From an optimization exercise on the open Yosys and OpenROAD flow, aimed at small area; shortcuts taken in it are not production practice. RTL that was checked went through simulation tests only; none was proved equivalent to the original. The series may have gaps, and a smaller design here may also do less where the tests do not look. For runs 5 to 8, only the layout was checked, not whether the RTL still works. Power and IR drop assume default switching activity.

Run 1, clock wiring as the flow saved it:
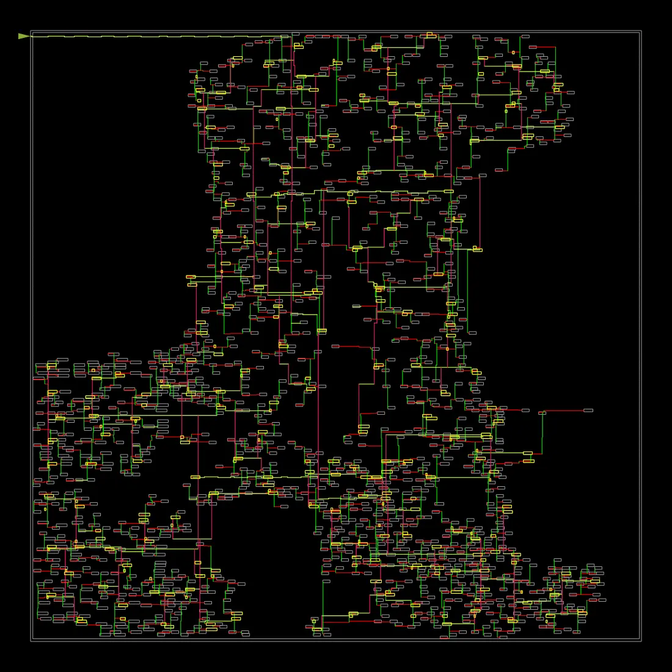
Run 1, cell density map:
The die is cut into 31 by 31 equal tiles; dark blue is low, red is high, 0 to 100% covered.
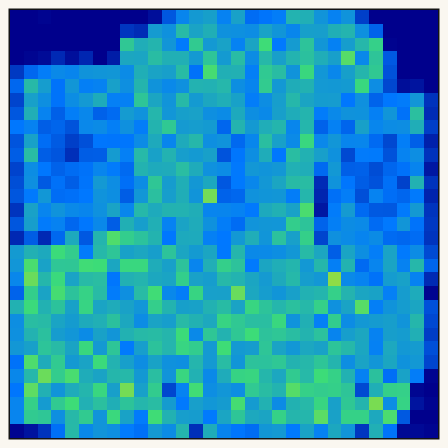
Run 1, nets reached from selected ports:
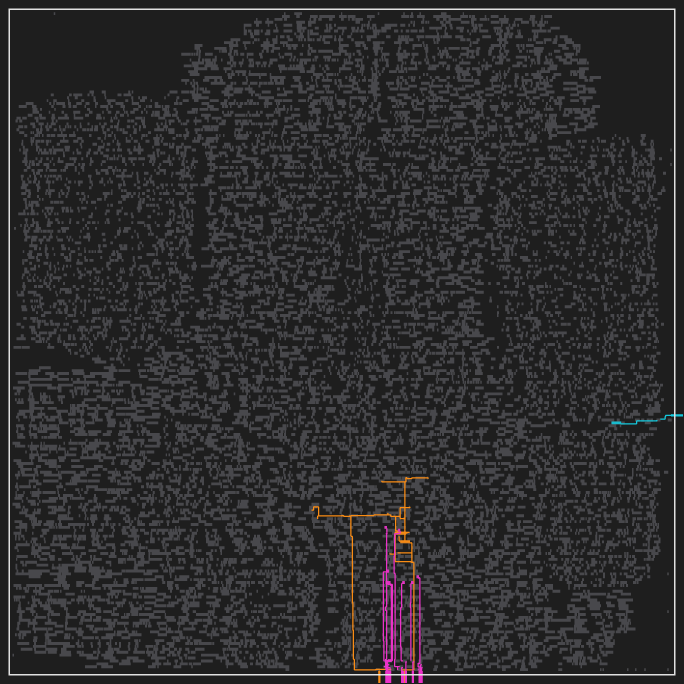
$ cat design/flow/design.v
`timescale 1ns / 1ps
module blk_mem_gen_font (
    input             clka,
    input             rsta,
    input             ena,
    input      [10:0] addra,
    output reg [7:0]  douta
);
    reg [7:0] rom [0:2047];
    initial $readmemh("font.mem", rom);
    reg [7:0] rom_q;
    always @(posedge clka) begin
        if (rsta) begin
            rom_q <= 8'h00;
            douta <= 8'h00;
        end else if (ena) begin
            rom_q <= rom[addra];
            douta <= rom_q;
        end
    end
endmodule
`timescale 1ns / 1ps
module flexible_timer #(
    parameter [31:0] frequency = 32'd6250000
)(
    input CLOCK,
    input reset,
    output reg SLOW_CLOCK,
    output SLOW_FALL
);
    localparam BASYS_CLOCK = 100_000_000;
    localparam [31:0] MAX_COUNT = (frequency > 0) ? (BASYS_CLOCK / (2 * frequency)) - 1
                                                  : 32'hFFFFFFFF;  
    reg [31:0] COUNT;
    assign SLOW_FALL = (COUNT == MAX_COUNT) && SLOW_CLOCK;
    always @(posedge CLOCK) begin
        if (reset) begin
            COUNT <= 0;
            SLOW_CLOCK <= 1'b0;
        end else if (COUNT == MAX_COUNT) begin
            COUNT <= 0;
            SLOW_CLOCK <= ~SLOW_CLOCK;
        end else begin
            COUNT <= COUNT + 1;
        end
    end
endmodule
module Oled_Display(clk, sclk_in, tick, reset, frame_begin, sending_pixels,
  sample_pixel, pixel_index, pixel_data, cs, sdin, sclk, d_cn, resn, vccen,
  pmoden);
localparam Width = 96;
localparam Height = 64;
localparam PixelCount = Width * Height;
localparam PixelCountWidth = $clog2(PixelCount);
parameter ClkFreq = 6250000;  
input clk, reset;
input sclk_in;  
input tick;     
output frame_begin, sending_pixels, sample_pixel;
output [PixelCountWidth-1:0] pixel_index;
input [15:0] pixel_data;
output cs, sdin, sclk, d_cn, resn, vccen, pmoden;
localparam FrameFreq = 60;
localparam FrameDiv = ClkFreq / FrameFreq;
localparam FrameDivWidth = $clog2(FrameDiv);
reg [FrameDivWidth-1:0] frame_counter;
assign frame_begin = frame_counter == 0;
localparam PowerDelay = 20;  
localparam ResetDelay = 3;  
localparam VccEnDelay = 20;  
localparam StartupCompleteDelay = 100;  
localparam MaxDelay = StartupCompleteDelay;
localparam MaxDelayCount = (ClkFreq * MaxDelay) / 1000000;
reg [$clog2(MaxDelayCount)-1:0] delay;
localparam StateCount = 32;
localparam StateWidth = $clog2(StateCount);
localparam PowerUp = 5'b00000;
localparam Reset = 5'b00001;
localparam ReleaseReset = 5'b00011;
localparam EnableDriver = 5'b00010;
localparam DisplayOff = 5'b00110;
localparam SetRemapDisplayFormat = 5'b00111;
localparam SetStartLine = 5'b00101;
localparam SetOffset = 5'b00100;
localparam SetNormalDisplay = 5'b01100;
localparam SetMultiplexRatio = 5'b01101;
localparam SetMasterConfiguration = 5'b01111;
localparam DisablePowerSave = 5'b01110;
localparam SetPhaseAdjust = 5'b01010;
localparam SetDisplayClock = 5'b01011;
localparam SetSecondPrechargeA = 5'b01001;
localparam SetSecondPrechargeB = 5'b01000;
localparam SetSecondPrechargeC = 5'b11000;
localparam SetPrechargeLevel = 5'b11001;
localparam SetVCOMH = 5'b11011;
localparam SetMasterCurrent = 5'b11010;
localparam SetContrastA = 5'b11110;
localparam SetContrastB = 5'b11111;
localparam SetContrastC = 5'b11101;
localparam DisableScrolling = 5'b11100;
localparam ClearScreen = 5'b10100;
localparam VccEn = 5'b10101;
localparam DisplayOn = 5'b10111;
localparam PrepareNextFrame = 5'b10110;
localparam SetColAddress = 5'b10010;
localparam SetRowAddress = 5'b10011;
localparam WaitNextFrame = 5'b10001;
localparam SendPixel = 5'b10000;
assign sending_pixels = state == SendPixel;
assign resn = state != Reset;
assign d_cn = sending_pixels;
assign vccen = state == VccEn || state == DisplayOn ||
  state == PrepareNextFrame || state == SetColAddress ||
  state == SetRowAddress || state == WaitNextFrame || state == SendPixel;
assign pmoden = !reset;
reg [15:0] color;
reg [StateWidth-1:0] state;
wire [StateWidth-1:0] next_state = fsm_next_state(state, frame_begin, pixel_index);
function [StateWidth-1:0] fsm_next_state;
  input [StateWidth-1:0] state;
  input frame_begin;
  input [PixelCountWidth-1:0] pixels_remain;
  case (state)
    PowerUp: fsm_next_state = Reset;
    Reset: fsm_next_state = ReleaseReset;
    ReleaseReset: fsm_next_state = EnableDriver;
    EnableDriver: fsm_next_state = DisplayOff;
    DisplayOff: fsm_next_state = SetRemapDisplayFormat;
    SetRemapDisplayFormat: fsm_next_state = SetStartLine;
    SetStartLine: fsm_next_state = SetOffset;
    SetOffset: fsm_next_state = SetNormalDisplay;
    SetNormalDisplay: fsm_next_state = SetMultiplexRatio;
    SetMultiplexRatio: fsm_next_state = SetMasterConfiguration;
    SetMasterConfiguration: fsm_next_state = DisablePowerSave;
    DisablePowerSave: fsm_next_state = SetPhaseAdjust;
    SetPhaseAdjust: fsm_next_state = SetDisplayClock;
    SetDisplayClock: fsm_next_state = SetSecondPrechargeA;
    SetSecondPrechargeA: fsm_next_state = SetSecondPrechargeB;
    SetSecondPrechargeB: fsm_next_state = SetSecondPrechargeC;
    SetSecondPrechargeC: fsm_next_state = SetPrechargeLevel;
    SetPrechargeLevel: fsm_next_state = SetVCOMH;
    SetVCOMH: fsm_next_state = SetMasterCurrent;
    SetMasterCurrent: fsm_next_state = SetContrastA;
    SetContrastA: fsm_next_state = SetContrastB;
    SetContrastB: fsm_next_state = SetContrastC;
    SetContrastC: fsm_next_state = DisableScrolling;
    DisableScrolling: fsm_next_state = ClearScreen;
    ClearScreen: fsm_next_state = VccEn;
    VccEn: fsm_next_state = DisplayOn;
    DisplayOn: fsm_next_state = PrepareNextFrame;
    PrepareNextFrame: fsm_next_state = SetColAddress;
    SetColAddress: fsm_next_state = SetRowAddress;
    SetRowAddress: fsm_next_state = WaitNextFrame;
    WaitNextFrame: fsm_next_state = frame_begin ? SendPixel : WaitNextFrame;
    SendPixel: fsm_next_state = (pixel_index == PixelCount-1) ?
      PrepareNextFrame : SendPixel;
    default: fsm_next_state = PowerUp;
  endcase
endfunction
localparam SpiCommandMaxWidth = 40;
localparam SpiCommandBitCountWidth = $clog2(SpiCommandMaxWidth);
reg [SpiCommandBitCountWidth-1:0] spi_word_bit_count;
reg [SpiCommandMaxWidth-1:0] spi_word;
wire spi_busy = spi_word_bit_count != 0;
assign cs = !spi_busy;
assign sclk = sclk_in | !spi_busy;
assign sdin = spi_word[SpiCommandMaxWidth-1] & spi_busy;
assign sample_pixel = (state == WaitNextFrame && frame_begin) ||
  (sending_pixels && frame_counter[3:0] == 0);
assign pixel_index = sending_pixels ?
  frame_counter[FrameDivWidth-1:$clog2(16)] : 0;
always @(posedge clk) begin
  if (reset) begin
    frame_counter <= 0;
    delay <= 0;
    state <= 0;
    spi_word <= 0;
    spi_word_bit_count <= 0;
  end else if (tick) begin
    frame_counter <= (frame_counter == FrameDiv-1) ? 0 : frame_counter + 1;
    if (spi_word_bit_count > 1) begin
      spi_word_bit_count <= spi_word_bit_count - 1;
      spi_word <= {spi_word[SpiCommandMaxWidth-2:0], 1'b0};
    end else if (delay != 0) begin
      spi_word <= 0;
      spi_word_bit_count <= 0;
      delay <= delay - 1;
    end else begin
      state <= next_state;
      case (next_state)
        PowerUp: begin
          spi_word <= 0;
          spi_word_bit_count <= 0;
          delay <= (ClkFreq * PowerDelay) / 1000000;
        end
        Reset: begin
          spi_word <= 0;
          spi_word_bit_count <= 0;
          delay <= (ClkFreq * ResetDelay) / 1000000;
        end
        ReleaseReset: begin
          spi_word <= 0;
          spi_word_bit_count <= 0;
          delay <= (ClkFreq * ResetDelay) / 1000000;
        end
        EnableDriver: begin
          spi_word <= {16'hFD12, {SpiCommandMaxWidth-16{1'b0}}};
          spi_word_bit_count <= 16;
          delay <= 1;
        end
        DisplayOff: begin
          spi_word <= {8'hAE, {SpiCommandMaxWidth-8{1'b0}}};
          spi_word_bit_count <= 8;
          delay <= 1;
        end
        SetRemapDisplayFormat: begin
          spi_word <= {16'hA072, {SpiCommandMaxWidth-16{1'b0}}};
          spi_word_bit_count <= 16;
          delay <= 1;
        end
        SetStartLine: begin
          spi_word <= {16'hA100, {SpiCommandMaxWidth-16{1'b0}}};
          spi_word_bit_count <= 16;
          delay <= 1;
        end
        SetOffset: begin
          spi_word <= {16'hA200, {SpiCommandMaxWidth-16{1'b0}}};
          spi_word_bit_count <= 16;
          delay <= 1;
        end
        SetNormalDisplay: begin
          spi_word <= {8'hA4, {SpiCommandMaxWidth-8{1'b0}}};
          spi_word_bit_count <= 8;
          delay <= 1;
        end
        SetMultiplexRatio: begin
          spi_word <= {16'hA83F, {SpiCommandMaxWidth-16{1'b0}}};
          spi_word_bit_count <= 16;
          delay <= 1;
        end
        SetMasterConfiguration: begin
          spi_word <= {16'hAD8E, {SpiCommandMaxWidth-16{1'b0}}};
          spi_word_bit_count <= 16;
          delay <= 1;
        end
        DisablePowerSave: begin
          spi_word <= {16'hB00B, {SpiCommandMaxWidth-16{1'b0}}};
          spi_word_bit_count <= 16;
          delay <= 1;
        end
        SetPhaseAdjust: begin
          spi_word <= {16'hB131, {SpiCommandMaxWidth-16{1'b0}}};
          spi_word_bit_count <= 16;
          delay <= 1;
        end
        SetDisplayClock: begin
          spi_word <= {16'hB3F0, {SpiCommandMaxWidth-16{1'b0}}};
          spi_word_bit_count <= 16;
          delay <= 1;
        end
        SetSecondPrechargeA: begin
          spi_word <= {16'h8A64, {SpiCommandMaxWidth-16{1'b0}}};
          spi_word_bit_count <= 16;
          delay <= 1;
        end
        SetSecondPrechargeB: begin
          spi_word <= {16'h8B78, {SpiCommandMaxWidth-16{1'b0}}};
          spi_word_bit_count <= 16;
          delay <= 1;
        end
        SetSecondPrechargeC: begin
          spi_word <= {16'h8C64, {SpiCommandMaxWidth-16{1'b0}}};
          spi_word_bit_count <= 16;
          delay <= 1;
        end
        SetPrechargeLevel: begin
          spi_word <= {16'hBB3A, {SpiCommandMaxWidth-16{1'b0}}};
          spi_word_bit_count <= 16;
          delay <= 1;
        end
        SetVCOMH: begin
          spi_word <= {16'hBE3E, {SpiCommandMaxWidth-16{1'b0}}};
          spi_word_bit_count <= 16;
          delay <= 1;
        end
        SetMasterCurrent: begin
          spi_word <= {16'h8706, {SpiCommandMaxWidth-16{1'b0}}};
          spi_word_bit_count <= 16;
          delay <= 1;
        end
        SetContrastA: begin
          spi_word <= {16'h8191, {SpiCommandMaxWidth-16{1'b0}}};
          spi_word_bit_count <= 16;
          delay <= 1;
        end
        SetContrastB: begin
          spi_word <= {16'h8250, {SpiCommandMaxWidth-16{1'b0}}};
          spi_word_bit_count <= 16;
          delay <= 1;
        end
        SetContrastC: begin
          spi_word <= {16'h837D, {SpiCommandMaxWidth-16{1'b0}}};
          spi_word_bit_count <= 16;
          delay <= 1;
        end
        DisableScrolling: begin
          spi_word <= {8'h25, {SpiCommandMaxWidth-8{1'b0}}};
          spi_word_bit_count <= 8;
          delay <= 1;
        end
        ClearScreen: begin
          spi_word <= {40'h2500005F3F, {SpiCommandMaxWidth-40{1'b0}}};
          spi_word_bit_count <= 40;
          delay <= 1;
        end
        VccEn: begin
          spi_word <= 0;
          spi_word_bit_count <= 0;
          delay <= (ClkFreq * VccEnDelay) / 1000000;
        end
        DisplayOn: begin
          spi_word <= {8'hAF, {SpiCommandMaxWidth-8{1'b0}}};
          spi_word_bit_count <= 8;
          delay <= (ClkFreq * StartupCompleteDelay) / 1000000;
        end
        PrepareNextFrame: begin
          spi_word <= 0;
          spi_word_bit_count <= 0;
          delay <= 1;
        end
        SetColAddress: begin
          spi_word <= {24'h15005F, {SpiCommandMaxWidth-24{1'b0}}};
          spi_word_bit_count <= 24;
          delay <= 1;
        end
        SetRowAddress: begin
          spi_word <= {24'h75003F, {SpiCommandMaxWidth-24{1'b0}}};
          spi_word_bit_count <= 24;
          delay <= 1;
        end
        WaitNextFrame: begin
          spi_word <= 0;
          spi_word_bit_count <= 0;
          delay <= 0;
        end
        SendPixel: begin
          spi_word <= {pixel_data, {SpiCommandMaxWidth-16{1'b0}}};
          spi_word_bit_count <= 16;
          delay <= 0;
        end
        default: begin
          spi_word <= 0;
          spi_word_bit_count <= 0;
          delay <= 0;
        end
      endcase
    end
  end
end
endmodule
module vga_sync(
		input wire clk, reset,
		output wire hsync, vsync, video_on, p_tick,
		output wire [9:0] x, y
);
		localparam H_DISPLAY       = 640;  
		localparam H_L_BORDER      =  48;  
		localparam H_R_BORDER      =  16;  
		localparam H_RETRACE       =  96;  
		localparam H_MAX           = H_DISPLAY + H_L_BORDER + H_R_BORDER + H_RETRACE - 1;
		localparam START_H_RETRACE = H_DISPLAY + H_R_BORDER;
		localparam END_H_RETRACE   = H_DISPLAY + H_R_BORDER + H_RETRACE - 1;
		localparam V_DISPLAY       = 480;  
		localparam V_T_BORDER      =  10;  
		localparam V_B_BORDER      =  33;  
		localparam V_RETRACE       =   2;  
		localparam V_MAX           = V_DISPLAY + V_T_BORDER + V_B_BORDER + V_RETRACE - 1;
		localparam START_V_RETRACE = V_DISPLAY + V_B_BORDER;
		localparam END_V_RETRACE   = V_DISPLAY + V_B_BORDER + V_RETRACE - 1;
		reg [1:0] pixel_reg;
		wire [1:0] pixel_next;
		wire pixel_tick;
		always @(posedge clk, posedge reset) begin
				if (reset) pixel_reg <= 0;
				else pixel_reg <= pixel_next;
		end
		assign pixel_next = pixel_reg + 1;  
		assign pixel_tick = (pixel_reg == 0);  
		reg [9:0] h_count_reg, h_count_next, v_count_reg, v_count_next;
		reg vsync_reg, hsync_reg;
		wire vsync_next, hsync_next;
		always @ (posedge clk, posedge reset) begin
				if (reset) begin
						v_count_reg <= 0;
						h_count_reg <= 0;
						vsync_reg   <= 0;
						hsync_reg   <= 0;
				end else begin
						v_count_reg <= v_count_next;
						h_count_reg <= h_count_next;
						vsync_reg   <= vsync_next;
						hsync_reg   <= hsync_next;
				end
		end
		always @(*) begin
				h_count_next = pixel_tick ? 
											h_count_reg == H_MAX ? 0 : h_count_reg + 1
											: h_count_reg;
				v_count_next = pixel_tick && h_count_reg == H_MAX ? 
											(v_count_reg == V_MAX ? 0 : v_count_reg + 1) 
											: v_count_reg;
		end
        assign hsync_next = h_count_reg >= START_H_RETRACE && h_count_reg <= END_H_RETRACE;
        assign vsync_next = v_count_reg >= START_V_RETRACE && v_count_reg <= END_V_RETRACE;
        assign video_on = (h_count_reg < H_DISPLAY) && (v_count_reg < V_DISPLAY);
        assign hsync  = hsync_reg;
        assign vsync  = vsync_reg;
        assign x      = h_count_reg;
        assign y      = v_count_reg;
        assign p_tick = pixel_tick;
endmodule
`timescale 1ns / 1ps
module display_handler(
    input clk,
    input reset,
    input [15:0] oled_data,
    input [11:0] vga_pixel_data,
    output [12:0] pixel_index,
    output [7:0] JB,
    output VGA_Hsync,
    output VGA_Vsync,
    output [11:0] VGA_RGB,
    output [9:0] vga_x,
    output [9:0] vga_y,
    output vga_p_tick
);
    wire clk6p25m;
    wire clk6p25m_fall;
    flexible_timer #(.frequency(32'd25000000)) clk_6p25m(
        .CLOCK(clk),
        .reset(reset),
        .SLOW_CLOCK(clk6p25m),
        .SLOW_FALL(clk6p25m_fall)
    );
    Oled_Display oled_display_inst(
        .clk(clk),
        .sclk_in(clk6p25m),
        .tick(clk6p25m_fall),
        .reset(reset),
        .pixel_index(pixel_index),
        .pixel_data(oled_data),
        .cs(JB[0]), 
        .sdin(JB[1]), 
        .sclk(JB[3]), 
        .d_cn(JB[4]), 
        .resn(JB[5]), 
        .vccen(JB[6]),
        .pmoden(JB[7])
    );
    assign JB[2] = 1'b0;
    wire video_on;
    vga_sync vga_sync_unit (
        .clk(clk),
        .reset(reset),
        .hsync(VGA_Hsync),
        .vsync(VGA_Vsync),
        .video_on(video_on),
        .p_tick(vga_p_tick),
        .x(vga_x),
        .y(vga_y)
    );
    reg [11:0] rgb_reg;
    always @(posedge clk, posedge reset) begin
        if (reset) begin
            rgb_reg <= 12'd0;
        end else if (vga_p_tick) begin
            rgb_reg <= vga_pixel_data;  
        end
    end
    assign VGA_RGB = (video_on) ? rgb_reg : 12'b0;
endmodule
`timescale 1ns / 1ps
module debouncer (
    input  wire clk,
    input  wire reset,
    input  wire btn_in,
    output reg  btn_out
);
    localparam integer DEBOUNCE_COUNT = 1_000 - 1;  
    reg btn_ff;
    reg [24:0] count;
    reg btn_sync;
    always @(posedge clk) begin
        if (reset) btn_sync <= 0;
        else btn_sync <= btn_in;
    end
    always @(posedge clk) begin
      if (reset) begin
        btn_out <= 0;
        btn_ff <= 0;
        count <= 0;
      end else begin
        btn_out <= 0;   
        if (!btn_ff && btn_sync) begin
            btn_out <= 1;     
            btn_ff <= 1;      
            count <= 0;       
        end
        else if (btn_ff) begin
            if (btn_sync) begin
                count <= count;
            end 
            else begin
                if (count < DEBOUNCE_COUNT)
                    count <= count + 1;
                else
                    btn_ff <= 0;  
            end
        end
      end
    end
endmodule
module button_debouncer_array (
    input wire clk,
    input wire reset,
    input wire [4:0] btn,
    output wire [4:0] btn_debounced 
);
    debouncer debouncer_inst_0 (
        .clk      (clk),
        .reset    (reset),
        .btn_in   (btn[0]),
        .btn_out  (btn_debounced[0])
    );
    debouncer debouncer_inst_1 (
        .clk      (clk),
        .reset    (reset),
        .btn_in   (btn[1]),
        .btn_out  (btn_debounced[1])
    );
    debouncer debouncer_inst_2 (
        .clk      (clk),
        .reset    (reset),
        .btn_in   (btn[2]),
        .btn_out  (btn_debounced[2])
    );
    debouncer debouncer_inst_3 (
        .clk      (clk),
        .reset    (reset),
        .btn_in   (btn[3]),
        .btn_out  (btn_debounced[3])
    );
    debouncer debouncer_inst_4 (
        .clk      (clk),
        .reset    (reset),
        .btn_in   (btn[4]),
        .btn_out  (btn_debounced[4])
    );
endmodule
`timescale 1ns / 1ps
module off_module(
    output [15:0] off_screen_oled,
    output [11:0] off_screen_vga
);
    assign off_screen_oled = 16'h0000;
    assign off_screen_vga  = 12'h000;
endmodule
`timescale 1ns / 1ps
module welcome_drawer_oled(
    input [12:0] pixel_index,   
    output [15:0] oled_data     
);
    assign oled_data = 16'h0000;   
endmodule
`timescale 1ns / 1ps
module welcome_drawer_vga(
    input  clk,
    input  reset,
    input  [1:0] current_main_mode,
    input  [4:0] btn,
    input  [9:0] vga_x,
    input  [9:0] vga_y,
    output reg [11:0] vga_data,
    output reg        mode_req,
    output reg [1:0]  mode_target,
    input             mode_ack
);
    localparam MODE_WELCOME = 2'b01;
    localparam H_RES = 640;
    localparam V_RES = 480;
    localparam FONT_WIDTH  = 8;   
    localparam FONT_HEIGHT = 8;   
    localparam CHAR_COUNT_ROW_1 = 6;
    localparam X_START_ROW_1 = 296;
    localparam Y_START_ROW_1 = 208;
    reg [7:0] row_1_rom [0:5];
    initial begin
        row_1_rom[0] = 8'h45;  
        row_1_rom[1] = 8'h45;  
        row_1_rom[2] = 8'h32;  
        row_1_rom[3] = 8'h30;  
        row_1_rom[4] = 8'h32;  
        row_1_rom[5] = 8'h36;  
    end
    localparam CHAR_COUNT_ROW_2 = 10;
    localparam X_START_ROW_2 = 280;
    localparam Y_START_ROW_2 = 224;
    reg [7:0] row_2_rom [0:9];
    initial begin
        row_2_rom[0] = 8'h43;  
        row_2_rom[1] = 8'h41;  
        row_2_rom[2] = 8'h4C;  
        row_2_rom[3] = 8'h43;  
        row_2_rom[4] = 8'h55;  
        row_2_rom[5] = 8'h4C;  
        row_2_rom[6] = 8'h41;  
        row_2_rom[7] = 8'h54;  
        row_2_rom[8] = 8'h4F;  
        row_2_rom[9] = 8'h52;  
    end
    localparam CHAR_COUNT_ROW_3 = 10;
    localparam X_START_ROW_3 = 280;
    localparam Y_START_ROW_3 = 272;
    reg [7:0] row_3_rom [0:9];
    initial begin
        row_3_rom[0] = 8'h43;  
        row_3_rom[1] = 8'h41;  
        row_3_rom[2] = 8'h4C;  
        row_3_rom[3] = 8'h43;  
        row_3_rom[4] = 8'h55;  
        row_3_rom[5] = 8'h4C;  
        row_3_rom[6] = 8'h41;  
        row_3_rom[7] = 8'h54;  
        row_3_rom[8] = 8'h4F;  
        row_3_rom[9] = 8'h52;  
    end
    localparam CHAR_COUNT_ROW_4 = 7;
    localparam X_START_ROW_4 = 292;
    localparam Y_START_ROW_4 = 308;
    reg [7:0] row_4_rom [0:6];
    initial begin
        row_4_rom[0] = 8'h47;  
        row_4_rom[1] = 8'h52;  
        row_4_rom[2] = 8'h41;  
        row_4_rom[3] = 8'h50;  
        row_4_rom[4] = 8'h48;  
        row_4_rom[5] = 8'h45;  
        row_4_rom[6] = 8'h52;  
    end
    reg  [3:0] char_index_reg;
    reg  [7:0] char_code_reg;
    reg  [2:0] row_index_reg;  
    reg  [9:0] vga_x_d;
    reg  [9:0] vga_y_d;
    reg  [2:0] pixel_column_d;  
    wire [10:0] font_address;   
    wire [7:0] font_data_out;
    reg  [7:0] font_data_out_d;
    reg selection;
    blk_mem_gen_font font_rom_inst (
        .clka  (clk),
        .rsta  (reset),
        .ena   (1'b1),
        .addra (font_address),
        .douta (font_data_out)
    ); 
    localparam SELECTION_COLOR = 12'h000;
    localparam SELECTION_BG_COLOR = 12'hFFF;
    localparam TEXT_COLOR = 12'hFFF;
    localparam BG_COLOR   = 12'h000;
    assign font_address = {char_code_reg, row_index_reg};
    wire [7:0] font_data_eff;
    assign font_data_eff = font_data_out_d;
    wire [2:0] pixel_column_eff;
    assign pixel_column_eff = ((pixel_column_d + 7) & 3'b111);
    wire [2:0] font_bit_index;
    assign font_bit_index = (FONT_WIDTH - 1 - pixel_column_eff);
    wire in_row_1 = (
        ( (vga_x >= X_START_ROW_1) && (vga_x < (X_START_ROW_1 + CHAR_COUNT_ROW_1 * FONT_WIDTH)) &&
          (vga_y >= Y_START_ROW_1) && (vga_y < (Y_START_ROW_1 + FONT_HEIGHT)) )
    );
    wire in_row_2 = (
        ( (vga_x >= X_START_ROW_2) && (vga_x < (X_START_ROW_2 + CHAR_COUNT_ROW_2 * FONT_WIDTH)) &&
          (vga_y >= Y_START_ROW_2) && (vga_y < (Y_START_ROW_2 + FONT_HEIGHT)) )
    );
    wire in_row_3 = (
        ( (vga_x >= X_START_ROW_3) && (vga_x < (X_START_ROW_3 + CHAR_COUNT_ROW_3 * FONT_WIDTH)) &&
          (vga_y >= Y_START_ROW_3) && (vga_y < (Y_START_ROW_3 + FONT_HEIGHT)) )
    );
    wire in_row_4 = (
        ( (vga_x >= X_START_ROW_4) && (vga_x < (X_START_ROW_4 + CHAR_COUNT_ROW_4 * FONT_WIDTH)) &&
          (vga_y >= Y_START_ROW_4) && (vga_y < (Y_START_ROW_4 + FONT_HEIGHT)) )
    );
    always @(posedge clk) begin
        if (reset) begin
            selection       <= 1'b0;
            vga_x_d         <= 10'd0;
            vga_y_d         <= 10'd0;
            font_data_out_d <= 8'h00;
            char_index_reg  <= 4'b0;
            char_code_reg   <= 8'h00;
            row_index_reg   <= 3'b0;
            pixel_column_d  <= 3'b0;
        end else if (current_main_mode == MODE_WELCOME) begin
            if (btn[4]) begin
                selection <= 1'b1;
            end else if (btn[1]) begin
                selection <= 1'b0;
            end
            vga_x_d <= vga_x;
            vga_y_d <= vga_y;
             font_data_out_d <= font_data_out; 
            char_index_reg <= 4'b0;
            char_code_reg  <= 8'h20;  
            row_index_reg  <= 3'b0;
            pixel_column_d <= 3'b0;
            if (in_row_1) begin
                char_index_reg <= (vga_x - X_START_ROW_1) / FONT_WIDTH;
                char_code_reg  <= row_1_rom[(vga_x - X_START_ROW_1) / FONT_WIDTH];
                row_index_reg  <= vga_y - Y_START_ROW_1;
                pixel_column_d <= (vga_x - X_START_ROW_1) % FONT_WIDTH;
            end
            else if (in_row_2) begin
                char_index_reg <= (vga_x - X_START_ROW_2) / FONT_WIDTH;
                char_code_reg  <= row_2_rom[(vga_x - X_START_ROW_2) / FONT_WIDTH];
                row_index_reg  <= vga_y - Y_START_ROW_2;
                pixel_column_d <= (vga_x - X_START_ROW_2) % FONT_WIDTH;
            end
            else if ((selection == 1'b0) &&
                     (vga_x >= (X_START_ROW_3 - FONT_WIDTH)) && (vga_x < X_START_ROW_3) &&
                     (vga_y >= Y_START_ROW_3) && (vga_y < (Y_START_ROW_3 + FONT_HEIGHT))) begin
                char_index_reg <= 4'b0;
                char_code_reg  <= 8'h10;  
                row_index_reg  <= vga_y - Y_START_ROW_3;
                pixel_column_d <= (vga_x - (X_START_ROW_3 - FONT_WIDTH)) % FONT_WIDTH;
            end
            else if (in_row_3) begin
                char_index_reg <= (vga_x - X_START_ROW_3) / FONT_WIDTH;
                char_code_reg  <= row_3_rom[(vga_x - X_START_ROW_3) / FONT_WIDTH];
                row_index_reg  <= vga_y - Y_START_ROW_3;
                pixel_column_d <= (vga_x - X_START_ROW_3) % FONT_WIDTH;
            end
            else if ((selection == 1'b1) &&
                     (vga_x >= (X_START_ROW_4 - FONT_WIDTH)) && (vga_x < X_START_ROW_4) &&
                     (vga_y >= Y_START_ROW_4) && (vga_y < (Y_START_ROW_4 + FONT_HEIGHT))) begin
                char_index_reg <= 4'b0;
                char_code_reg  <= 8'h10;  
                row_index_reg  <= vga_y - Y_START_ROW_4;
                pixel_column_d <= (vga_x - (X_START_ROW_4 - FONT_WIDTH)) % FONT_WIDTH;
            end
            else if (in_row_4) begin
                char_index_reg <= (vga_x - X_START_ROW_4) / FONT_WIDTH;
                char_code_reg  <= row_4_rom[(vga_x - X_START_ROW_4) / FONT_WIDTH];
                row_index_reg  <= vga_y - Y_START_ROW_4;
                pixel_column_d <= (vga_x - X_START_ROW_4) % FONT_WIDTH;
            end
        end
    end
    always @(posedge clk) begin
        if (reset) begin
            vga_data <= 12'h000;
        end else if (current_main_mode == MODE_WELCOME) begin
            if ( (vga_x_d >= X_START_ROW_1) && (vga_x_d < (X_START_ROW_1 + CHAR_COUNT_ROW_1 * FONT_WIDTH)) &&
                (vga_y_d >= Y_START_ROW_1) && (vga_y_d < (Y_START_ROW_1 + FONT_HEIGHT)) ) 
            begin
                if ((font_data_eff[font_bit_index] == 1'b1)) begin
                    vga_data <= TEXT_COLOR;
                end else begin
                    vga_data <= BG_COLOR;
                end
            end
            else if ( (vga_x_d >= X_START_ROW_2) && (vga_x_d < (X_START_ROW_2 + CHAR_COUNT_ROW_2 * FONT_WIDTH)) &&
                    (vga_y_d >= Y_START_ROW_2) && (vga_y_d < (Y_START_ROW_2 + FONT_HEIGHT)) ) 
            begin
                if ((font_data_eff[font_bit_index] == 1'b1)) begin
                    vga_data <= TEXT_COLOR;
                end else begin
                    vga_data <= BG_COLOR;
                end
            end
            else if ((selection == 1'b0) &&
                     (vga_x_d >= (X_START_ROW_3 - FONT_WIDTH)) && (vga_x_d < X_START_ROW_3) &&
                     (vga_y_d >= Y_START_ROW_3) && (vga_y_d < (Y_START_ROW_3 + FONT_HEIGHT))) begin
                if (font_data_eff[font_bit_index] == 1'b1) begin
                    vga_data <= TEXT_COLOR;
                end else begin
                    vga_data <= BG_COLOR;
                end
            end
            else if ( (vga_x_d >= X_START_ROW_3) && (vga_x_d < (X_START_ROW_3 + CHAR_COUNT_ROW_3 * FONT_WIDTH)) &&
                    (vga_y_d >= Y_START_ROW_3) && (vga_y_d < (Y_START_ROW_3 + FONT_HEIGHT)) ) 
            begin
                if ((font_data_eff[font_bit_index] == 1'b1) && (~selection)) begin
                    vga_data <= TEXT_COLOR;
                end else if (~(font_data_eff[font_bit_index]) && (~selection)) begin
                    vga_data <= BG_COLOR;
                end else if ((font_data_eff[font_bit_index] == 1'b1) && (selection)) begin
                    vga_data <= TEXT_COLOR;
                end else begin
                    vga_data <= BG_COLOR;
                end
            end
            else if ((selection == 1'b1) &&
                     (vga_x_d >= (X_START_ROW_4 - FONT_WIDTH)) && (vga_x_d < X_START_ROW_4) &&
                     (vga_y_d >= Y_START_ROW_4) && (vga_y_d < (Y_START_ROW_4 + FONT_HEIGHT))) begin
                if (font_data_eff[font_bit_index] == 1'b1) begin
                    vga_data <= TEXT_COLOR;
                end else begin
                    vga_data <= BG_COLOR;
                end
            end
            else if ( (vga_x_d >= X_START_ROW_4) && (vga_x_d < (X_START_ROW_4 + CHAR_COUNT_ROW_4 * FONT_WIDTH)) &&
                    (vga_y_d >= Y_START_ROW_4) && (vga_y_d < (Y_START_ROW_4 + FONT_HEIGHT)) ) 
            begin
                if ((font_data_eff[font_bit_index] == 1'b1) && (selection)) begin
                    vga_data <= TEXT_COLOR;
                end else if (~(font_data_eff[font_bit_index]) && (selection)) begin
                    vga_data <= BG_COLOR;
                end else if ((font_data_eff[font_bit_index] == 1'b1) && (~selection)) begin
                    vga_data <= TEXT_COLOR;
                end else begin
                    vga_data <= BG_COLOR;
                end
            end
            else begin
                vga_data <= BG_COLOR;
            end
        end
    end
    always @(posedge clk) begin
        if (reset) begin
            mode_req    <= 1'b0;
            mode_target <= 2'b01;
        end else if (current_main_mode != MODE_WELCOME) begin
            mode_req    <= 1'b0;
            mode_target <= 2'b01;  
        end else begin
            if (mode_ack) begin
                mode_req <= 1'b0;
            end else if (btn[0]) begin
                mode_req <= 1'b1;
                mode_target <= (selection ? 2'b11 : 2'b10);
            end
        end
    end
endmodule
`timescale 1ns / 1ps
module welcome_mode_module (
    input  [1:0]  current_main_mode,
    input  [4:0]  btn,
    input         clk,
    input         reset,
    input  [15:0] sw,
    output        mode_req,
    output [1:0]  mode_target,
    input         mode_ack,
    input  [12:0] pixel_index,
    output [15:0] oled_data,
    input  [9:0]  vga_x,
    input  [9:0]  vga_y,
    output [11:0] vga_data
);
    localparam MODE_WELCOME = 2'b01;
    welcome_drawer_oled welcome_drawer_oled_inst (
        .pixel_index(pixel_index),
        .oled_data(oled_data)
    );
    welcome_drawer_vga welcome_drawer_vga_inst (
        .clk(clk),
        .reset(reset),
        .current_main_mode(current_main_mode),
        .btn(btn),
        .vga_x(vga_x),
        .vga_y(vga_y),
        .vga_data(vga_data),
        .mode_req(mode_req),
        .mode_target(mode_target),
        .mode_ack(mode_ack)
    );
endmodule
module oled_keypad (
    input clk,
    input reset,
    input enable,               
    input [12:0] pixel_index,   
    input [4:0] btn_debounced,  
    output reg [15:0] oled_data,
    output reg [4:0] key_code,                
    output reg key_valid,                     
    output reg [255:0] vga_expression,        
    output reg [5:0] vga_expr_length,         
    output reg vga_output_valid,              
    output reg vga_output_complete            
);
    localparam OLED_WIDTH = 96;
    localparam OLED_HEIGHT = 64;
    localparam FONT_WIDTH = 8;
    localparam FONT_HEIGHT = 8;
    localparam INPUT_Y_START = 0;         
    localparam INPUT_Y_END = 7;           
    localparam KEYPAD_Y_START = 12;       
    localparam PAGE_NUMBERS = 1'b0;
    localparam PAGE_FUNCTIONS = 1'b1;
    localparam WHITE = 16'hFFFF;
    localparam BLACK = 16'h0000;
    localparam PAGE1_ROWS = 4;
    localparam PAGE1_COLS = 5;
    localparam PAGE1_CELL_WIDTH = 19;     
    localparam PAGE1_CELL_HEIGHT = 13;    
    localparam PAGE1_TOTAL_WIDTH = PAGE1_COLS * PAGE1_CELL_WIDTH;   
    localparam PAGE1_X_START = (OLED_WIDTH - PAGE1_TOTAL_WIDTH) / 2;   
    localparam PAGE2_ROWS = 3;
    localparam PAGE2_COLS = 3;
    localparam PAGE2_CELL_WIDTH = 32;     
    localparam PAGE2_CELL_HEIGHT = 17;    
    localparam PAGE2_X_START = 0;
    localparam CHAR_SQRT = 8'hFB;    
    localparam CHAR_PI = 8'hE3;      
    localparam KEY_0 = 5'd0;
    localparam KEY_1 = 5'd1;
    localparam KEY_2 = 5'd2;
    localparam KEY_3 = 5'd3;
    localparam KEY_4 = 5'd4;
    localparam KEY_5 = 5'd5;
    localparam KEY_6 = 5'd6;
    localparam KEY_7 = 5'd7;
    localparam KEY_8 = 5'd8;
    localparam KEY_9 = 5'd9;
    localparam KEY_ADD = 5'd10;      
    localparam KEY_SUB = 5'd11;      
    localparam KEY_MUL = 5'd12;      
    localparam KEY_DIV = 5'd13;      
    localparam KEY_POW = 5'd14;      
    localparam KEY_SIN = 5'd15;      
    localparam KEY_COS = 5'd16;      
    localparam KEY_TAN = 5'd17;      
    localparam KEY_LN  = 5'd18;      
    localparam KEY_SQRT = 5'd19;     
    localparam KEY_PI = 5'd20;       
    localparam KEY_E  = 5'd21;       
    localparam KEY_DOT   = 5'd22;    
    localparam KEY_EQUAL = 5'd23;    
    localparam KEY_CLEAR = 5'd24;    
    localparam KEY_LPAREN = 5'd25;   
    localparam KEY_RPAREN = 5'd26;   
    localparam KEY_DELETE = 5'd27;   
    localparam KEY_FACTORIAL = 5'd28;  
    reg [7:0] page1_chars [0:3][0:4];   
    reg [2:0] page2_char_lengths [0:2][0:2];   
    initial begin
        page1_chars[0][0] = 8'h37;   
        page1_chars[0][1] = 8'h38;   
        page1_chars[0][2] = 8'h39;   
        page1_chars[0][3] = 8'h2F;   
        page1_chars[0][4] = 8'h43;   
        page1_chars[1][0] = 8'h34;   
        page1_chars[1][1] = 8'h35;   
        page1_chars[1][2] = 8'h36;   
        page1_chars[1][3] = 8'h2A;   
        page1_chars[1][4] = 8'h44;   
        page1_chars[2][0] = 8'h31;   
        page1_chars[2][1] = 8'h32;   
        page1_chars[2][2] = 8'h33;   
        page1_chars[2][3] = 8'h2D;   
        page1_chars[2][4] = 8'h2B;   
        page1_chars[3][0] = 8'h30;   
        page1_chars[3][1] = 8'h2E;   
        page1_chars[3][2] = 8'h5E;   
        page1_chars[3][3] = CHAR_SQRT;   
        page1_chars[3][4] = 8'h3D;   
        page2_char_lengths[0][0] = 3;   
        page2_char_lengths[0][1] = 3;   
        page2_char_lengths[0][2] = 3;   
        page2_char_lengths[1][0] = 1;   
        page2_char_lengths[1][1] = 1;   
        page2_char_lengths[1][2] = 1;   
        page2_char_lengths[2][0] = 2;   
        page2_char_lengths[2][1] = 1;   
        page2_char_lengths[2][2] = 1;   
    end
    reg [7:0] expression_buffer [0:31];
    reg [4:0] cursor_pos;
    reg [4:0] expression_length;
    reg [25:0] blink_counter;
    wire cursor_visible = blink_counter < 500000;
    always @(posedge clk) begin
        if (reset) begin
            blink_counter <= 0;
        end else begin
            blink_counter <= blink_counter + 1;
            if (blink_counter >= 1000000) begin
                blink_counter <= 0;
            end
        end
    end
    reg current_page;
    reg [2:0] selected_row;
    reg [2:0] selected_col;
    integer i;
    reg [4:0] btn_prev;
    wire [4:0] btn_pressed_raw = ~btn_debounced & btn_prev;
    wire [4:0] btn_pressed = enable ? btn_pressed_raw : 5'b00000;
    always @(posedge clk) begin
        if (reset) begin
            btn_prev <= 5'b11111;
            current_page <= PAGE_NUMBERS;
            selected_row <= 0;
            selected_col <= 0;
            cursor_pos <= 0;
            expression_length <= 0;
            vga_output_valid <= 0;
            vga_output_complete <= 0;
            vga_expr_length <= 0;
            key_code <= 5'b00000;
            key_valid <= 0;
        end else begin
            btn_prev <= btn_debounced;
            key_valid <= 0;
            vga_output_valid <= 0;
            vga_output_complete <= 0;
            if (enable && btn_pressed[1]) begin   
                if (selected_row > 0) selected_row <= selected_row - 1;
            end else if (enable && btn_pressed[4]) begin   
                if (current_page == PAGE_NUMBERS) begin
                    if (selected_row < 3) selected_row <= selected_row + 1;
                end else begin
                    if (selected_row < 2) selected_row <= selected_row + 1;
                end
            end else if (enable && btn_pressed[2]) begin   
                if (selected_col == 0 && current_page == PAGE_FUNCTIONS) begin
                    current_page <= PAGE_NUMBERS;
                    selected_row <= 0;
                    selected_col <= 4;
                end else if (selected_col > 0) begin
                    selected_col <= selected_col - 1;
                end
            end else if (enable && btn_pressed[3]) begin   
                if (current_page == PAGE_NUMBERS) begin
                    if (selected_col == 4) begin
                        current_page <= PAGE_FUNCTIONS;
                        selected_row <= 0;
                        selected_col <= 0;
                    end else begin
                        selected_col <= selected_col + 1;
                    end
                end else begin
                    if (selected_col < 2) selected_col <= selected_col + 1;
                end
            end else if (enable && btn_pressed[0]) begin   
                key_valid <= 1;
                if (current_page == PAGE_NUMBERS) begin
                    case ({selected_row[2:0], selected_col[2:0]})
                        6'b000_100: begin   
                            key_code <= KEY_CLEAR;
                            expression_length <= 0;
                            cursor_pos <= 0;
                        end
                        6'b001_100: begin   
                            key_code <= KEY_DELETE;
                            if (expression_length > 0) begin
                                expression_length <= expression_length - 1;
                                cursor_pos <= cursor_pos - 1;
                            end
                        end
                        6'b000_011,   
                        6'b001_011,   
                        6'b010_011,   
                        6'b010_100: begin   
                            case ({selected_row[2:0], selected_col[2:0]})
                                6'b000_011: key_code <= KEY_DIV;   
                                6'b001_011: key_code <= KEY_MUL;   
                                6'b010_011: key_code <= KEY_SUB;   
                                6'b010_100: key_code <= KEY_ADD;   
                            endcase
                            if (expression_length > 0) begin   
                                for (i = 0; i < 32; i = i + 1) begin
                                    vga_expression[i*8 +: 8] <= expression_buffer[i];
                                end
                                vga_expr_length <= expression_length;
                                vga_output_valid <= 1;   
                                case ({selected_row[2:0], selected_col[2:0]})
                                    6'b000_011: expression_buffer[0] <= 8'h2F;   
                                    6'b001_011: expression_buffer[0] <= 8'h2A;   
                                    6'b010_011: expression_buffer[0] <= 8'h2D;   
                                    6'b010_100: expression_buffer[0] <= 8'h2B;   
                                endcase
                                expression_length <= 1;
                                cursor_pos <= 1;
                            end
                        end
                        6'b011_100: begin   
                            key_code <= KEY_EQUAL;
                            if (expression_length > 0) begin   
                                for (i = 0; i < 32; i = i + 1) begin
                                    vga_expression[i*8 +: 8] <= expression_buffer[i];
                                end
                                vga_expr_length <= expression_length;
                                vga_output_complete <= 1;   
                                expression_length <= 0;
                                cursor_pos <= 0;
                            end
                        end
                        default: begin
                            case ({selected_row[2:0], selected_col[2:0]})
                                6'b000_000: key_code <= KEY_7;        
                                6'b000_001: key_code <= KEY_8;        
                                6'b000_010: key_code <= KEY_9;        
                                6'b001_000: key_code <= KEY_4;        
                                6'b001_001: key_code <= KEY_5;        
                                6'b001_010: key_code <= KEY_6;        
                                6'b010_000: key_code <= KEY_1;        
                                6'b010_001: key_code <= KEY_2;        
                                6'b010_010: key_code <= KEY_3;        
                                6'b011_000: key_code <= KEY_0;        
                                6'b011_001: key_code <= KEY_DOT;      
                                6'b011_010: key_code <= KEY_POW;      
                                6'b011_011: key_code <= KEY_SQRT;     
                                default: key_code <= 5'b11111;        
                            endcase
                            if (expression_length < 31) begin
                                case ({selected_row[2:0], selected_col[2:0]})
                                    6'b000_000: begin key_code <= 5'd7; expression_buffer[expression_length] <= 8'h37; end   
                                    6'b000_001: begin key_code <= 5'd8; expression_buffer[expression_length] <= 8'h38; end   
                                    6'b000_010: begin key_code <= 5'd9; expression_buffer[expression_length] <= 8'h39; end   
                                    6'b001_000: begin key_code <= 5'd4; expression_buffer[expression_length] <= 8'h34; end   
                                    6'b001_001: begin key_code <= 5'd5; expression_buffer[expression_length] <= 8'h35; end   
                                    6'b001_010: begin key_code <= 5'd6; expression_buffer[expression_length] <= 8'h36; end   
                                    6'b010_000: begin key_code <= 5'd1; expression_buffer[expression_length] <= 8'h31; end   
                                    6'b010_001: begin key_code <= 5'd2; expression_buffer[expression_length] <= 8'h32; end   
                                    6'b010_010: begin key_code <= 5'd3; expression_buffer[expression_length] <= 8'h33; end   
                                    6'b011_000: begin key_code <= 5'd0; expression_buffer[expression_length] <= 8'h30; end   
                                    6'b011_001: begin key_code <= 5'd22; expression_buffer[expression_length] <= 8'h2E; end   
                                    6'b011_010: begin key_code <= 5'd14; expression_buffer[expression_length] <= 8'h5E; end   
                                    6'b011_011: begin key_code <= 5'd19; expression_buffer[expression_length] <= CHAR_SQRT; end   
                                endcase
                                expression_length <= expression_length + 1;
                                cursor_pos <= cursor_pos + 1;
                            end
                        end
                    endcase
                end else begin   
                    case ({selected_row[1:0], selected_col[1:0]})
                        4'b00_00: begin   
                            key_code <= KEY_SIN;
                            if (expression_length + 2 < 31) begin
                                expression_buffer[expression_length] <= 8'h73;       
                                expression_buffer[expression_length+1] <= 8'h69;    
                                expression_buffer[expression_length+2] <= 8'h6E;    
                                expression_length <= expression_length + 3;
                                cursor_pos <= cursor_pos + 3;
                            end
                        end
                        4'b00_01: begin   
                            key_code <= KEY_COS;
                            if (expression_length + 2 < 31) begin
                                expression_buffer[expression_length] <= 8'h63;       
                                expression_buffer[expression_length+1] <= 8'h6F;    
                                expression_buffer[expression_length+2] <= 8'h73;    
                                expression_length <= expression_length + 3;
                                cursor_pos <= cursor_pos + 3;
                            end
                        end
                        4'b00_10: begin   
                            key_code <= KEY_TAN;
                            if (expression_length + 2 < 31) begin
                                expression_buffer[expression_length] <= 8'h74;       
                                expression_buffer[expression_length+1] <= 8'h61;    
                                expression_buffer[expression_length+2] <= 8'h6E;    
                                expression_length <= expression_length + 3;
                                cursor_pos <= cursor_pos + 3;
                            end
                        end
                        4'b01_00: begin   
                            key_code <= KEY_LPAREN;
                            if (expression_length < 31) begin
                                expression_buffer[expression_length] <= 8'h28;
                                expression_length <= expression_length + 1;
                                cursor_pos <= cursor_pos + 1;
                            end
                        end
                        4'b01_01: begin   
                            key_code <= KEY_RPAREN;
                            if (expression_length < 31) begin
                                expression_buffer[expression_length] <= 8'h29;
                                expression_length <= expression_length + 1;
                                cursor_pos <= cursor_pos + 1;
                            end
                        end
                        4'b01_10: begin   
                            key_code <= KEY_FACTORIAL;
                            if (expression_length < 31) begin
                                expression_buffer[expression_length] <= 8'h21;   
                                expression_length <= expression_length + 1;
                                cursor_pos <= cursor_pos + 1;
                            end
                        end
                        4'b10_00: begin   
                            key_code <= KEY_LN;
                            if (expression_length + 1 < 31) begin
                                expression_buffer[expression_length] <= 8'h6C;       
                                expression_buffer[expression_length+1] <= 8'h6E;    
                                expression_length <= expression_length + 2;
                                cursor_pos <= cursor_pos + 2;
                            end
                        end
                        4'b10_01: begin   
                            key_code <= KEY_PI;
                            if (expression_length < 31) begin
                                expression_buffer[expression_length] <= CHAR_PI;
                                expression_length <= expression_length + 1;
                                cursor_pos <= cursor_pos + 1;
                            end
                        end
                        4'b10_10: begin   
                            key_code <= KEY_E;
                            if (expression_length < 31) begin
                                expression_buffer[expression_length] <= 8'h65;
                                expression_length <= expression_length + 1;
                                cursor_pos <= cursor_pos + 1;
                            end
                        end
                    endcase
                end
            end
        end
    end
    wire [6:0] oled_x = pixel_index % OLED_WIDTH;
    wire [5:0] oled_y = pixel_index / OLED_WIDTH;
    reg [2:0] keypad_cell_row;
    reg [2:0] keypad_cell_col;
    reg in_keypad_cell;
    reg [2:0] cell_font_col;
    reg [2:0] cell_font_row;
    reg [4:0] input_char_idx;
    reg [2:0] input_font_col;
    reg [2:0] input_font_row;
    reg in_input_area;
    reg in_cursor_pos;
    reg [2:0] cell_row_lut;
    reg [2:0] cell_col_lut;
    reg [6:0] char_x_base;
    reg [5:0] char_y_base;
    reg signed [7:0] font_x_offset;
    reg signed [6:0] font_y_offset;
    reg [2:0] pixel_cell_row;
    reg [2:0] pixel_cell_col;
    reg [2:0] char_col_calc;
    reg s1_in_input_area;
    reg [4:0] s1_input_char_idx;
    reg [2:0] s1_input_font_col;
    reg [2:0] s1_input_font_row;
    reg s1_in_cursor_pos;
    reg s1_in_keypad_cell;
    reg [2:0] s1_cell_font_col;
    reg [2:0] s1_cell_font_row;
    reg [2:0] s1_keypad_cell_row;
    reg [2:0] s1_keypad_cell_col;
    reg [2:0] s1_char_col_calc;
    reg [2:0] s1_selected_row;
    reg [2:0] s1_selected_col;
    reg s1_current_page;
    reg [7:0] s2_char_code;
    reg [2:0] s2_font_row;
    reg [2:0] s2_font_col;
    reg s2_in_input_area;
    reg s2_in_cursor;
    reg s2_in_keypad_cell;
    reg s2_is_selected_cell;
    always @(*) begin
        keypad_cell_row = 0;
        keypad_cell_col = 0;
        in_keypad_cell = 0;
        cell_font_col = 0;
        cell_font_row = 0;
        input_char_idx = 31;   
        input_font_col = 0;
        input_font_row = 0;
        in_input_area = 0;     
        in_cursor_pos = 0;     
        cell_row_lut = 0;
        cell_col_lut = 0;
        char_x_base = 0;
        char_y_base = 0;
        font_x_offset = 0;
        font_y_offset = 0;
        pixel_cell_row = 0;
        pixel_cell_col = 0;
        char_col_calc = 0;
        if (oled_y >= INPUT_Y_START && oled_y <= INPUT_Y_END) begin
            input_font_row = oled_y - INPUT_Y_START;
            if (input_font_row < 8) begin   
                if (oled_x >= 2 && oled_x <= 9) begin
                    input_font_col = oled_x - 2;
                    if (input_font_col < 8) begin   
                        input_char_idx = 0;
                        if (input_char_idx < expression_length) in_input_area = 1;
                    end
                end
                else if (oled_x >= 11 && oled_x <= 18) begin
                    input_font_col = oled_x - 11;
                    if (input_font_col < 8) begin
                        input_char_idx = 1;
                        if (input_char_idx < expression_length) in_input_area = 1;
                    end
                end
                else if (oled_x >= 20 && oled_x <= 27) begin
                    input_font_col = oled_x - 20;
                    if (input_font_col < 8) begin
                        input_char_idx = 2;
                        if (input_char_idx < expression_length) in_input_area = 1;
                    end
                end
                else if (oled_x >= 29 && oled_x <= 36) begin
                    input_font_col = oled_x - 29;
                    if (input_font_col < 8) begin
                        input_char_idx = 3;
                        if (input_char_idx < expression_length) in_input_area = 1;
                    end
                end
                else if (oled_x >= 38 && oled_x <= 45) begin
                    input_font_col = oled_x - 38;
                    if (input_font_col < 8) begin
                        input_char_idx = 4;
                        if (input_char_idx < expression_length) in_input_area = 1;
                    end
                end
                else if (oled_x >= 47 && oled_x <= 54) begin
                    input_font_col = oled_x - 47;
                    if (input_font_col < 8) begin
                        input_char_idx = 5;
                        if (input_char_idx < expression_length) in_input_area = 1;
                    end
                end
                else if (oled_x >= 56 && oled_x <= 63) begin
                    input_font_col = oled_x - 56;
                    if (input_font_col < 8) begin
                        input_char_idx = 6;
                        if (input_char_idx < expression_length) in_input_area = 1;
                    end
                end
                else if (oled_x >= 65 && oled_x <= 72) begin
                    input_font_col = oled_x - 65;
                    if (input_font_col < 8) begin
                        input_char_idx = 7;
                        if (input_char_idx < expression_length) in_input_area = 1;
                    end
                end
                else if (oled_x >= 74 && oled_x <= 81) begin
                    input_font_col = oled_x - 74;
                    if (input_font_col < 8) begin
                        input_char_idx = 8;
                        if (input_char_idx < expression_length) in_input_area = 1;
                    end
                end
                else if (oled_x >= 83 && oled_x <= 90) begin
                    input_font_col = oled_x - 83;
                    if (input_font_col < 8) begin
                        input_char_idx = 9;
                        if (input_char_idx < expression_length) in_input_area = 1;
                    end
                end
                if (cursor_visible && oled_x == (2 + cursor_pos * 9)) begin
                    in_cursor_pos = 1;
                end
            end
        end
        else if (oled_y >= KEYPAD_Y_START) begin
            if (current_page == PAGE_NUMBERS) begin
                if (oled_x >= PAGE1_X_START && oled_x < (PAGE1_X_START + PAGE1_COLS * PAGE1_CELL_WIDTH)) begin
                    if (oled_y < 25) cell_row_lut = 0;
                    else if (oled_y < 38) cell_row_lut = 1;
                    else if (oled_y < 51) cell_row_lut = 2;
                    else cell_row_lut = 3;
                    if (oled_x < PAGE1_X_START + 19) cell_col_lut = 0;
                    else if (oled_x < PAGE1_X_START + 38) cell_col_lut = 1;
                    else if (oled_x < PAGE1_X_START + 57) cell_col_lut = 2;
                    else if (oled_x < PAGE1_X_START + 76) cell_col_lut = 3;
                    else cell_col_lut = 4;
                    if (cell_row_lut < PAGE1_ROWS && cell_col_lut < PAGE1_COLS) begin
                        pixel_cell_row = cell_row_lut;
                        pixel_cell_col = cell_col_lut;
                        keypad_cell_row = cell_row_lut;
                        keypad_cell_col = cell_col_lut;
                        char_x_base = PAGE1_X_START + cell_col_lut * PAGE1_CELL_WIDTH + 5;
                        char_y_base = KEYPAD_Y_START + cell_row_lut * PAGE1_CELL_HEIGHT + 2;
                        font_x_offset = oled_x - char_x_base;
                        font_y_offset = oled_y - char_y_base;
                        if (font_x_offset >= 0 && font_x_offset < 8 && font_y_offset >= 0 && font_y_offset < 8) begin
                            cell_font_col = font_x_offset;
                            cell_font_row = font_y_offset;
                            in_keypad_cell = 1;
                        end
                    end
                end
            end else begin
                if (oled_x < (PAGE2_COLS * PAGE2_CELL_WIDTH)) begin
                    if (oled_y < 29) cell_row_lut = 0;
                    else if (oled_y < 46) cell_row_lut = 1;
                    else cell_row_lut = 2;
                    if (oled_x < 32) cell_col_lut = 0;
                    else if (oled_x < 64) cell_col_lut = 1;
                    else cell_col_lut = 2;
                    if (cell_row_lut < PAGE2_ROWS && cell_col_lut < PAGE2_COLS) begin
                        pixel_cell_row = cell_row_lut;
                        pixel_cell_col = cell_col_lut;
                        keypad_cell_row = cell_row_lut;
                        keypad_cell_col = cell_col_lut;
                        case (page2_char_lengths[cell_row_lut][cell_col_lut])
                            1: char_x_base = cell_col_lut * PAGE2_CELL_WIDTH + 12;   
                            2: char_x_base = cell_col_lut * PAGE2_CELL_WIDTH + 8;    
                            3: char_x_base = cell_col_lut * PAGE2_CELL_WIDTH + 4;    
                            default: char_x_base = cell_col_lut * PAGE2_CELL_WIDTH + 12;
                        endcase
                        char_y_base = KEYPAD_Y_START + cell_row_lut * PAGE2_CELL_HEIGHT + 4;
                        font_x_offset = oled_x - char_x_base;
                        font_y_offset = oled_y - char_y_base;
                        if (font_y_offset >= 0 && font_y_offset < 8) begin
                            case (page2_char_lengths[cell_row_lut][cell_col_lut])
                                1: begin
                                    if (font_x_offset >= 0 && font_x_offset < 8) begin
                                        char_col_calc = 0;
                                        cell_font_col = font_x_offset;
                                        cell_font_row = font_y_offset;
                                        in_keypad_cell = 1;
                                    end
                                end
                                2: begin
                                    if (font_x_offset >= 0 && font_x_offset < 16) begin
                                        char_col_calc = font_x_offset / 8;
                                        cell_font_col = font_x_offset % 8;
                                        cell_font_row = font_y_offset;
                                        in_keypad_cell = 1;
                                    end
                                end
                                3: begin
                                    if (font_x_offset >= 0 && font_x_offset < 24) begin
                                        char_col_calc = font_x_offset / 8;
                                        cell_font_col = font_x_offset % 8;
                                        cell_font_row = font_y_offset;
                                        in_keypad_cell = 1;
                                    end
                                end
                            endcase
                        end
                    end
                end
            end
        end
    end
    always @(posedge clk) begin
        if (reset) begin
            s1_in_input_area   <= 1'b0;
            s1_input_char_idx  <= 5'd31;   
            s1_input_font_col  <= 3'd0;
            s1_input_font_row  <= 3'd0;
            s1_in_cursor_pos   <= 1'b0;
            s1_in_keypad_cell  <= 1'b0;
            s1_cell_font_col   <= 3'd0;
            s1_cell_font_row   <= 3'd0;
            s1_keypad_cell_row <= 3'd0;
            s1_keypad_cell_col <= 3'd0;
            s1_char_col_calc   <= 3'd0;
            s1_selected_row    <= 3'd0;
            s1_selected_col    <= 3'd0;
            s1_current_page    <= 1'b0;
        end else begin
            s1_in_input_area   <= in_input_area;
            s1_input_char_idx  <= input_char_idx;
            s1_input_font_col  <= input_font_col;
            s1_input_font_row  <= input_font_row;
            s1_in_cursor_pos   <= in_cursor_pos;
            s1_in_keypad_cell  <= in_keypad_cell;
            s1_cell_font_col   <= cell_font_col;
            s1_cell_font_row   <= cell_font_row;
            s1_keypad_cell_row <= keypad_cell_row;
            s1_keypad_cell_col <= keypad_cell_col;
            s1_char_col_calc   <= char_col_calc;
            s1_selected_row    <= selected_row;
            s1_selected_col    <= selected_col;
            s1_current_page    <= current_page;
        end
    end
    reg [7:0] selected_char;
    reg is_selected_cell;
    wire [7:0] s1_expression_char = (s1_input_char_idx < 32) ? expression_buffer[s1_input_char_idx] : 8'h20;
    always @(*) begin
        selected_char = 8'h20;  
        is_selected_cell = 1'b0;
        if (s1_in_keypad_cell) begin
            is_selected_cell = (s1_keypad_cell_row == s1_selected_row) && (s1_keypad_cell_col == s1_selected_col);
            if (s1_current_page == PAGE_NUMBERS) begin
                if (s1_keypad_cell_row < 4 && s1_keypad_cell_col < 5) begin
                    selected_char = page1_chars[s1_keypad_cell_row][s1_keypad_cell_col];
                end
            end else begin
                if (s1_keypad_cell_row < 3 && s1_keypad_cell_col < 3) begin
                    case ({s1_keypad_cell_row[1:0], s1_keypad_cell_col[1:0]})
                        4'b00_00: begin   
                            case (s1_char_col_calc)
                                0: selected_char = 8'h73;   
                                1: selected_char = 8'h69;   
                                2: selected_char = 8'h6E;   
                                default: selected_char = 8'h20;
                            endcase
                        end
                        4'b00_01: begin   
                            case (s1_char_col_calc)
                                0: selected_char = 8'h63;   
                                1: selected_char = 8'h6F;   
                                2: selected_char = 8'h73;   
                                default: selected_char = 8'h20;
                            endcase
                        end
                        4'b00_10: begin   
                            case (s1_char_col_calc)
                                0: selected_char = 8'h74;   
                                1: selected_char = 8'h61;   
                                2: selected_char = 8'h6E;   
                                default: selected_char = 8'h20;
                            endcase
                        end
                        4'b01_00: selected_char = 8'h28;   
                        4'b01_01: selected_char = 8'h29;   
                        4'b01_10: selected_char = 8'h21;   
                        4'b10_00: begin   
                            case (s1_char_col_calc)
                                0: selected_char = 8'h6C;   
                                1: selected_char = 8'h6E;   
                                default: selected_char = 8'h20;
                            endcase
                        end
                        4'b10_01: selected_char = CHAR_PI;   
                        4'b10_10: selected_char = 8'h65;     
                        default: selected_char = 8'h20;
                    endcase
                end
            end
        end else if (s1_in_input_area) begin
            selected_char = s1_expression_char;
        end
    end
    always @(posedge clk) begin
        if (reset) begin
            s2_char_code       <= 8'h20;
            s2_font_row        <= 3'd0;
            s2_font_col        <= 3'd0;
            s2_in_input_area   <= 1'b0;
            s2_in_cursor       <= 1'b0;
            s2_in_keypad_cell  <= 1'b0;
            s2_is_selected_cell<= 1'b0;
        end else begin
            if (s1_in_input_area) begin
                s2_char_code <= s1_expression_char;
                s2_font_row  <= s1_input_font_row;
                s2_font_col  <= s1_input_font_col;
            end else if (s1_in_keypad_cell) begin
                s2_char_code <= selected_char;
                s2_font_row  <= s1_cell_font_row;
                s2_font_col  <= s1_cell_font_col;
            end else begin
                s2_char_code <= 8'h20;   
                s2_font_row  <= 3'd0;
                s2_font_col  <= 3'd0;
            end
            s2_in_input_area   <= s1_in_input_area;
            s2_in_cursor       <= s1_in_cursor_pos;
            s2_in_keypad_cell  <= s1_in_keypad_cell;
            s2_is_selected_cell<= s1_in_keypad_cell ? is_selected_cell : 1'b0;
        end
    end
    wire [10:0] font_addr = {s2_char_code, s2_font_row[2:0]};
    wire [7:0] font_row_data;
    blk_mem_gen_font font_rom (
        .clka(clk),
        .rsta(reset),
        .ena(1'b1),
        .addra(font_addr),
        .douta(font_row_data)
    );
    reg [7:0] font_data_reg;
    reg [2:0] font_col_reg;
    reg is_selected_reg;
    reg in_input_reg;
    reg in_cursor_reg;
    reg in_keypad_reg;
    always @(posedge clk) begin
        if (reset) begin
            font_data_reg <= 8'h00;
            font_col_reg <= 0;
            is_selected_reg <= 0;
            in_input_reg <= 0;
            in_cursor_reg <= 0;
            in_keypad_reg <= 0;
        end else begin
            font_data_reg <= (s2_in_input_area || s2_in_keypad_cell) ? font_row_data : 8'h00;
            font_col_reg <= s2_font_col;
            is_selected_reg <= s2_in_keypad_cell ? s2_is_selected_cell : 1'b0;
            in_input_reg <= s2_in_input_area;
            in_cursor_reg <= s2_in_cursor;
            in_keypad_reg <= s2_in_keypad_cell;
        end
    end
    wire font_pixel = font_data_reg[7 - font_col_reg];
    always @(posedge clk) begin
        if (reset) begin
            oled_data <= BLACK;
        end else begin
            if (in_cursor_reg) begin
                oled_data <= WHITE;   
            end else if (in_input_reg) begin
                oled_data <= font_pixel ? WHITE : BLACK;   
            end else if (in_keypad_reg) begin
                oled_data <= is_selected_reg ? (font_pixel ? BLACK : WHITE) : (font_pixel ? WHITE : BLACK);
            end else begin
                oled_data <= BLACK;   
            end
        end
    end
endmodule
`timescale 1ns / 1ps
module key_to_ascii_converter(
    input clk,
    input rst,
    input [4:0] key_code,
    input key_valid,
    output reg [7:0] ascii_char,
    output reg char_valid
);
    localparam KEY_0 = 5'd0, KEY_1 = 5'd1, KEY_2 = 5'd2, KEY_3 = 5'd3;
    localparam KEY_4 = 5'd4, KEY_5 = 5'd5, KEY_6 = 5'd6, KEY_7 = 5'd7;
    localparam KEY_8 = 5'd8, KEY_9 = 5'd9;
    localparam KEY_ADD = 5'd10, KEY_SUB = 5'd11, KEY_MUL = 5'd12, KEY_DIV = 5'd13;
    localparam KEY_POW = 5'd14;
    localparam KEY_SIN = 5'd15, KEY_COS = 5'd16, KEY_TAN = 5'd17, KEY_LN = 5'd18;
    localparam KEY_SQRT = 5'd19;
    localparam KEY_PI = 5'd20, KEY_E = 5'd21;
    localparam KEY_DOT = 5'd22, KEY_EQUAL = 5'd23, KEY_CLEAR = 5'd24;
    localparam KEY_LPAREN = 5'd25, KEY_RPAREN = 5'd26;
    localparam KEY_DELETE = 5'd27, KEY_FACTORIAL = 5'd28;
    always @(posedge clk) begin
        if (rst) begin
            ascii_char <= 8'h00;
            char_valid <= 0;
        end else begin
            char_valid <= 0;   
            if (key_valid) begin
                char_valid <= 1;   
                case (key_code)
                    KEY_0: ascii_char <= 8'h30;   
                    KEY_1: ascii_char <= 8'h31;   
                    KEY_2: ascii_char <= 8'h32;   
                    KEY_3: ascii_char <= 8'h33;   
                    KEY_4: ascii_char <= 8'h34;   
                    KEY_5: ascii_char <= 8'h35;   
                    KEY_6: ascii_char <= 8'h36;   
                    KEY_7: ascii_char <= 8'h37;   
                    KEY_8: ascii_char <= 8'h38;   
                    KEY_9: ascii_char <= 8'h39;   
                    KEY_ADD: ascii_char <= 8'h2B;      
                    KEY_SUB: ascii_char <= 8'h2D;      
                    KEY_MUL: ascii_char <= 8'h2A;      
                    KEY_DIV: ascii_char <= 8'h2F;      
                    KEY_POW: ascii_char <= 8'h5E;      
                    KEY_DOT: ascii_char <= 8'h2E;      
                    KEY_EQUAL: ascii_char <= 8'h3D;    
                    KEY_LPAREN: ascii_char <= 8'h28;   
                    KEY_RPAREN: ascii_char <= 8'h29;   
                    KEY_SIN: ascii_char <= 8'h73;      
                    KEY_COS: ascii_char <= 8'h63;      
                    KEY_TAN: ascii_char <= 8'h74;      
                    KEY_LN: ascii_char <= 8'h6C;       
                    KEY_SQRT: ascii_char <= 8'hFB;     
                    KEY_PI: ascii_char <= 8'hE3;       
                    KEY_E: ascii_char <= 8'h65;        
                    KEY_CLEAR: ascii_char <= 8'h43;    
                    KEY_DELETE: ascii_char <= 8'h44;   
                    KEY_FACTORIAL: ascii_char <= 8'h21;  
                    default: ascii_char <= 8'h3F;      
                endcase
            end
        end
    end
endmodule
`timescale 1ns / 1ps
module calc_mode_module(
    input clk,
    input reset,
    input [511:0] shared_buffer,   
    input [6:0] shared_length,          
    input shared_complete,              
    input [12:0] pixel_index,
    output [15:0] oled_data,
    input [9:0] vga_x,
    input [9:0] vga_y,
    input vga_p_tick,
    output reg [11:0] vga_data
);
    assign oled_data = 16'h0000;
    reg [9:0] vga_x_reg, vga_y_reg;
    always @(posedge clk) begin
        if (reset) begin
            vga_x_reg <= 0;
            vga_y_reg <= 0;
        end else if (vga_p_tick) begin
            vga_x_reg <= vga_x;
            vga_y_reg <= vga_y;
        end
    end
    localparam TEXT_BOX_Y_START = 25;   
    localparam TEXT_BOX_Y_END = 65;     
    localparam TEXT_BOX_X_START = 60;    
    localparam TEXT_BOX_X_END = 580;     
    localparam CHAR_WIDTH = 8;
    localparam CHAR_HEIGHT = 8;
    localparam TEXT_START_X = 68;        
    localparam TEXT_START_Y = 41;        
    wire [9:0] text_x = vga_x_reg - TEXT_START_X;
    wire [9:0] text_y = vga_y_reg - TEXT_START_Y;
    wire [5:0] char_index = text_x[9:3];   
    wire [2:0] char_col = 7 - text_x[2:0];     
    wire [2:0] char_row = text_y[2:0];     
    wire in_text_render_area = (vga_x_reg >= TEXT_START_X &&
                                vga_y_reg >= TEXT_START_Y &&
                                vga_y_reg < TEXT_START_Y + CHAR_HEIGHT &&   
                                vga_x_reg < TEXT_START_X + (shared_length * CHAR_WIDTH) &&   
                                char_index < shared_length);   
    wire [7:0] current_char = (char_index < shared_length) ?
                              shared_buffer[char_index*8 +: 8] : 8'h20;
    wire [10:0] font_addr = {current_char, char_row};
    wire [7:0] font_row_data;
    blk_mem_gen_font font_rom (
        .clka(clk),
        .rsta(reset),
        .ena(1'b1),
        .addra(font_addr),
        .douta(font_row_data)
    );
    reg [25:0] blink_counter;
    wire cursor_visible = blink_counter < 500000;   
    always @(posedge clk) begin
        if (reset) begin
            blink_counter <= 0;
        end else begin
            blink_counter <= blink_counter + 1;
            if (blink_counter >= 1000000) begin
                blink_counter <= 0;
            end
        end
    end
    wire cursor_x_match = (vga_x_reg == (TEXT_START_X + shared_length * CHAR_WIDTH));
    wire buffer_full = (shared_length >= 64);
    wire cursor_visible_here = cursor_visible && shared_complete && cursor_x_match &&
                              (vga_y_reg >= TEXT_START_Y && vga_y_reg < TEXT_START_Y + CHAR_HEIGHT);
    wire in_text_box = (vga_y_reg >= TEXT_BOX_Y_START && vga_y_reg <= TEXT_BOX_Y_END &&
                        vga_x_reg >= TEXT_BOX_X_START && vga_x_reg <= TEXT_BOX_X_END);
    wire is_border = (vga_y_reg == TEXT_BOX_Y_START || vga_y_reg == TEXT_BOX_Y_END ||
                      vga_x_reg == TEXT_BOX_X_START || vga_x_reg == TEXT_BOX_X_END);
    always @(*) begin
        if (in_text_render_area) begin
            vga_data = font_row_data[char_col] ? 12'hFFF : 12'h000;   
        end else if (cursor_visible_here) begin
            vga_data = buffer_full ? 12'hF00 : 12'h0F0;   
        end else if (in_text_box) begin
            vga_data = is_border ? 12'hFFF : 12'h000;   
        end else begin
            vga_data = 12'h888;   
        end
    end
endmodule
`timescale 1ns / 1ps
module graph_mode_module(
    input clk,
    input reset,
    input [511:0] shared_buffer,   
    input [6:0] shared_length,          
    input shared_complete,              
    input [12:0] pixel_index,
    output [15:0] oled_data,
    input [9:0] vga_x,
    input [9:0] vga_y,
    input vga_p_tick,
    output reg [11:0] vga_data
);
    assign oled_data = 16'h0000;
    reg [9:0] vga_x_reg, vga_y_reg;
    always @(posedge clk) begin
        if (reset) begin
            vga_x_reg <= 0;
            vga_y_reg <= 0;
        end else if (vga_p_tick) begin
            vga_x_reg <= vga_x;
            vga_y_reg <= vga_y;
        end
    end
    localparam TEXT_BOX_Y_START = 25;   
    localparam TEXT_BOX_Y_END = 65;     
    localparam TEXT_BOX_X_START = 60;
    localparam TEXT_BOX_X_END = 580;
    localparam GRAPH_Y_START = 75;      
    localparam GRAPH_Y_END = 470;
    localparam CHAR_WIDTH = 8;
    localparam CHAR_HEIGHT = 8;
    localparam TEXT_START_X = 68;
    localparam TEXT_START_Y = 41;   
    wire [9:0] text_x = vga_x_reg - TEXT_START_X;
    wire [9:0] text_y = vga_y_reg - TEXT_START_Y;
    wire [5:0] char_index = text_x[9:3];   
    wire [2:0] char_col = 7 - text_x[2:0];     
    wire [2:0] char_row = text_y[2:0];     
    wire in_text_render_area = (vga_x_reg >= TEXT_START_X &&
                                vga_y_reg >= TEXT_START_Y &&
                                vga_y_reg < TEXT_START_Y + CHAR_HEIGHT &&   
                                vga_x_reg < TEXT_START_X + (shared_length * CHAR_WIDTH) &&   
                                char_index < shared_length);   
    wire [7:0] current_char = (char_index < shared_length) ?
                              shared_buffer[char_index*8 +: 8] : 8'h20;
    wire [10:0] font_addr = {current_char, char_row};
    wire [7:0] font_row_data;
    blk_mem_gen_font font_rom (
        .clka(clk),
        .rsta(reset),
        .ena(1'b1),
        .addra(font_addr),
        .douta(font_row_data)
    );
    wire in_text_box = (vga_y_reg >= TEXT_BOX_Y_START && vga_y_reg <= TEXT_BOX_Y_END &&
                        vga_x_reg >= TEXT_BOX_X_START && vga_x_reg <= TEXT_BOX_X_END);
    wire in_graph_area = (vga_y_reg >= GRAPH_Y_START && vga_y_reg <= GRAPH_Y_END &&
                          vga_x_reg >= TEXT_BOX_X_START && vga_x_reg <= TEXT_BOX_X_END);
    wire is_border = (vga_y_reg == TEXT_BOX_Y_START || vga_y_reg == TEXT_BOX_Y_END ||
                      vga_x_reg == TEXT_BOX_X_START || vga_x_reg == TEXT_BOX_X_END);
    always @(*) begin
        if (in_text_render_area) begin
            vga_data = font_row_data[char_col] ? 12'hFFF : 12'h000;   
        end else if (in_text_box) begin
            vga_data = is_border ? 12'hFFF : 12'h000;   
        end else if (in_graph_area) begin
            vga_data = 12'hCCF;   
        end else begin
            vga_data = 12'h888;   
        end
    end
endmodule
`timescale 1ns / 1ps
module Top_Student (
    input clk,
    input [4:0] btn,
    input [15:0] sw,
    output [7:0] JB,
    output VGA_Hsync,
    output VGA_Vsync,
    output [11:0] VGA_RGB,
    output [13:0] led,
    output [7:0] seg,
    output [3:0] an,
    output reg [1:0] current_main_mode
);
    wire reset = ~sw[15];
    localparam MODE_OFF           = 2'b00;  
    localparam MODE_WELCOME       = 2'b01;  
    localparam MODE_CALCULATOR    = 2'b10;  
    localparam MODE_GRAPHER       = 2'b11;  
    wire [15:0] oled_data;
    wire [12:0] pixel_index;
    wire [15:0] off_screen_oled;
    wire [15:0] welcome_screen_oled;
    wire [15:0] calculator_screen_oled;
    wire [15:0] grapher_screen_oled;
    wire [15:0] keypad_oled_raw;
    wire [15:0] keypad_oled = ((current_main_mode == MODE_CALCULATOR) ||
                               (current_main_mode == MODE_GRAPHER)) ? keypad_oled_raw : 16'h0000;
    assign oled_data =
        (current_main_mode == MODE_OFF)        ? off_screen_oled :
        (current_main_mode == MODE_WELCOME)    ? welcome_screen_oled :
        (current_main_mode == MODE_CALCULATOR) ? keypad_oled :
        (current_main_mode == MODE_GRAPHER)    ? keypad_oled :
        16'h0000;
    wire [11:0] vga_pixel_data;
    wire [9:0] vga_x, vga_y;
    wire vga_p_tick;
    wire [11:0] off_screen_vga;
    wire [11:0] welcome_screen_vga;
    wire [11:0] calculator_screen_vga;
    wire [11:0] grapher_screen_vga;
    wire [11:0] selected_vga_data =
        (current_main_mode == MODE_OFF)        ? off_screen_vga :
        (current_main_mode == MODE_WELCOME)    ? welcome_screen_vga :
        (current_main_mode == MODE_CALCULATOR) ? calculator_screen_vga :
        (current_main_mode == MODE_GRAPHER)    ? grapher_screen_vga :
        12'h000;
    reg [11:0] vga_pixel_data_reg;
    assign vga_pixel_data = vga_pixel_data_reg;
    display_handler display_handler_inst(
        .clk(clk),
        .reset(reset),
        .oled_data(oled_data),
        .vga_pixel_data(vga_pixel_data),
        .pixel_index(pixel_index),
        .JB(JB),
        .VGA_Hsync(VGA_Hsync),
        .VGA_Vsync(VGA_Vsync),
        .VGA_RGB(VGA_RGB),
        .vga_x(vga_x),
        .vga_y(vga_y),
        .vga_p_tick(vga_p_tick)
    );
    wire        welcome_mode_req;
    wire [1:0]  welcome_mode_target;
    reg         welcome_mode_ack;
    wire [4:0] btn_debounced;
    button_debouncer_array button_debouncer_array_inst(
        .clk(clk),
        .reset(reset),
        .btn(btn),
        .btn_debounced(btn_debounced)
    );
    off_module off_module_inst(
        .off_screen_oled(off_screen_oled),
        .off_screen_vga(off_screen_vga)
    );
    welcome_mode_module welcome_mode_module_inst(
        .current_main_mode(current_main_mode),
        .btn(btn_debounced),
        .clk(clk),
        .reset(reset),
        .sw(sw),
        .mode_req(welcome_mode_req),
        .mode_target(welcome_mode_target),
        .mode_ack(welcome_mode_ack),
        .pixel_index(pixel_index),
        .oled_data(welcome_screen_oled),
        .vga_x(vga_x),
        .vga_y(vga_y),
        .vga_data(welcome_screen_vga)
    );
    wire [4:0] keypad_key_code;
    wire keypad_key_valid_raw;
    wire keypad_enable = ((current_main_mode == MODE_CALCULATOR) || (current_main_mode == MODE_GRAPHER));
    wire keypad_key_valid = keypad_key_valid_raw;   
    oled_keypad oled_keypad_inst(
        .clk(clk),
        .reset(reset),
        .enable(keypad_enable),        
        .pixel_index(pixel_index),
        .btn_debounced(btn_debounced),
        .oled_data(keypad_oled_raw),   
        .key_code(keypad_key_code),
        .key_valid(keypad_key_valid_raw)
    );
    wire [7:0] ascii_char;
    wire ascii_valid;
    wire [4:0] current_key_code;   
    key_to_ascii_converter ascii_converter_inst(
        .clk(clk),
        .rst(reset),
        .key_code(keypad_key_code),
        .key_valid(keypad_key_valid),
        .ascii_char(ascii_char),
        .char_valid(ascii_valid)
    );
    reg [4:0] key_code_reg;
    always @(posedge clk) begin
        if (reset) begin
            key_code_reg <= 0;
        end else if (keypad_key_valid) begin
            key_code_reg <= keypad_key_code;
        end
    end
    assign current_key_code = key_code_reg;
    reg [511:0] shared_equation_buffer;   
    reg [6:0] shared_equation_length;      
    reg shared_equation_complete;          
    always @(posedge clk) begin
        if (reset) begin
            shared_equation_length <= 0;
            shared_equation_complete <= 0;
            shared_equation_buffer <= 512'b0;
        end else begin
            if (ascii_valid) begin
                case (ascii_char)
                    8'h43: begin   
                        shared_equation_length <= 0;
                        shared_equation_complete <= 0;
                        shared_equation_buffer <= 512'b0;
                    end
                    8'h44: begin   
                        if (shared_equation_length > 0) begin
                            shared_equation_length <= shared_equation_length - 1;
                        end
                        shared_equation_complete <= 0;   
                    end
                    8'h3D: begin   
                        if (!shared_equation_complete) begin
                            shared_equation_complete <= 1;
                        end
                    end
                    default: begin   
                        case (current_key_code)
                            5'd15: begin   
                                if (shared_equation_length + 3 <= 64) begin
                                    shared_equation_buffer[shared_equation_length*8 +: 8] <= 8'h73;       
                                    shared_equation_buffer[(shared_equation_length+1)*8 +: 8] <= 8'h69;  
                                    shared_equation_buffer[(shared_equation_length+2)*8 +: 8] <= 8'h6E;  
                                    shared_equation_length <= shared_equation_length + 3;
                                    shared_equation_complete <= 0;   
                                end
                            end
                            5'd16: begin   
                                if (shared_equation_length + 3 <= 64) begin
                                    shared_equation_buffer[shared_equation_length*8 +: 8] <= 8'h63;       
                                    shared_equation_buffer[(shared_equation_length+1)*8 +: 8] <= 8'h6F;  
                                    shared_equation_buffer[(shared_equation_length+2)*8 +: 8] <= 8'h73;  
                                    shared_equation_length <= shared_equation_length + 3;
                                    shared_equation_complete <= 0;   
                                end
                            end
                            5'd17: begin   
                                if (shared_equation_length + 3 <= 64) begin
                                    shared_equation_buffer[shared_equation_length*8 +: 8] <= 8'h74;       
                                    shared_equation_buffer[(shared_equation_length+1)*8 +: 8] <= 8'h61;  
                                    shared_equation_buffer[(shared_equation_length+2)*8 +: 8] <= 8'h6E;  
                                    shared_equation_length <= shared_equation_length + 3;
                                    shared_equation_complete <= 0;   
                                end
                            end
                            5'd18: begin   
                                if (shared_equation_length + 2 <= 64) begin
                                    shared_equation_buffer[shared_equation_length*8 +: 8] <= 8'h6C;       
                                    shared_equation_buffer[(shared_equation_length+1)*8 +: 8] <= 8'h6E;  
                                    shared_equation_length <= shared_equation_length + 2;
                                    shared_equation_complete <= 0;   
                                end
                            end
                            5'd19: begin   
                                if (shared_equation_length + 1 <= 64) begin
                                    shared_equation_buffer[shared_equation_length*8 +: 8] <= 8'hFB;
                                    shared_equation_length <= shared_equation_length + 1;
                                    shared_equation_complete <= 0;   
                                end
                            end
                            5'd20: begin   
                                if (shared_equation_length + 1 <= 64) begin
                                    shared_equation_buffer[shared_equation_length*8 +: 8] <= 8'hE3;
                                    shared_equation_length <= shared_equation_length + 1;
                                    shared_equation_complete <= 0;   
                                end
                            end
                            5'd21: begin   
                                if (shared_equation_length + 1 <= 64) begin
                                    shared_equation_buffer[shared_equation_length*8 +: 8] <= 8'h65;
                                    shared_equation_length <= shared_equation_length + 1;
                                    shared_equation_complete <= 0;   
                                end
                            end
                            5'd28: begin   
                                if (shared_equation_length + 1 <= 64) begin
                                    shared_equation_buffer[shared_equation_length*8 +: 8] <= 8'h21;
                                    shared_equation_length <= shared_equation_length + 1;
                                    shared_equation_complete <= 0;   
                                end
                            end
                            default: begin   
                                if (shared_equation_length < 64) begin
                                    shared_equation_buffer[shared_equation_length*8 +: 8] <= ascii_char;
                                    shared_equation_length <= shared_equation_length + 1;
                                    shared_equation_complete <= 0;   
                                end
                            end
                        endcase
                    end
                endcase
            end
        end
    end
    always @(posedge clk) begin
        if (reset) begin
            vga_pixel_data_reg <= 12'h000;   
        end else begin
            vga_pixel_data_reg <= selected_vga_data;
        end
    end
    assign led = {
        current_main_mode,                
        shared_equation_length[6:1],      
        keypad_key_valid,                 
        keypad_key_code                   
    };
    assign seg = 8'b11111111;   
    assign an  = 4'b1111;       
    calc_mode_module calc_mode_module_inst(
        .clk(clk),
        .reset(reset),
        .shared_buffer(shared_equation_buffer),
        .shared_length(shared_equation_length),
        .shared_complete(shared_equation_complete),
        .pixel_index(pixel_index),
        .oled_data(calculator_screen_oled),
        .vga_x(vga_x),
        .vga_y(vga_y),
        .vga_p_tick(vga_p_tick),
        .vga_data(calculator_screen_vga)
    );
    graph_mode_module graph_mode_module_inst(
        .clk(clk),
        .reset(reset),
        .shared_buffer(shared_equation_buffer),
        .shared_length(shared_equation_length),
        .shared_complete(shared_equation_complete),
        .pixel_index(pixel_index),
        .oled_data(grapher_screen_oled),
        .vga_x(vga_x),
        .vga_y(vga_y),
        .vga_p_tick(vga_p_tick),
        .vga_data(grapher_screen_vga)
    );
    reg resetted;
    always @ (posedge clk or posedge reset) begin
        if (reset) begin
            current_main_mode <= MODE_OFF;
            resetted <= 1'b0;
            welcome_mode_ack <= 1'b0;
        end else begin
            if (~resetted) begin
                current_main_mode <= MODE_WELCOME;
                resetted <= 1'b1;
                welcome_mode_ack <= 1'b0;
            end else begin
                if (current_main_mode == MODE_WELCOME) begin
                    if (welcome_mode_req) begin
                        current_main_mode <= welcome_mode_target;
                        welcome_mode_ack <= 1'b1;  
                    end else begin
                        welcome_mode_ack <= 1'b0;
                    end
                end else begin
                    welcome_mode_ack <= 1'b0;
                end
            end
        end
    end
endmodule
$ cat design/flow/font.mem
00
00
00
00
00
00
00
00
7e
81
a5
81
bd
99
81
7e
7e
ff
db
ff
c3
e7
ff
7e
6c
fe
fe
fe
7c
38
10
00
10
38
7c
fe
7c
38
10
00
38
7c
38
fe
fe
7c
38
7c
10
10
38
7c
fe
7c
38
7c
60
f0
f0
60
00
00
00
00
ff
ff
e7
c3
c3
e7
ff
ff
78
cc
84
84
cc
78
00
00
ff
c3
99
bd
bd
99
c3
ff
0f
07
0f
7d
cc
cc
cc
78
78
cc
cc
cc
78
30
fc
30
3f
33
3f
30
30
70
f0
e0
7f
63
7f
63
63
67
e6
c0
99
5a
3c
e7
e7
3c
5a
99
80
e0
f8
fe
f8
e0
80
00
02
0e
3e
fe
3e
0e
02
00
30
78
fc
30
30
fc
78
30
cc
cc
cc
cc
cc
00
cc
00
7f
db
db
7b
1b
1b
1b
00
3e
63
38
6c
6c
38
cc
78
fc
fc
fc
00
00
00
00
00
18
3c
7e
18
7e
3c
18
ff
30
78
fc
30
30
30
30
00
30
30
30
30
fc
78
30
00
18
0c
fe
0c
18
00
00
00
30
60
fe
60
30
00
00
00
c0
c0
c0
fe
00
00
00
00
24
66
ff
66
24
00
00
00
18
3c
7e
ff
ff
00
00
00
ff
ff
7e
3c
18
00
00
00
00
00
00
00
00
00
00
00
60
f0
f0
60
60
00
60
00
d8
d8
d8
00
00
00
00
00
6c
6c
fe
6c
fe
6c
6c
00
30
7c
c0
78
0c
f8
30
00
c6
cc
18
30
66
c6
00
00
38
6c
38
76
dc
cc
76
00
60
60
c0
00
00
00
00
00
30
60
c0
c0
c0
60
30
00
c0
60
30
30
30
60
c0
00
66
3c
ff
3c
66
00
00
00
30
30
fc
30
30
00
00
00
60
60
c0
00
00
00
00
00
fc
00
00
00
00
00
00
00
c0
c0
00
00
00
00
00
00
06
0c
18
30
60
c0
80
00
7c
c6
ce
de
f6
e6
7c
00
30
70
30
30
30
30
fc
00
78
cc
0c
38
60
cc
fc
00
78
cc
0c
38
0c
cc
78
00
1c
3c
6c
cc
fe
0c
1e
00
fc
c0
f8
0c
0c
cc
78
00
38
60
c0
f8
cc
cc
78
00
fc
cc
0c
18
30
30
30
00
78
cc
cc
78
cc
cc
78
00
78
cc
cc
7c
0c
18
70
00
c0
c0
00
00
c0
c0
00
00
60
60
00
00
60
60
c0
00
18
30
60
c0
60
30
18
00
fc
00
00
fc
00
00
00
00
c0
60
30
18
30
60
c0
00
78
cc
0c
18
30
00
30
00
7c
c6
de
de
de
c0
78
00
30
78
cc
cc
fc
cc
cc
00
fc
66
66
7c
66
66
fc
00
3c
66
c0
c0
c0
66
3c
00
f8
6c
66
66
66
6c
f8
00
fe
62
68
78
68
62
fe
00
fe
62
68
78
68
60
f0
00
3c
66
c0
c0
ce
66
3e
00
cc
cc
cc
fc
cc
cc
cc
00
f0
60
60
60
60
60
f0
00
1e
0c
0c
0c
cc
cc
78
00
e6
66
6c
78
6c
66
e6
00
f0
60
60
60
62
66
fe
00
c6
ee
fe
fe
d6
c6
c6
00
c6
e6
f6
de
ce
c6
c6
00
38
6c
c6
c6
c6
6c
38
00
fc
66
66
7c
60
60
f0
00
78
cc
cc
cc
dc
78
1c
00
fc
66
66
7c
6c
66
e6
00
78
cc
e0
70
1c
cc
78
00
fc
b4
30
30
30
30
78
00
cc
cc
cc
cc
cc
cc
fc
00
cc
cc
cc
cc
cc
78
30
00
c6
c6
c6
d6
fe
ee
c6
00
c6
c6
6c
38
38
6c
c6
00
cc
cc
cc
78
30
30
78
00
fe
c6
8c
18
32
66
fe
00
f0
c0
c0
c0
c0
c0
f0
00
c0
60
30
18
0c
06
02
00
f0
30
30
30
30
30
f0
00
10
38
6c
c6
00
00
00
00
ff
00
00
00
00
00
00
00
c0
c0
60
00
00
00
00
00
78
0c
7c
cc
76
00
00
00
e0
60
60
7c
66
66
dc
00
78
cc
c0
cc
78
00
00
00
1c
0c
0c
7c
cc
cc
76
00
78
cc
fc
c0
78
00
00
00
38
6c
60
f0
60
60
f0
00
76
cc
cc
7c
0c
f8
00
00
e0
60
6c
76
66
66
e6
00
60
00
e0
60
60
60
f0
00
0c
00
0c
0c
0c
cc
cc
78
e0
60
66
6c
78
6c
e6
00
e0
60
60
60
60
60
f0
00
cc
fe
fe
d6
c6
00
00
00
f8
cc
cc
cc
cc
00
00
00
78
cc
cc
cc
78
00
00
00
dc
66
66
7c
60
f0
00
00
76
cc
cc
7c
0c
1e
00
00
dc
76
66
60
f0
00
00
00
7c
c0
78
0c
f8
00
00
00
20
60
f8
60
60
68
30
00
cc
cc
cc
cc
76
00
00
00
cc
cc
cc
78
30
00
00
00
c6
d6
fe
fe
6c
00
00
00
c6
6c
38
6c
c6
00
00
00
cc
cc
cc
7c
0c
f8
00
00
fc
98
30
64
fc
00
00
00
1c
30
30
e0
30
30
1c
00
c0
c0
c0
00
c0
c0
c0
00
e0
30
30
1c
30
30
e0
00
76
dc
00
00
00
00
00
00
10
38
6c
c6
c6
fe
00
00
78
cc
c0
cc
78
18
0c
78
cc
00
cc
cc
cc
7e
00
00
1c
00
78
cc
fc
c0
78
00
7e
c3
3c
06
3e
66
3f
00
cc
00
78
0c
7c
cc
7e
00
e0
00
78
0c
7c
cc
7e
00
30
30
78
0c
7c
cc
7e
00
78
c0
c0
78
0c
38
00
00
7e
c3
3c
66
7e
60
3c
00
cc
00
78
cc
fc
c0
78
00
e0
00
78
cc
fc
c0
78
00
cc
00
70
30
30
30
78
00
7c
c6
38
18
18
18
3c
00
e0
00
70
30
30
30
78
00
c6
38
6c
c6
fe
c6
c6
00
30
30
00
78
cc
fc
cc
00
1c
00
fc
60
78
60
fc
00
7f
0c
7f
cc
7f
00
00
00
3e
6c
cc
fe
cc
cc
ce
00
78
cc
00
78
cc
cc
78
00
cc
00
78
cc
cc
78
00
00
e0
00
78
cc
cc
78
00
00
78
cc
00
cc
cc
cc
7e
00
e0
00
cc
cc
cc
7e
00
00
cc
00
cc
cc
7c
0c
f8
00
c3
18
3c
66
66
3c
18
00
cc
00
cc
cc
cc
cc
78
00
18
18
7e
c0
c0
7e
18
18
38
6c
64
f0
60
e6
fc
00
cc
cc
78
fc
30
fc
30
30
f8
cc
cc
fa
c6
cf
c6
c7
0e
1b
18
3c
18
18
d8
70
1c
00
78
0c
7c
cc
7e
00
70
00
e0
60
60
60
f0
00
1c
00
78
cc
cc
78
00
00
1c
00
cc
cc
cc
7e
00
00
f8
00
f8
cc
cc
cc
00
00
fc
00
cc
ec
fc
dc
cc
00
78
d8
d8
7c
00
fc
00
00
70
d8
d8
70
00
f8
00
00
30
00
30
60
c0
cc
78
00
fc
c0
c0
00
00
00
00
00
fc
0c
0c
00
00
00
00
00
c3
c6
cc
de
33
66
cc
0f
c3
c6
cc
db
37
6f
cf
03
c0
c0
00
c0
c0
c0
c0
00
33
66
cc
66
33
00
00
00
cc
66
33
66
cc
00
00
00
22
88
22
88
22
88
22
88
55
aa
55
aa
55
aa
55
aa
db
77
db
ee
db
77
db
ee
c0
c0
c0
c0
c0
c0
c0
c0
18
18
18
18
f8
18
18
18
18
18
f8
18
f8
18
18
18
36
36
36
36
f6
36
36
36
fe
36
36
36
00
00
00
00
f8
18
f8
18
18
18
00
00
36
36
f6
06
f6
36
36
36
d8
d8
d8
d8
d8
d8
d8
d8
fe
06
f6
36
36
36
00
00
36
36
f6
06
fe
00
00
00
36
36
36
36
fe
00
00
00
18
18
f8
18
f8
00
00
00
f8
18
18
18
00
00
00
00
c0
c0
c0
c0
f8
00
00
00
18
18
18
18
ff
00
00
00
ff
18
18
18
00
00
00
00
c0
c0
c0
c0
f8
c0
c0
c0
ff
00
00
00
00
00
00
00
18
18
18
18
ff
18
18
18
c0
c0
f8
c0
f8
c0
c0
c0
d8
d8
d8
d8
dc
d8
d8
d8
d8
d8
dc
c0
fc
00
00
00
fc
c0
dc
d8
d8
d8
00
00
36
36
f7
00
ff
00
00
00
ff
00
f7
36
36
36
00
00
d8
d8
dc
c0
dc
d8
d8
d8
ff
00
ff
00
00
00
00
00
36
36
f7
00
f7
36
36
36
18
18
ff
00
ff
00
00
00
36
36
36
36
ff
00
00
00
ff
00
ff
18
18
18
00
00
ff
36
36
36
00
00
00
00
d8
d8
d8
d8
fc
00
00
00
c0
c0
f8
c0
f8
00
00
00
f8
c0
f8
c0
c0
c0
00
00
fc
d8
d8
d8
00
00
00
00
36
36
36
36
ff
36
36
36
18
18
ff
18
ff
18
18
18
18
18
18
18
f8
00
00
00
f8
c0
c0
c0
00
00
00
00
ff
ff
ff
ff
ff
ff
ff
ff
ff
ff
ff
ff
00
00
00
00
f0
f0
f0
f0
f0
f0
f0
f0
f0
f0
f0
f0
f0
f0
f0
f0
ff
ff
ff
ff
00
00
00
00
76
dc
c8
dc
76
00
00
00
78
cc
f8
cc
f8
c0
c0
00
fc
cc
c0
c0
c0
c0
00
00
fe
6c
6c
6c
6c
6c
00
00
fc
cc
60
30
60
cc
fc
00
7e
d8
d8
d8
70
00
00
00
66
66
66
66
7c
60
c0
00
76
dc
18
18
18
18
00
00
fc
30
78
cc
cc
78
30
fc
38
6c
c6
fe
c6
6c
38
00
38
6c
c6
c6
6c
6c
ee
00
1c
30
18
7c
cc
cc
78
00
7e
db
db
7e
00
00
00
00
06
0c
7e
db
db
7e
60
c0
38
60
c0
f8
c0
60
38
00
78
cc
cc
cc
cc
cc
cc
00
fc
00
fc
00
fc
00
00
00
30
30
fc
30
30
00
fc
00
60
30
18
30
60
00
fc
00
18
30
60
30
18
00
fc
00
70
d8
d8
c0
c0
c0
c0
c0
18
18
18
18
18
d8
d8
70
30
30
00
fc
00
30
30
00
76
dc
00
76
dc
00
00
00
70
d8
d8
70
00
00
00
00
c0
c0
00
00
00
00
00
00
c0
00
00
00
00
00
00
00
0f
0c
0c
0c
ec
6c
3c
1c
f0
d8
d8
d8
d8
00
00
00
e0
30
60
c0
f0
00
00
00
f0
f0
f0
f0
00
00
00
00
00
00
00
00
00
00
00
00
$ cat design/flow/run.sh
#!/bin/bash
# synth_recipe.tcl (not shown) runs the flow's synth.tcl, then flattens the netlist and writes it again
# the make line also repeats each setting of config.mk as NAME=value (left out here)
make -C /OpenROAD-flow-scripts/flow DESIGN_CONFIG=/design/flow/config.mk WORK_HOME=/design/flow/orfs CLKGATE_MAP_FILE= SYNTH_SCRIPT=/design/flow/synth_recipe.tcl finish
$ cat design/flow/config.mk
export PLATFORM = sky130hd
export DESIGN_NAME = Top_Student
export DESIGN_NICKNAME = Top_Student
export VERILOG_FILES = /design/flow/design.v
export SDC_FILE = /design/flow/constraint.sdc
export NUM_CORES = 4
export LEC_CHECK = 0
export CAP_MARGIN = 20
export CORE_MARGIN = 2
export CORE_UTILIZATION = 30
export PLACE_DENSITY = 0.4
export SLEW_MARGIN = 20
export SYNTH_MEMORY_MAX_BITS = 32768
$ cat design/flow/constraint.sdc
create_clock -name core_clock -period 12.0 [get_ports {clk}]
set_input_delay 2.4000 -clock core_clock [delete_from_list [all_inputs] [get_ports {clk}]]
set_output_delay 2.4000 -clock core_clock [all_outputs]
set_load 0.01 [all_outputs]
==> flow_summary_export.csv, run 1 <==
group,metric,value,unit
sta,tns,0,ns
sta,slew_headroom,0.0421,
floorplan,rows,227,
global_route,track_usage,0.363,
floorplan,die_y,622,um
final_layout,largest_reg_flops,512,
routing,drt-wirelength-per-cell,35.0,um
outcome,status,"complete, no violations",
routing,drt_wl_total,737000,um
global_route,met2_usage,0.528,
floorplan,die_w,622,um
routing,vias_per_cell,6.65,
final_layout,final_nets,16100,
critical_path,path_depth,41,
critical_path,startpoint,"display_handler_inst.oled_display_inst.state[2]",
power_and_ir_drop,leakage,43.5,nW
routing,via_count,140000,
yosys,synthTopCellsByArea,"dfxtp_1 21%, a21oi_1 9.1%, o21ai_0 8.2%, nor2_1 7.6%, nand2_1 7.0%",
critical_path,endpoint,"oled_keypad_inst.s1_cell_font_col[2]",
critical_path,critPathKind,"flop to flop",
floorplan,die_area,387000,sq um
routing,ant_nets,0,
routing,drc_errors,0,
global_route,grt_pass1_wl,1030000,um
yosys,ys_types,124,
sta,final_max_slew_viol_count,0,
yosys,synth_largest_area_cell,"dfxtp_1",
yosys,synth_seq_area_share,0.247,
yosys,synthMuxAreaShare,0.0682,
yosys,synth_edf_count,128,
critical_path,crit_fanout,14,
place,place_congestion,1.09,
yosys,synth_top_family_by_area,"compound AO/OA/AOI/OAI gates",
floorplan,num_io_pins,72,
critical_path,rr_endpoint,"oled_keypad_inst.s1_cell_font_col[2]",
final_layout,largestRegisters,"shared_equation_buffer x512, oled_keypad_inst.expression_buffer x256, display_handler_inst.oled_display_inst.spi_word x40",
## Picture notes: 'clock wiring as the flow saved it'
TritonCTS Buffers: 179
Seq cells: 1344
Clock Latency Late Sink: 0.92 ns
CTS sink count: 1344
clock buffer count: 261

## Picture notes: 'cell density map'
The mean over all tiles is 31%. 6.2% of the tiles are nearly empty. The emptiest ninth of the die: top left. The fullest tile reaches 61%.
core area: 381000 sq um
Finished Core Util: 0.332
Initial Util: 0.301

## Picture notes: 'nets reached from selected ports'
Orange marks `current_main_mode`, bits 2, direction output, edge bottom, end cells 2, buffers 3, wire 663 um. Cyan marks `VGA_Vsync`, bits 1, direction output, edge right, end cells 1, buffers 1, wire 52.7 um. Magenta marks `VGA_RGB`, bits 12, direction output, edge bottom, end cells 8, buffers 12, wire 882 um.

## run 1: power groups by stage
stage,sequential [mW],clock [mW],combinational (mW)
final,4.57,5.68,0.465
after global routing,4.57,5.97,0.499
after floorplan,4.66,0,0.304
after global placement,4.67,0,0.465
after CTS,4.57,5.81,0.463
after detailed placement,4.67,0,0.461
## run 1: cells in the mapped netlist, types with 128 or more instances
cell type,instances
inv_1,157
dfxtp_1,1180
mux2i_1,153
clkbuf_1,1305
o21ai_0,1867
edfxtp_1,128
a211oi_1,242
a32oi_1,132
mux4_2,261
a31oi_1,239
a21oi_1,2082
nand2_1,2125
a22oi_1,165
nor2_1,2309
o211ai_1,254
ha_1,236
nor3_1,380
nand3_1,383
and2_1,140
a221oi_1,176
and3_1,139
o221ai_1,138
buf_1,190
xnor2_1,138
o22ai_1,282
## run 1: cell usage in the layout (no fill, tap or decap), types with 261 or more instances in the layout
cell type | synthesis | routed
o22ai_1 | 282 | 282
mux4_2 | 261 | 261
dfxtp_1 | 1180 | 1163
nand2_1 | 2125 | 2113
o21ai_0 | 1867 | 1858
buf_4 | 36 | 501
a21oi_1 | 2082 | 2071
nand3_1 | 383 | 379
nor2_1 | 2309 | 2257
nor3_1 | 380 | 371
## run 1: how the worst min path moves through the flow
stage | from | endpoint | slack [ns] | cells after the start
floorplan | oled_keypad_inst.s1_selected_row[2] | oled_keypad_inst.s2_is_selected_cell | 0.37 | 1
global placement | display_handler_inst.vga_sync_unit.pixel_reg[0] | display_handler_inst.vga_sync_unit.pixel_reg[0] | 0.40 | 1
detailed placement | display_handler_inst.vga_sync_unit.pixel_reg[0] | display_handler_inst.vga_sync_unit.pixel_reg[0] | 0.40 | 1
CTS | oled_keypad_inst.font_rom.rom_q[3] | oled_keypad_inst.font_rom.douta[3] | 0.38 | 1
global route | oled_keypad_inst.font_rom.rom_q[3] | oled_keypad_inst.font_rom.douta[3] | 0.40 | 1
finish | oled_keypad_inst.font_rom.rom_q[3] | oled_keypad_inst.font_rom.douta[3] | 0.39 | 1
## run 1: what timing repair did
action                                  4_1_cts  5_1_grt
resized for setup                             0        6
endpoints found under the setup margin        0       10
buffers inserted                              0        0
## run 1: stage by stage
step                      instance area (sq um)  hold slack, ns  total power, mW  cells   util
after floorplan                          115000           0.373             4.97  16600      -
after global placement                   120000           0.399             5.13  20700  0.316
final                                    127000           0.388             10.7  21000  0.332
after detailed placement                 120000           0.399             5.13  20700  0.316
after CTS                                126000           0.379             10.8  21000  0.331
after global routing                     127000           0.401             11.0  21000  0.332
## run 1: worst reg2reg max path: cells and delay by family (launching register included)
family	cells	cell delay, ns
AOI/OAI and AO/OA	11	3.03
muxes	1	0.30
xor gates and xnor gates	2	0.42
DFF	1	0.32
buffers and inverters	7	1.14
adders and majority gates	5	1.80
and+or+nand+nor	15	4.01
## run 1: logic make-up (layout without fill, tap and decap cells)
logic type | count (synthesis) | in the layout
AO/OA/AOI/OAI | 6501 | 6501
XOR/XNOR | 246 | 246
adder cells (fa/ha/maj) | 248 | 248
buffers and inverters | 1728 | 1076
flip-flops | 1344 | 1344
multiplexers | 450 | 450
other | 2 | 74
AND/OR/NAND/NOR | 6061 | 6061
## run 1: cell type report
cell class | instances | area [sq um]
multi-input cells | 13500 | 80400
well taps | 5038 | 6300
repair buffers | 579 | 4780
fillers | 41600 | 255000
clock buffers | 261 | 5340
clock inverters | 60 | 723
flip-flops and latches | 1344 | 28400
diodes | 48 | 120
inverters | 176 | 678
## run 1: metal layers
metal	vias to the layer above	wire, um
li1	60000	-
met1	67800	294000
met2	9313	306000
met3	2702	76700
met4	46	59900
met5	-	293
Run 1, placed cells, one colour a class:
Fill, decap, tap and diode cells in grey.
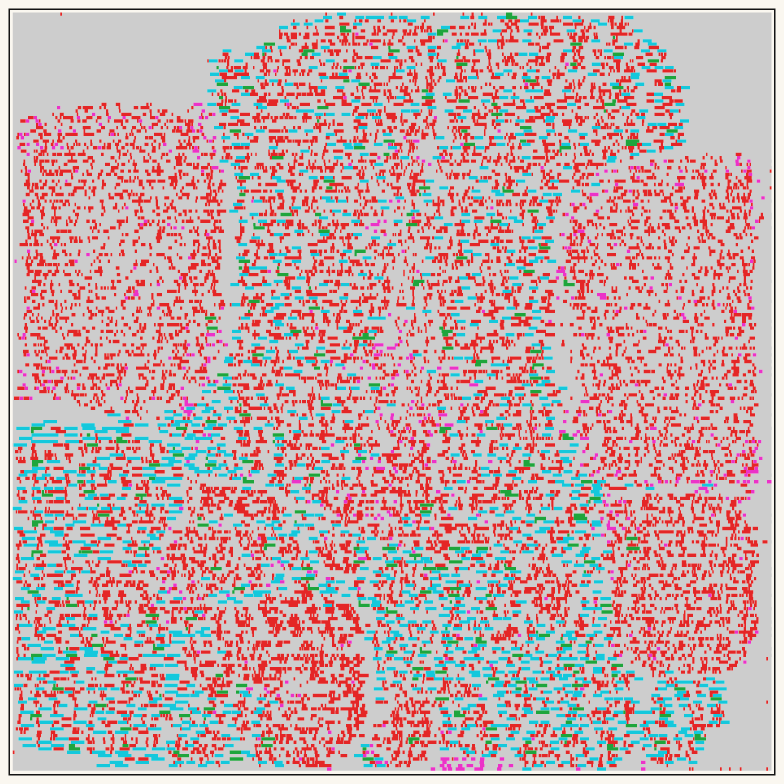

## Run 2: files that changed since run 1, shown whole
removed: design/flow/font.mem
==> design/flow/design.v <==
module glyph_rom (
    input      [5:0] code,
    input      [2:0] row,
    output reg [7:0] data
);
    always @(*) begin
        case ({code, row})
            9'd0: data = 8'h7C;
            9'd1: data = 8'hC6;
            9'd2: data = 8'hCE;
            9'd3: data = 8'hDE;
            9'd4: data = 8'hF6;
            9'd5: data = 8'hE6;
            9'd6: data = 8'h7C;
            9'd8: data = 8'h30;
            9'd9: data = 8'h70;
            9'd10: data = 8'h30;
            9'd11: data = 8'h30;
            9'd12: data = 8'h30;
            9'd13: data = 8'h30;
            9'd14: data = 8'hFC;
            9'd16: data = 8'h78;
            9'd17: data = 8'hCC;
            9'd18: data = 8'h0C;
            9'd19: data = 8'h38;
            9'd20: data = 8'h60;
            9'd21: data = 8'hCC;
            9'd22: data = 8'hFC;
            9'd24: data = 8'h78;
            9'd25: data = 8'hCC;
            9'd26: data = 8'h0C;
            9'd27: data = 8'h38;
            9'd28: data = 8'h0C;
            9'd29: data = 8'hCC;
            9'd30: data = 8'h78;
            9'd32: data = 8'h1C;
            9'd33: data = 8'h3C;
            9'd34: data = 8'h6C;
            9'd35: data = 8'hCC;
            9'd36: data = 8'hFE;
            9'd37: data = 8'h0C;
            9'd38: data = 8'h1E;
            9'd40: data = 8'hFC;
            9'd41: data = 8'hC0;
            9'd42: data = 8'hF8;
            9'd43: data = 8'h0C;
            9'd44: data = 8'h0C;
            9'd45: data = 8'hCC;
            9'd46: data = 8'h78;
            9'd48: data = 8'h38;
            9'd49: data = 8'h60;
            9'd50: data = 8'hC0;
            9'd51: data = 8'hF8;
            9'd52: data = 8'hCC;
            9'd53: data = 8'hCC;
            9'd54: data = 8'h78;
            9'd56: data = 8'hFC;
            9'd57: data = 8'hCC;
            9'd58: data = 8'h0C;
            9'd59: data = 8'h18;
            9'd60: data = 8'h30;
            9'd61: data = 8'h30;
            9'd62: data = 8'h30;
            9'd64: data = 8'h78;
            9'd65: data = 8'hCC;
            9'd66: data = 8'hCC;
            9'd67: data = 8'h78;
            9'd68: data = 8'hCC;
            9'd69: data = 8'hCC;
            9'd70: data = 8'h78;
            9'd72: data = 8'h78;
            9'd73: data = 8'hCC;
            9'd74: data = 8'hCC;
            9'd75: data = 8'h7C;
            9'd76: data = 8'h0C;
            9'd77: data = 8'h18;
            9'd78: data = 8'h70;
            9'd80: data = 8'h30;
            9'd81: data = 8'h30;
            9'd82: data = 8'hFC;
            9'd83: data = 8'h30;
            9'd84: data = 8'h30;
            9'd88: data = 8'hFC;
            9'd96: data = 8'h66;
            9'd97: data = 8'h3C;
            9'd98: data = 8'hFF;
            9'd99: data = 8'h3C;
            9'd100: data = 8'h66;
            9'd104: data = 8'h06;
            9'd105: data = 8'h0C;
            9'd106: data = 8'h18;
            9'd107: data = 8'h30;
            9'd108: data = 8'h60;
            9'd109: data = 8'hC0;
            9'd110: data = 8'h80;
            9'd112: data = 8'h10;
            9'd113: data = 8'h38;
            9'd114: data = 8'h6C;
            9'd115: data = 8'hC6;
            9'd120: data = 8'h7C;
            9'd121: data = 8'hC0;
            9'd122: data = 8'h78;
            9'd123: data = 8'h0C;
            9'd124: data = 8'hF8;
            9'd128: data = 8'h78;
            9'd129: data = 8'hCC;
            9'd130: data = 8'hC0;
            9'd131: data = 8'hCC;
            9'd132: data = 8'h78;
            9'd136: data = 8'h20;
            9'd137: data = 8'h60;
            9'd138: data = 8'hF8;
            9'd139: data = 8'h60;
            9'd140: data = 8'h60;
            9'd141: data = 8'h68;
            9'd142: data = 8'h30;
            9'd144: data = 8'hE0;
            9'd145: data = 8'h60;
            9'd146: data = 8'h60;
            9'd147: data = 8'h60;
            9'd148: data = 8'h60;
            9'd149: data = 8'h60;
            9'd150: data = 8'hF0;
            9'd152: data = 8'h0F;
            9'd153: data = 8'h0C;
            9'd154: data = 8'h0C;
            9'd155: data = 8'h0C;
            9'd156: data = 8'hEC;
            9'd157: data = 8'h6C;
            9'd158: data = 8'h3C;
            9'd159: data = 8'h1C;
            9'd160: data = 8'hFE;
            9'd161: data = 8'h6C;
            9'd162: data = 8'h6C;
            9'd163: data = 8'h6C;
            9'd164: data = 8'h6C;
            9'd165: data = 8'h6C;
            9'd168: data = 8'h78;
            9'd169: data = 8'hCC;
            9'd170: data = 8'hFC;
            9'd171: data = 8'hC0;
            9'd172: data = 8'h78;
            9'd176: data = 8'hC0;
            9'd177: data = 8'hC0;
            9'd184: data = 8'hF8;
            9'd185: data = 8'hCC;
            9'd186: data = 8'hCC;
            9'd187: data = 8'hCC;
            9'd188: data = 8'hCC;
            9'd192: data = 8'h3C;
            9'd193: data = 8'h66;
            9'd194: data = 8'hC0;
            9'd195: data = 8'hC0;
            9'd196: data = 8'hC0;
            9'd197: data = 8'h66;
            9'd198: data = 8'h3C;
            9'd200: data = 8'h30;
            9'd201: data = 8'h60;
            9'd202: data = 8'hC0;
            9'd203: data = 8'hC0;
            9'd204: data = 8'hC0;
            9'd205: data = 8'h60;
            9'd206: data = 8'h30;
            9'd208: data = 8'hC0;
            9'd209: data = 8'h60;
            9'd210: data = 8'h30;
            9'd211: data = 8'h30;
            9'd212: data = 8'h30;
            9'd213: data = 8'h60;
            9'd214: data = 8'hC0;
            9'd216: data = 8'hF8;
            9'd217: data = 8'h6C;
            9'd218: data = 8'h66;
            9'd219: data = 8'h66;
            9'd220: data = 8'h66;
            9'd221: data = 8'h6C;
            9'd222: data = 8'hF8;
            9'd224: data = 8'h60;
            9'd225: data = 8'hF0;
            9'd226: data = 8'hF0;
            9'd227: data = 8'h60;
            9'd228: data = 8'h60;
            9'd230: data = 8'h60;
            9'd232: data = 8'h60;
            9'd234: data = 8'hE0;
            9'd235: data = 8'h60;
            9'd236: data = 8'h60;
            9'd237: data = 8'h60;
            9'd238: data = 8'hF0;
            9'd240: data = 8'h78;
            9'd241: data = 8'hCC;
            9'd242: data = 8'hCC;
            9'd243: data = 8'hCC;
            9'd244: data = 8'h78;
            9'd248: data = 8'h78;
            9'd249: data = 8'h0C;
            9'd250: data = 8'h7C;
            9'd251: data = 8'hCC;
            9'd252: data = 8'h76;
            9'd256: data = 8'hFC;
            9'd259: data = 8'hFC;
            9'd264: data = 8'hFE;
            9'd265: data = 8'h62;
            9'd266: data = 8'h68;
            9'd267: data = 8'h78;
            9'd268: data = 8'h68;
            9'd269: data = 8'h62;
            9'd270: data = 8'hFE;
            9'd272: data = 8'h30;
            9'd273: data = 8'h78;
            9'd274: data = 8'hCC;
            9'd275: data = 8'hCC;
            9'd276: data = 8'hFC;
            9'd277: data = 8'hCC;
            9'd278: data = 8'hCC;
            9'd280: data = 8'hF0;
            9'd281: data = 8'h60;
            9'd282: data = 8'h60;
            9'd283: data = 8'h60;
            9'd284: data = 8'h62;
            9'd285: data = 8'h66;
            9'd286: data = 8'hFE;
            9'd288: data = 8'hCC;
            9'd289: data = 8'hCC;
            9'd290: data = 8'hCC;
            9'd291: data = 8'hCC;
            9'd292: data = 8'hCC;
            9'd293: data = 8'hCC;
            9'd294: data = 8'hFC;
            9'd296: data = 8'hFC;
            9'd297: data = 8'hB4;
            9'd298: data = 8'h30;
            9'd299: data = 8'h30;
            9'd300: data = 8'h30;
            9'd301: data = 8'h30;
            9'd302: data = 8'h78;
            9'd304: data = 8'h38;
            9'd305: data = 8'h6C;
            9'd306: data = 8'hC6;
            9'd307: data = 8'hC6;
            9'd308: data = 8'hC6;
            9'd309: data = 8'h6C;
            9'd310: data = 8'h38;
            9'd312: data = 8'hFC;
            9'd313: data = 8'h66;
            9'd314: data = 8'h66;
            9'd315: data = 8'h7C;
            9'd316: data = 8'h6C;
            9'd317: data = 8'h66;
            9'd318: data = 8'hE6;
            9'd320: data = 8'h3C;
            9'd321: data = 8'h66;
            9'd322: data = 8'hC0;
            9'd323: data = 8'hC0;
            9'd324: data = 8'hCE;
            9'd325: data = 8'h66;
            9'd326: data = 8'h3E;
            9'd328: data = 8'hFC;
            9'd329: data = 8'h66;
            9'd330: data = 8'h66;
            9'd331: data = 8'h7C;
            9'd332: data = 8'h60;
            9'd333: data = 8'h60;
            9'd334: data = 8'hF0;
            9'd336: data = 8'hCC;
            9'd337: data = 8'hCC;
            9'd338: data = 8'hCC;
            9'd339: data = 8'hFC;
            9'd340: data = 8'hCC;
            9'd341: data = 8'hCC;
            9'd342: data = 8'hCC;
            9'd344: data = 8'h80;
            9'd345: data = 8'hE0;
            9'd346: data = 8'hF8;
            9'd347: data = 8'hFE;
            9'd348: data = 8'hF8;
            9'd349: data = 8'hE0;
            9'd350: data = 8'h80;
            default: data = 8'h00;
        endcase
    end
endmodule
`timescale 1ns / 1ps
module Top_Student (
    input clk,
    input [4:0] btn,
    input [15:0] sw,
    output [7:0] JB,
    output VGA_Hsync,
    output VGA_Vsync,
    output [11:0] VGA_RGB,
    output [13:0] led,
    output [7:0] seg,
    output [3:0] an,
    output reg [1:0] current_main_mode
);
    wire reset = ~sw[15];
    localparam [5:0] CH_EQ = 6'd32, CH_E = 6'd33, CH_A = 6'd34, CH_L = 6'd35,
                     CH_U = 6'd36, CH_T = 6'd37, CH_O = 6'd38, CH_R = 6'd39,
                     CH_G = 6'd40, CH_P = 6'd41, CH_H = 6'd42, CH_ARROW = 6'd43,
                     CH_BLANK = 6'd63;
    reg [1:0] ph;
    reg [9:0] hc, vc;
    reg       hs_r, vs_r;
    always @(posedge clk or posedge reset) begin
        if (reset) begin
            ph   <= 2'd0;
            hc   <= 10'd0;
            vc   <= 10'd0;
            hs_r <= 1'b0;
            vs_r <= 1'b0;
        end else begin
            ph <= ph + 2'd1;
            if (ph == 2'd0) begin
                if (hc == 10'd799) begin
                    hc <= 10'd0;
                    vc <= (vc == 10'd524) ? 10'd0 : vc + 10'd1;
                end else begin
                    hc <= hc + 10'd1;
                end
            end
            hs_r <= (hc >= 10'd656) && (hc <= 10'd751);
            vs_r <= (vc >= 10'd513) && (vc <= 10'd514);
        end
    end
    wire ph0 = (ph == 2'd0);
    wire ph1 = (ph == 2'd1);
    wire ph2 = (ph == 2'd2);
    wire ph3 = (ph == 2'd3);
    assign VGA_Hsync = hs_r;
    assign VGA_Vsync = vs_r;
    wire video_on = (hc < 10'd640) && (vc < 10'd480);
    reg [4:0] bsync, bff, bout, bprev;
    reg [9:0] bcnt [0:4];
    integer i;
    always @(posedge clk) begin
        bprev <= bout;
        if (reset) begin
            bsync <= 5'd0;
            bff   <= 5'd0;
            bout  <= 5'd0;
        end else begin
            bsync <= btn;
            for (i = 0; i < 5; i = i + 1) begin
                bout[i] <= ~bff[i] & bsync[i];
                if (~bff[i] & bsync[i]) begin
                    bff[i]  <= 1'b1;
                    bcnt[i] <= 10'd0;
                end else if (bff[i] & ~bsync[i]) begin
                    if (bcnt[i] != 10'd999)
                        bcnt[i] <= bcnt[i] + 10'd1;
                    else
                        bff[i] <= 1'b0;
                end
            end
        end
    end
    reg req, tgt, sel, sel_d;
    wire welcome = (current_main_mode == 2'b01);
    always @(posedge clk or posedge reset) begin
        if (reset)
            current_main_mode <= 2'b00;
        else if (current_main_mode == 2'b00)
            current_main_mode <= 2'b01;
        else if (welcome && req)
            current_main_mode <= {1'b1, tgt};
    end
    always @(posedge clk) begin
        sel_d <= sel;
        if (welcome && bout[0])
            tgt <= sel;
        if (reset) begin
            req <= 1'b0;
            sel <= 1'b0;
        end else begin
            req <= welcome & (req | bout[0]);
            if (welcome) begin
                if (bout[4])
                    sel <= 1'b1;
                else if (bout[1])
                    sel <= 1'b0;
            end
        end
    end
    reg [19:0] blink;
    always @(posedge clk) begin
        if (reset)
            blink <= 20'd0;
        else if (blink >= 20'd1000000)
            blink <= 20'd0;
        else
            blink <= blink + 20'd1;
    end
    wire vis = (blink < 20'd500000);
    reg       kpage;
    reg [1:0] srow;
    reg [2:0] scol;
    reg [4:0] klen;
    reg [4:0] kcode;
    reg       kvalid;
    reg [4:0] kbuf [0:9];
    wire       en = current_main_mode[1];
    wire [4:0] pr = en ? bprev : 5'd0;    
    reg [4:0] kc;
    always @(*) begin
        kc = 5'd0;
        if (!kpage) begin
            case ({srow, scol})
                5'b00_000: kc = 5'd7;
                5'b00_001: kc = 5'd8;
                5'b00_010: kc = 5'd9;
                5'b00_011: kc = 5'd13;
                5'b00_100: kc = 5'd24;
                5'b01_000: kc = 5'd4;
                5'b01_001: kc = 5'd5;
                5'b01_010: kc = 5'd6;
                5'b01_011: kc = 5'd12;
                5'b01_100: kc = 5'd27;
                5'b10_000: kc = 5'd1;
                5'b10_001: kc = 5'd2;
                5'b10_010: kc = 5'd3;
                5'b10_011: kc = 5'd11;
                5'b10_100: kc = 5'd10;
                5'b11_000: kc = 5'd0;
                5'b11_001: kc = 5'd22;
                5'b11_010: kc = 5'd14;
                5'b11_011: kc = 5'd19;
                5'b11_100: kc = 5'd23;
                default:   kc = 5'd0;
            endcase
        end else begin
            case ({srow, scol[1:0]})
                4'b00_00: kc = 5'd15;
                4'b00_01: kc = 5'd16;
                4'b00_10: kc = 5'd17;
                4'b01_00: kc = 5'd25;
                4'b01_01: kc = 5'd26;
                4'b01_10: kc = 5'd28;
                4'b10_00: kc = 5'd18;
                4'b10_01: kc = 5'd20;
                4'b10_10: kc = 5'd21;
                default:  kc = 5'd0;
            endcase
        end
    end
    function [1:0] nchars;           
        input [4:0] k;
        nchars = (k == 5'd15 || k == 5'd16 || k == 5'd17) ? 2'd2 :
                 (k == 5'd18) ? 2'd1 : 2'd0;
    endfunction
    function [4:0] char1;
        input [4:0] k;
        char1 = (k == 5'd15) ? 5'd29 : (k == 5'd16) ? 5'd30 :
                (k == 5'd17) ? 5'd31 : 5'd23;
    endfunction
    function [4:0] char2;
        input [4:0] k;
        char2 = (k == 5'd16) ? 5'd15 : 5'd23;
    endfunction
    function [19:0] lanes;
        input [4:0] k;
        input [1:0] b;
        reg [4:0] s0, s1, s2;
        begin
            s0 = k; s1 = char1(k); s2 = char2(k);
            case (b)
                2'd0: lanes = {5'd0, s2, s1, s0};
                2'd1: lanes = {s2, s1, s0, 5'd0};
                2'd2: lanes = {s1, s0, 5'd0, s2};
                default: lanes = {s0, 5'd0, s2, s1};
            endcase
        end
    endfunction
    wire [1:0] kn = nchars(kc);
    wire k_is_op = (kc == 5'd10) || (kc == 5'd11) || (kc == 5'd12) || (kc == 5'd13);
    wire k_ctrl = (kc == 5'd23) || (kc == 5'd24) || (kc == 5'd27) || k_is_op;
    wire k_fits = (kn == 2'd2) ? (klen < 5'd29) : (kn == 2'd1) ? (klen < 5'd30) : (klen < 5'd31);
    wire centre = pr[0] & ~pr[1] & ~pr[2] & ~pr[3] & ~pr[4];
    wire k_op_wr = centre & k_is_op & (klen != 5'd0);
    wire k_app = centre & ~k_ctrl & k_fits;
    wire [4:0] kbase = k_is_op ? 5'd0 : klen;
    wire [1:0] kwn = k_is_op ? 2'd0 : kn;
    wire [19:0] klanes = lanes(kc, kbase[1:0]);
    always @(posedge clk) begin
        if (k_op_wr | k_app) begin
            for (i = 0; i < 10; i = i + 1) begin
                if ((kbase == i) || (kwn != 2'd0 && kbase + 5'd1 == i) ||
                    (kwn == 2'd2 && kbase + 5'd2 == i))
                    kbuf[i] <= klanes[(i % 4) * 5 +: 5];
            end
        end
    end
    always @(posedge clk) begin
        if (reset) begin
            kpage  <= 1'b0;
            srow   <= 2'd0;
            scol   <= 3'd0;
            klen   <= 5'd0;
            kcode  <= 5'd0;
            kvalid <= 1'b0;
        end else begin
            kvalid <= 1'b0;
            if (pr[1]) begin                                   
                if (srow != 2'd0) srow <= srow - 2'd1;
            end else if (pr[4]) begin                          
                if (!kpage) begin
                    if (srow != 2'd3) srow <= srow + 2'd1;
                end else begin
                    if (srow < 2'd2) srow <= srow + 2'd1;
                end
            end else if (pr[2]) begin                          
                if (scol == 3'd0 && kpage) begin
                    kpage <= 1'b0;
                    srow  <= 2'd0;
                    scol  <= 3'd4;
                end else if (scol != 3'd0) begin
                    scol <= scol - 3'd1;
                end
            end else if (pr[3]) begin                          
                if (!kpage) begin
                    if (scol == 3'd4) begin
                        kpage <= 1'b1;
                        srow  <= 2'd0;
                        scol  <= 3'd0;
                    end else begin
                        scol <= scol + 3'd1;
                    end
                end else begin
                    if (scol < 3'd2) scol <= scol + 3'd1;
                end
            end else if (pr[0]) begin                          
                kvalid <= 1'b1;
                kcode  <= kc;
                if (kc == 5'd24)
                    klen <= 5'd0;
                else if (kc == 5'd27) begin
                    if (klen != 5'd0) klen <= klen - 5'd1;
                end else if (k_is_op) begin
                    if (klen != 5'd0) klen <= 5'd1;
                end else if (kc == 5'd23)
                    klen <= 5'd0;
                else if (k_fits)
                    klen <= klen + {3'd0, kn} + 5'd1;
            end
        end
    end
    reg       kv_d;                  
    reg [6:0] len;
    reg       complete;
    reg [4:0] sbuf [0:63];
    wire [1:0] kn_s = nchars(kcode);
    wire       s_fits = (kn_s == 2'd2) ? (len < 7'd62) : (kn_s == 2'd1) ? (len < 7'd63) : (len < 7'd64);
    wire       s_ctrl = (kcode == 5'd23) || (kcode == 5'd24) || (kcode == 5'd27);
    wire       s_app = kv_d & ~s_ctrl & s_fits;
    wire [19:0] slanes = lanes(kcode, len[1:0]);
    always @(posedge clk) begin
        if (s_app) begin
            for (i = 0; i < 64; i = i + 1) begin
                if ((len == i) || (kn_s != 2'd0 && len + 7'd1 == i) ||
                    (kn_s == 2'd2 && len + 7'd2 == i))
                    sbuf[i] <= slanes[(i % 4) * 5 +: 5];
            end
        end
    end
    always @(posedge clk) begin
        if (reset) begin
            kv_d     <= 1'b0;
            len      <= 7'd0;
            complete <= 1'b0;
        end else begin
            kv_d <= kvalid;
            if (kv_d) begin
                if (kcode == 5'd24) begin
                    len      <= 7'd0;
                    complete <= 1'b0;
                end else if (kcode == 5'd27) begin
                    if (len != 7'd0) len <= len - 7'd1;
                    complete <= 1'b0;
                end else if (kcode == 5'd23) begin
                    complete <= 1'b1;
                end else if (s_fits) begin
                    len      <= len + {5'd0, kn_s} + 7'd1;
                    complete <= 1'b0;
                end
            end
        end
    end
    assign led = {current_main_mode, len[6:1], kvalid, kcode};
    assign seg = 8'b11111111;
    assign an  = 4'b1111;
    reg [4:0] st;
    reg [5:0] cnt;
    reg [9:0] dly;
    reg       pix;
    reg [3:0] flo;           
    reg [6:0] fx, fy;
    reg       obit;          
    wire fbegin  = (flo == 4'd0) && (fx == 7'd0) && (fy == 7'd0);
    wire sending = (st == 5'd31);
    wire [4:0] nst = (st == 5'd30) ? (fbegin ? 5'd31 : 5'd30) :
                     (st == 5'd31) ? ((fx == 7'd95 && fy == 7'd63) ? 5'd27 : 5'd31) :
                     st + 5'd1;
    reg [5:0] nbits;
    reg [9:0] ndly;
    always @(*) begin
        case (nst)
            5'd1, 5'd2:  begin nbits = 6'd0;  ndly = 10'd18;  end
            5'd4, 5'd8, 5'd23:
                         begin nbits = 6'd8;  ndly = 10'd1;   end
            5'd24:       begin nbits = 6'd40; ndly = 10'd1;   end
            5'd25:       begin nbits = 6'd0;  ndly = 10'd125; end
            5'd26:       begin nbits = 6'd8;  ndly = 10'd625; end
            5'd27:       begin nbits = 6'd0;  ndly = 10'd1;   end
            5'd28, 5'd29:begin nbits = 6'd24; ndly = 10'd1;   end
            5'd30:       begin nbits = 6'd0;  ndly = 10'd0;   end
            5'd31:       begin nbits = 6'd16; ndly = 10'd0;   end
            5'd0:        begin nbits = 6'd0;  ndly = 10'd125; end
            default:     begin nbits = 6'd16; ndly = 10'd1;   end
        endcase
    end
    always @(posedge clk) begin
        if (reset) begin
            st  <= 5'd0;
            cnt <= 6'd0;
            dly <= 10'd0;
            flo <= 4'd0;
            fx  <= 7'd0;
            fy  <= 7'd0;
        end else if (ph3) begin
            if (fy == 7'd67 && fx == 7'd78 && flo == 4'd5) begin
                flo <= 4'd0;
                fx  <= 7'd0;
                fy  <= 7'd0;
            end else begin
                flo <= flo + 4'd1;
                if (flo == 4'd15) begin
                    if (fx == 7'd95) begin
                        fx <= 7'd0;
                        fy <= fy + 7'd1;
                    end else begin
                        fx <= fx + 7'd1;
                    end
                end
            end
            if (cnt > 6'd1) begin
                cnt <= cnt - 6'd1;
            end else if (dly != 10'd0) begin
                cnt <= 6'd0;
                dly <= dly - 10'd1;
            end else begin
                st  <= nst;
                cnt <= nbits;
                dly <= ndly;
            end
        end
    end
    always @(posedge clk) begin
        if (ph3 && cnt <= 6'd1 && dly == 10'd0)
            pix <= current_main_mode[1] & obit;
    end
    reg [39:0] word;
    always @(*) begin
        case (st)
            5'd3:  word = 40'hFD12;
            5'd4:  word = 40'hAE;
            5'd5:  word = 40'hA072;
            5'd6:  word = 40'hA100;
            5'd7:  word = 40'hA200;
            5'd8:  word = 40'hA4;
            5'd9:  word = 40'hA83F;
            5'd10: word = 40'hAD8E;
            5'd11: word = 40'hB00B;
            5'd12: word = 40'hB131;
            5'd13: word = 40'hB3F0;
            5'd14: word = 40'h8A64;
            5'd15: word = 40'h8B78;
            5'd16: word = 40'h8C64;
            5'd17: word = 40'hBB3A;
            5'd18: word = 40'hBE3E;
            5'd19: word = 40'h8706;
            5'd20: word = 40'h8191;
            5'd21: word = 40'h8250;
            5'd22: word = 40'h837D;
            5'd23: word = 40'h25;
            5'd24: word = 40'h2500005F3F;
            5'd26: word = 40'hAF;
            5'd28: word = 40'h15005F;
            5'd29: word = 40'h75003F;
            5'd31: word = {40{pix}};
            default: word = 40'h0;
        endcase
    end
    wire [5:0] bitn = cnt - 6'd1;
    wire busy = (cnt != 6'd0);
    assign JB[0] = ~busy;
    assign JB[1] = busy & word[bitn];
    assign JB[2] = 1'b0;
    assign JB[3] = ph[1] | ~busy;
    assign JB[4] = sending;
    assign JB[5] = (st != 5'd1);
    assign JB[6] = (st >= 5'd25);
    oled_power_enable oled_power_enable_inst (
        .reset(reset),
        .pmoden(JB[7])
    );
    wire [6:0] ox = sending ? fx : 7'd0;
    wire [5:0] oy = sending ? fy[5:0] : 6'd0;
    reg       d_in_input, d_in_kp, d_cursor, d_selcell;
    reg [3:0] d_idx;
    reg [2:0] d_fcol, d_frow;
    reg [5:0] d_label;
    reg [1:0] d_r;
    reg [2:0] d_c;
    reg [2:0] d_bx;
    reg [5:0] d_by;
    reg [6:0] d_x0;
    reg [4:0] d_w;
    reg [6:0] d_dx;
    reg [5:0] d_dy;
    always @(*) begin
        d_in_input = 1'b0;
        d_in_kp    = 1'b0;
        d_cursor   = 1'b0;
        d_idx      = 4'd0;
        d_fcol     = 3'd0;
        d_frow     = 3'd0;
        d_label    = CH_BLANK;
        d_r        = 2'd0;
        d_c        = 3'd0;
        d_x0       = 7'd0;
        d_w        = 5'd0;
        d_by       = 6'd0;
        d_dx       = 7'd0;
        d_dy       = 6'd0;
        if (oy <= 6'd7) begin
            d_frow = oy[2:0];
            if      (ox >= 7'd2  && ox <= 7'd9)  begin d_idx = 4'd0; d_x0 = 7'd2;  d_in_input = 1'b1; end
            else if (ox >= 7'd11 && ox <= 7'd18) begin d_idx = 4'd1; d_x0 = 7'd11; d_in_input = 1'b1; end
            else if (ox >= 7'd20 && ox <= 7'd27) begin d_idx = 4'd2; d_x0 = 7'd20; d_in_input = 1'b1; end
            else if (ox >= 7'd29 && ox <= 7'd36) begin d_idx = 4'd3; d_x0 = 7'd29; d_in_input = 1'b1; end
            else if (ox >= 7'd38 && ox <= 7'd45) begin d_idx = 4'd4; d_x0 = 7'd38; d_in_input = 1'b1; end
            else if (ox >= 7'd47 && ox <= 7'd54) begin d_idx = 4'd5; d_x0 = 7'd47; d_in_input = 1'b1; end
            else if (ox >= 7'd56 && ox <= 7'd63) begin d_idx = 4'd6; d_x0 = 7'd56; d_in_input = 1'b1; end
            else if (ox >= 7'd65 && ox <= 7'd72) begin d_idx = 4'd7; d_x0 = 7'd65; d_in_input = 1'b1; end
            else if (ox >= 7'd74 && ox <= 7'd81) begin d_idx = 4'd8; d_x0 = 7'd74; d_in_input = 1'b1; end
            else if (ox >= 7'd83 && ox <= 7'd90) begin d_idx = 4'd9; d_x0 = 7'd83; d_in_input = 1'b1; end
            d_dx = ox - d_x0;
            d_fcol = d_dx[2:0];
            d_in_input = d_in_input && ({1'b0, d_idx} < klen);
            d_cursor = vis && ({2'b00, ox} == {4'd0, klen} * 9 + 9'd2);
        end else if (oy >= 6'd12) begin
            if (!kpage) begin
                if (ox < 7'd95) begin
                    if      (oy < 6'd25) begin d_r = 2'd0; d_by = 6'd14; end
                    else if (oy < 6'd38) begin d_r = 2'd1; d_by = 6'd27; end
                    else if (oy < 6'd51) begin d_r = 2'd2; d_by = 6'd40; end
                    else                 begin d_r = 2'd3; d_by = 6'd53; end
                    if      (ox < 7'd19) begin d_c = 3'd0; d_x0 = 7'd5;  end
                    else if (ox < 7'd38) begin d_c = 3'd1; d_x0 = 7'd24; end
                    else if (ox < 7'd57) begin d_c = 3'd2; d_x0 = 7'd43; end
                    else if (ox < 7'd76) begin d_c = 3'd3; d_x0 = 7'd62; end
                    else                 begin d_c = 3'd4; d_x0 = 7'd81; end
                    d_dx = ox - d_x0;
                    d_dy = oy - d_by;
                    if (ox >= d_x0 && d_dx < 7'd8 && oy >= d_by && d_dy < 6'd8) begin
                        d_in_kp = 1'b1;
                        d_fcol  = d_dx[2:0];
                        d_frow  = d_dy[2:0];
                    end
                    case ({d_r, d_c})
                        5'b00_000: d_label = 6'd7;
                        5'b00_001: d_label = 6'd8;
                        5'b00_010: d_label = 6'd9;
                        5'b00_011: d_label = 6'd13;
                        5'b00_100: d_label = 6'd24;
                        5'b01_000: d_label = 6'd4;
                        5'b01_001: d_label = 6'd5;
                        5'b01_010: d_label = 6'd6;
                        5'b01_011: d_label = 6'd12;
                        5'b01_100: d_label = 6'd27;
                        5'b10_000: d_label = 6'd1;
                        5'b10_001: d_label = 6'd2;
                        5'b10_010: d_label = 6'd3;
                        5'b10_011: d_label = 6'd11;
                        5'b10_100: d_label = 6'd10;
                        5'b11_000: d_label = 6'd0;
                        5'b11_001: d_label = 6'd22;
                        5'b11_010: d_label = 6'd14;
                        5'b11_011: d_label = 6'd19;
                        5'b11_100: d_label = CH_EQ;
                        default:   d_label = CH_BLANK;
                    endcase
                end
            end else begin
                if      (oy < 6'd29) begin d_r = 2'd0; d_by = 6'd16; end
                else if (oy < 6'd46) begin d_r = 2'd1; d_by = 6'd33; end
                else                 begin d_r = 2'd2; d_by = 6'd50; end
                if      (ox < 7'd32) d_c = 3'd0;
                else if (ox < 7'd64) d_c = 3'd1;
                else                 d_c = 3'd2;
                case ({d_r, d_c[1:0]})
                    4'b00_00, 4'b00_01, 4'b00_10: d_w = 5'd24;
                    4'b10_00:                     d_w = 5'd16;
                    default:                      d_w = 5'd8;
                endcase
                d_x0 = {d_c[1:0], 5'd0} + ((d_w == 5'd24) ? 7'd4 : (d_w == 5'd16) ? 7'd8 : 7'd12);
                d_dx = ox - d_x0;
                d_dy = oy - d_by;
                if (ox >= d_x0 && d_dx < {2'b00, d_w} && oy >= d_by && d_dy < 6'd8) begin
                    d_in_kp = 1'b1;
                    d_fcol  = d_dx[2:0];
                    d_frow  = d_dy[2:0];
                end
                case ({d_r, d_c[1:0], d_dx[4:3]})
                    6'b00_00_00: d_label = 6'd15;
                    6'b00_00_01: d_label = 6'd29;
                    6'b00_00_10: d_label = 6'd23;
                    6'b00_01_00: d_label = 6'd16;
                    6'b00_01_01: d_label = 6'd30;
                    6'b00_01_10: d_label = 6'd15;
                    6'b00_10_00: d_label = 6'd17;
                    6'b00_10_01: d_label = 6'd31;
                    6'b00_10_10: d_label = 6'd23;
                    6'b01_00_00: d_label = 6'd25;
                    6'b01_01_00: d_label = 6'd26;
                    6'b01_10_00: d_label = 6'd28;
                    6'b10_00_00: d_label = 6'd18;
                    6'b10_00_01: d_label = 6'd23;
                    6'b10_01_00: d_label = 6'd20;
                    6'b10_10_00: d_label = 6'd21;
                    default:     d_label = CH_BLANK;
                endcase
            end
        end
        d_selcell = d_in_kp && (d_r == srow) && (d_c == scol);
    end
    reg       a_buf;
    reg [5:0] a_code;
    reg [2:0] a_row;
    always @(posedge clk) begin
        if (ph1) begin
            a_buf  <= d_in_input;
            a_code <= d_in_input ? {2'b00, d_idx} : d_in_kp ? d_label : CH_BLANK;
            a_row  <= d_frow;
        end else if (ph2 && a_buf) begin
            a_code <= {1'b0, kbuf[a_code[3:0]]};
        end
    end
    wire [9:0] tx = hc - 10'd69;
    wire       t_before_len = (tx[9:3] < len);
    wire [5:0] calc_code = t_before_len ? {1'b0, sbuf[tx[8:3]]} : CH_BLANK;
    wire [2:0] calc_row = vc[2:0] - 3'd1;
    wire yb1 = (vc >= 10'd208) && (vc < 10'd216);
    wire yb2 = (vc >= 10'd224) && (vc < 10'd232);
    wire yb3 = (vc >= 10'd272) && (vc < 10'd280);
    wire yb4 = (vc >= 10'd308) && (vc < 10'd316);
    wire wr1 = yb1 && (hc >= 10'd296) && (hc < 10'd344);
    wire wr2 = yb2 && (hc >= 10'd280) && (hc < 10'd360);
    wire wa3 = yb3 && (hc >= 10'd272) && (hc < 10'd280);
    wire wr3 = yb3 && (hc >= 10'd280) && (hc < 10'd360);
    wire wa4 = yb4 && (hc >= 10'd284) && (hc < 10'd292);
    wire wr4 = yb4 && (hc >= 10'd292) && (hc < 10'd348);
    wire wtext = wr1 | wr2 | wr3 | wr4;
    wire wreg_s  = wtext | (~sel & wa3)   | (sel & wa4);
    wire wreg_sd = wtext | (~sel_d & wa3) | (sel_d & wa4);
    wire [9:0] w1x = hc - 10'd296;
    wire [9:0] w2x = hc - 10'd280;
    wire [9:0] w4x = hc - 10'd292;
    reg [5:0] wel_code;
    always @(*) begin
        wel_code = CH_BLANK;
        if (wr1) begin
            case (w1x[5:3])
                3'd0, 3'd1: wel_code = CH_E;
                3'd2, 3'd4: wel_code = 6'd2;
                3'd3:       wel_code = 6'd0;
                default:    wel_code = 6'd6;
            endcase
        end else if (wr2 | wr3) begin
            case (w2x[6:3])
                4'd0, 4'd3: wel_code = 6'd24;
                4'd1, 4'd6: wel_code = CH_A;
                4'd2, 4'd5: wel_code = CH_L;
                4'd4:       wel_code = CH_U;
                4'd7:       wel_code = CH_T;
                4'd8:       wel_code = CH_O;
                default:    wel_code = CH_R;
            endcase
        end else if ((~sel & wa3) | (sel & wa4)) begin
            wel_code = CH_ARROW;
        end else if (wr4) begin
            case (w4x[5:3])
                3'd0:       wel_code = CH_G;
                3'd1, 3'd6: wel_code = CH_R;
                3'd2:       wel_code = CH_A;
                3'd3:       wel_code = CH_P;
                3'd4:       wel_code = CH_H;
                default:    wel_code = CH_E;
            endcase
        end
    end
    wire [2:0] wel_row = yb4 ? (vc[2:0] ^ 3'd4) : vc[2:0];
    wire [2:0] wcol_next = (hc[2:0] + 3'd1) ^ (yb4 ? 3'd4 : 3'd0);
    wire [2:0] wel_bit = 3'd0 - wcol_next;
    wire [5:0] r_code = ph1 ? calc_code : ph2 ? wel_code : a_code;
    wire [2:0] r_row  = ph1 ? calc_row  : ph2 ? wel_row  : a_row;
    wire [2:0] r_bit  = ph1 ? (3'd7 - tx[2:0]) : ph2 ? wel_bit : (3'd7 - d_fcol);
    wire [7:0] r_data;
    glyph_rom glyph_rom_inst (
        .code(r_code),
        .row(r_row),
        .data(r_data)
    );
    wire r_pix = r_data[r_bit];
    reg t_pix;         
    reg w_pix, w_pix0;
    always @(posedge clk) begin
        if (ph1) t_pix <= r_pix;
        if (ph2) begin
            w_pix  <= r_pix;
            w_pix0 <= r_data[0];
        end
        if (ph3) obit <= d_cursor | (d_in_input & r_pix) | (d_in_kp & (d_selcell ^ r_pix));
    end
    reg w_on;
    always @(posedge clk)
        w_on <= wreg_s & (wreg_sd ? w_pix : w_pix0);
    localparam [2:0] C_BLACK = 3'd0, C_WHITE = 3'd1, C_RED = 3'd2,
                     C_GREEN = 3'd3, C_GRAY = 3'd4, C_LBLUE = 3'd5;
    wire rows_txt = (vc >= 10'd41) && (vc < 10'd49);
    wire render   = rows_txt && t_before_len;
    wire cur_here = vis && complete && rows_txt && (tx[2:0] == 3'd0) && (tx[9:3] == len);
    wire in_xbox  = (hc >= 10'd61) && (hc <= 10'd581);
    wire in_box   = in_xbox && (vc >= 10'd25) && (vc <= 10'd65);
    wire border   = (vc == 10'd25) || (vc == 10'd65) || (hc == 10'd61) || (hc == 10'd581);
    wire in_graph = in_xbox && (vc >= 10'd75) && (vc <= 10'd470);
    reg [2:0] col_next;
    always @(*) begin
        case (current_main_mode)
            2'b00: col_next = C_BLACK;
            2'b01: col_next = w_on ? C_WHITE : C_BLACK;
            2'b10: col_next = render ? (t_pix ? C_WHITE : C_BLACK) :
                              cur_here ? (len[6] ? C_RED : C_GREEN) :
                              in_box ? (border ? C_WHITE : C_BLACK) : C_GRAY;
            default: col_next = render ? (t_pix ? C_WHITE : C_BLACK) :
                                in_box ? (border ? C_WHITE : C_BLACK) :
                                in_graph ? C_LBLUE : C_GRAY;
        endcase
    end
    reg [2:0] col1;
    always @(posedge clk) begin
        if (reset) col1 <= C_BLACK;
        else col1 <= col_next;
    end
    reg [2:0] col2;
    always @(posedge clk or posedge reset) begin
        if (reset) col2 <= C_BLACK;
        else if (ph0) col2 <= col1;
    end
    reg [11:0] rgb;
    always @(*) begin
        case (col2)
            C_WHITE: rgb = 12'hFFF;
            C_RED:   rgb = 12'hF00;
            C_GREEN: rgb = 12'h0F0;
            C_GRAY:  rgb = 12'h888;
            C_LBLUE: rgb = 12'hCCF;
            default: rgb = 12'h000;
        endcase
    end
    assign VGA_RGB = video_on ? rgb : 12'h000;
endmodule
module oled_power_enable (
    input  reset,
    output pmoden
);
    assign pmoden = !reset;
endmodule
Run 2, placed cells, one colour a class:
Fill, decap, tap and diode cells in grey.
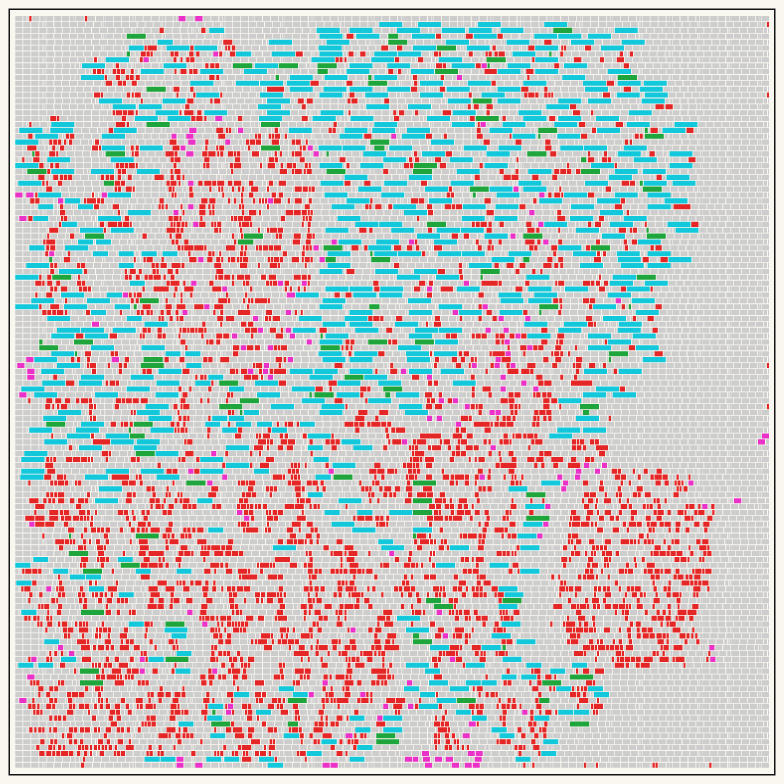
Red marks remaining logic cells, cells 3121, share of their area 49%. Magenta marks remaining buffers and delay cells, cells 177, share of their area 3.6%. Cyan marks registers, cells 577, share of their area 41%. Green marks clock drivers and dummy loads, cells 132, share of their area 6.5%.

Run 2, cell density map:
The die is cut into 35 by 35 equal tiles; dark blue is low, red is high, 0 to 100% covered.
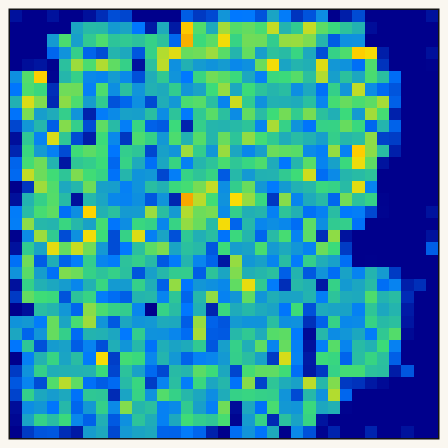
15% of the tiles are nearly empty. The mean over all tiles is 32%. 0.60% of the tiles are over 75% full. The fullest tile reaches 81%.

==> run 2 against run 1 <==
Cell area shrank 67%. Largest cell class unchanged. Synthesized cell count down 76%. Clock skew is 0.038 ns lower. Critical path depth shrank 14. Final cell count down 73%. Worst setup slack improved by 2.4 ns. Via count is 76% lower.
==> flow_summary_export.csv, run 2 <==
group,metric,value,unit
global_route,grt_pass1_wl,221000,um
routing,via_count,32900,
floorplan,num_io_pins,72,
sta,slew_headroom,0.185,
outcome,status,"complete, no violations",
routing,vias_per_cell,5.85,
clock_tree,clk_latency,0.67,ns
clock_tree,cts_buffers,72,
floorplan,start_util,0.302,
critical_path,endpoint,"obit",
yosys,synthTopCellsByArea,"edfxtp_1 36%, dfxtp_1 6.1%, ha_1 4.9%, nor2_1 4.1%, nand2_1 3.9%",
floorplan,die_w,354,um
routing,drc_errors,0,
sta,whs,0.330,ns
global_route,track_usage,0.234,
yosys,synth_common_cells,"436 x edfxtp_1, 402 x nor2_1, 382 x nand2_1",
floorplan,rows,128,
critical_path,startpoint,"hc[3]",
critical_path,rr_endpoint,"obit",
floorplan,core_area,122000,sq um
final_layout,stdcell_count,5633,
place,placedCellCount,5497,
yosys,yosysMostFrequentCell,"edfxtp_1",
clock_tree,postCtsSetupBuffers,0,
clock_tree,cts_resized,0,
## run 2: changes by cell type after synthesis, sizes merged, moves of 274 or more
cell / delta
dfxtp: -1068
nor2: -1904
a21oi: -1810
edfxtp: +308
nand2: -1740
o21ai: -1642
clkbuf: -1125
nor3: -274
## run 2: power groups by stage
stage               clock, mW  combinational, mW  sequential (mW)
finish                   2.40              0.328             2.20
global route             2.52              0.364             2.21
CTS                      2.45              0.328             2.20
detailed placement          0              0.326             2.25
floorplan                   0              0.222             2.23
global placement            0              0.326             2.25
## run 2: worst min path at each step
stage             from       end  slack (ns)  depth (start not counted)
3_3_place_gp   bout[2]  bprev[2]        0.31                          0
3_5_place_dp   bout[3]  bprev[3]        0.32                          0
2_1_floorplan  bout[2]  bprev[2]        0.31                          0
5_1_grt        bout[3]  bprev[3]        0.34                          0
6_report       bout[3]  bprev[3]        0.33                          0
4_1_cts        bout[3]  bprev[3]        0.33                          0
## run 2: final cells by class
class	count	area (sq um)
diodes	1	2.50
multi-input cells	2984	19000
clock inverters	37	593
fillers	12400	79900
inverters	137	514
clock buffers	95	1990
well taps	1625	2030
repair buffers	177	1440
flip-flops and latches	577	16100
## run 2: per-stage QoR
| stage | util | area [sq um] |
|---|---|---|
| 6_report | 0.343 | 41700 |
| 3_5_place_dp | 0.321 | 39000 |
| 3_3_place_gp | 0.321 | 39000 |
| 5_1_grt | 0.343 | 41700 |
| 4_1_cts | 0.342 | 41600 |
| 2_1_floorplan | - | 36700 |
## run 2: kinds of logic after synthesis
logic type / count (synthesis)
flip-flops: 577
multiplexers: 71
other: 2
adder cells (fa/ha/maj): 152
buffers and inverters: 425
AND/OR/NAND/NOR: 1437
AO/OA/AOI/OAI: 1190
XOR/XNOR: 121
## run 2: worst max-delay path: stages, from the launching register on
cell,delay (ns)
dfrtp_1,0.77
inv_1,0.43
ha_1,0.35
nand2b_1,0.24
a21oi_1,0.12
buf_4,0.23
nor2_2,0.09
buf_4,0.41
inv_1,0.31
ha_1,0.36
nor2b_1,0.13
o21a_1,0.16
o21ai_0,0.15
a21o_1,0.21
nand2_1,0.36
a311o_1,0.42
a2111oi_0,0.54
nand4_1,0.39
o21ai_4,0.26
buf_4,0.37
nand2_2,0.30
a2111o_1,0.42
o211ai_1,0.10
a221oi_1,0.11
or4_1,0.51
a32o_2,0.35
xnor2_1,0.19
o211ai_1,0.09
## run 2: per-layer routing
metal	wire (um)	track usage	part of all wire
met3	11300	0.0368	0.075
met1	69100	0.340	0.46
met2	65900	0.356	0.44
met5	0	0	0
met4	4350	0.0691	0.029
Run 2, clock wiring as the flow saved it:
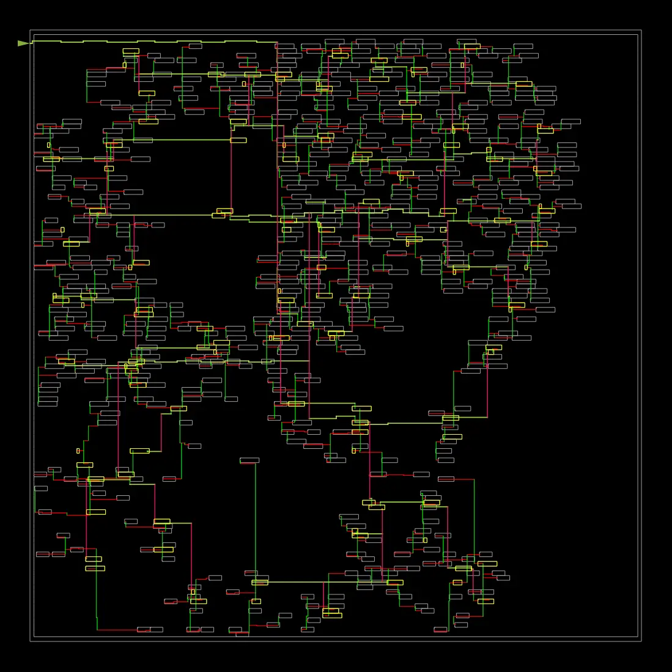

==> run 2 -> run 3 <==
--- a/design/flow/design.v
+++ b/design/flow/design.v
@@ -332,5 +332,5 @@
     wire video_on = (hc < 10'd640) && (vc < 10'd480);
     reg [4:0] bsync, bff, bout, bprev;
-    reg [9:0] bcnt [0:4];
+    reg [9:0] bcnt [0:4];     
     integer i;
     always @(posedge clk) begin
@@ -346,8 +346,8 @@
                 if (~bff[i] & bsync[i]) begin
                     bff[i]  <= 1'b1;
-                    bcnt[i] <= 10'd0;
+                    bcnt[i] <= 10'd1;
                 end else if (bff[i] & ~bsync[i]) begin
-                    if (bcnt[i] != 10'd999)
-                        bcnt[i] <= bcnt[i] + 10'd1;
+                    if (bcnt[i] != 10'd982)
+                        bcnt[i] <= {bcnt[i][8:0], bcnt[i][9] ^ bcnt[i][6]};
                     else
                         bff[i] <= 1'b0;
@@ -384,13 +384,18 @@
     end
     reg [19:0] blink;
+    reg        vis;
     always @(posedge clk) begin
-        if (reset)
-            blink <= 20'd0;
-        else if (blink >= 20'd1000000)
-            blink <= 20'd0;
-        else
-            blink <= blink + 20'd1;
+        if (reset) begin
+            blink <= 20'd1;
+            vis   <= 1'b1;
+        end else if (blink == 20'd564798) begin
+            blink <= 20'd1;
+            vis   <= 1'b1;
+        end else begin
+            blink <= {blink[18:0], blink[19] ^ blink[16]};
+            if (blink == 20'd964510)
+                vis <= 1'b0;
+        end
     end
-    wire vis = (blink < 20'd500000);
     reg       kpage;
     reg [1:0] srow;
@@ -548,19 +553,57 @@
     reg [6:0] len;
     reg       complete;
-    reg [4:0] sbuf [0:63];
     wire [1:0] kn_s = nchars(kcode);
     wire       s_fits = (kn_s == 2'd2) ? (len < 7'd62) : (kn_s == 2'd1) ? (len < 7'd63) : (len < 7'd64);
     wire       s_ctrl = (kcode == 5'd23) || (kcode == 5'd24) || (kcode == 5'd27);
     wire       s_app = kv_d & ~s_ctrl & s_fits;
-    wire [19:0] slanes = lanes(kcode, len[1:0]);
+    reg [5:0] rr;
+    reg [4:0] ring [0:63];
+    reg       pv;
+    reg [5:0] pbase;
+    reg [4:0] pk;
+    reg [1:0] pn;
+    reg [7:0] plife;
     always @(posedge clk) begin
-        if (s_app) begin
-            for (i = 0; i < 64; i = i + 1) begin
-                if ((len == i) || (kn_s != 2'd0 && len + 7'd1 == i) ||
-                    (kn_s == 2'd2 && len + 7'd2 == i))
-                    sbuf[i] <= slanes[(i % 4) * 5 +: 5];
-            end
+        if (reset) begin
+            pv <= 1'b0;
+        end else if (s_app) begin
+            pv    <= 1'b1;
+            pbase <= len[5:0];
+            pk    <= kcode;
+            pn    <= kn_s;
+            plife <= 8'd0;
+        end else if (pv) begin
+            plife <= plife + 8'd1;
+            if (plife == 8'd255)
+                pv <= 1'b0;
         end
     end
+    function [4:0] pchar;
+        input [4:0] k;
+        input [1:0] o;
+        pchar = (o == 2'd0) ? k : (o == 2'd1) ? char1(k) : char2(k);
+    endfunction
+    wire [5:0] w_off = ~rr - pbase;                     
+    wire       ring_wr = pv && (w_off <= {4'd0, pn});
+    always @(posedge clk) begin
+        rr <= rr + 6'd1;
+        for (i = 63; i > 0; i = i - 1)
+            ring[i] <= ring[i - 1];
+        ring[0] <= ring_wr ? pchar(pk, w_off[1:0]) : ring[63];
+    end
+    wire [9:0] tx = hc - 10'd69;
+    wire [5:0] ci = tx[8:3];
+    wire [5:0] cn = ci + 6'd1;
+    wire       cap = (~rr[4:0] == cn[4:0]);
+    wire [4:0] capv = (~rr[5] == cn[5]) ? ring[63] : ring[31];
+    reg  [4:0] nxt, cur;
+    always @(posedge clk) begin
+        if (cap)
+            nxt <= capv;
+        if (ph0 && tx[2:0] == 3'd7)
+            cur <= cap ? capv : nxt;
+    end
+    wire [5:0] r_off = ci - pbase;
+    wire [4:0] sval = (pv && r_off <= {4'd0, pn}) ? pchar(pk, r_off[1:0]) : cur;
     always @(posedge clk) begin
         if (reset) begin
@@ -591,5 +634,5 @@
     reg [4:0] st;
     reg [5:0] cnt;
-    reg [9:0] dly;
+    reg [9:0] dly;           
     reg       pix;
     reg [3:0] flo;           
@@ -605,16 +648,16 @@
     always @(*) begin
         case (nst)
-            5'd1, 5'd2:  begin nbits = 6'd0;  ndly = 10'd18;  end
+            5'd1, 5'd2:  begin nbits = 6'd0;  ndly = 10'd658;  end
             5'd4, 5'd8, 5'd23:
-                         begin nbits = 6'd8;  ndly = 10'd1;   end
-            5'd24:       begin nbits = 6'd40; ndly = 10'd1;   end
-            5'd25:       begin nbits = 6'd0;  ndly = 10'd125; end
-            5'd26:       begin nbits = 6'd8;  ndly = 10'd625; end
-            5'd27:       begin nbits = 6'd0;  ndly = 10'd1;   end
-            5'd28, 5'd29:begin nbits = 6'd24; ndly = 10'd1;   end
-            5'd30:       begin nbits = 6'd0;  ndly = 10'd0;   end
-            5'd31:       begin nbits = 6'd16; ndly = 10'd0;   end
-            5'd0:        begin nbits = 6'd0;  ndly = 10'd125; end
-            default:     begin nbits = 6'd16; ndly = 10'd1;   end
+                         begin nbits = 6'd8;  ndly = 10'd838;  end
+            5'd24:       begin nbits = 6'd40; ndly = 10'd838;  end
+            5'd25:       begin nbits = 6'd0;  ndly = 10'd1005; end
+            5'd26:       begin nbits = 6'd8;  ndly = 10'd1;    end
+            5'd27:       begin nbits = 6'd0;  ndly = 10'd838;  end
+            5'd28, 5'd29:begin nbits = 6'd24; ndly = 10'd838;  end
+            5'd30:       begin nbits = 6'd0;  ndly = 10'd652;  end
+            5'd31:       begin nbits = 6'd16; ndly = 10'd652;  end
+            5'd0:        begin nbits = 6'd0;  ndly = 10'd1005; end
+            default:     begin nbits = 6'd16; ndly = 10'd838;  end
         endcase
     end
@@ -623,5 +666,5 @@
             st  <= 5'd0;
             cnt <= 6'd0;
-            dly <= 10'd0;
+            dly <= 10'd652;
             flo <= 4'd0;
             fx  <= 7'd0;
@@ -645,7 +688,7 @@
             if (cnt > 6'd1) begin
                 cnt <= cnt - 6'd1;
-            end else if (dly != 10'd0) begin
+            end else if (dly != 10'd652) begin
                 cnt <= 6'd0;
-                dly <= dly - 10'd1;
+                dly <= {dly[8:0], dly[9] ^ dly[6]};
             end else begin
                 st  <= nst;
@@ -656,5 +699,5 @@
     end
     always @(posedge clk) begin
-        if (ph3 && cnt <= 6'd1 && dly == 10'd0)
+        if (ph3 && cnt <= 6'd1 && dly == 10'd652)
             pix <= current_main_mode[1] & obit;
     end
@@ -847,7 +890,6 @@
         end
     end
-    wire [9:0] tx = hc - 10'd69;
     wire       t_before_len = (tx[9:3] < len);
-    wire [5:0] calc_code = t_before_len ? {1'b0, sbuf[tx[8:3]]} : CH_BLANK;
+    wire [5:0] calc_code = t_before_len ? {1'b0, sval} : CH_BLANK;
     wire [2:0] calc_row = vc[2:0] - 3'd1;
     wire yb1 = (vc >= 10'd208) && (vc < 10'd216);
--- a/design/flow/config.mk
+++ b/design/flow/config.mk
@@ -6,8 +6,10 @@
 export NUM_CORES = 4
 export LEC_CHECK = 0
+export ABC_AREA = 1
 export CAP_MARGIN = 20
 export CORE_MARGIN = 2
-export CORE_UTILIZATION = 30
-export PLACE_DENSITY = 0.4
+export CORE_UTILIZATION = 45
+export CTS_CLUSTER_SIZE = 30
+export PLACE_DENSITY = 0.6
 export SLEW_MARGIN = 20
 export SYNTH_MEMORY_MAX_BITS = 32768
Run 3, clock wiring as the flow saved it:
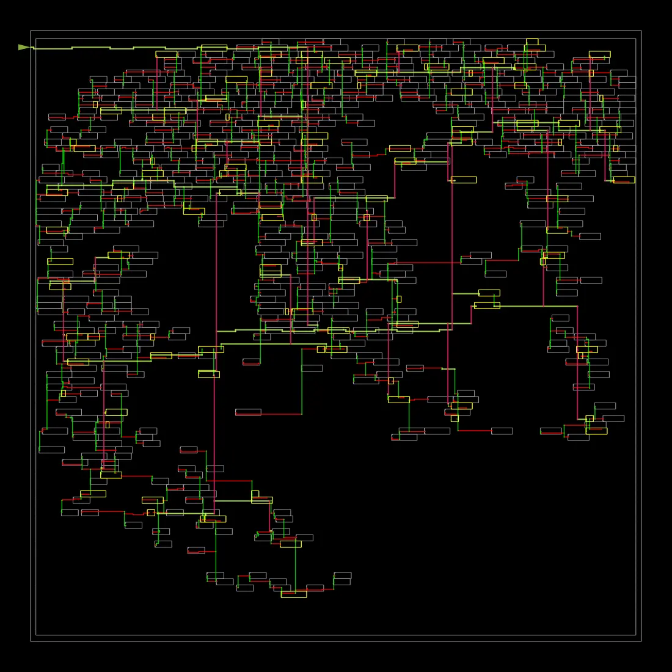
CTS sink count: 616
Max Clock Skew: 0.0505 ns
Seq cells: 616
Clock Latency Late Sink: 0.65 ns
clock buffer count: 81

==> run 3 against run 2 <==
Worst setup slack gained 1.2 ns. Cell area shrank 19%. Clock skew grew 0.017 ns. Sequential cell count grew 39. Clock power shrank 15%. Synthesized area shrank 17%. Synthesized cell count shrank 3.2%. Combinational power grew about 10%. Critical path type unchanged. Global-route usage shrank 1.6 points. Non-clock buffer count shrank 123.
==> flow_summary_export.csv, run 3 <==
group,metric,value,unit
place,placedCellCount,4664,
floorplan,num_io_pins,72,
sta,slew_headroom,0.302,
floorplan,core_area,67200,sq um
critical_path,critPathKind,"flop to flop",
yosys,yosysMostFrequentCell,"nand2_1",
yosys,synth_largest_area_cell,"dfxtp_1",
global_route,track_usage,0.218,
floorplan,die_area,70000,sq um
yosys,syn_inst,3849,
critical_path,crit_fanout,50,
final_layout,mostFrequentLayoutCell,"nand2_1",
yosys,ys_types,73,
routing,drt-wirelength-per-cell,16.2,um
routing,via_count,25200,
yosys,synth_seq_area_share,0.455,
sta,whs,0.303,ns
routing,ant_nets,0,
global_route,grt_pass1_wl,124000,um
power_and_ir_drop,leakage,14.6,nW
yosys,synth_edf_count,142,
final_layout,final_nets,4031,
routing,drc_errors,0,
routing,drt_wl_total,77200,um
critical_path,timing.critical_path.mode_cell,"nand2_1",
final_layout,stdcell_count,4781,
final_layout,fillerInstances,6501,
final_layout,largest_reg_flops,320,
clock_tree,cts_buffers,61,
clock_tree,postCtsSetupBuffers,0,
sta,final_max_slew_viol_count,0,
floorplan,die_w,265,um
sta,tns,0,ns
final_layout,layout_common_cells,"825 x nand2_1, 504 x inv_1, 445 x dfxtp_1",
yosys,synth_flop_cell,"dfxtp_1",
critical_path,critPathMaxStageDelay,0.79,ns
routing,vias_per_cell,5.28,
clock_tree,cts_resized,0,
power_and_ir_drop,vdd_drop_max,0.139,mV
min_path,hold_path_startpoint,"ring[60][4]",
yosys,synth_common_cells,"825 x nand2_1, 504 x inv_1, 445 x dfxtp_1",
floorplan,start_util,0.455,
outcome,status,"complete, no violations",
yosys,synthTopCellsByArea,"dfxtp_1 29%, edfxtp_1 14%, nand2_1 10%, inv_1 6.2%, ha_1 6.0%",
place,io_buffers,43,
final_layout,drive_above_1_share,0.0668,
final_layout,largestRegisters,"ring x320, bcnt x50, kbuf x50",
critical_path,cpMaxStageDelayCell,"nand2_2",
Run 3, placed cells, one colour a class:
Fill, decap, tap and diode cells in grey.
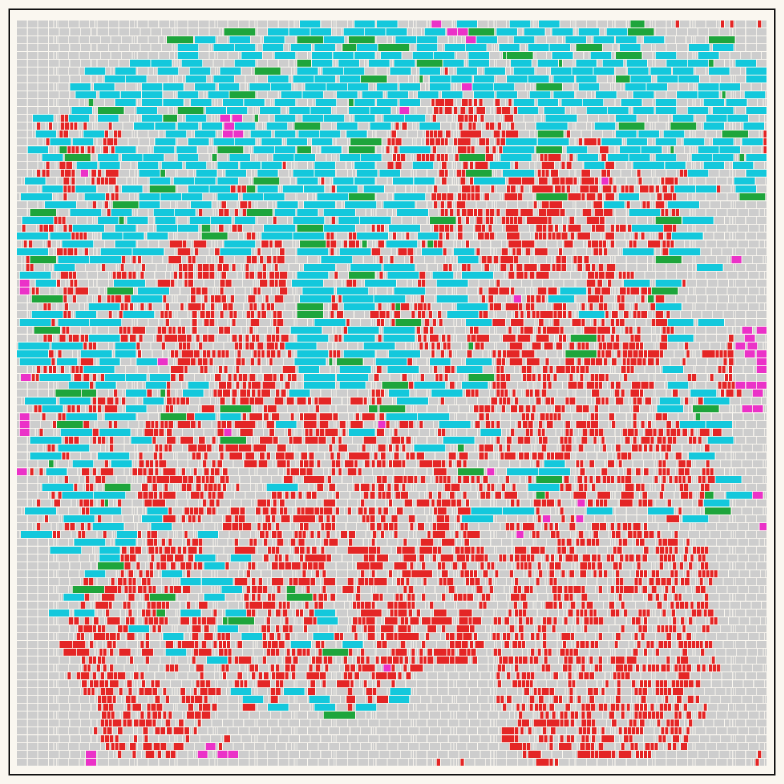
Cyan marks registers, cells 616, share of their area 43%. Green marks clock drivers and dummy loads, cells 116, share of their area 6.8%. Magenta marks remaining buffers and delay cells, cells 54, share of their area 1.6%. Red marks remaining logic cells, cells 3121, share of their area 49%.
fin area: 33700 sq um
Seq area share: 0.413
Finished Core Util: 0.501
num rows: 95

run 3: cells by family (layout without fill, tap and decap cells):
family | after synthesis | in the layout | synth area share
xor gates and xnor gates | 70 | 70 | 0.0201
DFF | 616 | 616 | 0.455
other | 2 | 14 | 0.000246
and+or+nand+nor | 1764 | 1764 | 0.252
adders and majority gates | 155 | 155 | 0.0657
buffers and inverters | 668 | 715 | 0.0929
AOI/OAI and AO/OA | 574 | 574 | 0.114
run 3: critical path, delay by kind of cell (launching register included):
kind | cells | cell delay (ns)
adders and majority gates | 3 | 1.24
DFF | 1 | 0.50
buffers and inverters | 6 | 1.02
xor gates and xnor gates | 1 | 0.50
AOI/OAI and AO/OA | 1 | 0.14
and+or+nand+nor | 26 | 3.87
run 3: routing by layer:
layer / part of all wire / global-route usage / up-vias
li1: - / - / 12600
met1: 0.48 / 0.313 / 11600
met2: 0.44 / 0.344 / 800
met3: 0.057 / 0.0224 / 157
met4: 0.030 / 0.0711 / 0
met5: 0 / 0 / -
run 3: metrics by stage:
step / setup slack, ns / power (mW) / utilization / area (sq um)
floorplan: 6.91 / 2.49 / - / 30600
detailed placement: 4.52 / 2.61 / 0.468 / 31400
finish: 4.44 / 4.60 / 0.501 / 33700
global placement: 4.56 / 2.60 / 0.468 / 31400
global route: 3.87 / 4.79 / 0.501 / 33700
CTS: 4.53 / 4.65 / 0.501 / 33700
run 3: report_power, final:
group,internal [mW],switching (mW)
Sequential,2.17,0.0377
Clock,1.20,0.831
Combinational,0.114,0.248
Total,3.48,1.12
run 3: final cells by class:
type,instances,area (sq um),area share
flip-flops and latches,616,13900,0.413
multi-input cells,2576,13900,0.412
inverters,545,2060,0.0611
clock buffers,81,1800,0.0534
well taps,873,1090,0.0324
repair buffers,54,510,0.0152
clock inverters,35,432,0.0128
diodes,1,2.50,0.0000743
run 3: final timing paths:
path / cells after the start / slack (ns) / end
max: 37 / 4.44 / obit
min: 0 / 0.30 / ring[61][4]
max reg2reg: 37 / 4.44 / obit
min reg2reg: 0 / 0.30 / ring[61][4]
max in group asynchronous: 2 / 9.27 / hc[1]
min in group asynchronous: 1 / 1.69 / vc[1]
Run 3, selected gate families:
Scale bar: 100 um.
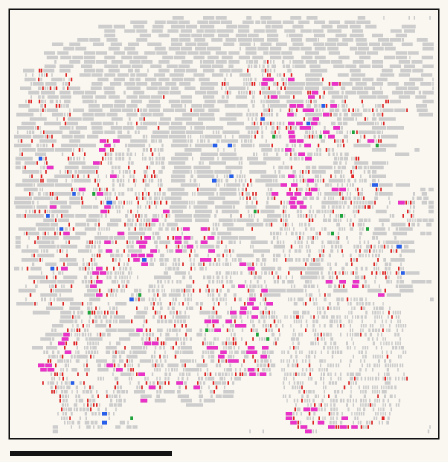

==> run 3 -> run 4 <==
==> design/flow/config.mk (replaced) <==
export PLATFORM = sky130hd
export DESIGN_NAME = Top_Student
export DESIGN_NICKNAME = Top_Student
export VERILOG_FILES = /design/flow/design.v
export SDC_FILE = /design/flow/constraint.sdc
export NUM_CORES = 4
export LEC_CHECK = 0
export CAP_MARGIN = 20
export CORE_MARGIN = 2
export CORE_UTILIZATION = 30
export PLACE_DENSITY = 0.4
export SLEW_MARGIN = 20
export SYNTH_MEMORY_MAX_BITS = 32768
Run 4, selected gate families:
Scale bar: 100 um.
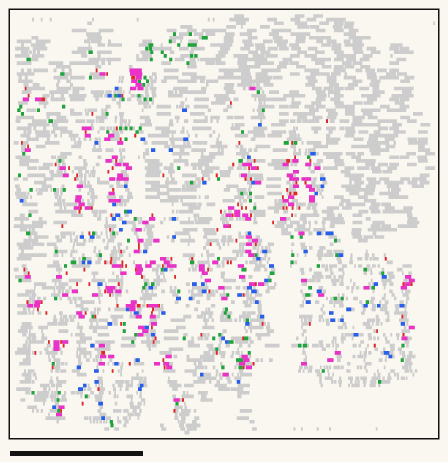
Blue marks non-inverting ao/oa cells, cells 94, most used o21a_1. Red marks inv cells, cells 150, most used inv_1. Green marks and/or cells, cells 143, most used and2_1. Magenta marks fa/ha/maj cells, cells 155, most used ha_1.
commonest non-fill, non-tap cell in the layout: dfxtp_1
Final Non-Filler Cells: 4592
fraction of area in multi-input gates: 0.435

==> run 4 against run 3 <==
Still clean. Synthesized cell count fell by 15%. Clock skew fell by 0.0062 ns. Fmax decreased by 11%. Cell area rose by 1.3%. First-iteration DRC count is 11% lower. Global-route usage fell by 4.2 points. Largest cell class is now multi-input gates. Highest routed layer unchanged.
==> flow_summary_export.csv, run 4 <==
group,metric,value,unit
outcome,status,"complete, no violations",
yosys,synthSimpleGateAreaFrac,0.183,
yosys,synth_largest_area_cell,"dfxtp_1",
yosys,synth_xor_area_frac,0.0308,
min_path,hold-path-cell-count,0,
global_route,track_usage,0.175,
place,post-place-ws,3.41,ns
floorplan,start_util,0.302,
yosys,syn-cell-area,30200,sq um
yosys,ys_types,113,
global_route,grt_pass1_wl,143000,um
final_layout,top_register,"ring",
clock_tree,cts_resized,0,
yosys,synthTopCellsByArea,"dfxtp_1 29%, edfxtp_1 14%, ha_1 6.0%, a21oi_1 3.6%, nor2_1 3.5%",
final_layout,largestRegisters,"ring x320, bcnt x50, kbuf x50",
yosys,ys_seq_elements,616,
power_and_ir_drop,vdd_drop_max,0.0847,mV
routing,drc_errors,0,
clock_tree,postCtsSetupBuffers,0,
routing,drt-wirelength-per-cell,20.0,um
critical_path,critPathKind,"flop to flop",
routing,drt_wl_total,92000,um
floorplan,die_w,321,um
final_layout,final_nets,3412,
yosys,synth_seq_area_share,0.460,
power_and_ir_drop,power,4.66,mW
yosys,synth_top_family_by_area,"compound AO/OA/AOI/OAI gates",
clock_tree,cts.path.max_buffers,3,
final_layout,largest_reg_flops,320,
yosys,syn_inst,3269,
critical_path,crit_fanout,27,
yosys,yosysMostFrequentCell,"dfxtp_1",
yosys,yosysWarnings,5,
yosys,synth_edf_count,142,
routing,first_pass_iters,6,
critical_path,reg2reg_depth,26,
routing,via_count,24600,
clock_tree,clk_latency,0.64,ns
sta,slew_headroom,0.255,
sta,final_max_slew_viol_count,0,
routing,vias_per_cell,5.35,
floorplan,die_y,321,um
final_layout,layout_common_cells,"445 x dfxtp_1, 283 x nor2_1, 269 x nand2_1",
yosys,synthMuxAreaShare,0.0137,
critical_path,critPathMaxStageDelay,0.79,ns
floorplan,rows,116,
yosys,synthAdderAreaFrac,0.0664,
place,place_congestion,0.928,
yosys,synth_common_cells,"445 x dfxtp_1, 284 x nor2_1, 269 x nand2_1",
yosys,synth_compound_area_frac,0.194,
yosys,synth_flop_cell,"dfxtp_1",
power_and_ir_drop,leakage,12.5,nW
Run 4, nets reached from selected ports:
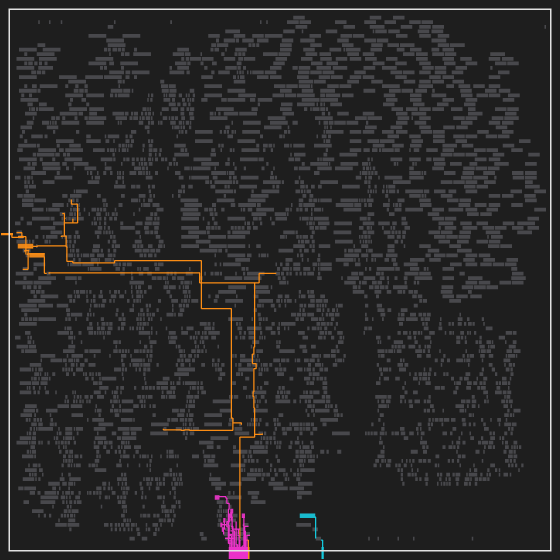
Orange marks `current_main_mode`, bits 2, direction output, edge 1 bottom, 1 left, end cells 2, buffers 3, wire 734 um. Cyan marks `VGA_Vsync`, bits 1, direction output, edge bottom, end cells 1, buffers 1, wire 19.6 um. Magenta marks `VGA_RGB`, bits 12, direction output, edge bottom, end cells 8, buffers 12, wire 226 um.
Ports: 72
number of I/O port buffers: 43

[run 4: cell types whose count changed after synthesis, sizes merged, moves of 79 or more]
cell / delta
nor2b: +81
nand2: -583
nor2: -159
clkbuf: +79
nand3: -187
inv: -393
[run 4: area by class of cell]
type | instances | area, sq um
inverter | 150 | 563
clock inverter | 36 | 379
antenna | 2 | 5.00
tap | 1298 | 1620
timing repair buffer | 92 | 796
sequential | 616 | 13900
multi-input combinational | 2304 | 14800
fill | 10200 | 65900
clock buffer | 94 | 1990
[run 4: final timing paths]
check,startpoint,to,slack [ns]
worst min register to register,ring[57][1],ring[58][1],0.31
worst max-delay path,hc[3],obit,3.49
worst max register to register,hc[3],obit,3.49
worst min-delay path,ring[57][1],ring[58][1],0.31
max in group asynchronous,sw[15],hc[5],9.64
min in group asynchronous,sw[15],vc[2],1.68
[run 4: per-layer routing]
metal | GRT usage | part of all wire | vias to the layer above | wire (um)
met5 | 0 | 0 | - | 0
met4 | 0.0643 | 0.034 | 0 | 3090
met3 | 0.0314 | 0.055 | 189 | 5020
met2 | 0.282 | 0.45 | 754 | 41900
met1 | 0.235 | 0.46 | 11900 | 42100
li1 | - | - | 11700 | -
[run 4: logic make-up (layout without fill, tap and decap cells)]
kind of cell / after synthesis / count (layout)
simple gates: 1104 / 1104
flops: 616 / 616
mux: 40 / 40
buf+inv: 360 / 372
fa+ha+maj: 155 / 155
compound gates: 889 / 889
xor+xnor: 103 / 103
other cells: 2 / 15
[run 4: worst max-delay path: cells and delay by family (launching register included)]
family / cells / cell delay (ns)
compound gates: 9 / 2.45
simple gates: 6 / 1.52
buf+inv: 6 / 1.50
fa+ha+maj: 3 / 1.21
flops: 1 / 0.79
xor+xnor: 2 / 0.67
[run 4: metrics by stage]
stage          utilization  hold WS, ns  instances  cell area (sq um)
2_1_floorplan            -        0.310       3280              30300
6_report             0.341        0.306       4592              34100
3_5_place_dp         0.317        0.312       4460              31700
3_3_place_gp         0.317        0.310       4460              31700
5_1_grt              0.341        0.318       4590              34100
4_1_cts              0.341        0.308       4590              34100
[run 4: report_power, final]
group | leakage, nW | internal (mW) | switching, mW
clock | 1.17 | 1.27 | 0.894
sequential | 5.28 | 2.16 | 0.0292
combinational | 6.08 | 0.108 | 0.195
total | 12.5 | 3.54 | 1.12
Run 4, cell density map:
The die is cut into 32 by 32 equal tiles; dark blue is low, red is high, 0 to 100% covered.
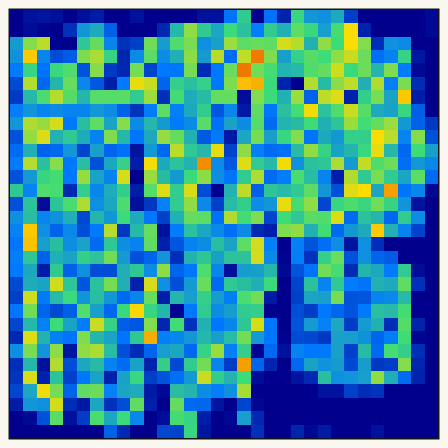

## Run 5: large edit since run 4, in outline
design/flow/design.v: 1020 -> 1694 lines; modules unchanged: 1
  glyph_rom: edited, 282 -> 964 lines
  Top_Student: edited, 731 -> 723 lines
--- a/design/flow/config.mk
+++ b/design/flow/config.mk
@@ -9,4 +9,5 @@
 export CORE_MARGIN = 2
 export CORE_UTILIZATION = 30
+export CTS_BUF_LIST = sky130_fd_sc_hd__clkbuf_4
 export PLACE_DENSITY = 0.4
 export SLEW_MARGIN = 20
Run 5, cell density map:
The die is cut into 31 by 31 equal tiles; dark blue is low, red is high, 0 to 100% covered.
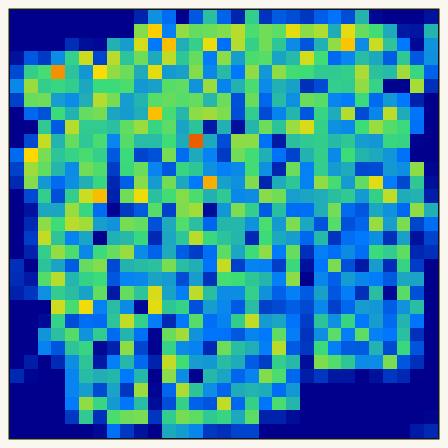
The fullest tile reaches 89%. 0.90% of the tiles are over 75% full. The densest ninth of the die: top middle. 15% of the tiles are nearly empty.
Initial Util: 0.304
core area: 95300 sq um

Run 5, clock wiring as the flow saved it:
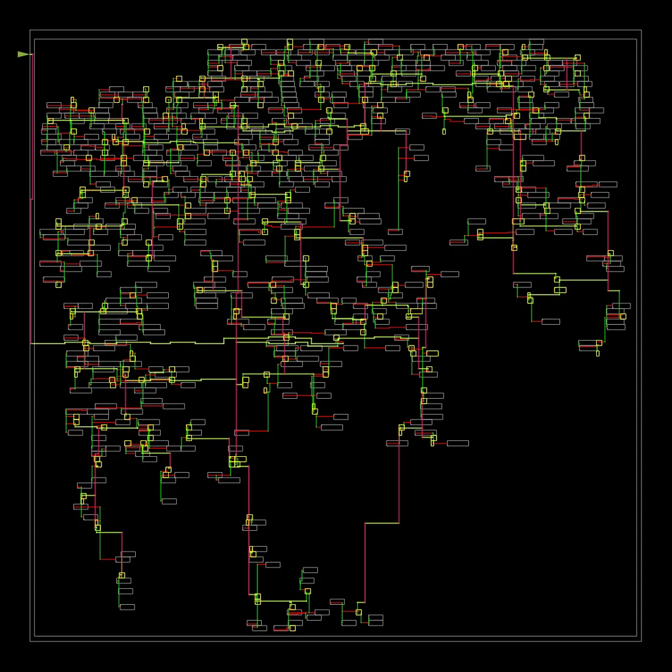
TritonCTS Buffers: 163
clock buffer count: 240
Max Clock Skew: 0.0542 ns
Clock Latency Late Sink: 1.01 ns

==> run 5 against run 4 <==
Fmax decreased by 4.4%. Hold slack got worse by 0.028 ns. Synthesized cell count decreased by 4.7%. Sequential power decreased by 3%. Non-clock buffer count decreased by 3. Total power decreased by 9.2%. Combinational power about the same. Worst setup slack got worse by 0.39 ns. Utilization increased by 0.079 points. Global-route usage decreased by 0.59 points.
==> flow_summary_export.csv, run 5 <==
group,metric,value,unit
outcome,status,"complete, no violations",
place,post-place-ws,3.15,ns
power_and_ir_drop,p_seq_frac,0.503,
final_layout,largest_reg_flops,320,
routing,drc_errors,0,
yosys,synth_largest_area_cell,"dfxtp_1",
routing,vias_per_cell,5.16,
critical_path,critPathKind,"flop to flop",
final_layout,multi_input_area,14100,sq um
sta,slew_headroom,0.303,
final_layout,final_util,0.342,
power_and_ir_drop,internal_power,3.14,mW
final_layout,drive_above_1_share,0.113,
yosys,synthTopCellsByArea,"dfxtp_1 31%, edfxtp_1 13%, ha_1 6.4%, nor2_1 3.9%, a21oi_1 3.4%",
power_and_ir_drop,vdd_drop_max,0.0848,mV
global_route,busiest_layer,"met2",
yosys,yosysWarnings,5,
routing,via_count,23600,
final_layout,final_nets,3354,
power_and_ir_drop,p_clk_frac,0.426,
place,io_buffers,43,
routing,drt-wirelength-per-cell,18.6,um
final_layout,fin_area,32600,sq um
clock_tree,cts_sinks,601,
critical_path,critPathMaxStageDelay,0.52,ns
yosys,synth_edf_count,128,
final_layout,largestRegisters,"ring x320, bcnt x50, kbuf x50",
final_layout,mostFrequentLayoutCell,"dfxtp_1",
yosys,synth_seq_area_share,0.464,
power_and_ir_drop,power,4.23,mW
global_route,grt_pass1_wl,132000,um
sta,tns,0,ns
place,placed_area,30500,sq um
critical_path,cpMaxStageDelayCell,"ha_1",
routing,drt_wl_total,84800,um
yosys,yosysMostFrequentCell,"dfxtp_1",
power_and_ir_drop,leakage,12.5,nW
clock_tree,postCtsSetupBuffers,0,
floorplan,die_area,99100,sq um
floorplan,num_io_pins,72,
routing,first_pass_iters,6,
global_route,met2_usage,0.261,
final_layout,fillerInstances,9877,
routing,ant_nets,0,
global_route,use_met3,0.0330,
final_layout,stdcell_count,4564,
critical_path,crit_fanout,13,
floorplan,die_y,315,um
run 5: changes by cell type after synthesis, sizes merged, moves of 17 or more:
cell / before / now
clkbuf: 121 / 141
nand2: 271 / 237
a21oi: 216 / 197
o21ai: 226 / 175
buf: 89 / 64
a31oi: 53 / 36
run 5: worst max-delay path, delay by kind of cell (launching register included):
family / cells / cell delay (ns)
DFF: 1 / 0.40
adders and majority gates: 5 / 2.04
AOI/OAI and AO/OA: 17 / 3.61
buffers and inverters: 7 / 1.13
and+or+nand+nor: 7 / 1.44
run 5: routing by layer:
metal / wire, um / vias up
met5: 0 / -
met4: 2470 / 0
met3: 4440 / 171
met2: 37600 / 706
met1: 40300 / 11300
li1: - / 11400
run 5: path summary, 6_finish.rpt:
kind,from,endpoint,depth (start not counted)
max in group asynchronous,sw[15],vc[2],2
min in group asynchronous,sw[15],hc[1],1
min reg2reg,ring[15][3],ring[16][3],0
min,ring[15][3],ring[16][3],0
max reg2reg,st[0],obit,36
max,st[0],obit,36
run 5: kinds of logic after synthesis:
kind of cell,synth area share
AOI/OAI and AO/OA,0.179
xor gates and xnor gates,0.0360
adders and majority gates,0.0706
buffers and inverters,0.0499
DFF,0.464
muxes,0.0201
other,0.000259
and+or+nand+nor,0.180
run 5: power groups by stage:
stage / Sequential [mW] / Combinational, mW / Clock (mW)
after floorplan: 2.16 / 0.206 / 0
after global placement: 2.17 / 0.295 / 0
after detailed placement: 2.17 / 0.299 / 0
after CTS: 2.13 / 0.301 / 1.90
after global routing: 2.13 / 0.333 / 2.01
final: 2.13 / 0.300 / 1.80
run 5: layout make-up:
type	instances	area share
Multi-Input combinational cell	2178	0.434
Sequential cell	601	0.413
Clock buffer	240	0.0553
Tap cell	1265	0.0486
Timing Repair Buffer	89	0.0237
Inverter	141	0.0162
Clock inverter	41	0.00837
Antenna cell	9	0.000691
Run 5, placed cells, one colour a class:
Fill, decap, tap and diode cells in grey.
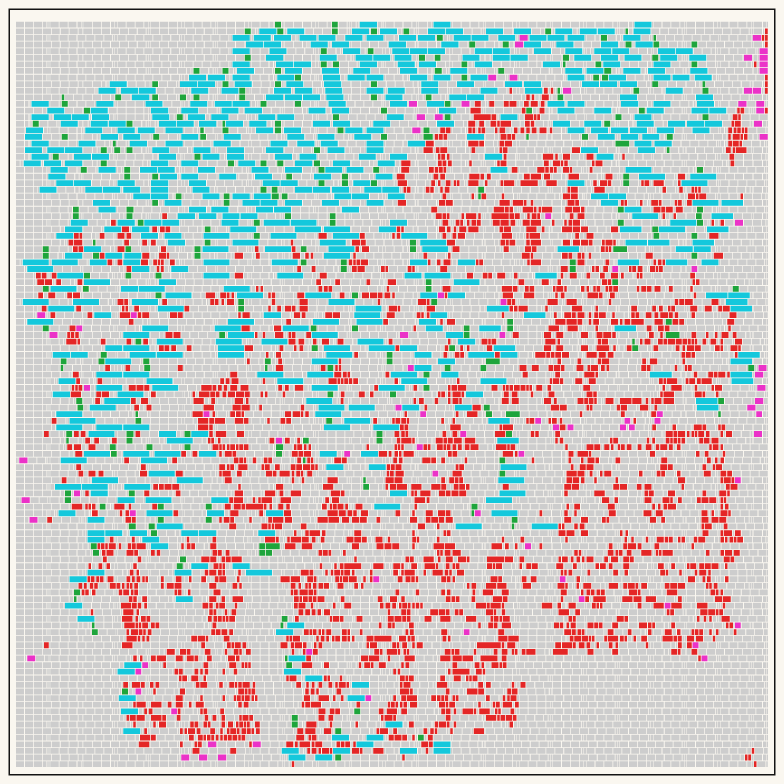

==> run 5 -> run 6 <==
--- a/design/flow/config.mk
+++ b/design/flow/config.mk
@@ -8,7 +8,8 @@
 export CAP_MARGIN = 20
 export CORE_MARGIN = 2
-export CORE_UTILIZATION = 30
-export CTS_BUF_LIST = sky130_fd_sc_hd__clkbuf_4
-export PLACE_DENSITY = 0.4
+export CORE_UTILIZATION = 40
+export CTS_BUF_LIST = sky130_fd_sc_hd__clkbuf_2 sky130_fd_sc_hd__clkbuf_4
+export CTS_CLUSTER_SIZE = 20
+export PLACE_DENSITY = 0.5
 export SLEW_MARGIN = 20
 export SYNTH_MEMORY_MAX_BITS = 32768
Run 6, placed cells, one colour a class:
Fill, decap, tap and diode cells in grey.
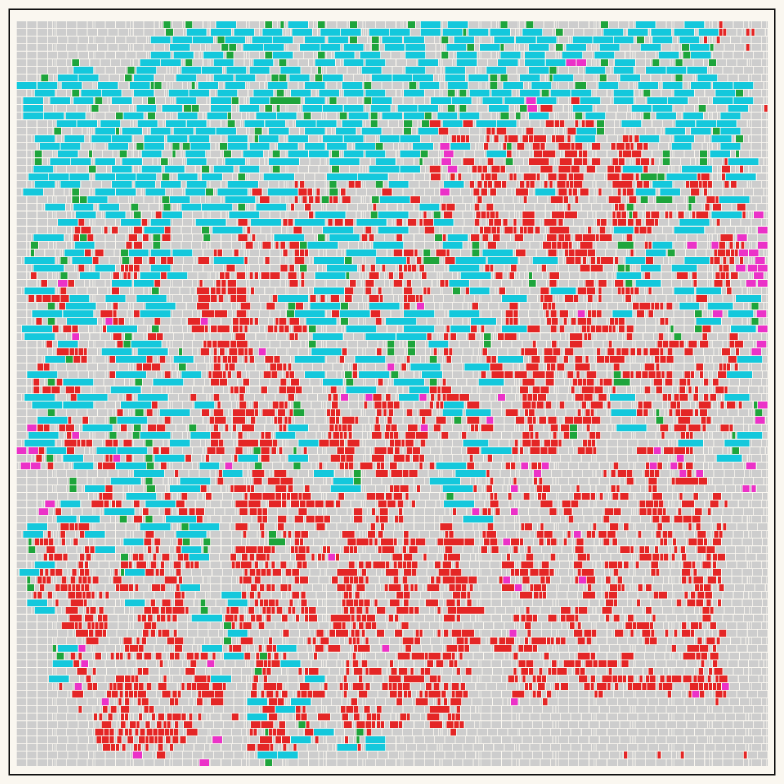
Red marks remaining logic cells, cells 2319, share of their area 47%. Magenta marks remaining buffers and delay cells, cells 89, share of their area 2.5%. Green marks clock drivers and dummy loads, cells 282, share of their area 6.7%. Cyan marks registers, cells 601, share of their area 43%.

==> run 6 against run 5 <==
Critical path depth fell by 2. Die area decreased by 25%. First-iteration DRC count rose by 6.6%. Cell area down 1.2%. Non-clock buffer count unchanged. Synthesized cell count stayed put. Via count grew 0.14%. Critical endpoint unchanged.
==> flow_summary_export.csv, run 6 <==
group,metric,value,unit
yosys,syn-cell-area,29000,sq um
sta,tns,0,ns
sta,slew_headroom,0.274,
critical_path,critPathKind,"flop to flop",
outcome,status,"complete, no violations",
sta,final_max_slew_viol_count,0,
global_route,use_met3,0.0453,
critical_path,timing.critical_path.mode_cell,"ha_1",
yosys,yosysMostFrequentCell,"dfxtp_1",
floorplan,num_io_pins,72,
yosys,synth_common_cells,"444 x dfxtp_1, 304 x nor2_1, 236 x nand2_1",
yosys,synth_largest_area_cell,"dfxtp_1",
routing,via_count,23600,
global_route,track_usage,0.209,
critical_path,critPathMaxStageDelay,0.53,ns
critical_path,cpMaxStageDelayCell,"ha_1",
routing,first_pass_iters,6,
yosys,ys_seq_elements,601,
critical_path,crit_fanout,13,
global_route,busiest_layer,"met2",
floorplan,die_w,273,um
global_route,grt_pass1_wl,125000,um
place,place_congestion,0.954,
yosys,synth_edf_count,128,
place,placedCellCount,3959,
final_layout,largestRegisters,"ring x320, bcnt x50, kbuf x50",
sta,whs,0.289,ns
routing,drt-wirelength-per-cell,18.6,um
final_layout,stdcell_count,4251,
routing,ant_nets,0,
place,io_buffers,43,
routing,vias_per_cell,5.55,
clock_tree,cts.path.max_buffers,3,
final_layout,largest_reg_flops,320,
final_layout,mostFrequentLayoutCell,"dfxtp_1",
clock_tree,cts_buffers,157,
global_route,met2_usage,0.326,
yosys,syn_inst,3114,
Run 6, clock wiring as the flow saved it:
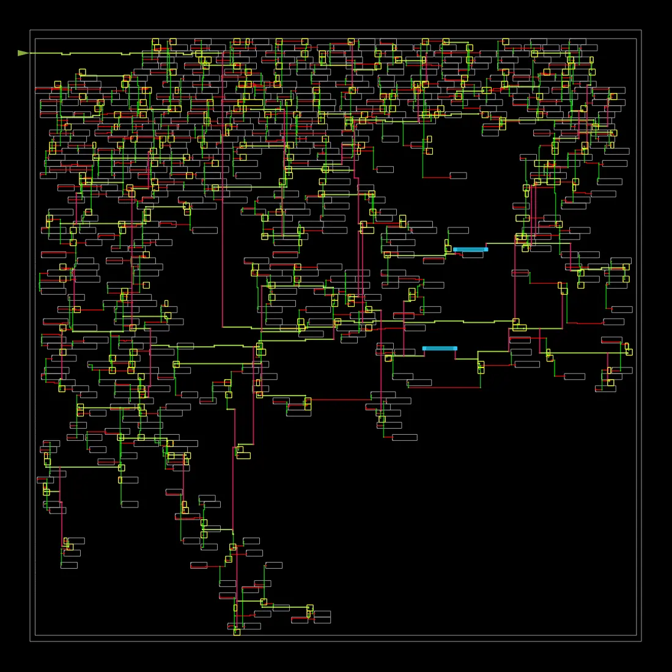
Max Clock Skew: 0.0762 ns
P_clk: 1.79 mW

[run 6: worst paths after layout]
check	endpoint	depth (start not counted)	start	slack (ns)
max	obit	34	st[0]	3.03
min	ring[4][3]	0	ring[3][3]	0.29
max reg2reg	obit	34	st[0]	3.03
min reg2reg	ring[4][3]	0	ring[3][3]	0.29
max in group asynchronous	col2[0]	3	sw[15]	9.76
min in group asynchronous	hc[3]	2	sw[15]	1.44
[run 6: per-stage QoR]
stage	power, mW	utilization	area [sq um]	setup slack (ns)
after floorplan	2.37	-	29000	4.74
after global placement	2.46	0.420	30100	3.25
after detailed placement	2.46	0.420	30100	3.18
after CTS	4.29	0.449	32200	3.12
after global routing	4.43	0.449	32200	2.39
final	4.22	0.449	32200	3.03
[run 6: per-layer routing]
metal  routed length, um  up-vias
li1                    -    11400
met1               36400    11300
met3                4700      186
met4                2170        4
met5                  27        -
met2               35600      765
[run 6: worst reg2reg max path: cells and delay by family (launching register included)]
kind	cells	cell delay [ns]
AOI/OAI and AO/OA	16	3.70
adders and majority gates	5	2.14
and+or+nand+nor	7	1.37
buffers and inverters	5	0.86
DFF	1	0.41
xor gates and xnor gates	1	0.24
[run 6: layout make-up]
type | count | area (sq um)
antenna | 10 | 25.0
clock buffer | 229 | 1720
clock inverter | 53 | 350
fill | 7009 | 39400
inverter | 141 | 529
multi-input combinational | 2178 | 14100
sequential | 601 | 13500
tap | 950 | 1190
timing repair buffer | 89 | 771
[run 6: power by group]
group | total, mW | switching [mW] | internal (mW)
sequential | 2.13 | 0.0263 | 2.10
clock | 1.79 | 0.871 | 0.920
combinational | 0.293 | 0.187 | 0.106
total | 4.22 | 1.08 | 3.13
[run 6: cell families after synthesis]
kind of cell | synth area share
other cells | 0.000259
xor+xnor | 0.0360
buf+inv | 0.0499
fa+ha+maj | 0.0706
mux | 0.0201
simple gates | 0.180
compound gates | 0.179
flops | 0.464
Run 6, nets reached from selected ports:
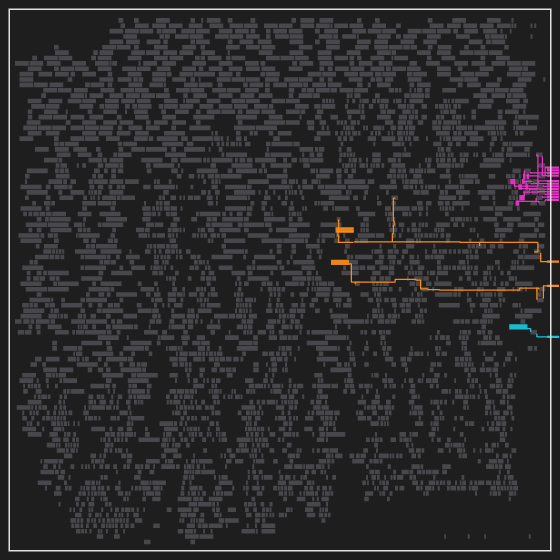

==> run 6 -> run 7 <==
--- a/design/flow/design.v
+++ b/design/flow/design.v
@@ -1013,6 +1013,6 @@
     assign VGA_Vsync = vs_r;
     wire video_on = (hc < 10'd640) && (vc < 10'd480);
-    reg [4:0] bsync, bff, bout, bprev;
-    reg [9:0] bcnt [0:4];     
+    reg [4:0] bsync, bout, bprev;
+    reg [9:0] bcnt [0:4];
     integer i;
     always @(posedge clk) begin
@@ -1020,18 +1020,16 @@
         if (reset) begin
             bsync <= 5'd0;
-            bff   <= 5'd0;
             bout  <= 5'd0;
+            for (i = 0; i < 5; i = i + 1)
+                bcnt[i] <= 10'd940;
         end else begin
             bsync <= btn;
             for (i = 0; i < 5; i = i + 1) begin
-                bout[i] <= ~bff[i] & bsync[i];
-                if (~bff[i] & bsync[i]) begin
-                    bff[i]  <= 1'b1;
-                    bcnt[i] <= 10'd1;
-                end else if (bff[i] & ~bsync[i]) begin
-                    if (bcnt[i] != 10'd982)
-                        bcnt[i] <= {bcnt[i][8:0], bcnt[i][9] ^ bcnt[i][6]};
-                    else
-                        bff[i] <= 1'b0;
+                bout[i] <= (bcnt[i] == 10'd940) & bsync[i];
+                if (bcnt[i] == 10'd940) begin
+                    if (bsync[i])
+                        bcnt[i] <= 10'd1;
+                end else if (~bsync[i]) begin
+                    bcnt[i] <= {bcnt[i][8:0], bcnt[i][9] ^ bcnt[i][6]};
                 end
             end
@@ -1085,5 +1083,5 @@
     reg [4:0] kcode;
     reg       kvalid;
-    reg [4:0] kbuf [0:9];
+    reg [4:0] kring [0:9];           
     wire       en = current_main_mode[1];
     wire [4:0] pr = en ? bprev : 5'd0;    
@@ -1163,18 +1161,7 @@
     wire k_fits = (kn == 2'd2) ? (klen < 5'd29) : (kn == 2'd1) ? (klen < 5'd30) : (klen < 5'd31);
     wire centre = pr[0] & ~pr[1] & ~pr[2] & ~pr[3] & ~pr[4];
+    wire kvalid_next = centre;
     wire k_op_wr = centre & k_is_op & (klen != 5'd0);
     wire k_app = centre & ~k_ctrl & k_fits;
-    wire [4:0] kbase = k_is_op ? 5'd0 : klen;
-    wire [1:0] kwn = k_is_op ? 2'd0 : kn;
-    wire [19:0] klanes = lanes(kc, kbase[1:0]);
-    always @(posedge clk) begin
-        if (k_op_wr | k_app) begin
-            for (i = 0; i < 10; i = i + 1) begin
-                if ((kbase == i) || (kwn != 2'd0 && kbase + 5'd1 == i) ||
-                    (kwn == 2'd2 && kbase + 5'd2 == i))
-                    kbuf[i] <= klanes[(i % 4) * 5 +: 5];
-            end
-        end
-    end
     always @(posedge clk) begin
         if (reset) begin
@@ -1240,16 +1227,23 @@
     reg [5:0] rr;
     reg [4:0] ring [0:63];
-    reg       pv;
+    reg       pv, kpv;
     reg [7:0] plife;
     always @(posedge clk) begin
-        if (reset) begin
-            pv <= 1'b0;
-        end else if (s_app) begin
-            pv    <= 1'b1;
+        if (kvalid_next)
             plife <= 8'd0;
-        end else if (pv) begin
+        else if (plife != 8'd255)
             plife <= plife + 8'd1;
-            if (plife == 8'd255)
+        if (reset) begin
+            pv  <= 1'b0;
+            kpv <= 1'b0;
+        end else begin
+            if (s_app)
+                pv <= 1'b1;
+            else if (plife == 8'd255)
                 pv <= 1'b0;
+            if (k_op_wr | k_app)
+                kpv <= 1'b1;
+            else if (plife == 8'd255)
+                kpv <= 1'b0;
         end
     end
@@ -1269,4 +1263,16 @@
         ring[0] <= ring_wr ? echar(kcode, w_e[1:0]) : ring[63];
     end
+    reg [3:0] kr;
+    wire k_opk = (kcode == 5'd10) || (kcode == 5'd11) || (kcode == 5'd12) || (kcode == 5'd13);
+    wire [1:0] kn_k = k_opk ? 2'd0 : nchars(kcode);
+    wire [3:0] kw_l = 4'd9 - kr;                         
+    wire [4:0] kw_e = klen - 5'd1 - {1'b0, kw_l};
+    wire       kring_wr = kpv && (kw_e <= {3'd0, kn_k});
+    always @(posedge clk) begin
+        kr <= (kr == 4'd9) ? 4'd0 : kr + 4'd1;
+        for (i = 9; i > 0; i = i - 1)
+            kring[i] <= kring[i - 1];
+        kring[0] <= kring_wr ? echar(kcode, kw_e[1:0]) : kring[9];
+    end
     wire [9:0] tx = hc - 10'd69;
     wire [5:0] ci = tx[8:3];
@@ -1315,4 +1321,5 @@
     reg [3:0] flo;           
     reg [6:0] fx, fy;
+    reg [3:0] u9, s9;        
     reg       obit;          
     wire fbegin  = (flo == 4'd0) && (fx == 7'd0) && (fy == 7'd0);
@@ -1347,4 +1354,6 @@
             fx  <= 7'd0;
             fy  <= 7'd0;
+            u9  <= 4'd7;
+            s9  <= 4'd0;
         end else if (ph3) begin
             if (fy == 7'd67 && fx == 7'd78 && flo == 4'd5) begin
@@ -1352,4 +1361,6 @@
                 fx  <= 7'd0;
                 fy  <= 7'd0;
+                u9  <= 4'd7;
+                s9  <= 4'd0;
             end else begin
                 flo <= flo + 4'd1;
@@ -1358,6 +1369,14 @@
                         fx <= 7'd0;
                         fy <= fy + 7'd1;
+                        u9 <= 4'd7;
+                        s9 <= 4'd0;
                     end else begin
                         fx <= fx + 7'd1;
+                        if (u9 == 4'd8) begin
+                            u9 <= 4'd0;
+                            s9 <= s9 + 4'd1;
+                        end else begin
+                            u9 <= u9 + 4'd1;
+                        end
                     end
                 end
@@ -1454,19 +1473,9 @@
         d_dy       = 6'd0;
         if (oy <= 6'd7) begin
-            d_frow = oy[2:0];
-            if      (ox >= 7'd2  && ox <= 7'd9)  begin d_idx = 4'd0; d_x0 = 7'd2;  d_in_input = 1'b1; end
-            else if (ox >= 7'd11 && ox <= 7'd18) begin d_idx = 4'd1; d_x0 = 7'd11; d_in_input = 1'b1; end
-            else if (ox >= 7'd20 && ox <= 7'd27) begin d_idx = 4'd2; d_x0 = 7'd20; d_in_input = 1'b1; end
-            else if (ox >= 7'd29 && ox <= 7'd36) begin d_idx = 4'd3; d_x0 = 7'd29; d_in_input = 1'b1; end
-            else if (ox >= 7'd38 && ox <= 7'd45) begin d_idx = 4'd4; d_x0 = 7'd38; d_in_input = 1'b1; end
-            else if (ox >= 7'd47 && ox <= 7'd54) begin d_idx = 4'd5; d_x0 = 7'd47; d_in_input = 1'b1; end
-            else if (ox >= 7'd56 && ox <= 7'd63) begin d_idx = 4'd6; d_x0 = 7'd56; d_in_input = 1'b1; end
-            else if (ox >= 7'd65 && ox <= 7'd72) begin d_idx = 4'd7; d_x0 = 7'd65; d_in_input = 1'b1; end
-            else if (ox >= 7'd74 && ox <= 7'd81) begin d_idx = 4'd8; d_x0 = 7'd74; d_in_input = 1'b1; end
-            else if (ox >= 7'd83 && ox <= 7'd90) begin d_idx = 4'd9; d_x0 = 7'd83; d_in_input = 1'b1; end
-            d_dx = ox - d_x0;
-            d_fcol = d_dx[2:0];
-            d_in_input = d_in_input && ({1'b0, d_idx} < klen);
-            d_cursor = vis && ({2'b00, ox} == {4'd0, klen} * 9 + 9'd2);
+            d_frow     = oy[2:0];
+            d_fcol     = u9[2:0];
+            d_idx      = s9 - 4'd1;
+            d_in_input = sending && (u9 != 4'd8) && (s9 != 4'd0) && (s9 <= 4'd10) && ({1'b0, s9} <= klen);
+            d_cursor   = sending && vis && (u9 == 4'd0) && ({1'b0, s9} == klen + 5'd1);
         end else if (oy >= 6'd12) begin
             if (!kpage) begin
@@ -1564,7 +1573,14 @@
             a_row  <= d_frow;
         end else if (ph2 && a_buf) begin
-            a_code <= {1'b0, kbuf[a_code[3:0]]};
+            a_code <= {1'b0, kval};
         end
     end
+    wire [3:0] kt = (u9 == 4'd8) ? s9 : s9 - 4'd1;
+    reg  [4:0] kcap;
+    always @(posedge clk)
+        if (kw_l == kt)
+            kcap <= kring[9];
+    wire [4:0] kr_e = klen - 5'd1 - {1'b0, a_code[3:0]};
+    wire [4:0] kval = (kpv && kr_e <= {3'd0, kn_k}) ? echar(kcode, kr_e[1:0]) : kcap;
     wire       t_before_len = (tx[9:3] < len);
     wire [5:0] calc_code = t_before_len ? {1'b0, sval} : CH_BLANK;
==> design/flow/config.mk (replaced) <==
export PLATFORM = sky130hd
export DESIGN_NAME = Top_Student
export DESIGN_NICKNAME = Top_Student
export VERILOG_FILES = /design/flow/design.v
export SDC_FILE = /design/flow/constraint.sdc
export NUM_CORES = 4
export LEC_CHECK = 0
export CAP_MARGIN = 20
export CORE_MARGIN = 2
export CORE_UTILIZATION = 30
export CTS_CLUSTER_DIAMETER = 80
export CTS_CLUSTER_SIZE = 30
export PLACE_DENSITY = 0.4
export SLEW_MARGIN = 20
export SYNTH_MEMORY_MAX_BITS = 32768
Run 7, nets reached from selected ports:
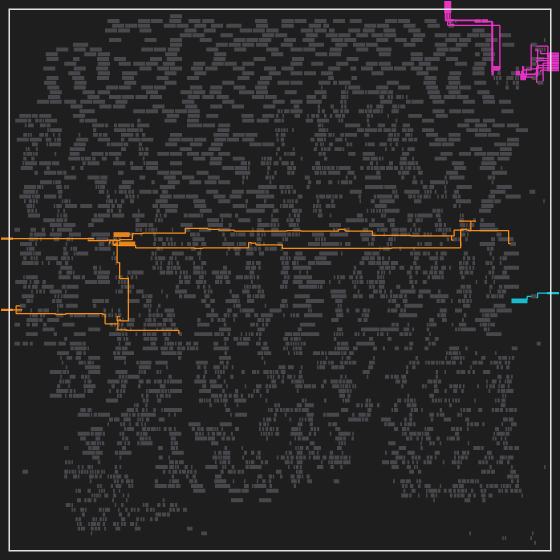
Magenta marks `VGA_RGB`, bits 12, direction output, edge 8 right, 4 top, end cells 8, buffers 12, wire 351 um. Cyan marks `VGA_Vsync`, bits 1, direction output, edge right, end cells 1, buffers 1, wire 13.8 um. Orange marks `current_main_mode`, bits 2, direction output, edge left, end cells 2, buffers 3, wire 755 um.

Run 7, clock wiring as the flow saved it:
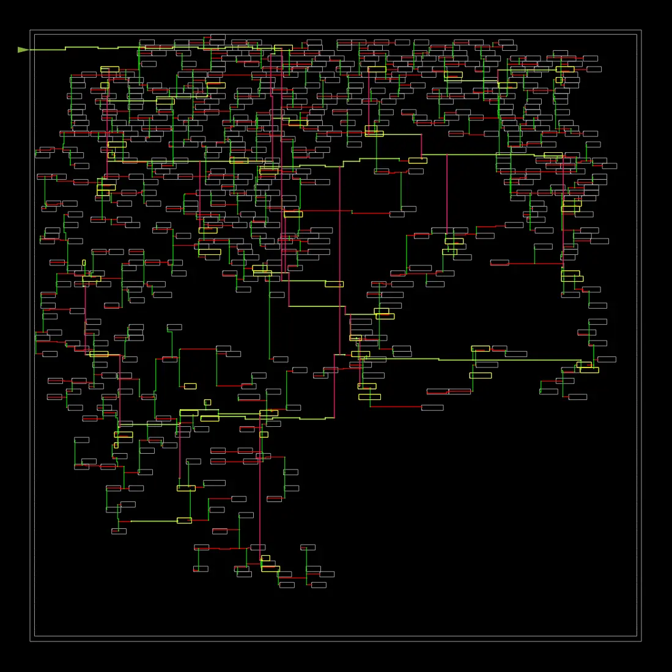
CTS sink count: 614
Max Clock Skew: 0.0285 ns

==> run 7 against run 6 <==
Total power down 8.4%. First-iteration DRC count down 17%. Via count down 6.9%. Critical path type unchanged. Cell area shrank 4.7%. Largest power group unchanged. Sequential share of layout area is 0.46 points lower. Clock skew down 0.048 ns. Die area up 28%. Non-clock buffer count fell by 20. Largest cell class unchanged. Hold slack better by 0.030 ns. Wire length decreased by 2.0%. Global-route usage down 5.2 points. Synthesized cell count fell by 0.90%.
==> flow_summary_export.csv, run 7 <==
group,metric,value,unit
critical_path,endpoint,"obit",
floorplan,num_io_pins,72,
final_layout,final_util,0.330,
floorplan,die_w,310,um
floorplan,die_y,310,um
yosys,yosysWarnings,5,
final_layout,drive_above_1_share,0.0448,
yosys,yosysMostFrequentCell,"dfxtp_1",
yosys,syn-cell-area,28000,sq um
sta,tns,0,ns
critical_path,startpoint,"st[0]",
critical_path,path_depth,25,
yosys,synth_common_cells,"560 x dfxtp_1, 310 x nand2_1, 238 x nor2_1",
routing,ant_nets,0,
global_route,met2_usage,0.249,
sta,slew_headroom,0.296,
place,io_buffers,43,
global_route,grt_pass1_wl,121000,um
yosys,synthTopCellsByArea,"dfxtp_1 40%, ha_1 6.6%, nand2_1 4.2%, a21oi_1 3.5%, nor2_1 3.2%",
clock_tree,clk_latency,0.58,ns
clock_tree,cts.path.max_buffers,3,
yosys,syn_inst,3086,
final_layout,largestRegisters,"ring x320, bcnt x50, kring x50",
final_layout,final_nets,3193,
yosys,ys_types,109,
critical_path,crit_fanout,22,
critical_path,timing.critical_path.mode_cell,"ha_1",
yosys,synth_largest_area_cell,"dfxtp_1",
floorplan,start_util,0.302,
final_layout,layout_common_cells,"560 x dfxtp_1, 310 x nand2_1, 238 x nor2_1",
routing,drc_errors,0,
min_path,hold-path-cell-count,0,
floorplan,core_area,92900,sq um
routing,via_count,22000,
clock_tree,path_clk_slew,0.11,ns
critical_path,cpMaxStageDelayCell,"ha_1",
routing,drt-wirelength-per-cell,18.0,um
sta,final_max_slew_viol_count,0,
routing,vias_per_cell,5.12,
routing,first_pass_iters,7,
final_layout,largest_reg_flops,320,
final_layout,top_register,"ring",
clock_tree,postCtsSetupBuffers,0,
global_route,use_met3,0.0260,
floorplan,die_area,95800,sq um
global_route,busiest_layer,"met2",
global_route,met1_usage,0.221,
place,place_congestion,0.846,
yosys,ys_seq_elements,614,
outcome,status,"complete, no violations",
critical_path,cp.buffers_inverters,1,
critical_path,rr_endpoint,"obit",
yosys,synth_seq_area_share,0.453,
power_and_ir_drop,leakage,11.9,nW
floorplan,rows,112,
yosys,synth_edf_count,25,
final_layout,fillerInstances,9491,
critical_path,critPathKind,"flop to flop",
clock_tree,cts_buffers,36,
run 7: kinds of logic (layout without fill, tap and decap cells):
kind of cell	after synthesis	count (layout)	synth area share
AND/OR/NAND/NOR	1018	1018	0.178
AO/OA/AOI/OAI	781	781	0.185
flip-flops	614	614	0.453
buffers and inverters	333	269	0.0506
adder cells (fa/ha/maj)	163	163	0.0751
XOR/XNOR	118	118	0.0374
multiplexers	57	57	0.0209
other	2	14	0.000268
run 7: metrics by stage:
stage                     power, mW  hold slack, ns  area, sq um  cells  setup WS [ns]
final                          3.86           0.319        30700   4288           1.90
after global routing           4.05           0.317        30700   4287           1.30
after floorplan                2.41           0.310        28100   3097           4.90
after global placement         2.49           0.310        29400   4229           2.05
after CTS                      3.94           0.325        30700   4287           2.05
after detailed placement       2.49           0.312        29400   4229           2.12
run 7: worst reg2reg max path, cell delays in order (launching register included):
cell	delay, ns
dfxtp_1	0.44
ha_1	0.56
nand4_4	0.48
o21ai_0	0.59
ha_1	0.26
inv_1	0.05
fa_1	0.42
xor2_1	0.64
ha_1	0.39
a2111oi_2	0.37
o21ai_1	0.19
o31ai_4	0.42
a21boi_1	0.84
a221oi_1	0.21
a211oi_1	0.23
a21oi_1	0.16
ha_1	0.94
o221ai_1	0.24
a2111oi_0	0.93
a21oi_1	0.10
a221oi_1	0.27
a311oi_1	0.10
nor2_1	0.14
a41oi_2	0.30
xnor2_1	0.23
a221o_1	0.36
run 7: layout make-up:
cell class	count	area [sq um]	share of cell area
sequential	614	12700	0.414
clock buffer	38	930	0.0303
antenna	1	2.50	0.0000816
timing repair buffer	69	623	0.0203
inverter	142	536	0.0175
tap	1254	1570	0.0511
clock inverter	20	350	0.0114
multi-input combinational	2150	14000	0.456
run 7: power by group:
part           switching (mW)  internal [mW]  total [mW]
clock network           0.777          0.642        1.42
logic                   0.163          0.120       0.283
registers              0.0490           2.11        2.16
total                   0.989           2.87        3.86
run 7: worst min path at each step:
stage,startpoint,to
floorplan,bout[2],bprev[2]
global placement,ring[28][3],ring[29][3]
detailed placement,ring[2][3],ring[3][3]
CTS,ring[41][3],ring[42][3]
global route,kring[4][4],kring[5][4]
finish,kring[4][4],kring[5][4]
run 7: layer usage:
layer / up-vias / share of wire
li1: 10700 / -
met1: 10500 / 0.48
met2: 602 / 0.44
met3: 103 / 0.053
met4: 0 / 0.021
met5: - / 0
Run 7, selected gate families:
Scale bar: 100 um.
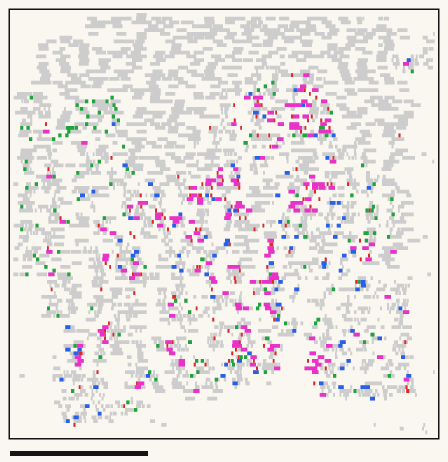

==> run 7 -> run 8 <==
--- a/design/flow/config.mk
+++ b/design/flow/config.mk
@@ -9,6 +9,6 @@
 export CORE_MARGIN = 2
 export CORE_UTILIZATION = 30
-export CTS_CLUSTER_DIAMETER = 80
-export CTS_CLUSTER_SIZE = 30
+export CTS_CLUSTER_DIAMETER = 50
+export CTS_CLUSTER_SIZE = 40
 export PLACE_DENSITY = 0.4
 export SLEW_MARGIN = 20
Run 8, selected gate families:
Scale bar: 100 um.
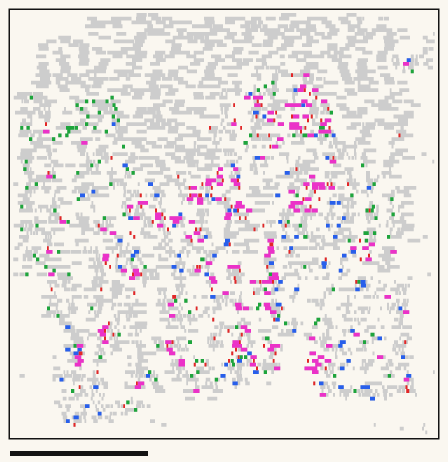
Blue marks non-inverting ao/oa cells, cells 97, most used a21o_1. Green marks and/or cells, cells 130, most used and2_1. Magenta marks fa/ha/maj cells, cells 163, most used ha_1. Red marks inv cells, cells 142, most used inv_1.

Run 8, placed cells, one colour a class:
Fill, decap, tap and diode cells in grey.
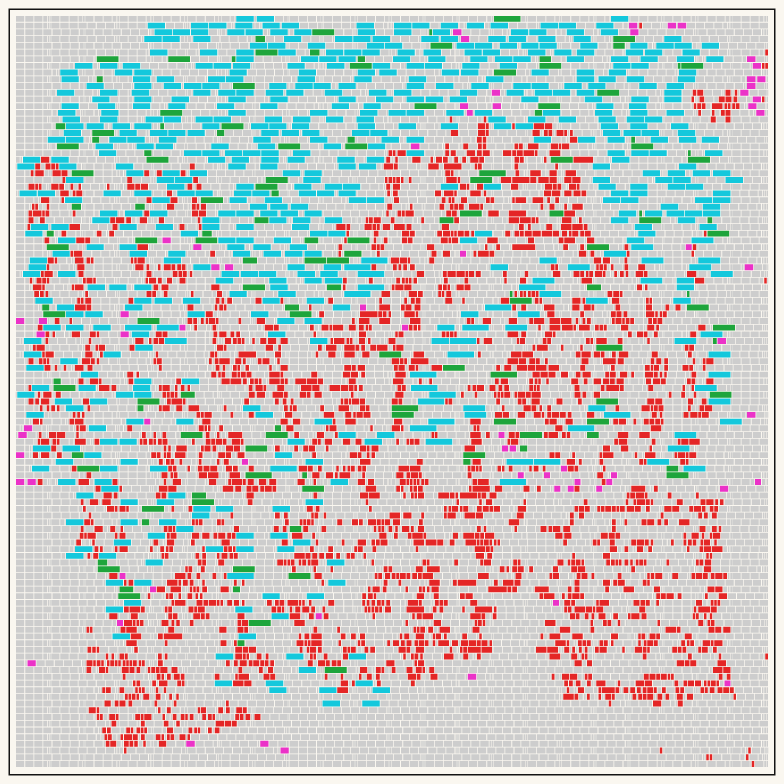
Cyan marks registers, cells 614, share of their area 42%. Green marks clock drivers and dummy loads, cells 132, share of their area 8.3%. Magenta marks remaining buffers and delay cells, cells 69, share of their area 2.1%. Red marks remaining logic cells, cells 2292, share of their area 48%.
fin area: 31900 sq um
core area: 92900 sq um

==> run 8 against run 7 <==
Worst setup slack worse by 0.028 ns. Fmax is 0.28% lower. Via count is 1.1% higher. Clock-buffer cell count is 44 higher. Synthesized area stayed put. Non-clock buffer count stayed put. Wire length is 0.47% higher. Clock power is 56% higher. Utilization is 1.3 points higher. Cell area is 4.1% higher. Global-route usage is 0.20 points higher. Combinational power hardly changed. Critical endpoint unchanged. Largest cell class unchanged. Highest routed layer unchanged.
==> flow_summary_export.csv, run 8 <==
group,metric,value,unit
power_and_ir_drop,vdd_drop_max,0.0905,mV
place,place_congestion,0.846,
yosys,synth_edf_count,25,
yosys,synth_largest_area_cell,"dfxtp_1",
routing,drc_errors,0,
yosys,ys_seq_elements,614,
place,placed_area,29400,sq um
final_layout,drive_above_1_share,0.0660,
yosys,syn-cell-area,28000,sq um
routing,vias_per_cell,5.09,
power_and_ir_drop,p_clk_frac,0.475,
routing,wl_met1,37200,um
sta,tns,0,ns
power_and_ir_drop,p_switching,1.18,mW
sta,final_max_slew_viol_count,0,
final_layout,final_util,0.344,
power_and_ir_drop,internal_power,3.47,mW
clock_tree,clk_latency,0.63,ns
yosys,yosysMostFrequentCell,"dfxtp_1",
critical_path,rr_endpoint,"obit",
critical_path,reg2reg_depth,25,
sta,slew_headroom,0.271,
critical_path,worstReg2RegStart,"st[0]",
yosys,syn_inst,3086,
final_layout,multi_input_area,14000,sq um
floorplan,start_util,0.302,
critical_path,r2r_slack,1.87,ns
outcome,status,"complete, no violations",
critical_path,crit_fanout,22,
clock_tree,cts.path.max_buffers,3,
final_layout,final_nets,3228,
place,io_buffers,43,
clock_tree,cts_resized,0,
final_layout,largest_reg_flops,320,
final_layout,fillerInstances,9419,
floorplan,die_area,95800,sq um
global_route,track_usage,0.160,
final_layout,layout.area.seq,12700,sq um
min_path,hold-path-cell-count,0,
clock_tree,cts_buffers,71,
clock_tree,postCtsSetupBuffers,0,
routing,drt_wl_total,77700,um
-- run 8: changes by cell type in the layout (fill, tap and decap cells not counted), sizes merged --
cell / change
bufinv: +1
clkbuf: +44
clkinv: +14
clkinvlp: +3
inv: +12
-- run 8: cells by family (layout without fill, tap and decap cells) --
group	Yosys count	count (layout)	synth area share
fa+ha+maj	163	163	0.0751
mux	57	57	0.0209
flops	614	614	0.453
simple gates	1018	1018	0.178
other cells	2	14	0.000268
buf+inv	333	343	0.0506
compound gates	781	781	0.185
xor+xnor	118	118	0.0374
-- run 8: worst max-delay path: stages, from the launching register on --
cell,delay (ns)
dfxtp_1,0.43
ha_1,0.58
nand4_4,0.48
o21ai_0,0.57
ha_1,0.26
inv_1,0.06
fa_1,0.42
xor2_1,0.64
ha_1,0.39
a2111oi_2,0.37
o21ai_1,0.19
o31ai_4,0.42
a21boi_1,0.86
a221oi_1,0.21
a211oi_1,0.23
a21oi_1,0.16
ha_1,0.91
o221ai_1,0.24
a2111oi_0,0.93
nor3_1,0.14
o211ai_1,0.22
a311oi_1,0.08
nor2_1,0.14
a41oi_2,0.30
xnor2_1,0.23
a221o_1,0.36
-- run 8: worst max path at each step --
stage,slack (ns),depth (start not counted),to,from
after floorplan,4.90,32,obit,st[0]
after global placement,2.05,26,obit,st[0]
after detailed placement,2.12,26,obit,st[0]
after CTS,2.02,26,obit,st[0]
after global routing,1.28,30,obit,st[0]
final,1.87,25,obit,st[0]
-- run 8: power groups by stage --
stage | registers [mW] | logic [mW] | clock network, mW
floorplan | 2.19 | 0.220 | 0
global placement | 2.21 | 0.282 | 0
detailed placement | 2.21 | 0.286 | 0
CTS | 2.16 | 0.287 | 2.30
global route | 2.17 | 0.320 | 2.39
finish | 2.16 | 0.282 | 2.21
-- run 8: metrics by stage --
| stage | total power [mW] | hold WS [ns] | setup slack, ns |
|---|---|---|---|
| after detailed placement | 2.49 | 0.312 | 2.12 |
| after floorplan | 2.41 | 0.310 | 4.90 |
| final | 4.66 | 0.309 | 1.87 |
| after CTS | 4.75 | 0.312 | 2.02 |
| after global routing | 4.89 | 0.323 | 1.28 |
| after global placement | 2.49 | 0.310 | 2.05 |
-- run 8: area by class of cell --
cell class / instances / share of cell area
Clock buffer: 82 / 0.0588
Clock inverter: 50 / 0.0203
Timing Repair Buffer: 69 / 0.0195
Sequential cell: 614 / 0.397
Multi-Input combinational cell: 2150 / 0.438
Tap cell: 1254 / 0.0491
Inverter: 142 / 0.0168
Antenna cell: 1 / 0.0000784
-- run 8: layer usage --
layer	vias to the layer above	GRT usage
met5	-	0
met4	0	0.0501
met3	155	0.0336
met2	624	0.247
met1	10600	0.221
li1	10800	-
Run 8, clock wiring as the flow saved it:
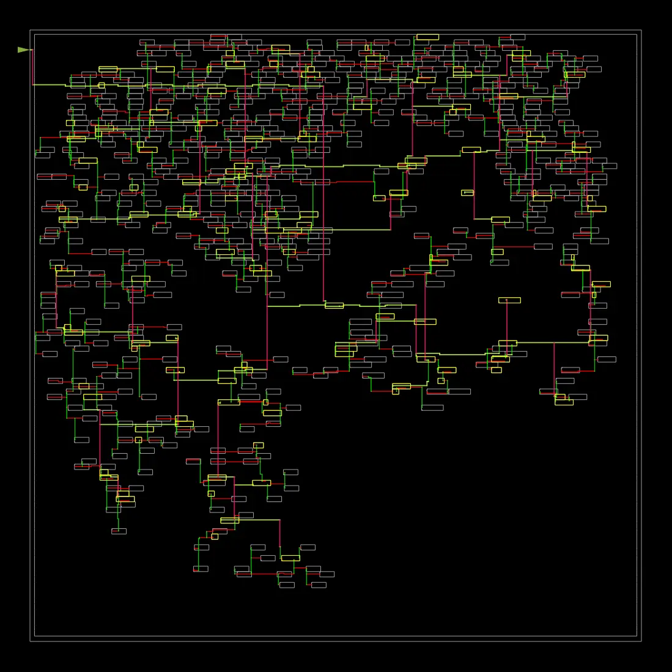

==> run 8 -> run 9 <==
--- a/design/flow/design.v
+++ b/design/flow/design.v
@@ -1228,10 +1228,11 @@
     reg [4:0] ring [0:63];
     reg       pv, kpv;
-    reg [7:0] plife;
+    reg [1:0] plife;
+    wire      pend_end = (plife == 2'd3) && (rr == 6'd63);
     always @(posedge clk) begin
         if (kvalid_next)
-            plife <= 8'd0;
-        else if (plife != 8'd255)
-            plife <= plife + 8'd1;
+            plife <= 2'd0;
+        else if (rr == 6'd63 && plife != 2'd3)
+            plife <= plife + 2'd1;
         if (reset) begin
             pv  <= 1'b0;
@@ -1240,9 +1241,9 @@
             if (s_app)
                 pv <= 1'b1;
-            else if (plife == 8'd255)
+            else if (pend_end)
                 pv <= 1'b0;
             if (k_op_wr | k_app)
                 kpv <= 1'b1;
-            else if (plife == 8'd255)
+            else if (pend_end)
                 kpv <= 1'b0;
         end
@@ -1316,5 +1317,5 @@
     assign an  = 4'b1111;
     reg [4:0] st;
-    reg [5:0] cnt;
+    reg [5:0] bc;            
     reg [9:0] dly;           
     reg       pix;
@@ -1328,20 +1329,21 @@
                      (st == 5'd31) ? ((fx == 7'd95 && fy == 7'd63) ? 5'd27 : 5'd31) :
                      st + 5'd1;
-    reg [5:0] nbits;
+    wire busy = (bc != 6'd63);
+    reg [5:0] nbits;         
     reg [9:0] ndly;
     always @(*) begin
         case (nst)
-            5'd1, 5'd2:  begin nbits = 6'd0;  ndly = 10'd658;  end
+            5'd1, 5'd2:  begin nbits = 6'd63;  ndly = 10'd658;  end
             5'd4, 5'd8, 5'd23:
-                         begin nbits = 6'd8;  ndly = 10'd838;  end
-            5'd24:       begin nbits = 6'd40; ndly = 10'd838;  end
-            5'd25:       begin nbits = 6'd0;  ndly = 10'd1005; end
-            5'd26:       begin nbits = 6'd8;  ndly = 10'd1;    end
-            5'd27:       begin nbits = 6'd0;  ndly = 10'd838;  end
-            5'd28, 5'd29:begin nbits = 6'd24; ndly = 10'd838;  end
-            5'd30:       begin nbits = 6'd0;  ndly = 10'd652;  end
-            5'd31:       begin nbits = 6'd16; ndly = 10'd652;  end
-            5'd0:        begin nbits = 6'd0;  ndly = 10'd1005; end
-            default:     begin nbits = 6'd16; ndly = 10'd838;  end
+                         begin nbits = 6'd7;  ndly = 10'd838;  end
+            5'd24:       begin nbits = 6'd39; ndly = 10'd838;  end
+            5'd25:       begin nbits = 6'd63;  ndly = 10'd1005; end
+            5'd26:       begin nbits = 6'd7;  ndly = 10'd1;    end
+            5'd27:       begin nbits = 6'd63;  ndly = 10'd838;  end
+            5'd28, 5'd29:begin nbits = 6'd23; ndly = 10'd838;  end
+            5'd30:       begin nbits = 6'd63;  ndly = 10'd652;  end
+            5'd31:       begin nbits = 6'd15; ndly = 10'd652;  end
+            5'd0:        begin nbits = 6'd63;  ndly = 10'd1005; end
+            default:     begin nbits = 6'd15; ndly = 10'd838;  end
         endcase
     end
@@ -1349,5 +1351,5 @@
         if (reset) begin
             st  <= 5'd0;
-            cnt <= 6'd0;
+            bc  <= 6'd63;
             dly <= 10'd652;
             flo <= 4'd0;
@@ -1382,12 +1384,12 @@
                 end
             end
-            if (cnt > 6'd1) begin
-                cnt <= cnt - 6'd1;
+            if (busy && bc != 6'd0) begin
+                bc <= bc - 6'd1;
             end else if (dly != 10'd652) begin
-                cnt <= 6'd0;
+                bc  <= 6'd63;
                 dly <= {dly[8:0], dly[9] ^ dly[6]};
             end else begin
                 st  <= nst;
-                cnt <= nbits;
+                bc  <= nbits;
                 dly <= ndly;
             end
@@ -1395,5 +1397,5 @@
     end
     always @(posedge clk) begin
-        if (ph3 && cnt <= 6'd1 && dly == 10'd652)
+        if (ph3 && !(busy && bc != 6'd0) && dly == 10'd652)
             pix <= current_main_mode[1] & obit;
     end
@@ -1430,8 +1432,6 @@
         endcase
     end
-    wire [5:0] bitn = cnt - 6'd1;
-    wire busy = (cnt != 6'd0);
     assign JB[0] = ~busy;
-    assign JB[1] = busy & word[bitn];
+    assign JB[1] = busy & word[bc];
     assign JB[2] = 1'b0;
     assign JB[3] = ph[1] | ~busy;
--- a/design/flow/config.mk
+++ b/design/flow/config.mk
@@ -9,6 +9,6 @@
 export CORE_MARGIN = 2
 export CORE_UTILIZATION = 30
-export CTS_CLUSTER_DIAMETER = 50
-export CTS_CLUSTER_SIZE = 40
+export CTS_CLUSTER_DIAMETER = 90
+export CTS_CLUSTER_SIZE = 35
 export PLACE_DENSITY = 0.4
 export SLEW_MARGIN = 20
Run 9, clock wiring as the flow saved it:
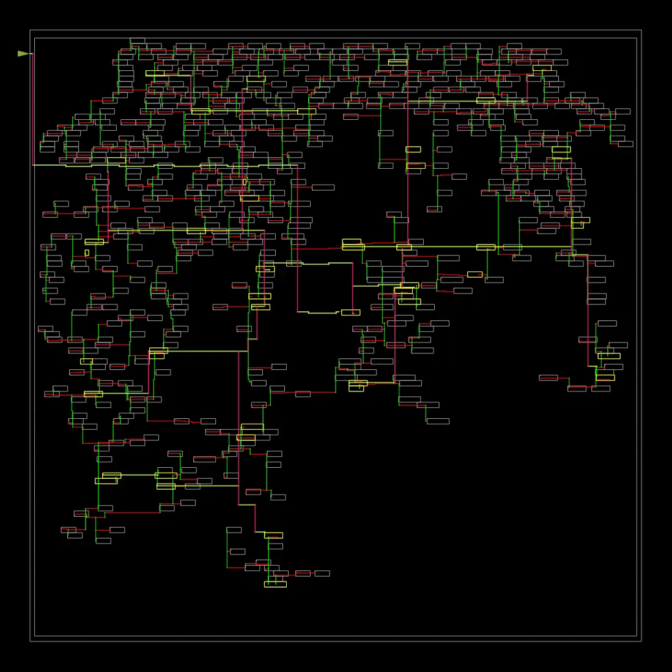
TritonCTS Buffers: 29
CTS sink count: 608
Clock Latency Late Sink: 0.64 ns
Max Clock Skew: 0.0362 ns
Seq cells: 608

Run 9, selected gate families:
Scale bar: 100 um.
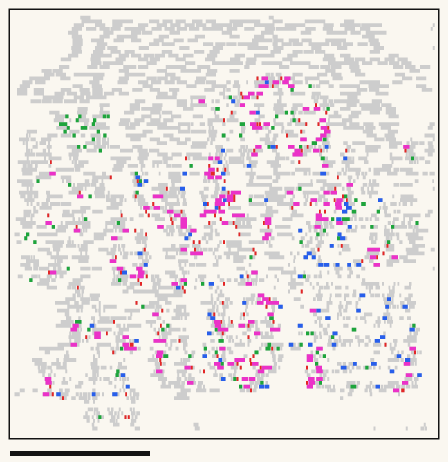
Blue marks non-inverting ao/oa cells, cells 89, most used a21o_1. Red marks inv cells, cells 145, most used inv_1. Magenta marks fa/ha/maj cells, cells 163, most used ha_1. Green marks and/or cells, cells 114, most used and2_1.
Final Non-Filler Cells: 4171
fraction of area in multi-input gates: 0.451

==> run 9 against run 8 <==
Hold slack gained 0.022 ns. Sequential share of layout area grew 2.3 points. Largest cell class unchanged. Critical path depth grew 3. Utilization shrank 1.2 points. Synthesized cell count shrank 1.4%. Wire length shrank 2.3%. Sequential power shrank 2%. Critical endpoint unchanged. Clock skew shrank 0.029 ns. Still clean on timing, DRC and antenna. Final cell count shrank 4.4%. Worst setup slack gained 0.60 ns. Clock power shrank 43%. Cell area shrank 6.4%.
==> flow_summary_export.csv, run 9 <==
group,metric,value,unit
final_layout,largestRegisters,"ring x320, bcnt x50, kring x50",
global_route,busiest_layer,"met2",
routing,via_count,21600,
yosys,synth_xor_area_frac,0.0349,
clock_tree,path_clk_slew,0.11,ns
yosys,syn-cell-area,27400,sq um
sta,tns,0,ns
power_and_ir_drop,vdd_drop_max,0.0982,mV
power_and_ir_drop,leakage,11.7,nW
yosys,synth_compound_area_frac,0.179,
place,io_buffers,43,
clock_tree,cts_resized,0,
yosys,synthMuxAreaShare,0.0186,
global_route,met2_usage,0.256,
global_route,use_met3,0.0196,
sta,slew_headroom,0.320,
global_route,track_usage,0.159,
yosys,synth_top_family_by_area,"simple AND/OR/NAND/NOR gates",
global_route,met1_usage,0.227,
final_layout,layout_common_cells,"554 x dfxtp_1, 313 x nand2_1, 307 x nor2_1",
critical_path,worstReg2RegStart,"st[0]",
yosys,ys_seq_elements,608,
yosys,synthAdderAreaFrac,0.0770,
yosys,synth_flop_cell,"dfxtp_1",
yosys,synth_edf_count,25,
critical_path,critPathMaxStageDelay,0.83,ns
routing,first_pass_iters,5,
clock_tree,postCtsSetupBuffers,0,
critical_path,startpoint,"st[0]",
place,place_congestion,0.874,
critical_path,timing.critical_path.mode_cell,"ha_1",
yosys,synthSimpleGateAreaFrac,0.180,
routing,drc_errors,0,
yosys,ys_types,103,
final_layout,mostFrequentLayoutCell,"dfxtp_1",
routing,ant_nets,0,
floorplan,core_area,90100,sq um
floorplan,start_util,0.303,
floorplan,num_io_pins,72,
critical_path,cpMaxStageDelayCell,"ha_1",
yosys,synth_largest_area_cell,"dfxtp_1",
critical_path,endpoint,"obit",
floorplan,die_y,306,um
critical_path,critPathTopFamily,"compound AO/OA/AOI/OAI gates",
yosys,synthTopCellsByArea,"dfxtp_1 41%, ha_1 6.9%, nand2_1 4.3%, nor2_1 4.2%, a21oi_1 3.8%",
power_and_ir_drop,power,3.65,mW
outcome,status,"complete, no violations",
-- run 9: area by class of cell --
class | count | area, sq um | area share
multi-input cells | 2114 | 13500 | 0.451
flip-flops and latches | 608 | 12600 | 0.421
well taps | 1176 | 1470 | 0.0493
clock buffers | 30 | 729 | 0.0244
repair buffers | 82 | 721 | 0.0241
inverters | 145 | 547 | 0.0183
clock inverters | 16 | 378 | 0.0127
-- run 9: where the power goes --
group / switching [mW] / total, mW / leakage, nW / internal, mW
Clock: 0.753 / 1.26 / 0.517 / 0.507
Combinational: 0.159 / 0.269 / 6.02 / 0.110
Sequential: 0.0405 / 2.12 / 5.13 / 2.08
Total: 0.952 / 3.65 / 11.7 / 2.70
-- run 9: through the flow --
stage	setup WS, ns	hold slack [ns]	utilization	std cells
2_1_floorplan	5.08	0.310	-	3054
3_3_place_gp	2.70	0.310	0.319	4125
3_5_place_dp	2.78	0.312	0.319	4125
4_1_cts	2.71	0.327	0.331	4171
5_1_grt	1.80	0.318	0.331	4171
6_report	2.47	0.331	0.331	4171
-- run 9: logic make-up (layout without fill, tap and decap cells) --
| group | count (synthesis) | after routing |
|---|---|---|
| buf+inv | 332 | 273 |
| compound gates | 739 | 739 |
| xor+xnor | 109 | 109 |
| fa+ha+maj | 163 | 163 |
| mux | 50 | 50 |
| simple gates | 1040 | 1040 |
| other cells | 2 | 13 |
| flops | 608 | 608 |
-- run 9: worst min-delay path by stage --
stage,end,slack (ns),startpoint
floorplan,bprev[2],0.31,bout[2]
global placement,ring[49][2],0.31,ring[48][2]
detailed placement,ring[45][1],0.31,ring[44][1]
CTS,ring[33][0],0.33,ring[32][0]
global route,ring[33][0],0.32,ring[32][0]
finish,ring[33][0],0.33,ring[32][0]
-- run 9: per-layer routing --
layer | share of wire | wire length (um)
met2 | 0.45 | 34100
met5 | 0 | 0
met3 | 0.047 | 3590
met4 | 0.018 | 1380
met1 | 0.48 | 36800
Run 9, cell density map:
The die is cut into 31 by 31 equal tiles; dark blue is low, red is high, 0 to 100% covered.
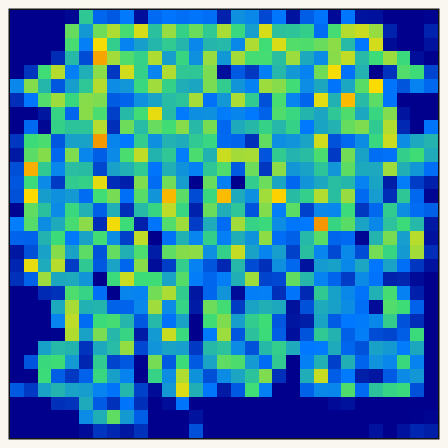

==> run 9 -> run 10 <==
--- a/design/flow/config.mk
+++ b/design/flow/config.mk
@@ -9,6 +9,7 @@
 export CORE_MARGIN = 2
 export CORE_UTILIZATION = 30
-export CTS_CLUSTER_DIAMETER = 90
-export CTS_CLUSTER_SIZE = 35
+export CTS_CLUSTER_DIAMETER = 80
+export CTS_CLUSTER_SIZE = 30
+export GPL_TIMING_DRIVEN = 0
 export PLACE_DENSITY = 0.4
 export SLEW_MARGIN = 20
Run 10, cell density map:
The die is cut into 31 by 31 equal tiles; dark blue is low, red is high, 0 to 100% covered.
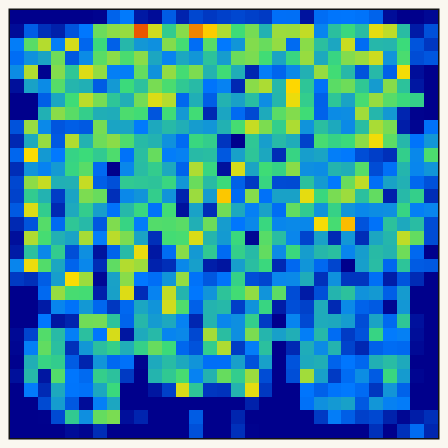
The emptiest ninth of the die: bottom right. The densest ninth of the die: top middle. 12% of the tiles are nearly empty. 0.60% of the tiles are over 75% full. The fullest tile reaches 90%.
Initial Util: 0.303
core area: 90100 sq um
Finished Core Util: 0.339

Run 10, clock wiring as the flow saved it:
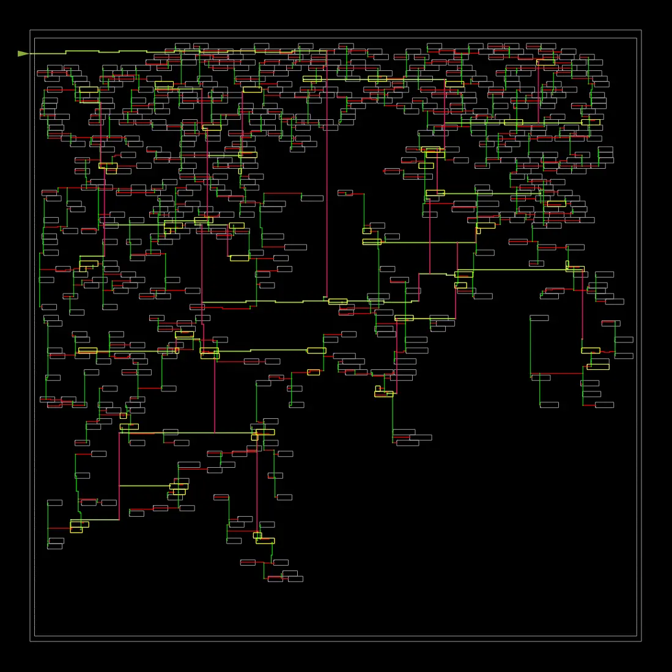
Clock Latency Late Sink: 0.58 ns
P_clk: 1.35 mW
clock buffer count: 41
TritonCTS Buffers: 36

==> run 10 against run 9 <==
Clock skew increased by 0.0079 ns. Total power increased by 3.1%. Wire length increased by 12%. Clock power increased by 7%. First-iteration DRC count decreased by 7.8%. Critical endpoint unchanged. Highest routed layer unchanged.
==> flow_summary_export.csv, run 10 <==
group,metric,value,unit
outcome,status,"complete, no violations",
clock_tree,cts.path.max_buffers,3,
final_layout,top_register,"ring",
final_layout,mostFrequentLayoutCell,"dfxtp_1",
place,placed_area,29300,sq um
routing,ant_nets,0,
final_layout,final_nets,3320,
clock_tree,path_clk_slew,0.10,ns
final_layout,fillerInstances,9263,
sta,final_max_slew_viol_count,0,
global_route,grt_pass1_wl,131000,um
critical_path,cpMaxStageDelayCell,"a2111o_1",
critical_path,worstReg2RegStart,"st[0]",
routing,drt_wl_total,84700,um
critical_path,critPathMaxStageDelay,0.57,ns
yosys,yosysWarnings,5,
floorplan,die_area,93600,sq um
sta,finalWorstSetupSlack,2.34,ns
yosys,synth_flop_cell,"dfxtp_1",
final_layout,fin_area,30500,sq um
sta,clock_skew,0.0441,ns
yosys,yosysMostFrequentCell,"dfxtp_1",
critical_path,startpoint,"st[0]",
yosys,synth_largest_area_cell,"dfxtp_1",
clock_tree,cts_sinks,608,
routing,via_count,22400,
place,io_buffers,43,
critical_path,rr_endpoint,"obit",
clock_tree,postCtsSetupBuffers,0,
final_layout,largest_reg_flops,320,
yosys,synthTopCellsByArea,"dfxtp_1 41%, ha_1 6.9%, nand2_1 4.3%, nor2_1 4.2%, a21oi_1 3.8%",
sta,tns,0,ns
clock_tree,cts_resized,0,
power_and_ir_drop,vdd_drop_max,0.0781,mV
sta,slew_headroom,0.294,
floorplan,die_y,306,um
yosys,syn_inst,3043,
critical_path,reg2reg_depth,37,
routing,drt-wirelength-per-cell,19.6,um
final_layout,layout_common_cells,"554 x dfxtp_1, 313 x nand2_1, 307 x nor2_1",
place,place_congestion,0.953,
floorplan,rows,110,
critical_path,r2r_slack,2.34,ns
yosys,synth_edf_count,25,
yosys,synth_seq_area_share,0.459,
floorplan,num_io_pins,72,
critical_path,endpoint,"obit",
yosys,synth_common_cells,"554 x dfxtp_1, 313 x nand2_1, 307 x nor2_1",
floorplan,die_w,306,um
yosys,ys_seq_elements,608,
final_layout,drive_above_1_share,0.0510,
==> run 10: cell counts after synthesis <==
Identical to the previous run, type by type.
==> run 10: worst max-delay path: cells and delay by family, from the launching register on <==
| family | cells | cell delay [ns] |
|---|---|---|
| adders and majority gates | 5 | 1.80 |
| buffers and inverters | 7 | 1.69 |
| DFF | 1 | 0.46 |
| AOI/OAI and AO/OA | 13 | 3.30 |
| and+or+nand+nor | 12 | 2.20 |
==> run 10: how the worst min path moves through the flow <==
stage,slack (ns),to,cells past startpoint,start
finish,0.29,ring[57][1],0,ring[56][1]
global route,0.29,ring[57][1],0,ring[56][1]
CTS,0.29,ring[57][1],0,ring[56][1]
detailed placement,0.31,ring[55][1],0,ring[54][1]
global placement,0.31,ring[14][3],0,ring[13][3]
floorplan,0.31,bprev[2],0,bout[2]
==> run 10: power breakdown <==
part	internal, mW	switching [mW]	total, mW
Sequential	2.08	0.0475	2.13
Combinational	0.117	0.168	0.285
Clock	0.632	0.718	1.35
==> run 10: per-layer routing <==
metal  track usage  vias up  routed length, um  part of all wire
met3        0.0199      120               3800             0.045
met2         0.287      599              38100              0.45
met1         0.249    10800              40900              0.48
met4        0.0442        0               1970             0.023
li1              -    10900                  -                 -
met5             0        -                  0                 0
==> run 10: final cells by class <==
| type | instances | area, sq um | area share |
|---|---|---|---|
| multi-input cells | 2114 | 13500 | 0.441 |
| flip-flops and latches | 608 | 12600 | 0.411 |
| well taps | 1176 | 1470 | 0.0482 |
| clock buffers | 41 | 972 | 0.0318 |
| plain buffers | 187 | 851 | 0.0279 |
| inverters | 145 | 547 | 0.0179 |
| repair buffers | 46 | 460 | 0.0151 |
| clock inverters | 16 | 209 | 0.00684 |
| diodes | 1 | 2.50 | 0.0000819 |
==> run 10: metrics by stage <==
stage / std cells / power [mW] / hold slack (ns)
after floorplan: 3054 / 2.36 / 0.310
final: 4334 / 3.77 / 0.294
after global placement: 4273 / 2.46 / 0.310
after detailed placement: 4275 / 2.46 / 0.312
after CTS: 4332 / 3.83 / 0.288
after global routing: 4333 / 3.95 / 0.285
==> run 10: logic make-up (layout without fill, tap and decap cells) <==
family | count (synthesis) | after routing | share of synthesized area
fa+ha+maj | 163 | 163 | 0.0770
other cells | 2 | 14 | 0.000275
flops | 608 | 608 | 0.459
xor+xnor | 109 | 109 | 0.0349
mux | 50 | 50 | 0.0186
compound gates | 739 | 739 | 0.179
simple gates | 1040 | 1040 | 0.180
buf+inv | 332 | 435 | 0.0511
Run 10, selected gate families:
Scale bar: 100 um.
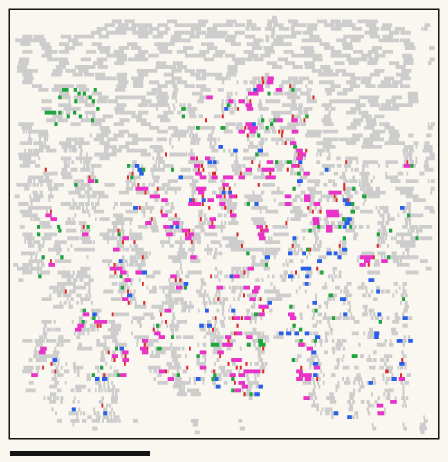

==> run 10 -> run 11 <==
--- a/design/flow/config.mk
+++ b/design/flow/config.mk
@@ -11,5 +11,4 @@
 export CTS_CLUSTER_DIAMETER = 80
 export CTS_CLUSTER_SIZE = 30
-export GPL_TIMING_DRIVEN = 0
 export PLACE_DENSITY = 0.4
 export SLEW_MARGIN = 20
Run 11, selected gate families:
Scale bar: 100 um.
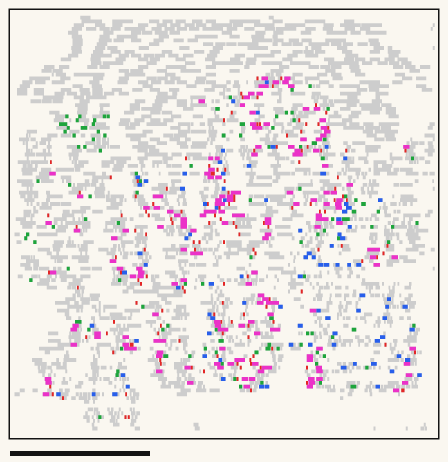
Blue marks non-inverting ao/oa cells, cells 89, most used a21o_1. Green marks and/or cells, cells 114, most used and2_1. Red marks inv cells, cells 145, most used inv_1. Magenta marks fa/ha/maj cells, cells 163, most used ha_1.

Run 11, nets reached from selected ports:
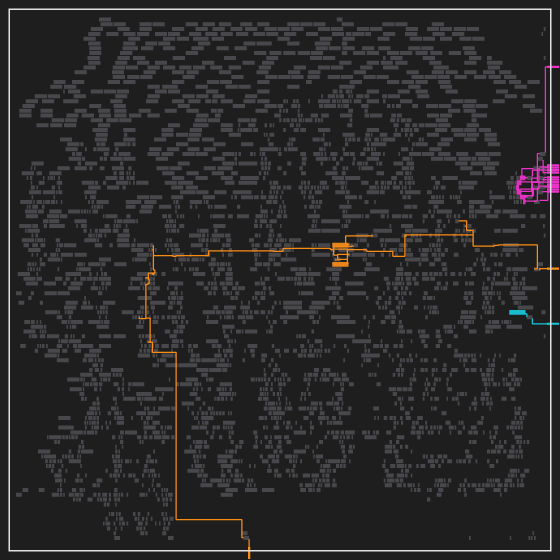
Cyan marks `VGA_Vsync`, bits 1, direction output, edge right, end cells 1, buffers 1, wire 15.1 um. Orange marks `current_main_mode`, bits 2, direction output, edge 1 right, 1 bottom, end cells 2, buffers 3, wire 597 um. Magenta marks `VGA_RGB`, bits 12, direction output, edge right, end cells 8, buffers 12, wire 250 um.

==> run 11 against run 10 <==
Still clean. Synthesized cell count unchanged. Sequential power about the same. Utilization decreased by 0.64 points. Combinational power decreased by 6%. Synthesized area unchanged. Via count decreased by 3.7%. Wire length decreased by 10%. Non-clock buffer count decreased by 151. Register-to-register slack improved by 0.11 ns. Die area unchanged. Clock-buffer cell count decreased by 4. Sequential cell count unchanged. Critical path type unchanged. Largest power group unchanged.
==> flow_summary_export.csv, run 11 <==
group,metric,value,unit
outcome,status,"complete, no violations",
critical_path,cp.buffers_inverters,5,
floorplan,num_io_pins,72,
global_route,grt_pass1_wl,121000,um
clock_tree,clk_latency,0.59,ns
sta,final_max_slew_viol_count,0,
floorplan,die_w,306,um
floorplan,die_y,306,um
critical_path,critPathKind,"flop to flop",
clock_tree,cts.path.max_buffers,3,
final_layout,drive_above_1_share,0.0495,
global_route,grt_pass1_vias,20900,
sta,tns,0,ns
floorplan,rows,110,
yosys,synth_seq_area_share,0.459,
final_layout,top_register,"ring",
routing,drc_errors,0,
clock_tree,cts_sinks,608,
final_layout,largestRegisters,"ring x320, bcnt x50, kring x50",
critical_path,cpMaxStageDelayCell,"ha_1",
yosys,syn-cell-area,27400,sq um
power_and_ir_drop,leakage,11.7,nW
routing,drt-wirelength-per-cell,18.2,um
final_layout,largest_reg_flops,320,
final_layout,fillerInstances,9327,
clock_tree,cts_resized,0,
sta,whs,0.322,ns
yosys,ys_types,103,
final_layout,mostFrequentLayoutCell,"dfxtp_1",
clock_tree,path_clk_slew,0.09,ns
routing,drt_wl_total,76100,um
routing,first_pass_iters,6,
critical_path,crit_fanout,23,
final_layout,final_nets,3169,
critical_path,critPathMaxStageDelay,0.83,ns
yosys,synth_flop_cell,"dfxtp_1",
critical_path,critPathTopFamily,"simple AND/OR/NAND/NOR gates",
sta,slew_headroom,0.319,
routing,vias_per_cell,5.15,
yosys,yosysMostFrequentCell,"dfxtp_1",
final_layout,antenna_cells,0,
yosys,yosysWarnings,5,
place,io_buffers,43,
clock_tree,cts_buffers,36,
floorplan,start_util,0.303,
final_layout,layout_common_cells,"554 x dfxtp_1, 313 x nand2_1, 307 x nor2_1",
yosys,synthTopCellsByArea,"dfxtp_1 41%, ha_1 6.9%, nand2_1 4.3%, nor2_1 4.2%, a21oi_1 3.8%",
yosys,ys_seq_elements,608,
floorplan,die_area,93600,sq um
sta,worst_pin_slew,1.01,ns
run 11: cell count changes in the layout (fill, tap and decap cells not counted), moves of 2 or more:
cell,delta
clkbuf_1,-125
clkinv_8,+2
buf_4,+7
buf_1,-13
clkbuf_16,-2
nor4_1,+4
inv_8,+2
nor4_2,-4
inv_12,+2
buf_2,-17
run 11: final timing paths:
kind / cells past startpoint / from / to
worst min-delay path: 0 / bout[2] / bprev[2]
max in group asynchronous: 3 / sw[15] / hc[1]
worst max register to register: 30 / st[0] / obit
worst min register to register: 0 / bout[2] / bprev[2]
min in group asynchronous: 2 / sw[15] / hs_r
worst max-delay path: 30 / st[0] / obit
run 11: metal layers:
| metal | vias up | global-route usage | part of all wire |
|---|---|---|---|
| li1 | 10600 | - | - |
| met1 | 10300 | 0.228 | 0.48 |
| met2 | 573 | 0.256 | 0.45 |
| met3 | 95 | 0.0230 | 0.050 |
| met4 | 0 | 0.0377 | 0.018 |
| met5 | - | 0 | 0 |
run 11: logic make-up (layout without fill, tap and decap cells):
logic type,Yosys count,count (layout),synth area share
adder cells (fa/ha/maj),163,163,0.0770
XOR/XNOR,109,109,0.0349
multiplexers,50,50,0.0186
flip-flops,608,608,0.459
AND/OR/NAND/NOR,1040,1040,0.180
other,2,13,0.000275
buffers and inverters,332,287,0.0511
AO/OA/AOI/OAI,739,739,0.179
run 11: area by class of cell:
type                       count  area (sq um)  area share
sequential                   608         12600       0.419
clock inverter                23           300      0.0100
inverter                     145           547      0.0182
multi-input combinational   2114         13500       0.449
clock buffer                  37           905      0.0302
timing repair buffer          82           721      0.0240
tap                         1176          1470      0.0491
run 11: through the flow:
step            util  total power [mW]  area, sq um  std cells
2_1_floorplan      -              2.36        27400       3054
3_3_place_gp   0.319              2.43        28800       4125
3_5_place_dp   0.319              2.44        28800       4125
4_1_cts        0.332              3.82        30000       4185
5_1_grt        0.332              3.94        30000       4185
6_report       0.332              3.75        30000       4185
run 11: report_power, final:
group,leakage [nW],internal [mW],switching [mW]
Sequential,5.13,2.08,0.0404
Combinational,6.02,0.110,0.159
Clock,0.585,0.600,0.757
Run 11, clock wiring as the flow saved it:
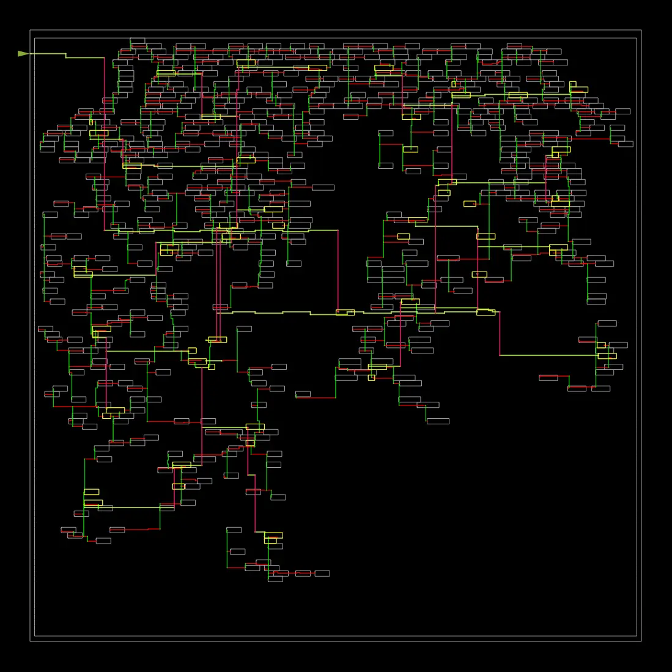

==> run 11 -> run 12 <==
--- a/design/flow/config.mk
+++ b/design/flow/config.mk
@@ -8,8 +8,8 @@
 export CAP_MARGIN = 20
 export CORE_MARGIN = 2
-export CORE_UTILIZATION = 30
+export CORE_UTILIZATION = 50
 export CTS_CLUSTER_DIAMETER = 80
 export CTS_CLUSTER_SIZE = 30
-export PLACE_DENSITY = 0.4
+export PLACE_DENSITY = 0.65
 export SLEW_MARGIN = 20
 export SYNTH_MEMORY_MAX_BITS = 32768
Run 12, clock wiring as the flow saved it:
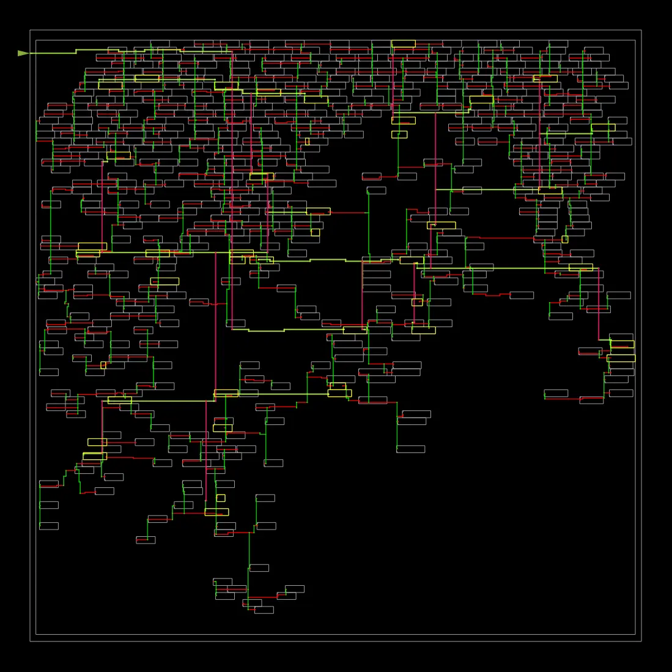
P_clk: 1.16 mW
clock buffer count: 29
Clock Latency Late Sink: 0.62 ns

==> run 12 against run 11 <==
Global-route usage up 7.1 points. Critical endpoint unchanged. Final cell count down 12%. Die area down 40%. Wire length down 12%. Sequential cell count unchanged. Synthesized area unchanged. Synthesized cell count unchanged. Sequential power about the same. Worst setup slack better by 0.13 ns.
==> flow_summary_export.csv, run 12 <==
group,metric,value,unit
routing,drt_wl_total,67000,um
floorplan,core_area,53900,sq um
routing,drc_errors,0,
power_and_ir_drop,leakage,11.6,nW
clock_tree,cts_sinks,608,
yosys,yosysMostFrequentCell,"dfxtp_1",
final_layout,largestRegisters,"ring x320, bcnt x50, kring x50",
clock_tree,cts_buffers,28,
critical_path,rr_endpoint,"obit",
clock_tree,cts_resized,0,
floorplan,die_w,238,um
sta,final_max_slew_viol_count,0,
routing,first_pass_iters,5,
yosys,synth_seq_area_share,0.459,
yosys,syn_inst,3043,
outcome,status,"complete, no violations",
critical_path,cpMaxStageDelayCell,"a2111oi_0",
yosys,synthTopCellsByArea,"dfxtp_1 41%, ha_1 6.9%, nand2_1 4.3%, nor2_1 4.2%, a21oi_1 3.8%",
clock_tree,path_clk_slew,0.11,ns
yosys,synth_edf_count,25,
yosys,synth_largest_area_cell,"dfxtp_1",
final_layout,drive_above_1_share,0.0419,
floorplan,die_area,56600,sq um
floorplan,start_util,0.507,
critical_path,reg2reg_depth,28,
floorplan,rows,85,
min_path,hold_path_startpoint,"ring[38][1]",
critical_path,timing.critical_path.mode_cell,"ha_1",
global_route,track_usage,0.231,
place,placedCellCount,3635,
Run 12, selected gate families:
Scale bar: 50 um.
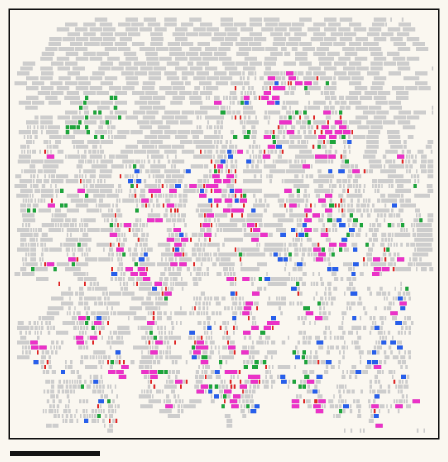
Red marks inv cells, cells 145, most used inv_1. Magenta marks fa/ha/maj cells, cells 163, most used ha_1. Blue marks non-inverting ao/oa cells, cells 89, most used a21o_1. Green marks and/or cells, cells 114, most used and2_1, where widely spread.
fraction of area in multi-input gates: 0.464
Final Non-Filler Cells: 3679

==> run 12: cell counts after synthesis <==
Identical to the previous run, type by type.
==> run 12: through the flow <==
step                power, mW  hold slack (ns)
detailed placement       2.43            0.312
finish                   3.55            0.323
floorplan                2.36            0.310
global placement         2.42            0.310
CTS                      3.59            0.327
global route             3.70            0.331
==> run 12: per-layer routing <==
metal	global-route usage	vias up	wire, um
li1	-	10500	-
met1	0.327	10400	31500
met2	0.372	723	30000
met3	0.0258	130	3690
met4	0.0682	0	1830
met5	0	-	0
==> run 12: logic make-up (layout without fill, tap and decap cells) <==
kind of cell               count (synthesis)  after routing  synth area share
buffers and inverters                    332            260            0.0511
and+or+nand+nor                         1040           1040             0.180
xor gates and xnor gates                 109            109            0.0349
other                                      2             14          0.000275
adders and majority gates                163            163            0.0770
muxes                                     50             50            0.0186
DFF                                      608            608             0.459
AOI/OAI and AO/OA                        739            739             0.179
==> run 12: power breakdown <==
group,switching [mW],leakage [nW],total [mW],internal (mW)
clock,0.660,0.462,1.16,0.501
combinational,0.154,5.97,0.263,0.109
sequential,0.0441,5.13,2.13,2.08
==> run 12: how the worst max path moves through the flow <==
| stage | slack [ns] | end | from |
|---|---|---|---|
| global route | 2.02 | obit | st[0] |
| global placement | 2.96 | obit | st[0] |
| detailed placement | 2.95 | obit | st[0] |
| floorplan | 5.08 | obit | st[0] |
| finish | 2.58 | obit | st[0] |
| CTS | 2.83 | obit | st[0] |
==> run 12: cell type report <==
cell class / instances / area, sq um
clock buffers: 29 / 704
multi-input cells: 2114 / 13500
well taps: 696 / 871
fillers: 4887 / 24900
repair buffers: 72 / 646
diodes: 1 / 2.50
flip-flops and latches: 608 / 12600
clock inverters: 14 / 249
inverters: 145 / 547
==> run 12: worst max-delay path, delay by kind of cell (launching register included) <==
kind,cells,cell delay (ns)
simple gates,9,2.86
xor+xnor,1,0.46
fa+ha+maj,5,1.85
compound gates,8,2.44
flops,1,0.46
buf+inv,5,1.02
Run 12, placed cells, one colour a class:
Fill, decap, tap and diode cells in grey.
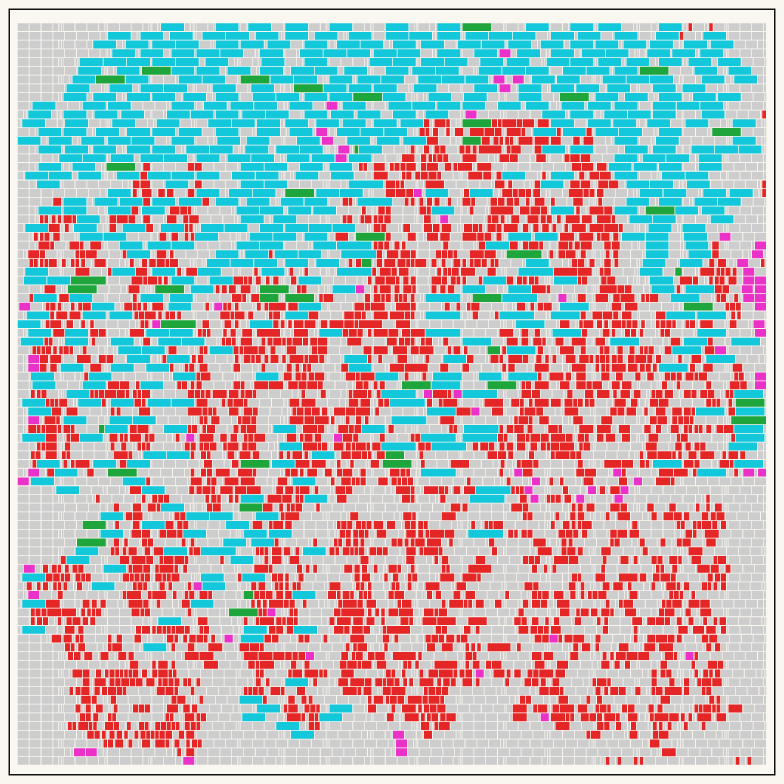

==> run 12 -> run 13 <==
--- a/design/flow/config.mk
+++ b/design/flow/config.mk
@@ -8,8 +8,8 @@
 export CAP_MARGIN = 20
 export CORE_MARGIN = 2
-export CORE_UTILIZATION = 50
+export CORE_UTILIZATION = 65
 export CTS_CLUSTER_DIAMETER = 80
 export CTS_CLUSTER_SIZE = 30
-export PLACE_DENSITY = 0.65
+export PLACE_DENSITY = 0.8
 export SLEW_MARGIN = 20
 export SYNTH_MEMORY_MAX_BITS = 32768
Run 13, placed cells, one colour a class:
Fill, decap, tap and diode cells in grey.
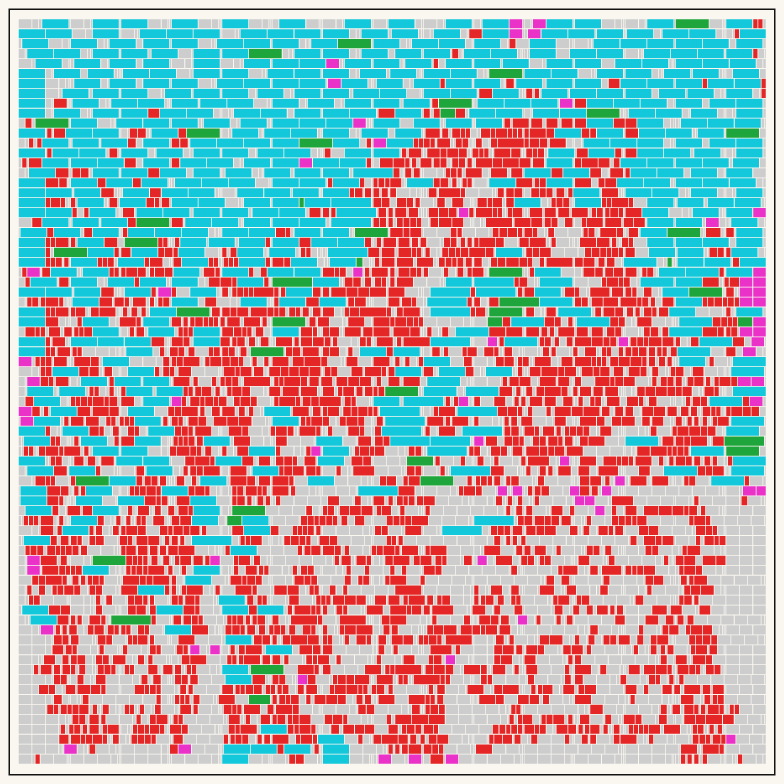
Red marks remaining logic cells, cells 2259, share of their area 50%. Cyan marks registers, cells 608, share of their area 45%. Magenta marks remaining buffers and delay cells, cells 68, share of their area 2.2%. Green marks clock drivers and dummy loads, cells 41, share of their area 3.3%.
core area: 41800 sq um
fin area: 28800 sq um
num rows: 75
Finished Core Util: 0.689

Run 13, nets reached from selected ports:
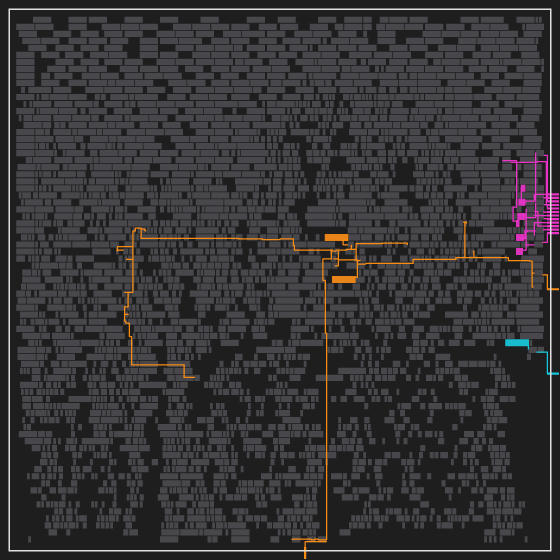
Orange marks `current_main_mode`, bits 2, direction output, edge 1 right, 1 bottom, end cells 2, buffers 3, wire 516 um. Magenta marks `VGA_RGB`, bits 12, direction output, edge right, end cells 8, buffers 12, wire 212 um. Cyan marks `VGA_Vsync`, bits 1, direction output, edge right, end cells 1, buffers 1, wire 14.4 um.

==> run 13 against run 12 <==
Clock power down 3%. Sequential share of layout area increased by 0.39 points. Non-clock buffer count decreased by 4. Largest power group unchanged. Worst setup slack worse by 0.32 ns. Synthesized area did not move. Total power down 0.71%. Highest routed layer unchanged. Final cell count down 4.4%.
==> flow_summary_export.csv, run 13 <==
group,metric,value,unit
yosys,synthSimpleGateAreaFrac,0.180,
floorplan,die_area,43700,sq um
place,place_congestion,0.966,
yosys,yosysWarnings,5,
final_layout,drive_above_1_share,0.0400,
clock_tree,cts.path.max_buffers,3,
yosys,synth_compound_area_frac,0.179,
yosys,ys_types,103,
yosys,synth_top_family_by_area,"simple AND/OR/NAND/NOR gates",
global_route,track_usage,0.313,
yosys,synthTopCellsByArea,"dfxtp_1 41%, ha_1 6.9%, nand2_1 4.3%, nor2_1 4.2%, a21oi_1 3.8%",
sta,tns,0,ns
final_layout,mostFrequentLayoutCell,"dfxtp_1",
outcome,status,"complete, no violations",
sta,slew_headroom,0.325,
sta,whs,0.321,ns
power_and_ir_drop,power,3.53,mW
routing,drc_errors,0,
sta,worst_pin_slew,1.00,ns
place,placed_area,27900,sq um
critical_path,critPathKind,"flop to flop",
routing,drt-wirelength-per-cell,19.8,um
floorplan,num_io_pins,72,
routing,ant_nets,0,
clock_tree,cts_buffers,28,
routing,drt_wl_total,69700,um
critical_path,crit_fanout,33,
yosys,syn_inst,3043,
place,io_buffers,43,
final_layout,layout_common_cells,"554 x dfxtp_1, 313 x nand2_1, 306 x nor2_1",
yosys,synth_edf_count,25,
yosys,synth_xor_area_frac,0.0349,
final_layout,fillerInstances,3111,
yosys,syn-cell-area,27400,sq um
sta,final_max_slew_viol_count,0,
clock_tree,postCtsSetupBuffers,0,
power_and_ir_drop,vdd_drop_max,0.197,mV
floorplan,start_util,0.655,
place,post-place-ws,2.70,ns
critical_path,timing.critical_path.mode_cell,"nor2_1",
clock_tree,cts_resized,0,
global_route,grt_pass1_wl,112000,um
clock_tree,path_clk_slew,0.11,ns
routing,first_pass_iters,6,
yosys,synth_seq_area_share,0.459,
clock_tree,clk_latency,0.62,ns
yosys,synth_common_cells,"554 x dfxtp_1, 313 x nand2_1, 307 x nor2_1",
routing,vias_per_cell,6.35,
sta,clock_skew,0.0332,ns
yosys,synth_largest_area_cell,"dfxtp_1",
yosys,synth_flop_cell,"dfxtp_1",
critical_path,cpMaxStageDelayCell,"a2111oi_0",
clock_tree,cts_sinks,608,
yosys,ys_seq_elements,608,
floorplan,die_y,209,um
run 13: cell counts after synthesis:
No cell type changed its count.
run 13: logic make-up after synthesis:
| kind of cell | count (synthesis) |
|---|---|
| compound gates | 739 |
| xor+xnor | 109 |
| fa+ha+maj | 163 |
| buf+inv | 332 |
| flops | 608 |
| mux | 50 |
| other cells | 2 |
| simple gates | 1040 |
run 13: report_power, final:
group	switching (mW)	internal (mW)
clock	0.664	0.460
combinational	0.164	0.110
sequential	0.0444	2.08
run 13: worst paths after layout:
kind | startpoint | end | slack, ns | cells after the start
min in group asynchronous | sw[15] | vc[7] | 1.76 | 1
max reg2reg | st[0] | obit | 2.26 | 34
max | st[0] | obit | 2.26 | 34
min reg2reg | ring[33][2] | ring[34][2] | 0.32 | 0
min | ring[33][2] | ring[34][2] | 0.32 | 0
max in group asynchronous | sw[15] | vc[0] | 9.21 | 2
run 13: routing by layer:
metal,global-route usage,part of all wire,wire [um],vias to the layer above
li1,-,-,-,10500
met1,0.418,0.42,29600,10700
met2,0.534,0.48,33500,926
met3,0.0395,0.065,4560,182
met4,0.0929,0.029,2040,0
met5,0,0,0,-
run 13: critical path, delay by kind of cell, from the launching register on:
kind	cells	cell delay (ns)
AND/OR/NAND/NOR	10	2.50
buffers and inverters	7	1.33
flip-flops	1	0.44
adder cells (fa/ha/maj)	5	2.05
AO/OA/AOI/OAI	11	2.64
XOR/XNOR	1	0.46
run 13: area by class of cell:
class / count / area [sq um] / area share
Tap cell: 539 / 674 / 0.0234
Multi-Input combinational cell: 2114 / 13500 / 0.468
Clock inverter: 11 / 206 / 0.00717
Antenna cell: 1 / 2.50 / 0.0000869
Clock buffer: 30 / 708 / 0.0246
Timing Repair Buffer: 68 / 616 / 0.0214
Sequential cell: 608 / 12600 / 0.436
Inverter: 145 / 547 / 0.0190
Run 13, selected gate families:
Scale bar: 50 um.
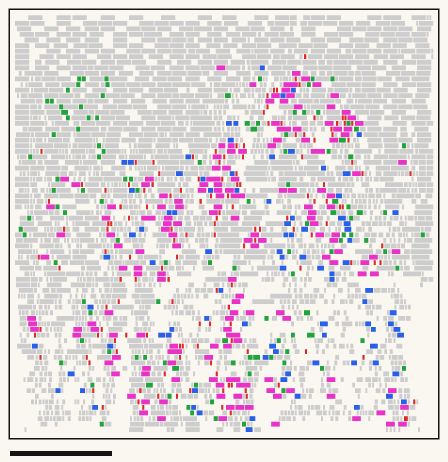

==> run 13 -> run 14 <==
--- a/design/flow/config.mk
+++ b/design/flow/config.mk
@@ -8,8 +8,10 @@
 export CAP_MARGIN = 20
 export CORE_MARGIN = 2
-export CORE_UTILIZATION = 65
-export CTS_CLUSTER_DIAMETER = 80
-export CTS_CLUSTER_SIZE = 30
-export PLACE_DENSITY = 0.8
+export CORE_UTILIZATION = 30
+export CTS_BUF_LIST = sky130_fd_sc_hd__clkbuf_8
+export CTS_CLUSTER_DIAMETER = 60
+export CTS_CLUSTER_SIZE = 20
+export GPL_TIMING_DRIVEN = 0
+export PLACE_DENSITY = 0.4
 export SLEW_MARGIN = 20
 export SYNTH_MEMORY_MAX_BITS = 32768
Run 14, selected gate families:
Scale bar: 100 um.
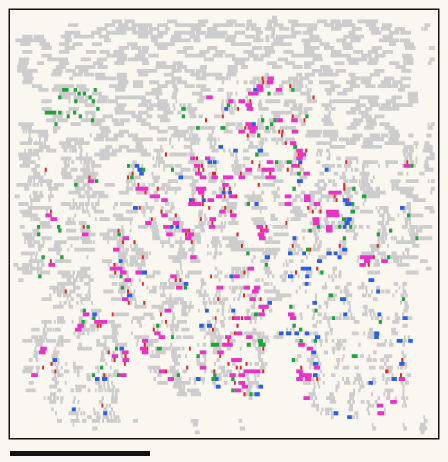
Blue marks non-inverting ao/oa cells, cells 89, most used a21o_1. Red marks inv cells, cells 145, most used inv_1. Green marks and/or cells, cells 114, most used and2_1. Magenta marks fa/ha/maj cells, cells 163, most used ha_1.

==> run 14 against run 13 <==
Wire length grew 22%. Clock power increased by 21%. Non-clock buffer count grew 165. Via count up 1.2%. Largest cell class unchanged. Largest power group unchanged. Highest routed layer unchanged.
==> flow_summary_export.csv, run 14 <==
group,metric,value,unit
routing,vias_per_cell,5.17,
yosys,synth_common_cells,"554 x dfxtp_1, 313 x nand2_1, 307 x nor2_1",
sta,clock_skew,0.0436,ns
routing,drt_wl_total,85000,um
sta,whs,0.330,ns
final_layout,stdcell_count,4369,
yosys,yosysMostFrequentCell,"dfxtp_1",
critical_path,timing.critical_path.mode_cell,"ha_1",
critical_path,cp.buffers_inverters,8,
routing,via_count,22600,
clock_tree,path_clk_slew,0.11,ns
critical_path,critPathKind,"flop to flop",
sta,worst_pin_slew,1.09,ns
routing,drt-wirelength-per-cell,19.5,um
yosys,synthTopCellsByArea,"dfxtp_1 41%, ha_1 6.9%, nand2_1 4.3%, nor2_1 4.2%, a21oi_1 3.8%",
floorplan,start_util,0.303,
routing,wl_met1,40800,um
routing,dr_wl_met2,38200,um
power_and_ir_drop,vdd_drop_max,0.0772,mV
yosys,syn_inst,3043,
global_route,track_usage,0.178,
floorplan,die_area,93600,sq um
clock_tree,clk_latency,0.71,ns
yosys,yosysWarnings,5,
routing,wl_met3,3980,um
yosys,ys_seq_elements,608,
place,placedCellCount,4275,
clock_tree,postCtsSetupBuffers,0,
routing,first_pass_iters,6,
clock_tree,cts.path.max_buffers,3,
place,place_congestion,0.953,
yosys,synth_edf_count,25,
place,placed_area,29300,sq um
floorplan,die_w,306,um
routing,ant_nets,0,
sta,final_max_slew_viol_count,0,
floorplan,rows,110,
critical_path,crit_fanout,12,
clock_tree,cts_resized,0,
routing,drc_errors,0,
outcome,status,"complete, no violations",
critical_path,cpMaxStageDelayCell,"a2111oi_0",
yosys,ys_types,103,
yosys,synth_flop_cell,"dfxtp_1",
power_and_ir_drop,leakage,12.0,nW
yosys,synth_seq_area_share,0.459,
global_route,grt_pass1_vias,22000,
final_layout,drive_above_1_share,0.0617,
critical_path,critPathTopFamily,"compound AO/OA/AOI/OAI gates",
sta,slew_headroom,0.270,
final_layout,largestRegisters,"ring x320, bcnt x50, kring x50",
clock_tree,cts_sinks,608,
final_layout,top_register,"ring",
global_route,grt_pass1_wl,132000,um
final_layout,final_nets,3337,
sta,tns,0,ns
power_and_ir_drop,power,3.77,mW
Run 14, cell density map:
The die is cut into 31 by 31 equal tiles; dark blue is low, red is high, 0 to 100% covered.
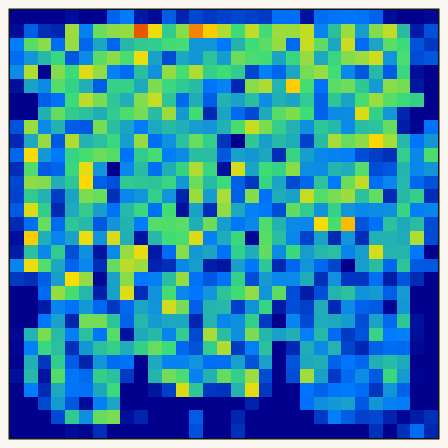
The emptiest ninth of the die: bottom right. The fullest tile reaches 90%. The densest ninth of the die: top middle. The mean over all tiles is 31%.
core area: 90100 sq um
Finished Core Util: 0.340

[run 14: cell counts after synthesis]
Identical to the previous run, type by type.
[run 14: cell type report]
| cell class | instances | area (sq um) |
|---|---|---|
| multi-input combinational | 2114 | 13500 |
| tap | 1176 | 1470 |
| sequential | 608 | 12600 |
| clock buffer | 55 | 757 |
| clock inverter | 36 | 485 |
| timing repair buffer | 46 | 460 |
| inverter | 145 | 547 |
| fill | 9285 | 59500 |
| antenna | 2 | 5.00 |
| buffer | 187 | 851 |
[run 14: cell families after synthesis]
kind of cell    count (synthesis)  share of synthesized area
mux                            50                     0.0186
fa+ha+maj                     163                     0.0770
buf+inv                       332                     0.0511
simple gates                 1040                      0.180
compound gates                739                      0.179
xor+xnor                      109                     0.0349
other cells                     2                   0.000275
flops                         608                      0.459
[run 14: layer usage]
| layer | vias to the layer above | GRT usage |
|---|---|---|
| li1 | 10900 | - |
| met1 | 10900 | 0.250 |
| met2 | 647 | 0.287 |
| met3 | 135 | 0.0218 |
| met4 | 0 | 0.0491 |
| met5 | - | 0 |
[run 14: worst paths after layout]
kind | start | endpoint | slack, ns | cells past startpoint
worst max-delay path | st[0] | obit | 2.31 | 33
worst min-delay path | ring[25][3] | ring[26][3] | 0.33 | 0
worst max register to register | st[0] | obit | 2.31 | 33
worst min register to register | ring[25][3] | ring[26][3] | 0.33 | 0
max in group asynchronous | sw[15] | ph[1] | 10.06 | 2
min in group asynchronous | sw[15] | vc[2] | 1.54 | 1
[run 14: stage by stage]
stage / worst slack, ns / util
after global placement: 2.02 / 0.325
after detailed placement: 2.02 / 0.325
after global routing: 1.69 / 0.340
final: 2.31 / 0.340
after CTS: 1.93 / 0.339
after floorplan: 5.08 / -
[run 14: power breakdown]
group / internal [mW] / switching (mW)
sequential: 2.08 / 0.0476
combinational: 0.117 / 0.169
clock: 0.570 / 0.785
total: 2.77 / 1.00
[run 14: worst reg2reg max path, delay by kind of cell, from the launching register on]
| family | cells | cell delay [ns] |
|---|---|---|
| compound gates | 10 | 2.98 |
| buf+inv | 8 | 2.19 |
| simple gates | 9 | 1.99 |
| fa+ha+maj | 5 | 1.37 |
| flops | 1 | 0.47 |
| xor+xnor | 1 | 0.47 |

[port drivers added, routing unchanged]
Ports are ideal in the flow. The routed layouts listed here were re-timed in OpenROAD. Step 1: set_driving_cell puts a clkbuf_16 on clk and a buf_2 on each other input, an assumption about the parent block. Step 2 also shifts input and output timing later by t, the mid clock arrival at the registers, as if the neighbouring blocks saw the same clock. Slacks: ideal ports / drivers / drivers and shift; pairs: ideal ports / drivers.
| run | t, ns | setup WS [ns] | hold WS [ns] | worst setup path after step 2 | worst slew at a driven data input, ns |
|---|---|---|---|---|---|
| run 1 | 0.988 | 0.883 / 0.883 / 0.883 | 0.388 / 0.388 / 0.388 | register to register | 0.07 |
| run 2 | 0.731 | 3.285 / 3.285 / 3.285 | 0.330 / 0.330 / 0.330 | register to register | 0.03 |
| run 3 | 0.689 | 4.439 / 4.439 / 4.439 | 0.303 / 0.303 / 0.303 | register to register | 0.04 |
| run 4 | 0.682 | 3.486 / 3.486 / 3.486 | 0.306 / 0.306 / 0.306 | register to register | 0.03 |
| run 5 | 1.047 | 3.095 / 3.095 / 3.095 | 0.278 / 0.278 / 0.278 | register to register | 0.03 |
| run 6 | 1.037 | 3.030 / 3.030 / 3.030 | 0.289 / 0.289 / 0.289 | register to register | 0.04 |
| run 7 | 0.634 | 1.899 / 1.899 / 1.899 | 0.319 / 0.319 / 0.319 | register to register | 0.06 |
| run 8 | 0.663 | 1.870 / 1.870 / 1.870 | 0.309 / 0.309 / 0.309 | register to register | 0.05 |
| run 9 | 0.683 | 2.470 / 2.470 / 2.470 | 0.331 / 0.331 / 0.331 | register to register | 0.04 |
| run 10 | 0.624 | 2.338 / 2.338 / 2.338 | 0.294 / 0.294 / 0.294 | register to register | 0.03 |
| run 11 | 0.645 | 2.452 / 2.452 / 2.452 | 0.322 / 0.322 / 0.322 | register to register | 0.04 |
| run 12 | 0.656 | 2.582 / 2.582 / 2.582 | 0.323 / 0.323 / 0.323 | register to register | 0.03 |
| run 13 | 0.661 | 2.264 / 2.264 / 2.264 | 0.321 / 0.321 / 0.321 | register to register | 0.03 |
| run 14 | 0.750 | 2.307 / 2.307 / 2.307 | 0.330 / 0.330 / 0.330 | register to register | 0.03 |
After both steps setup and hold are still met in every run listed.
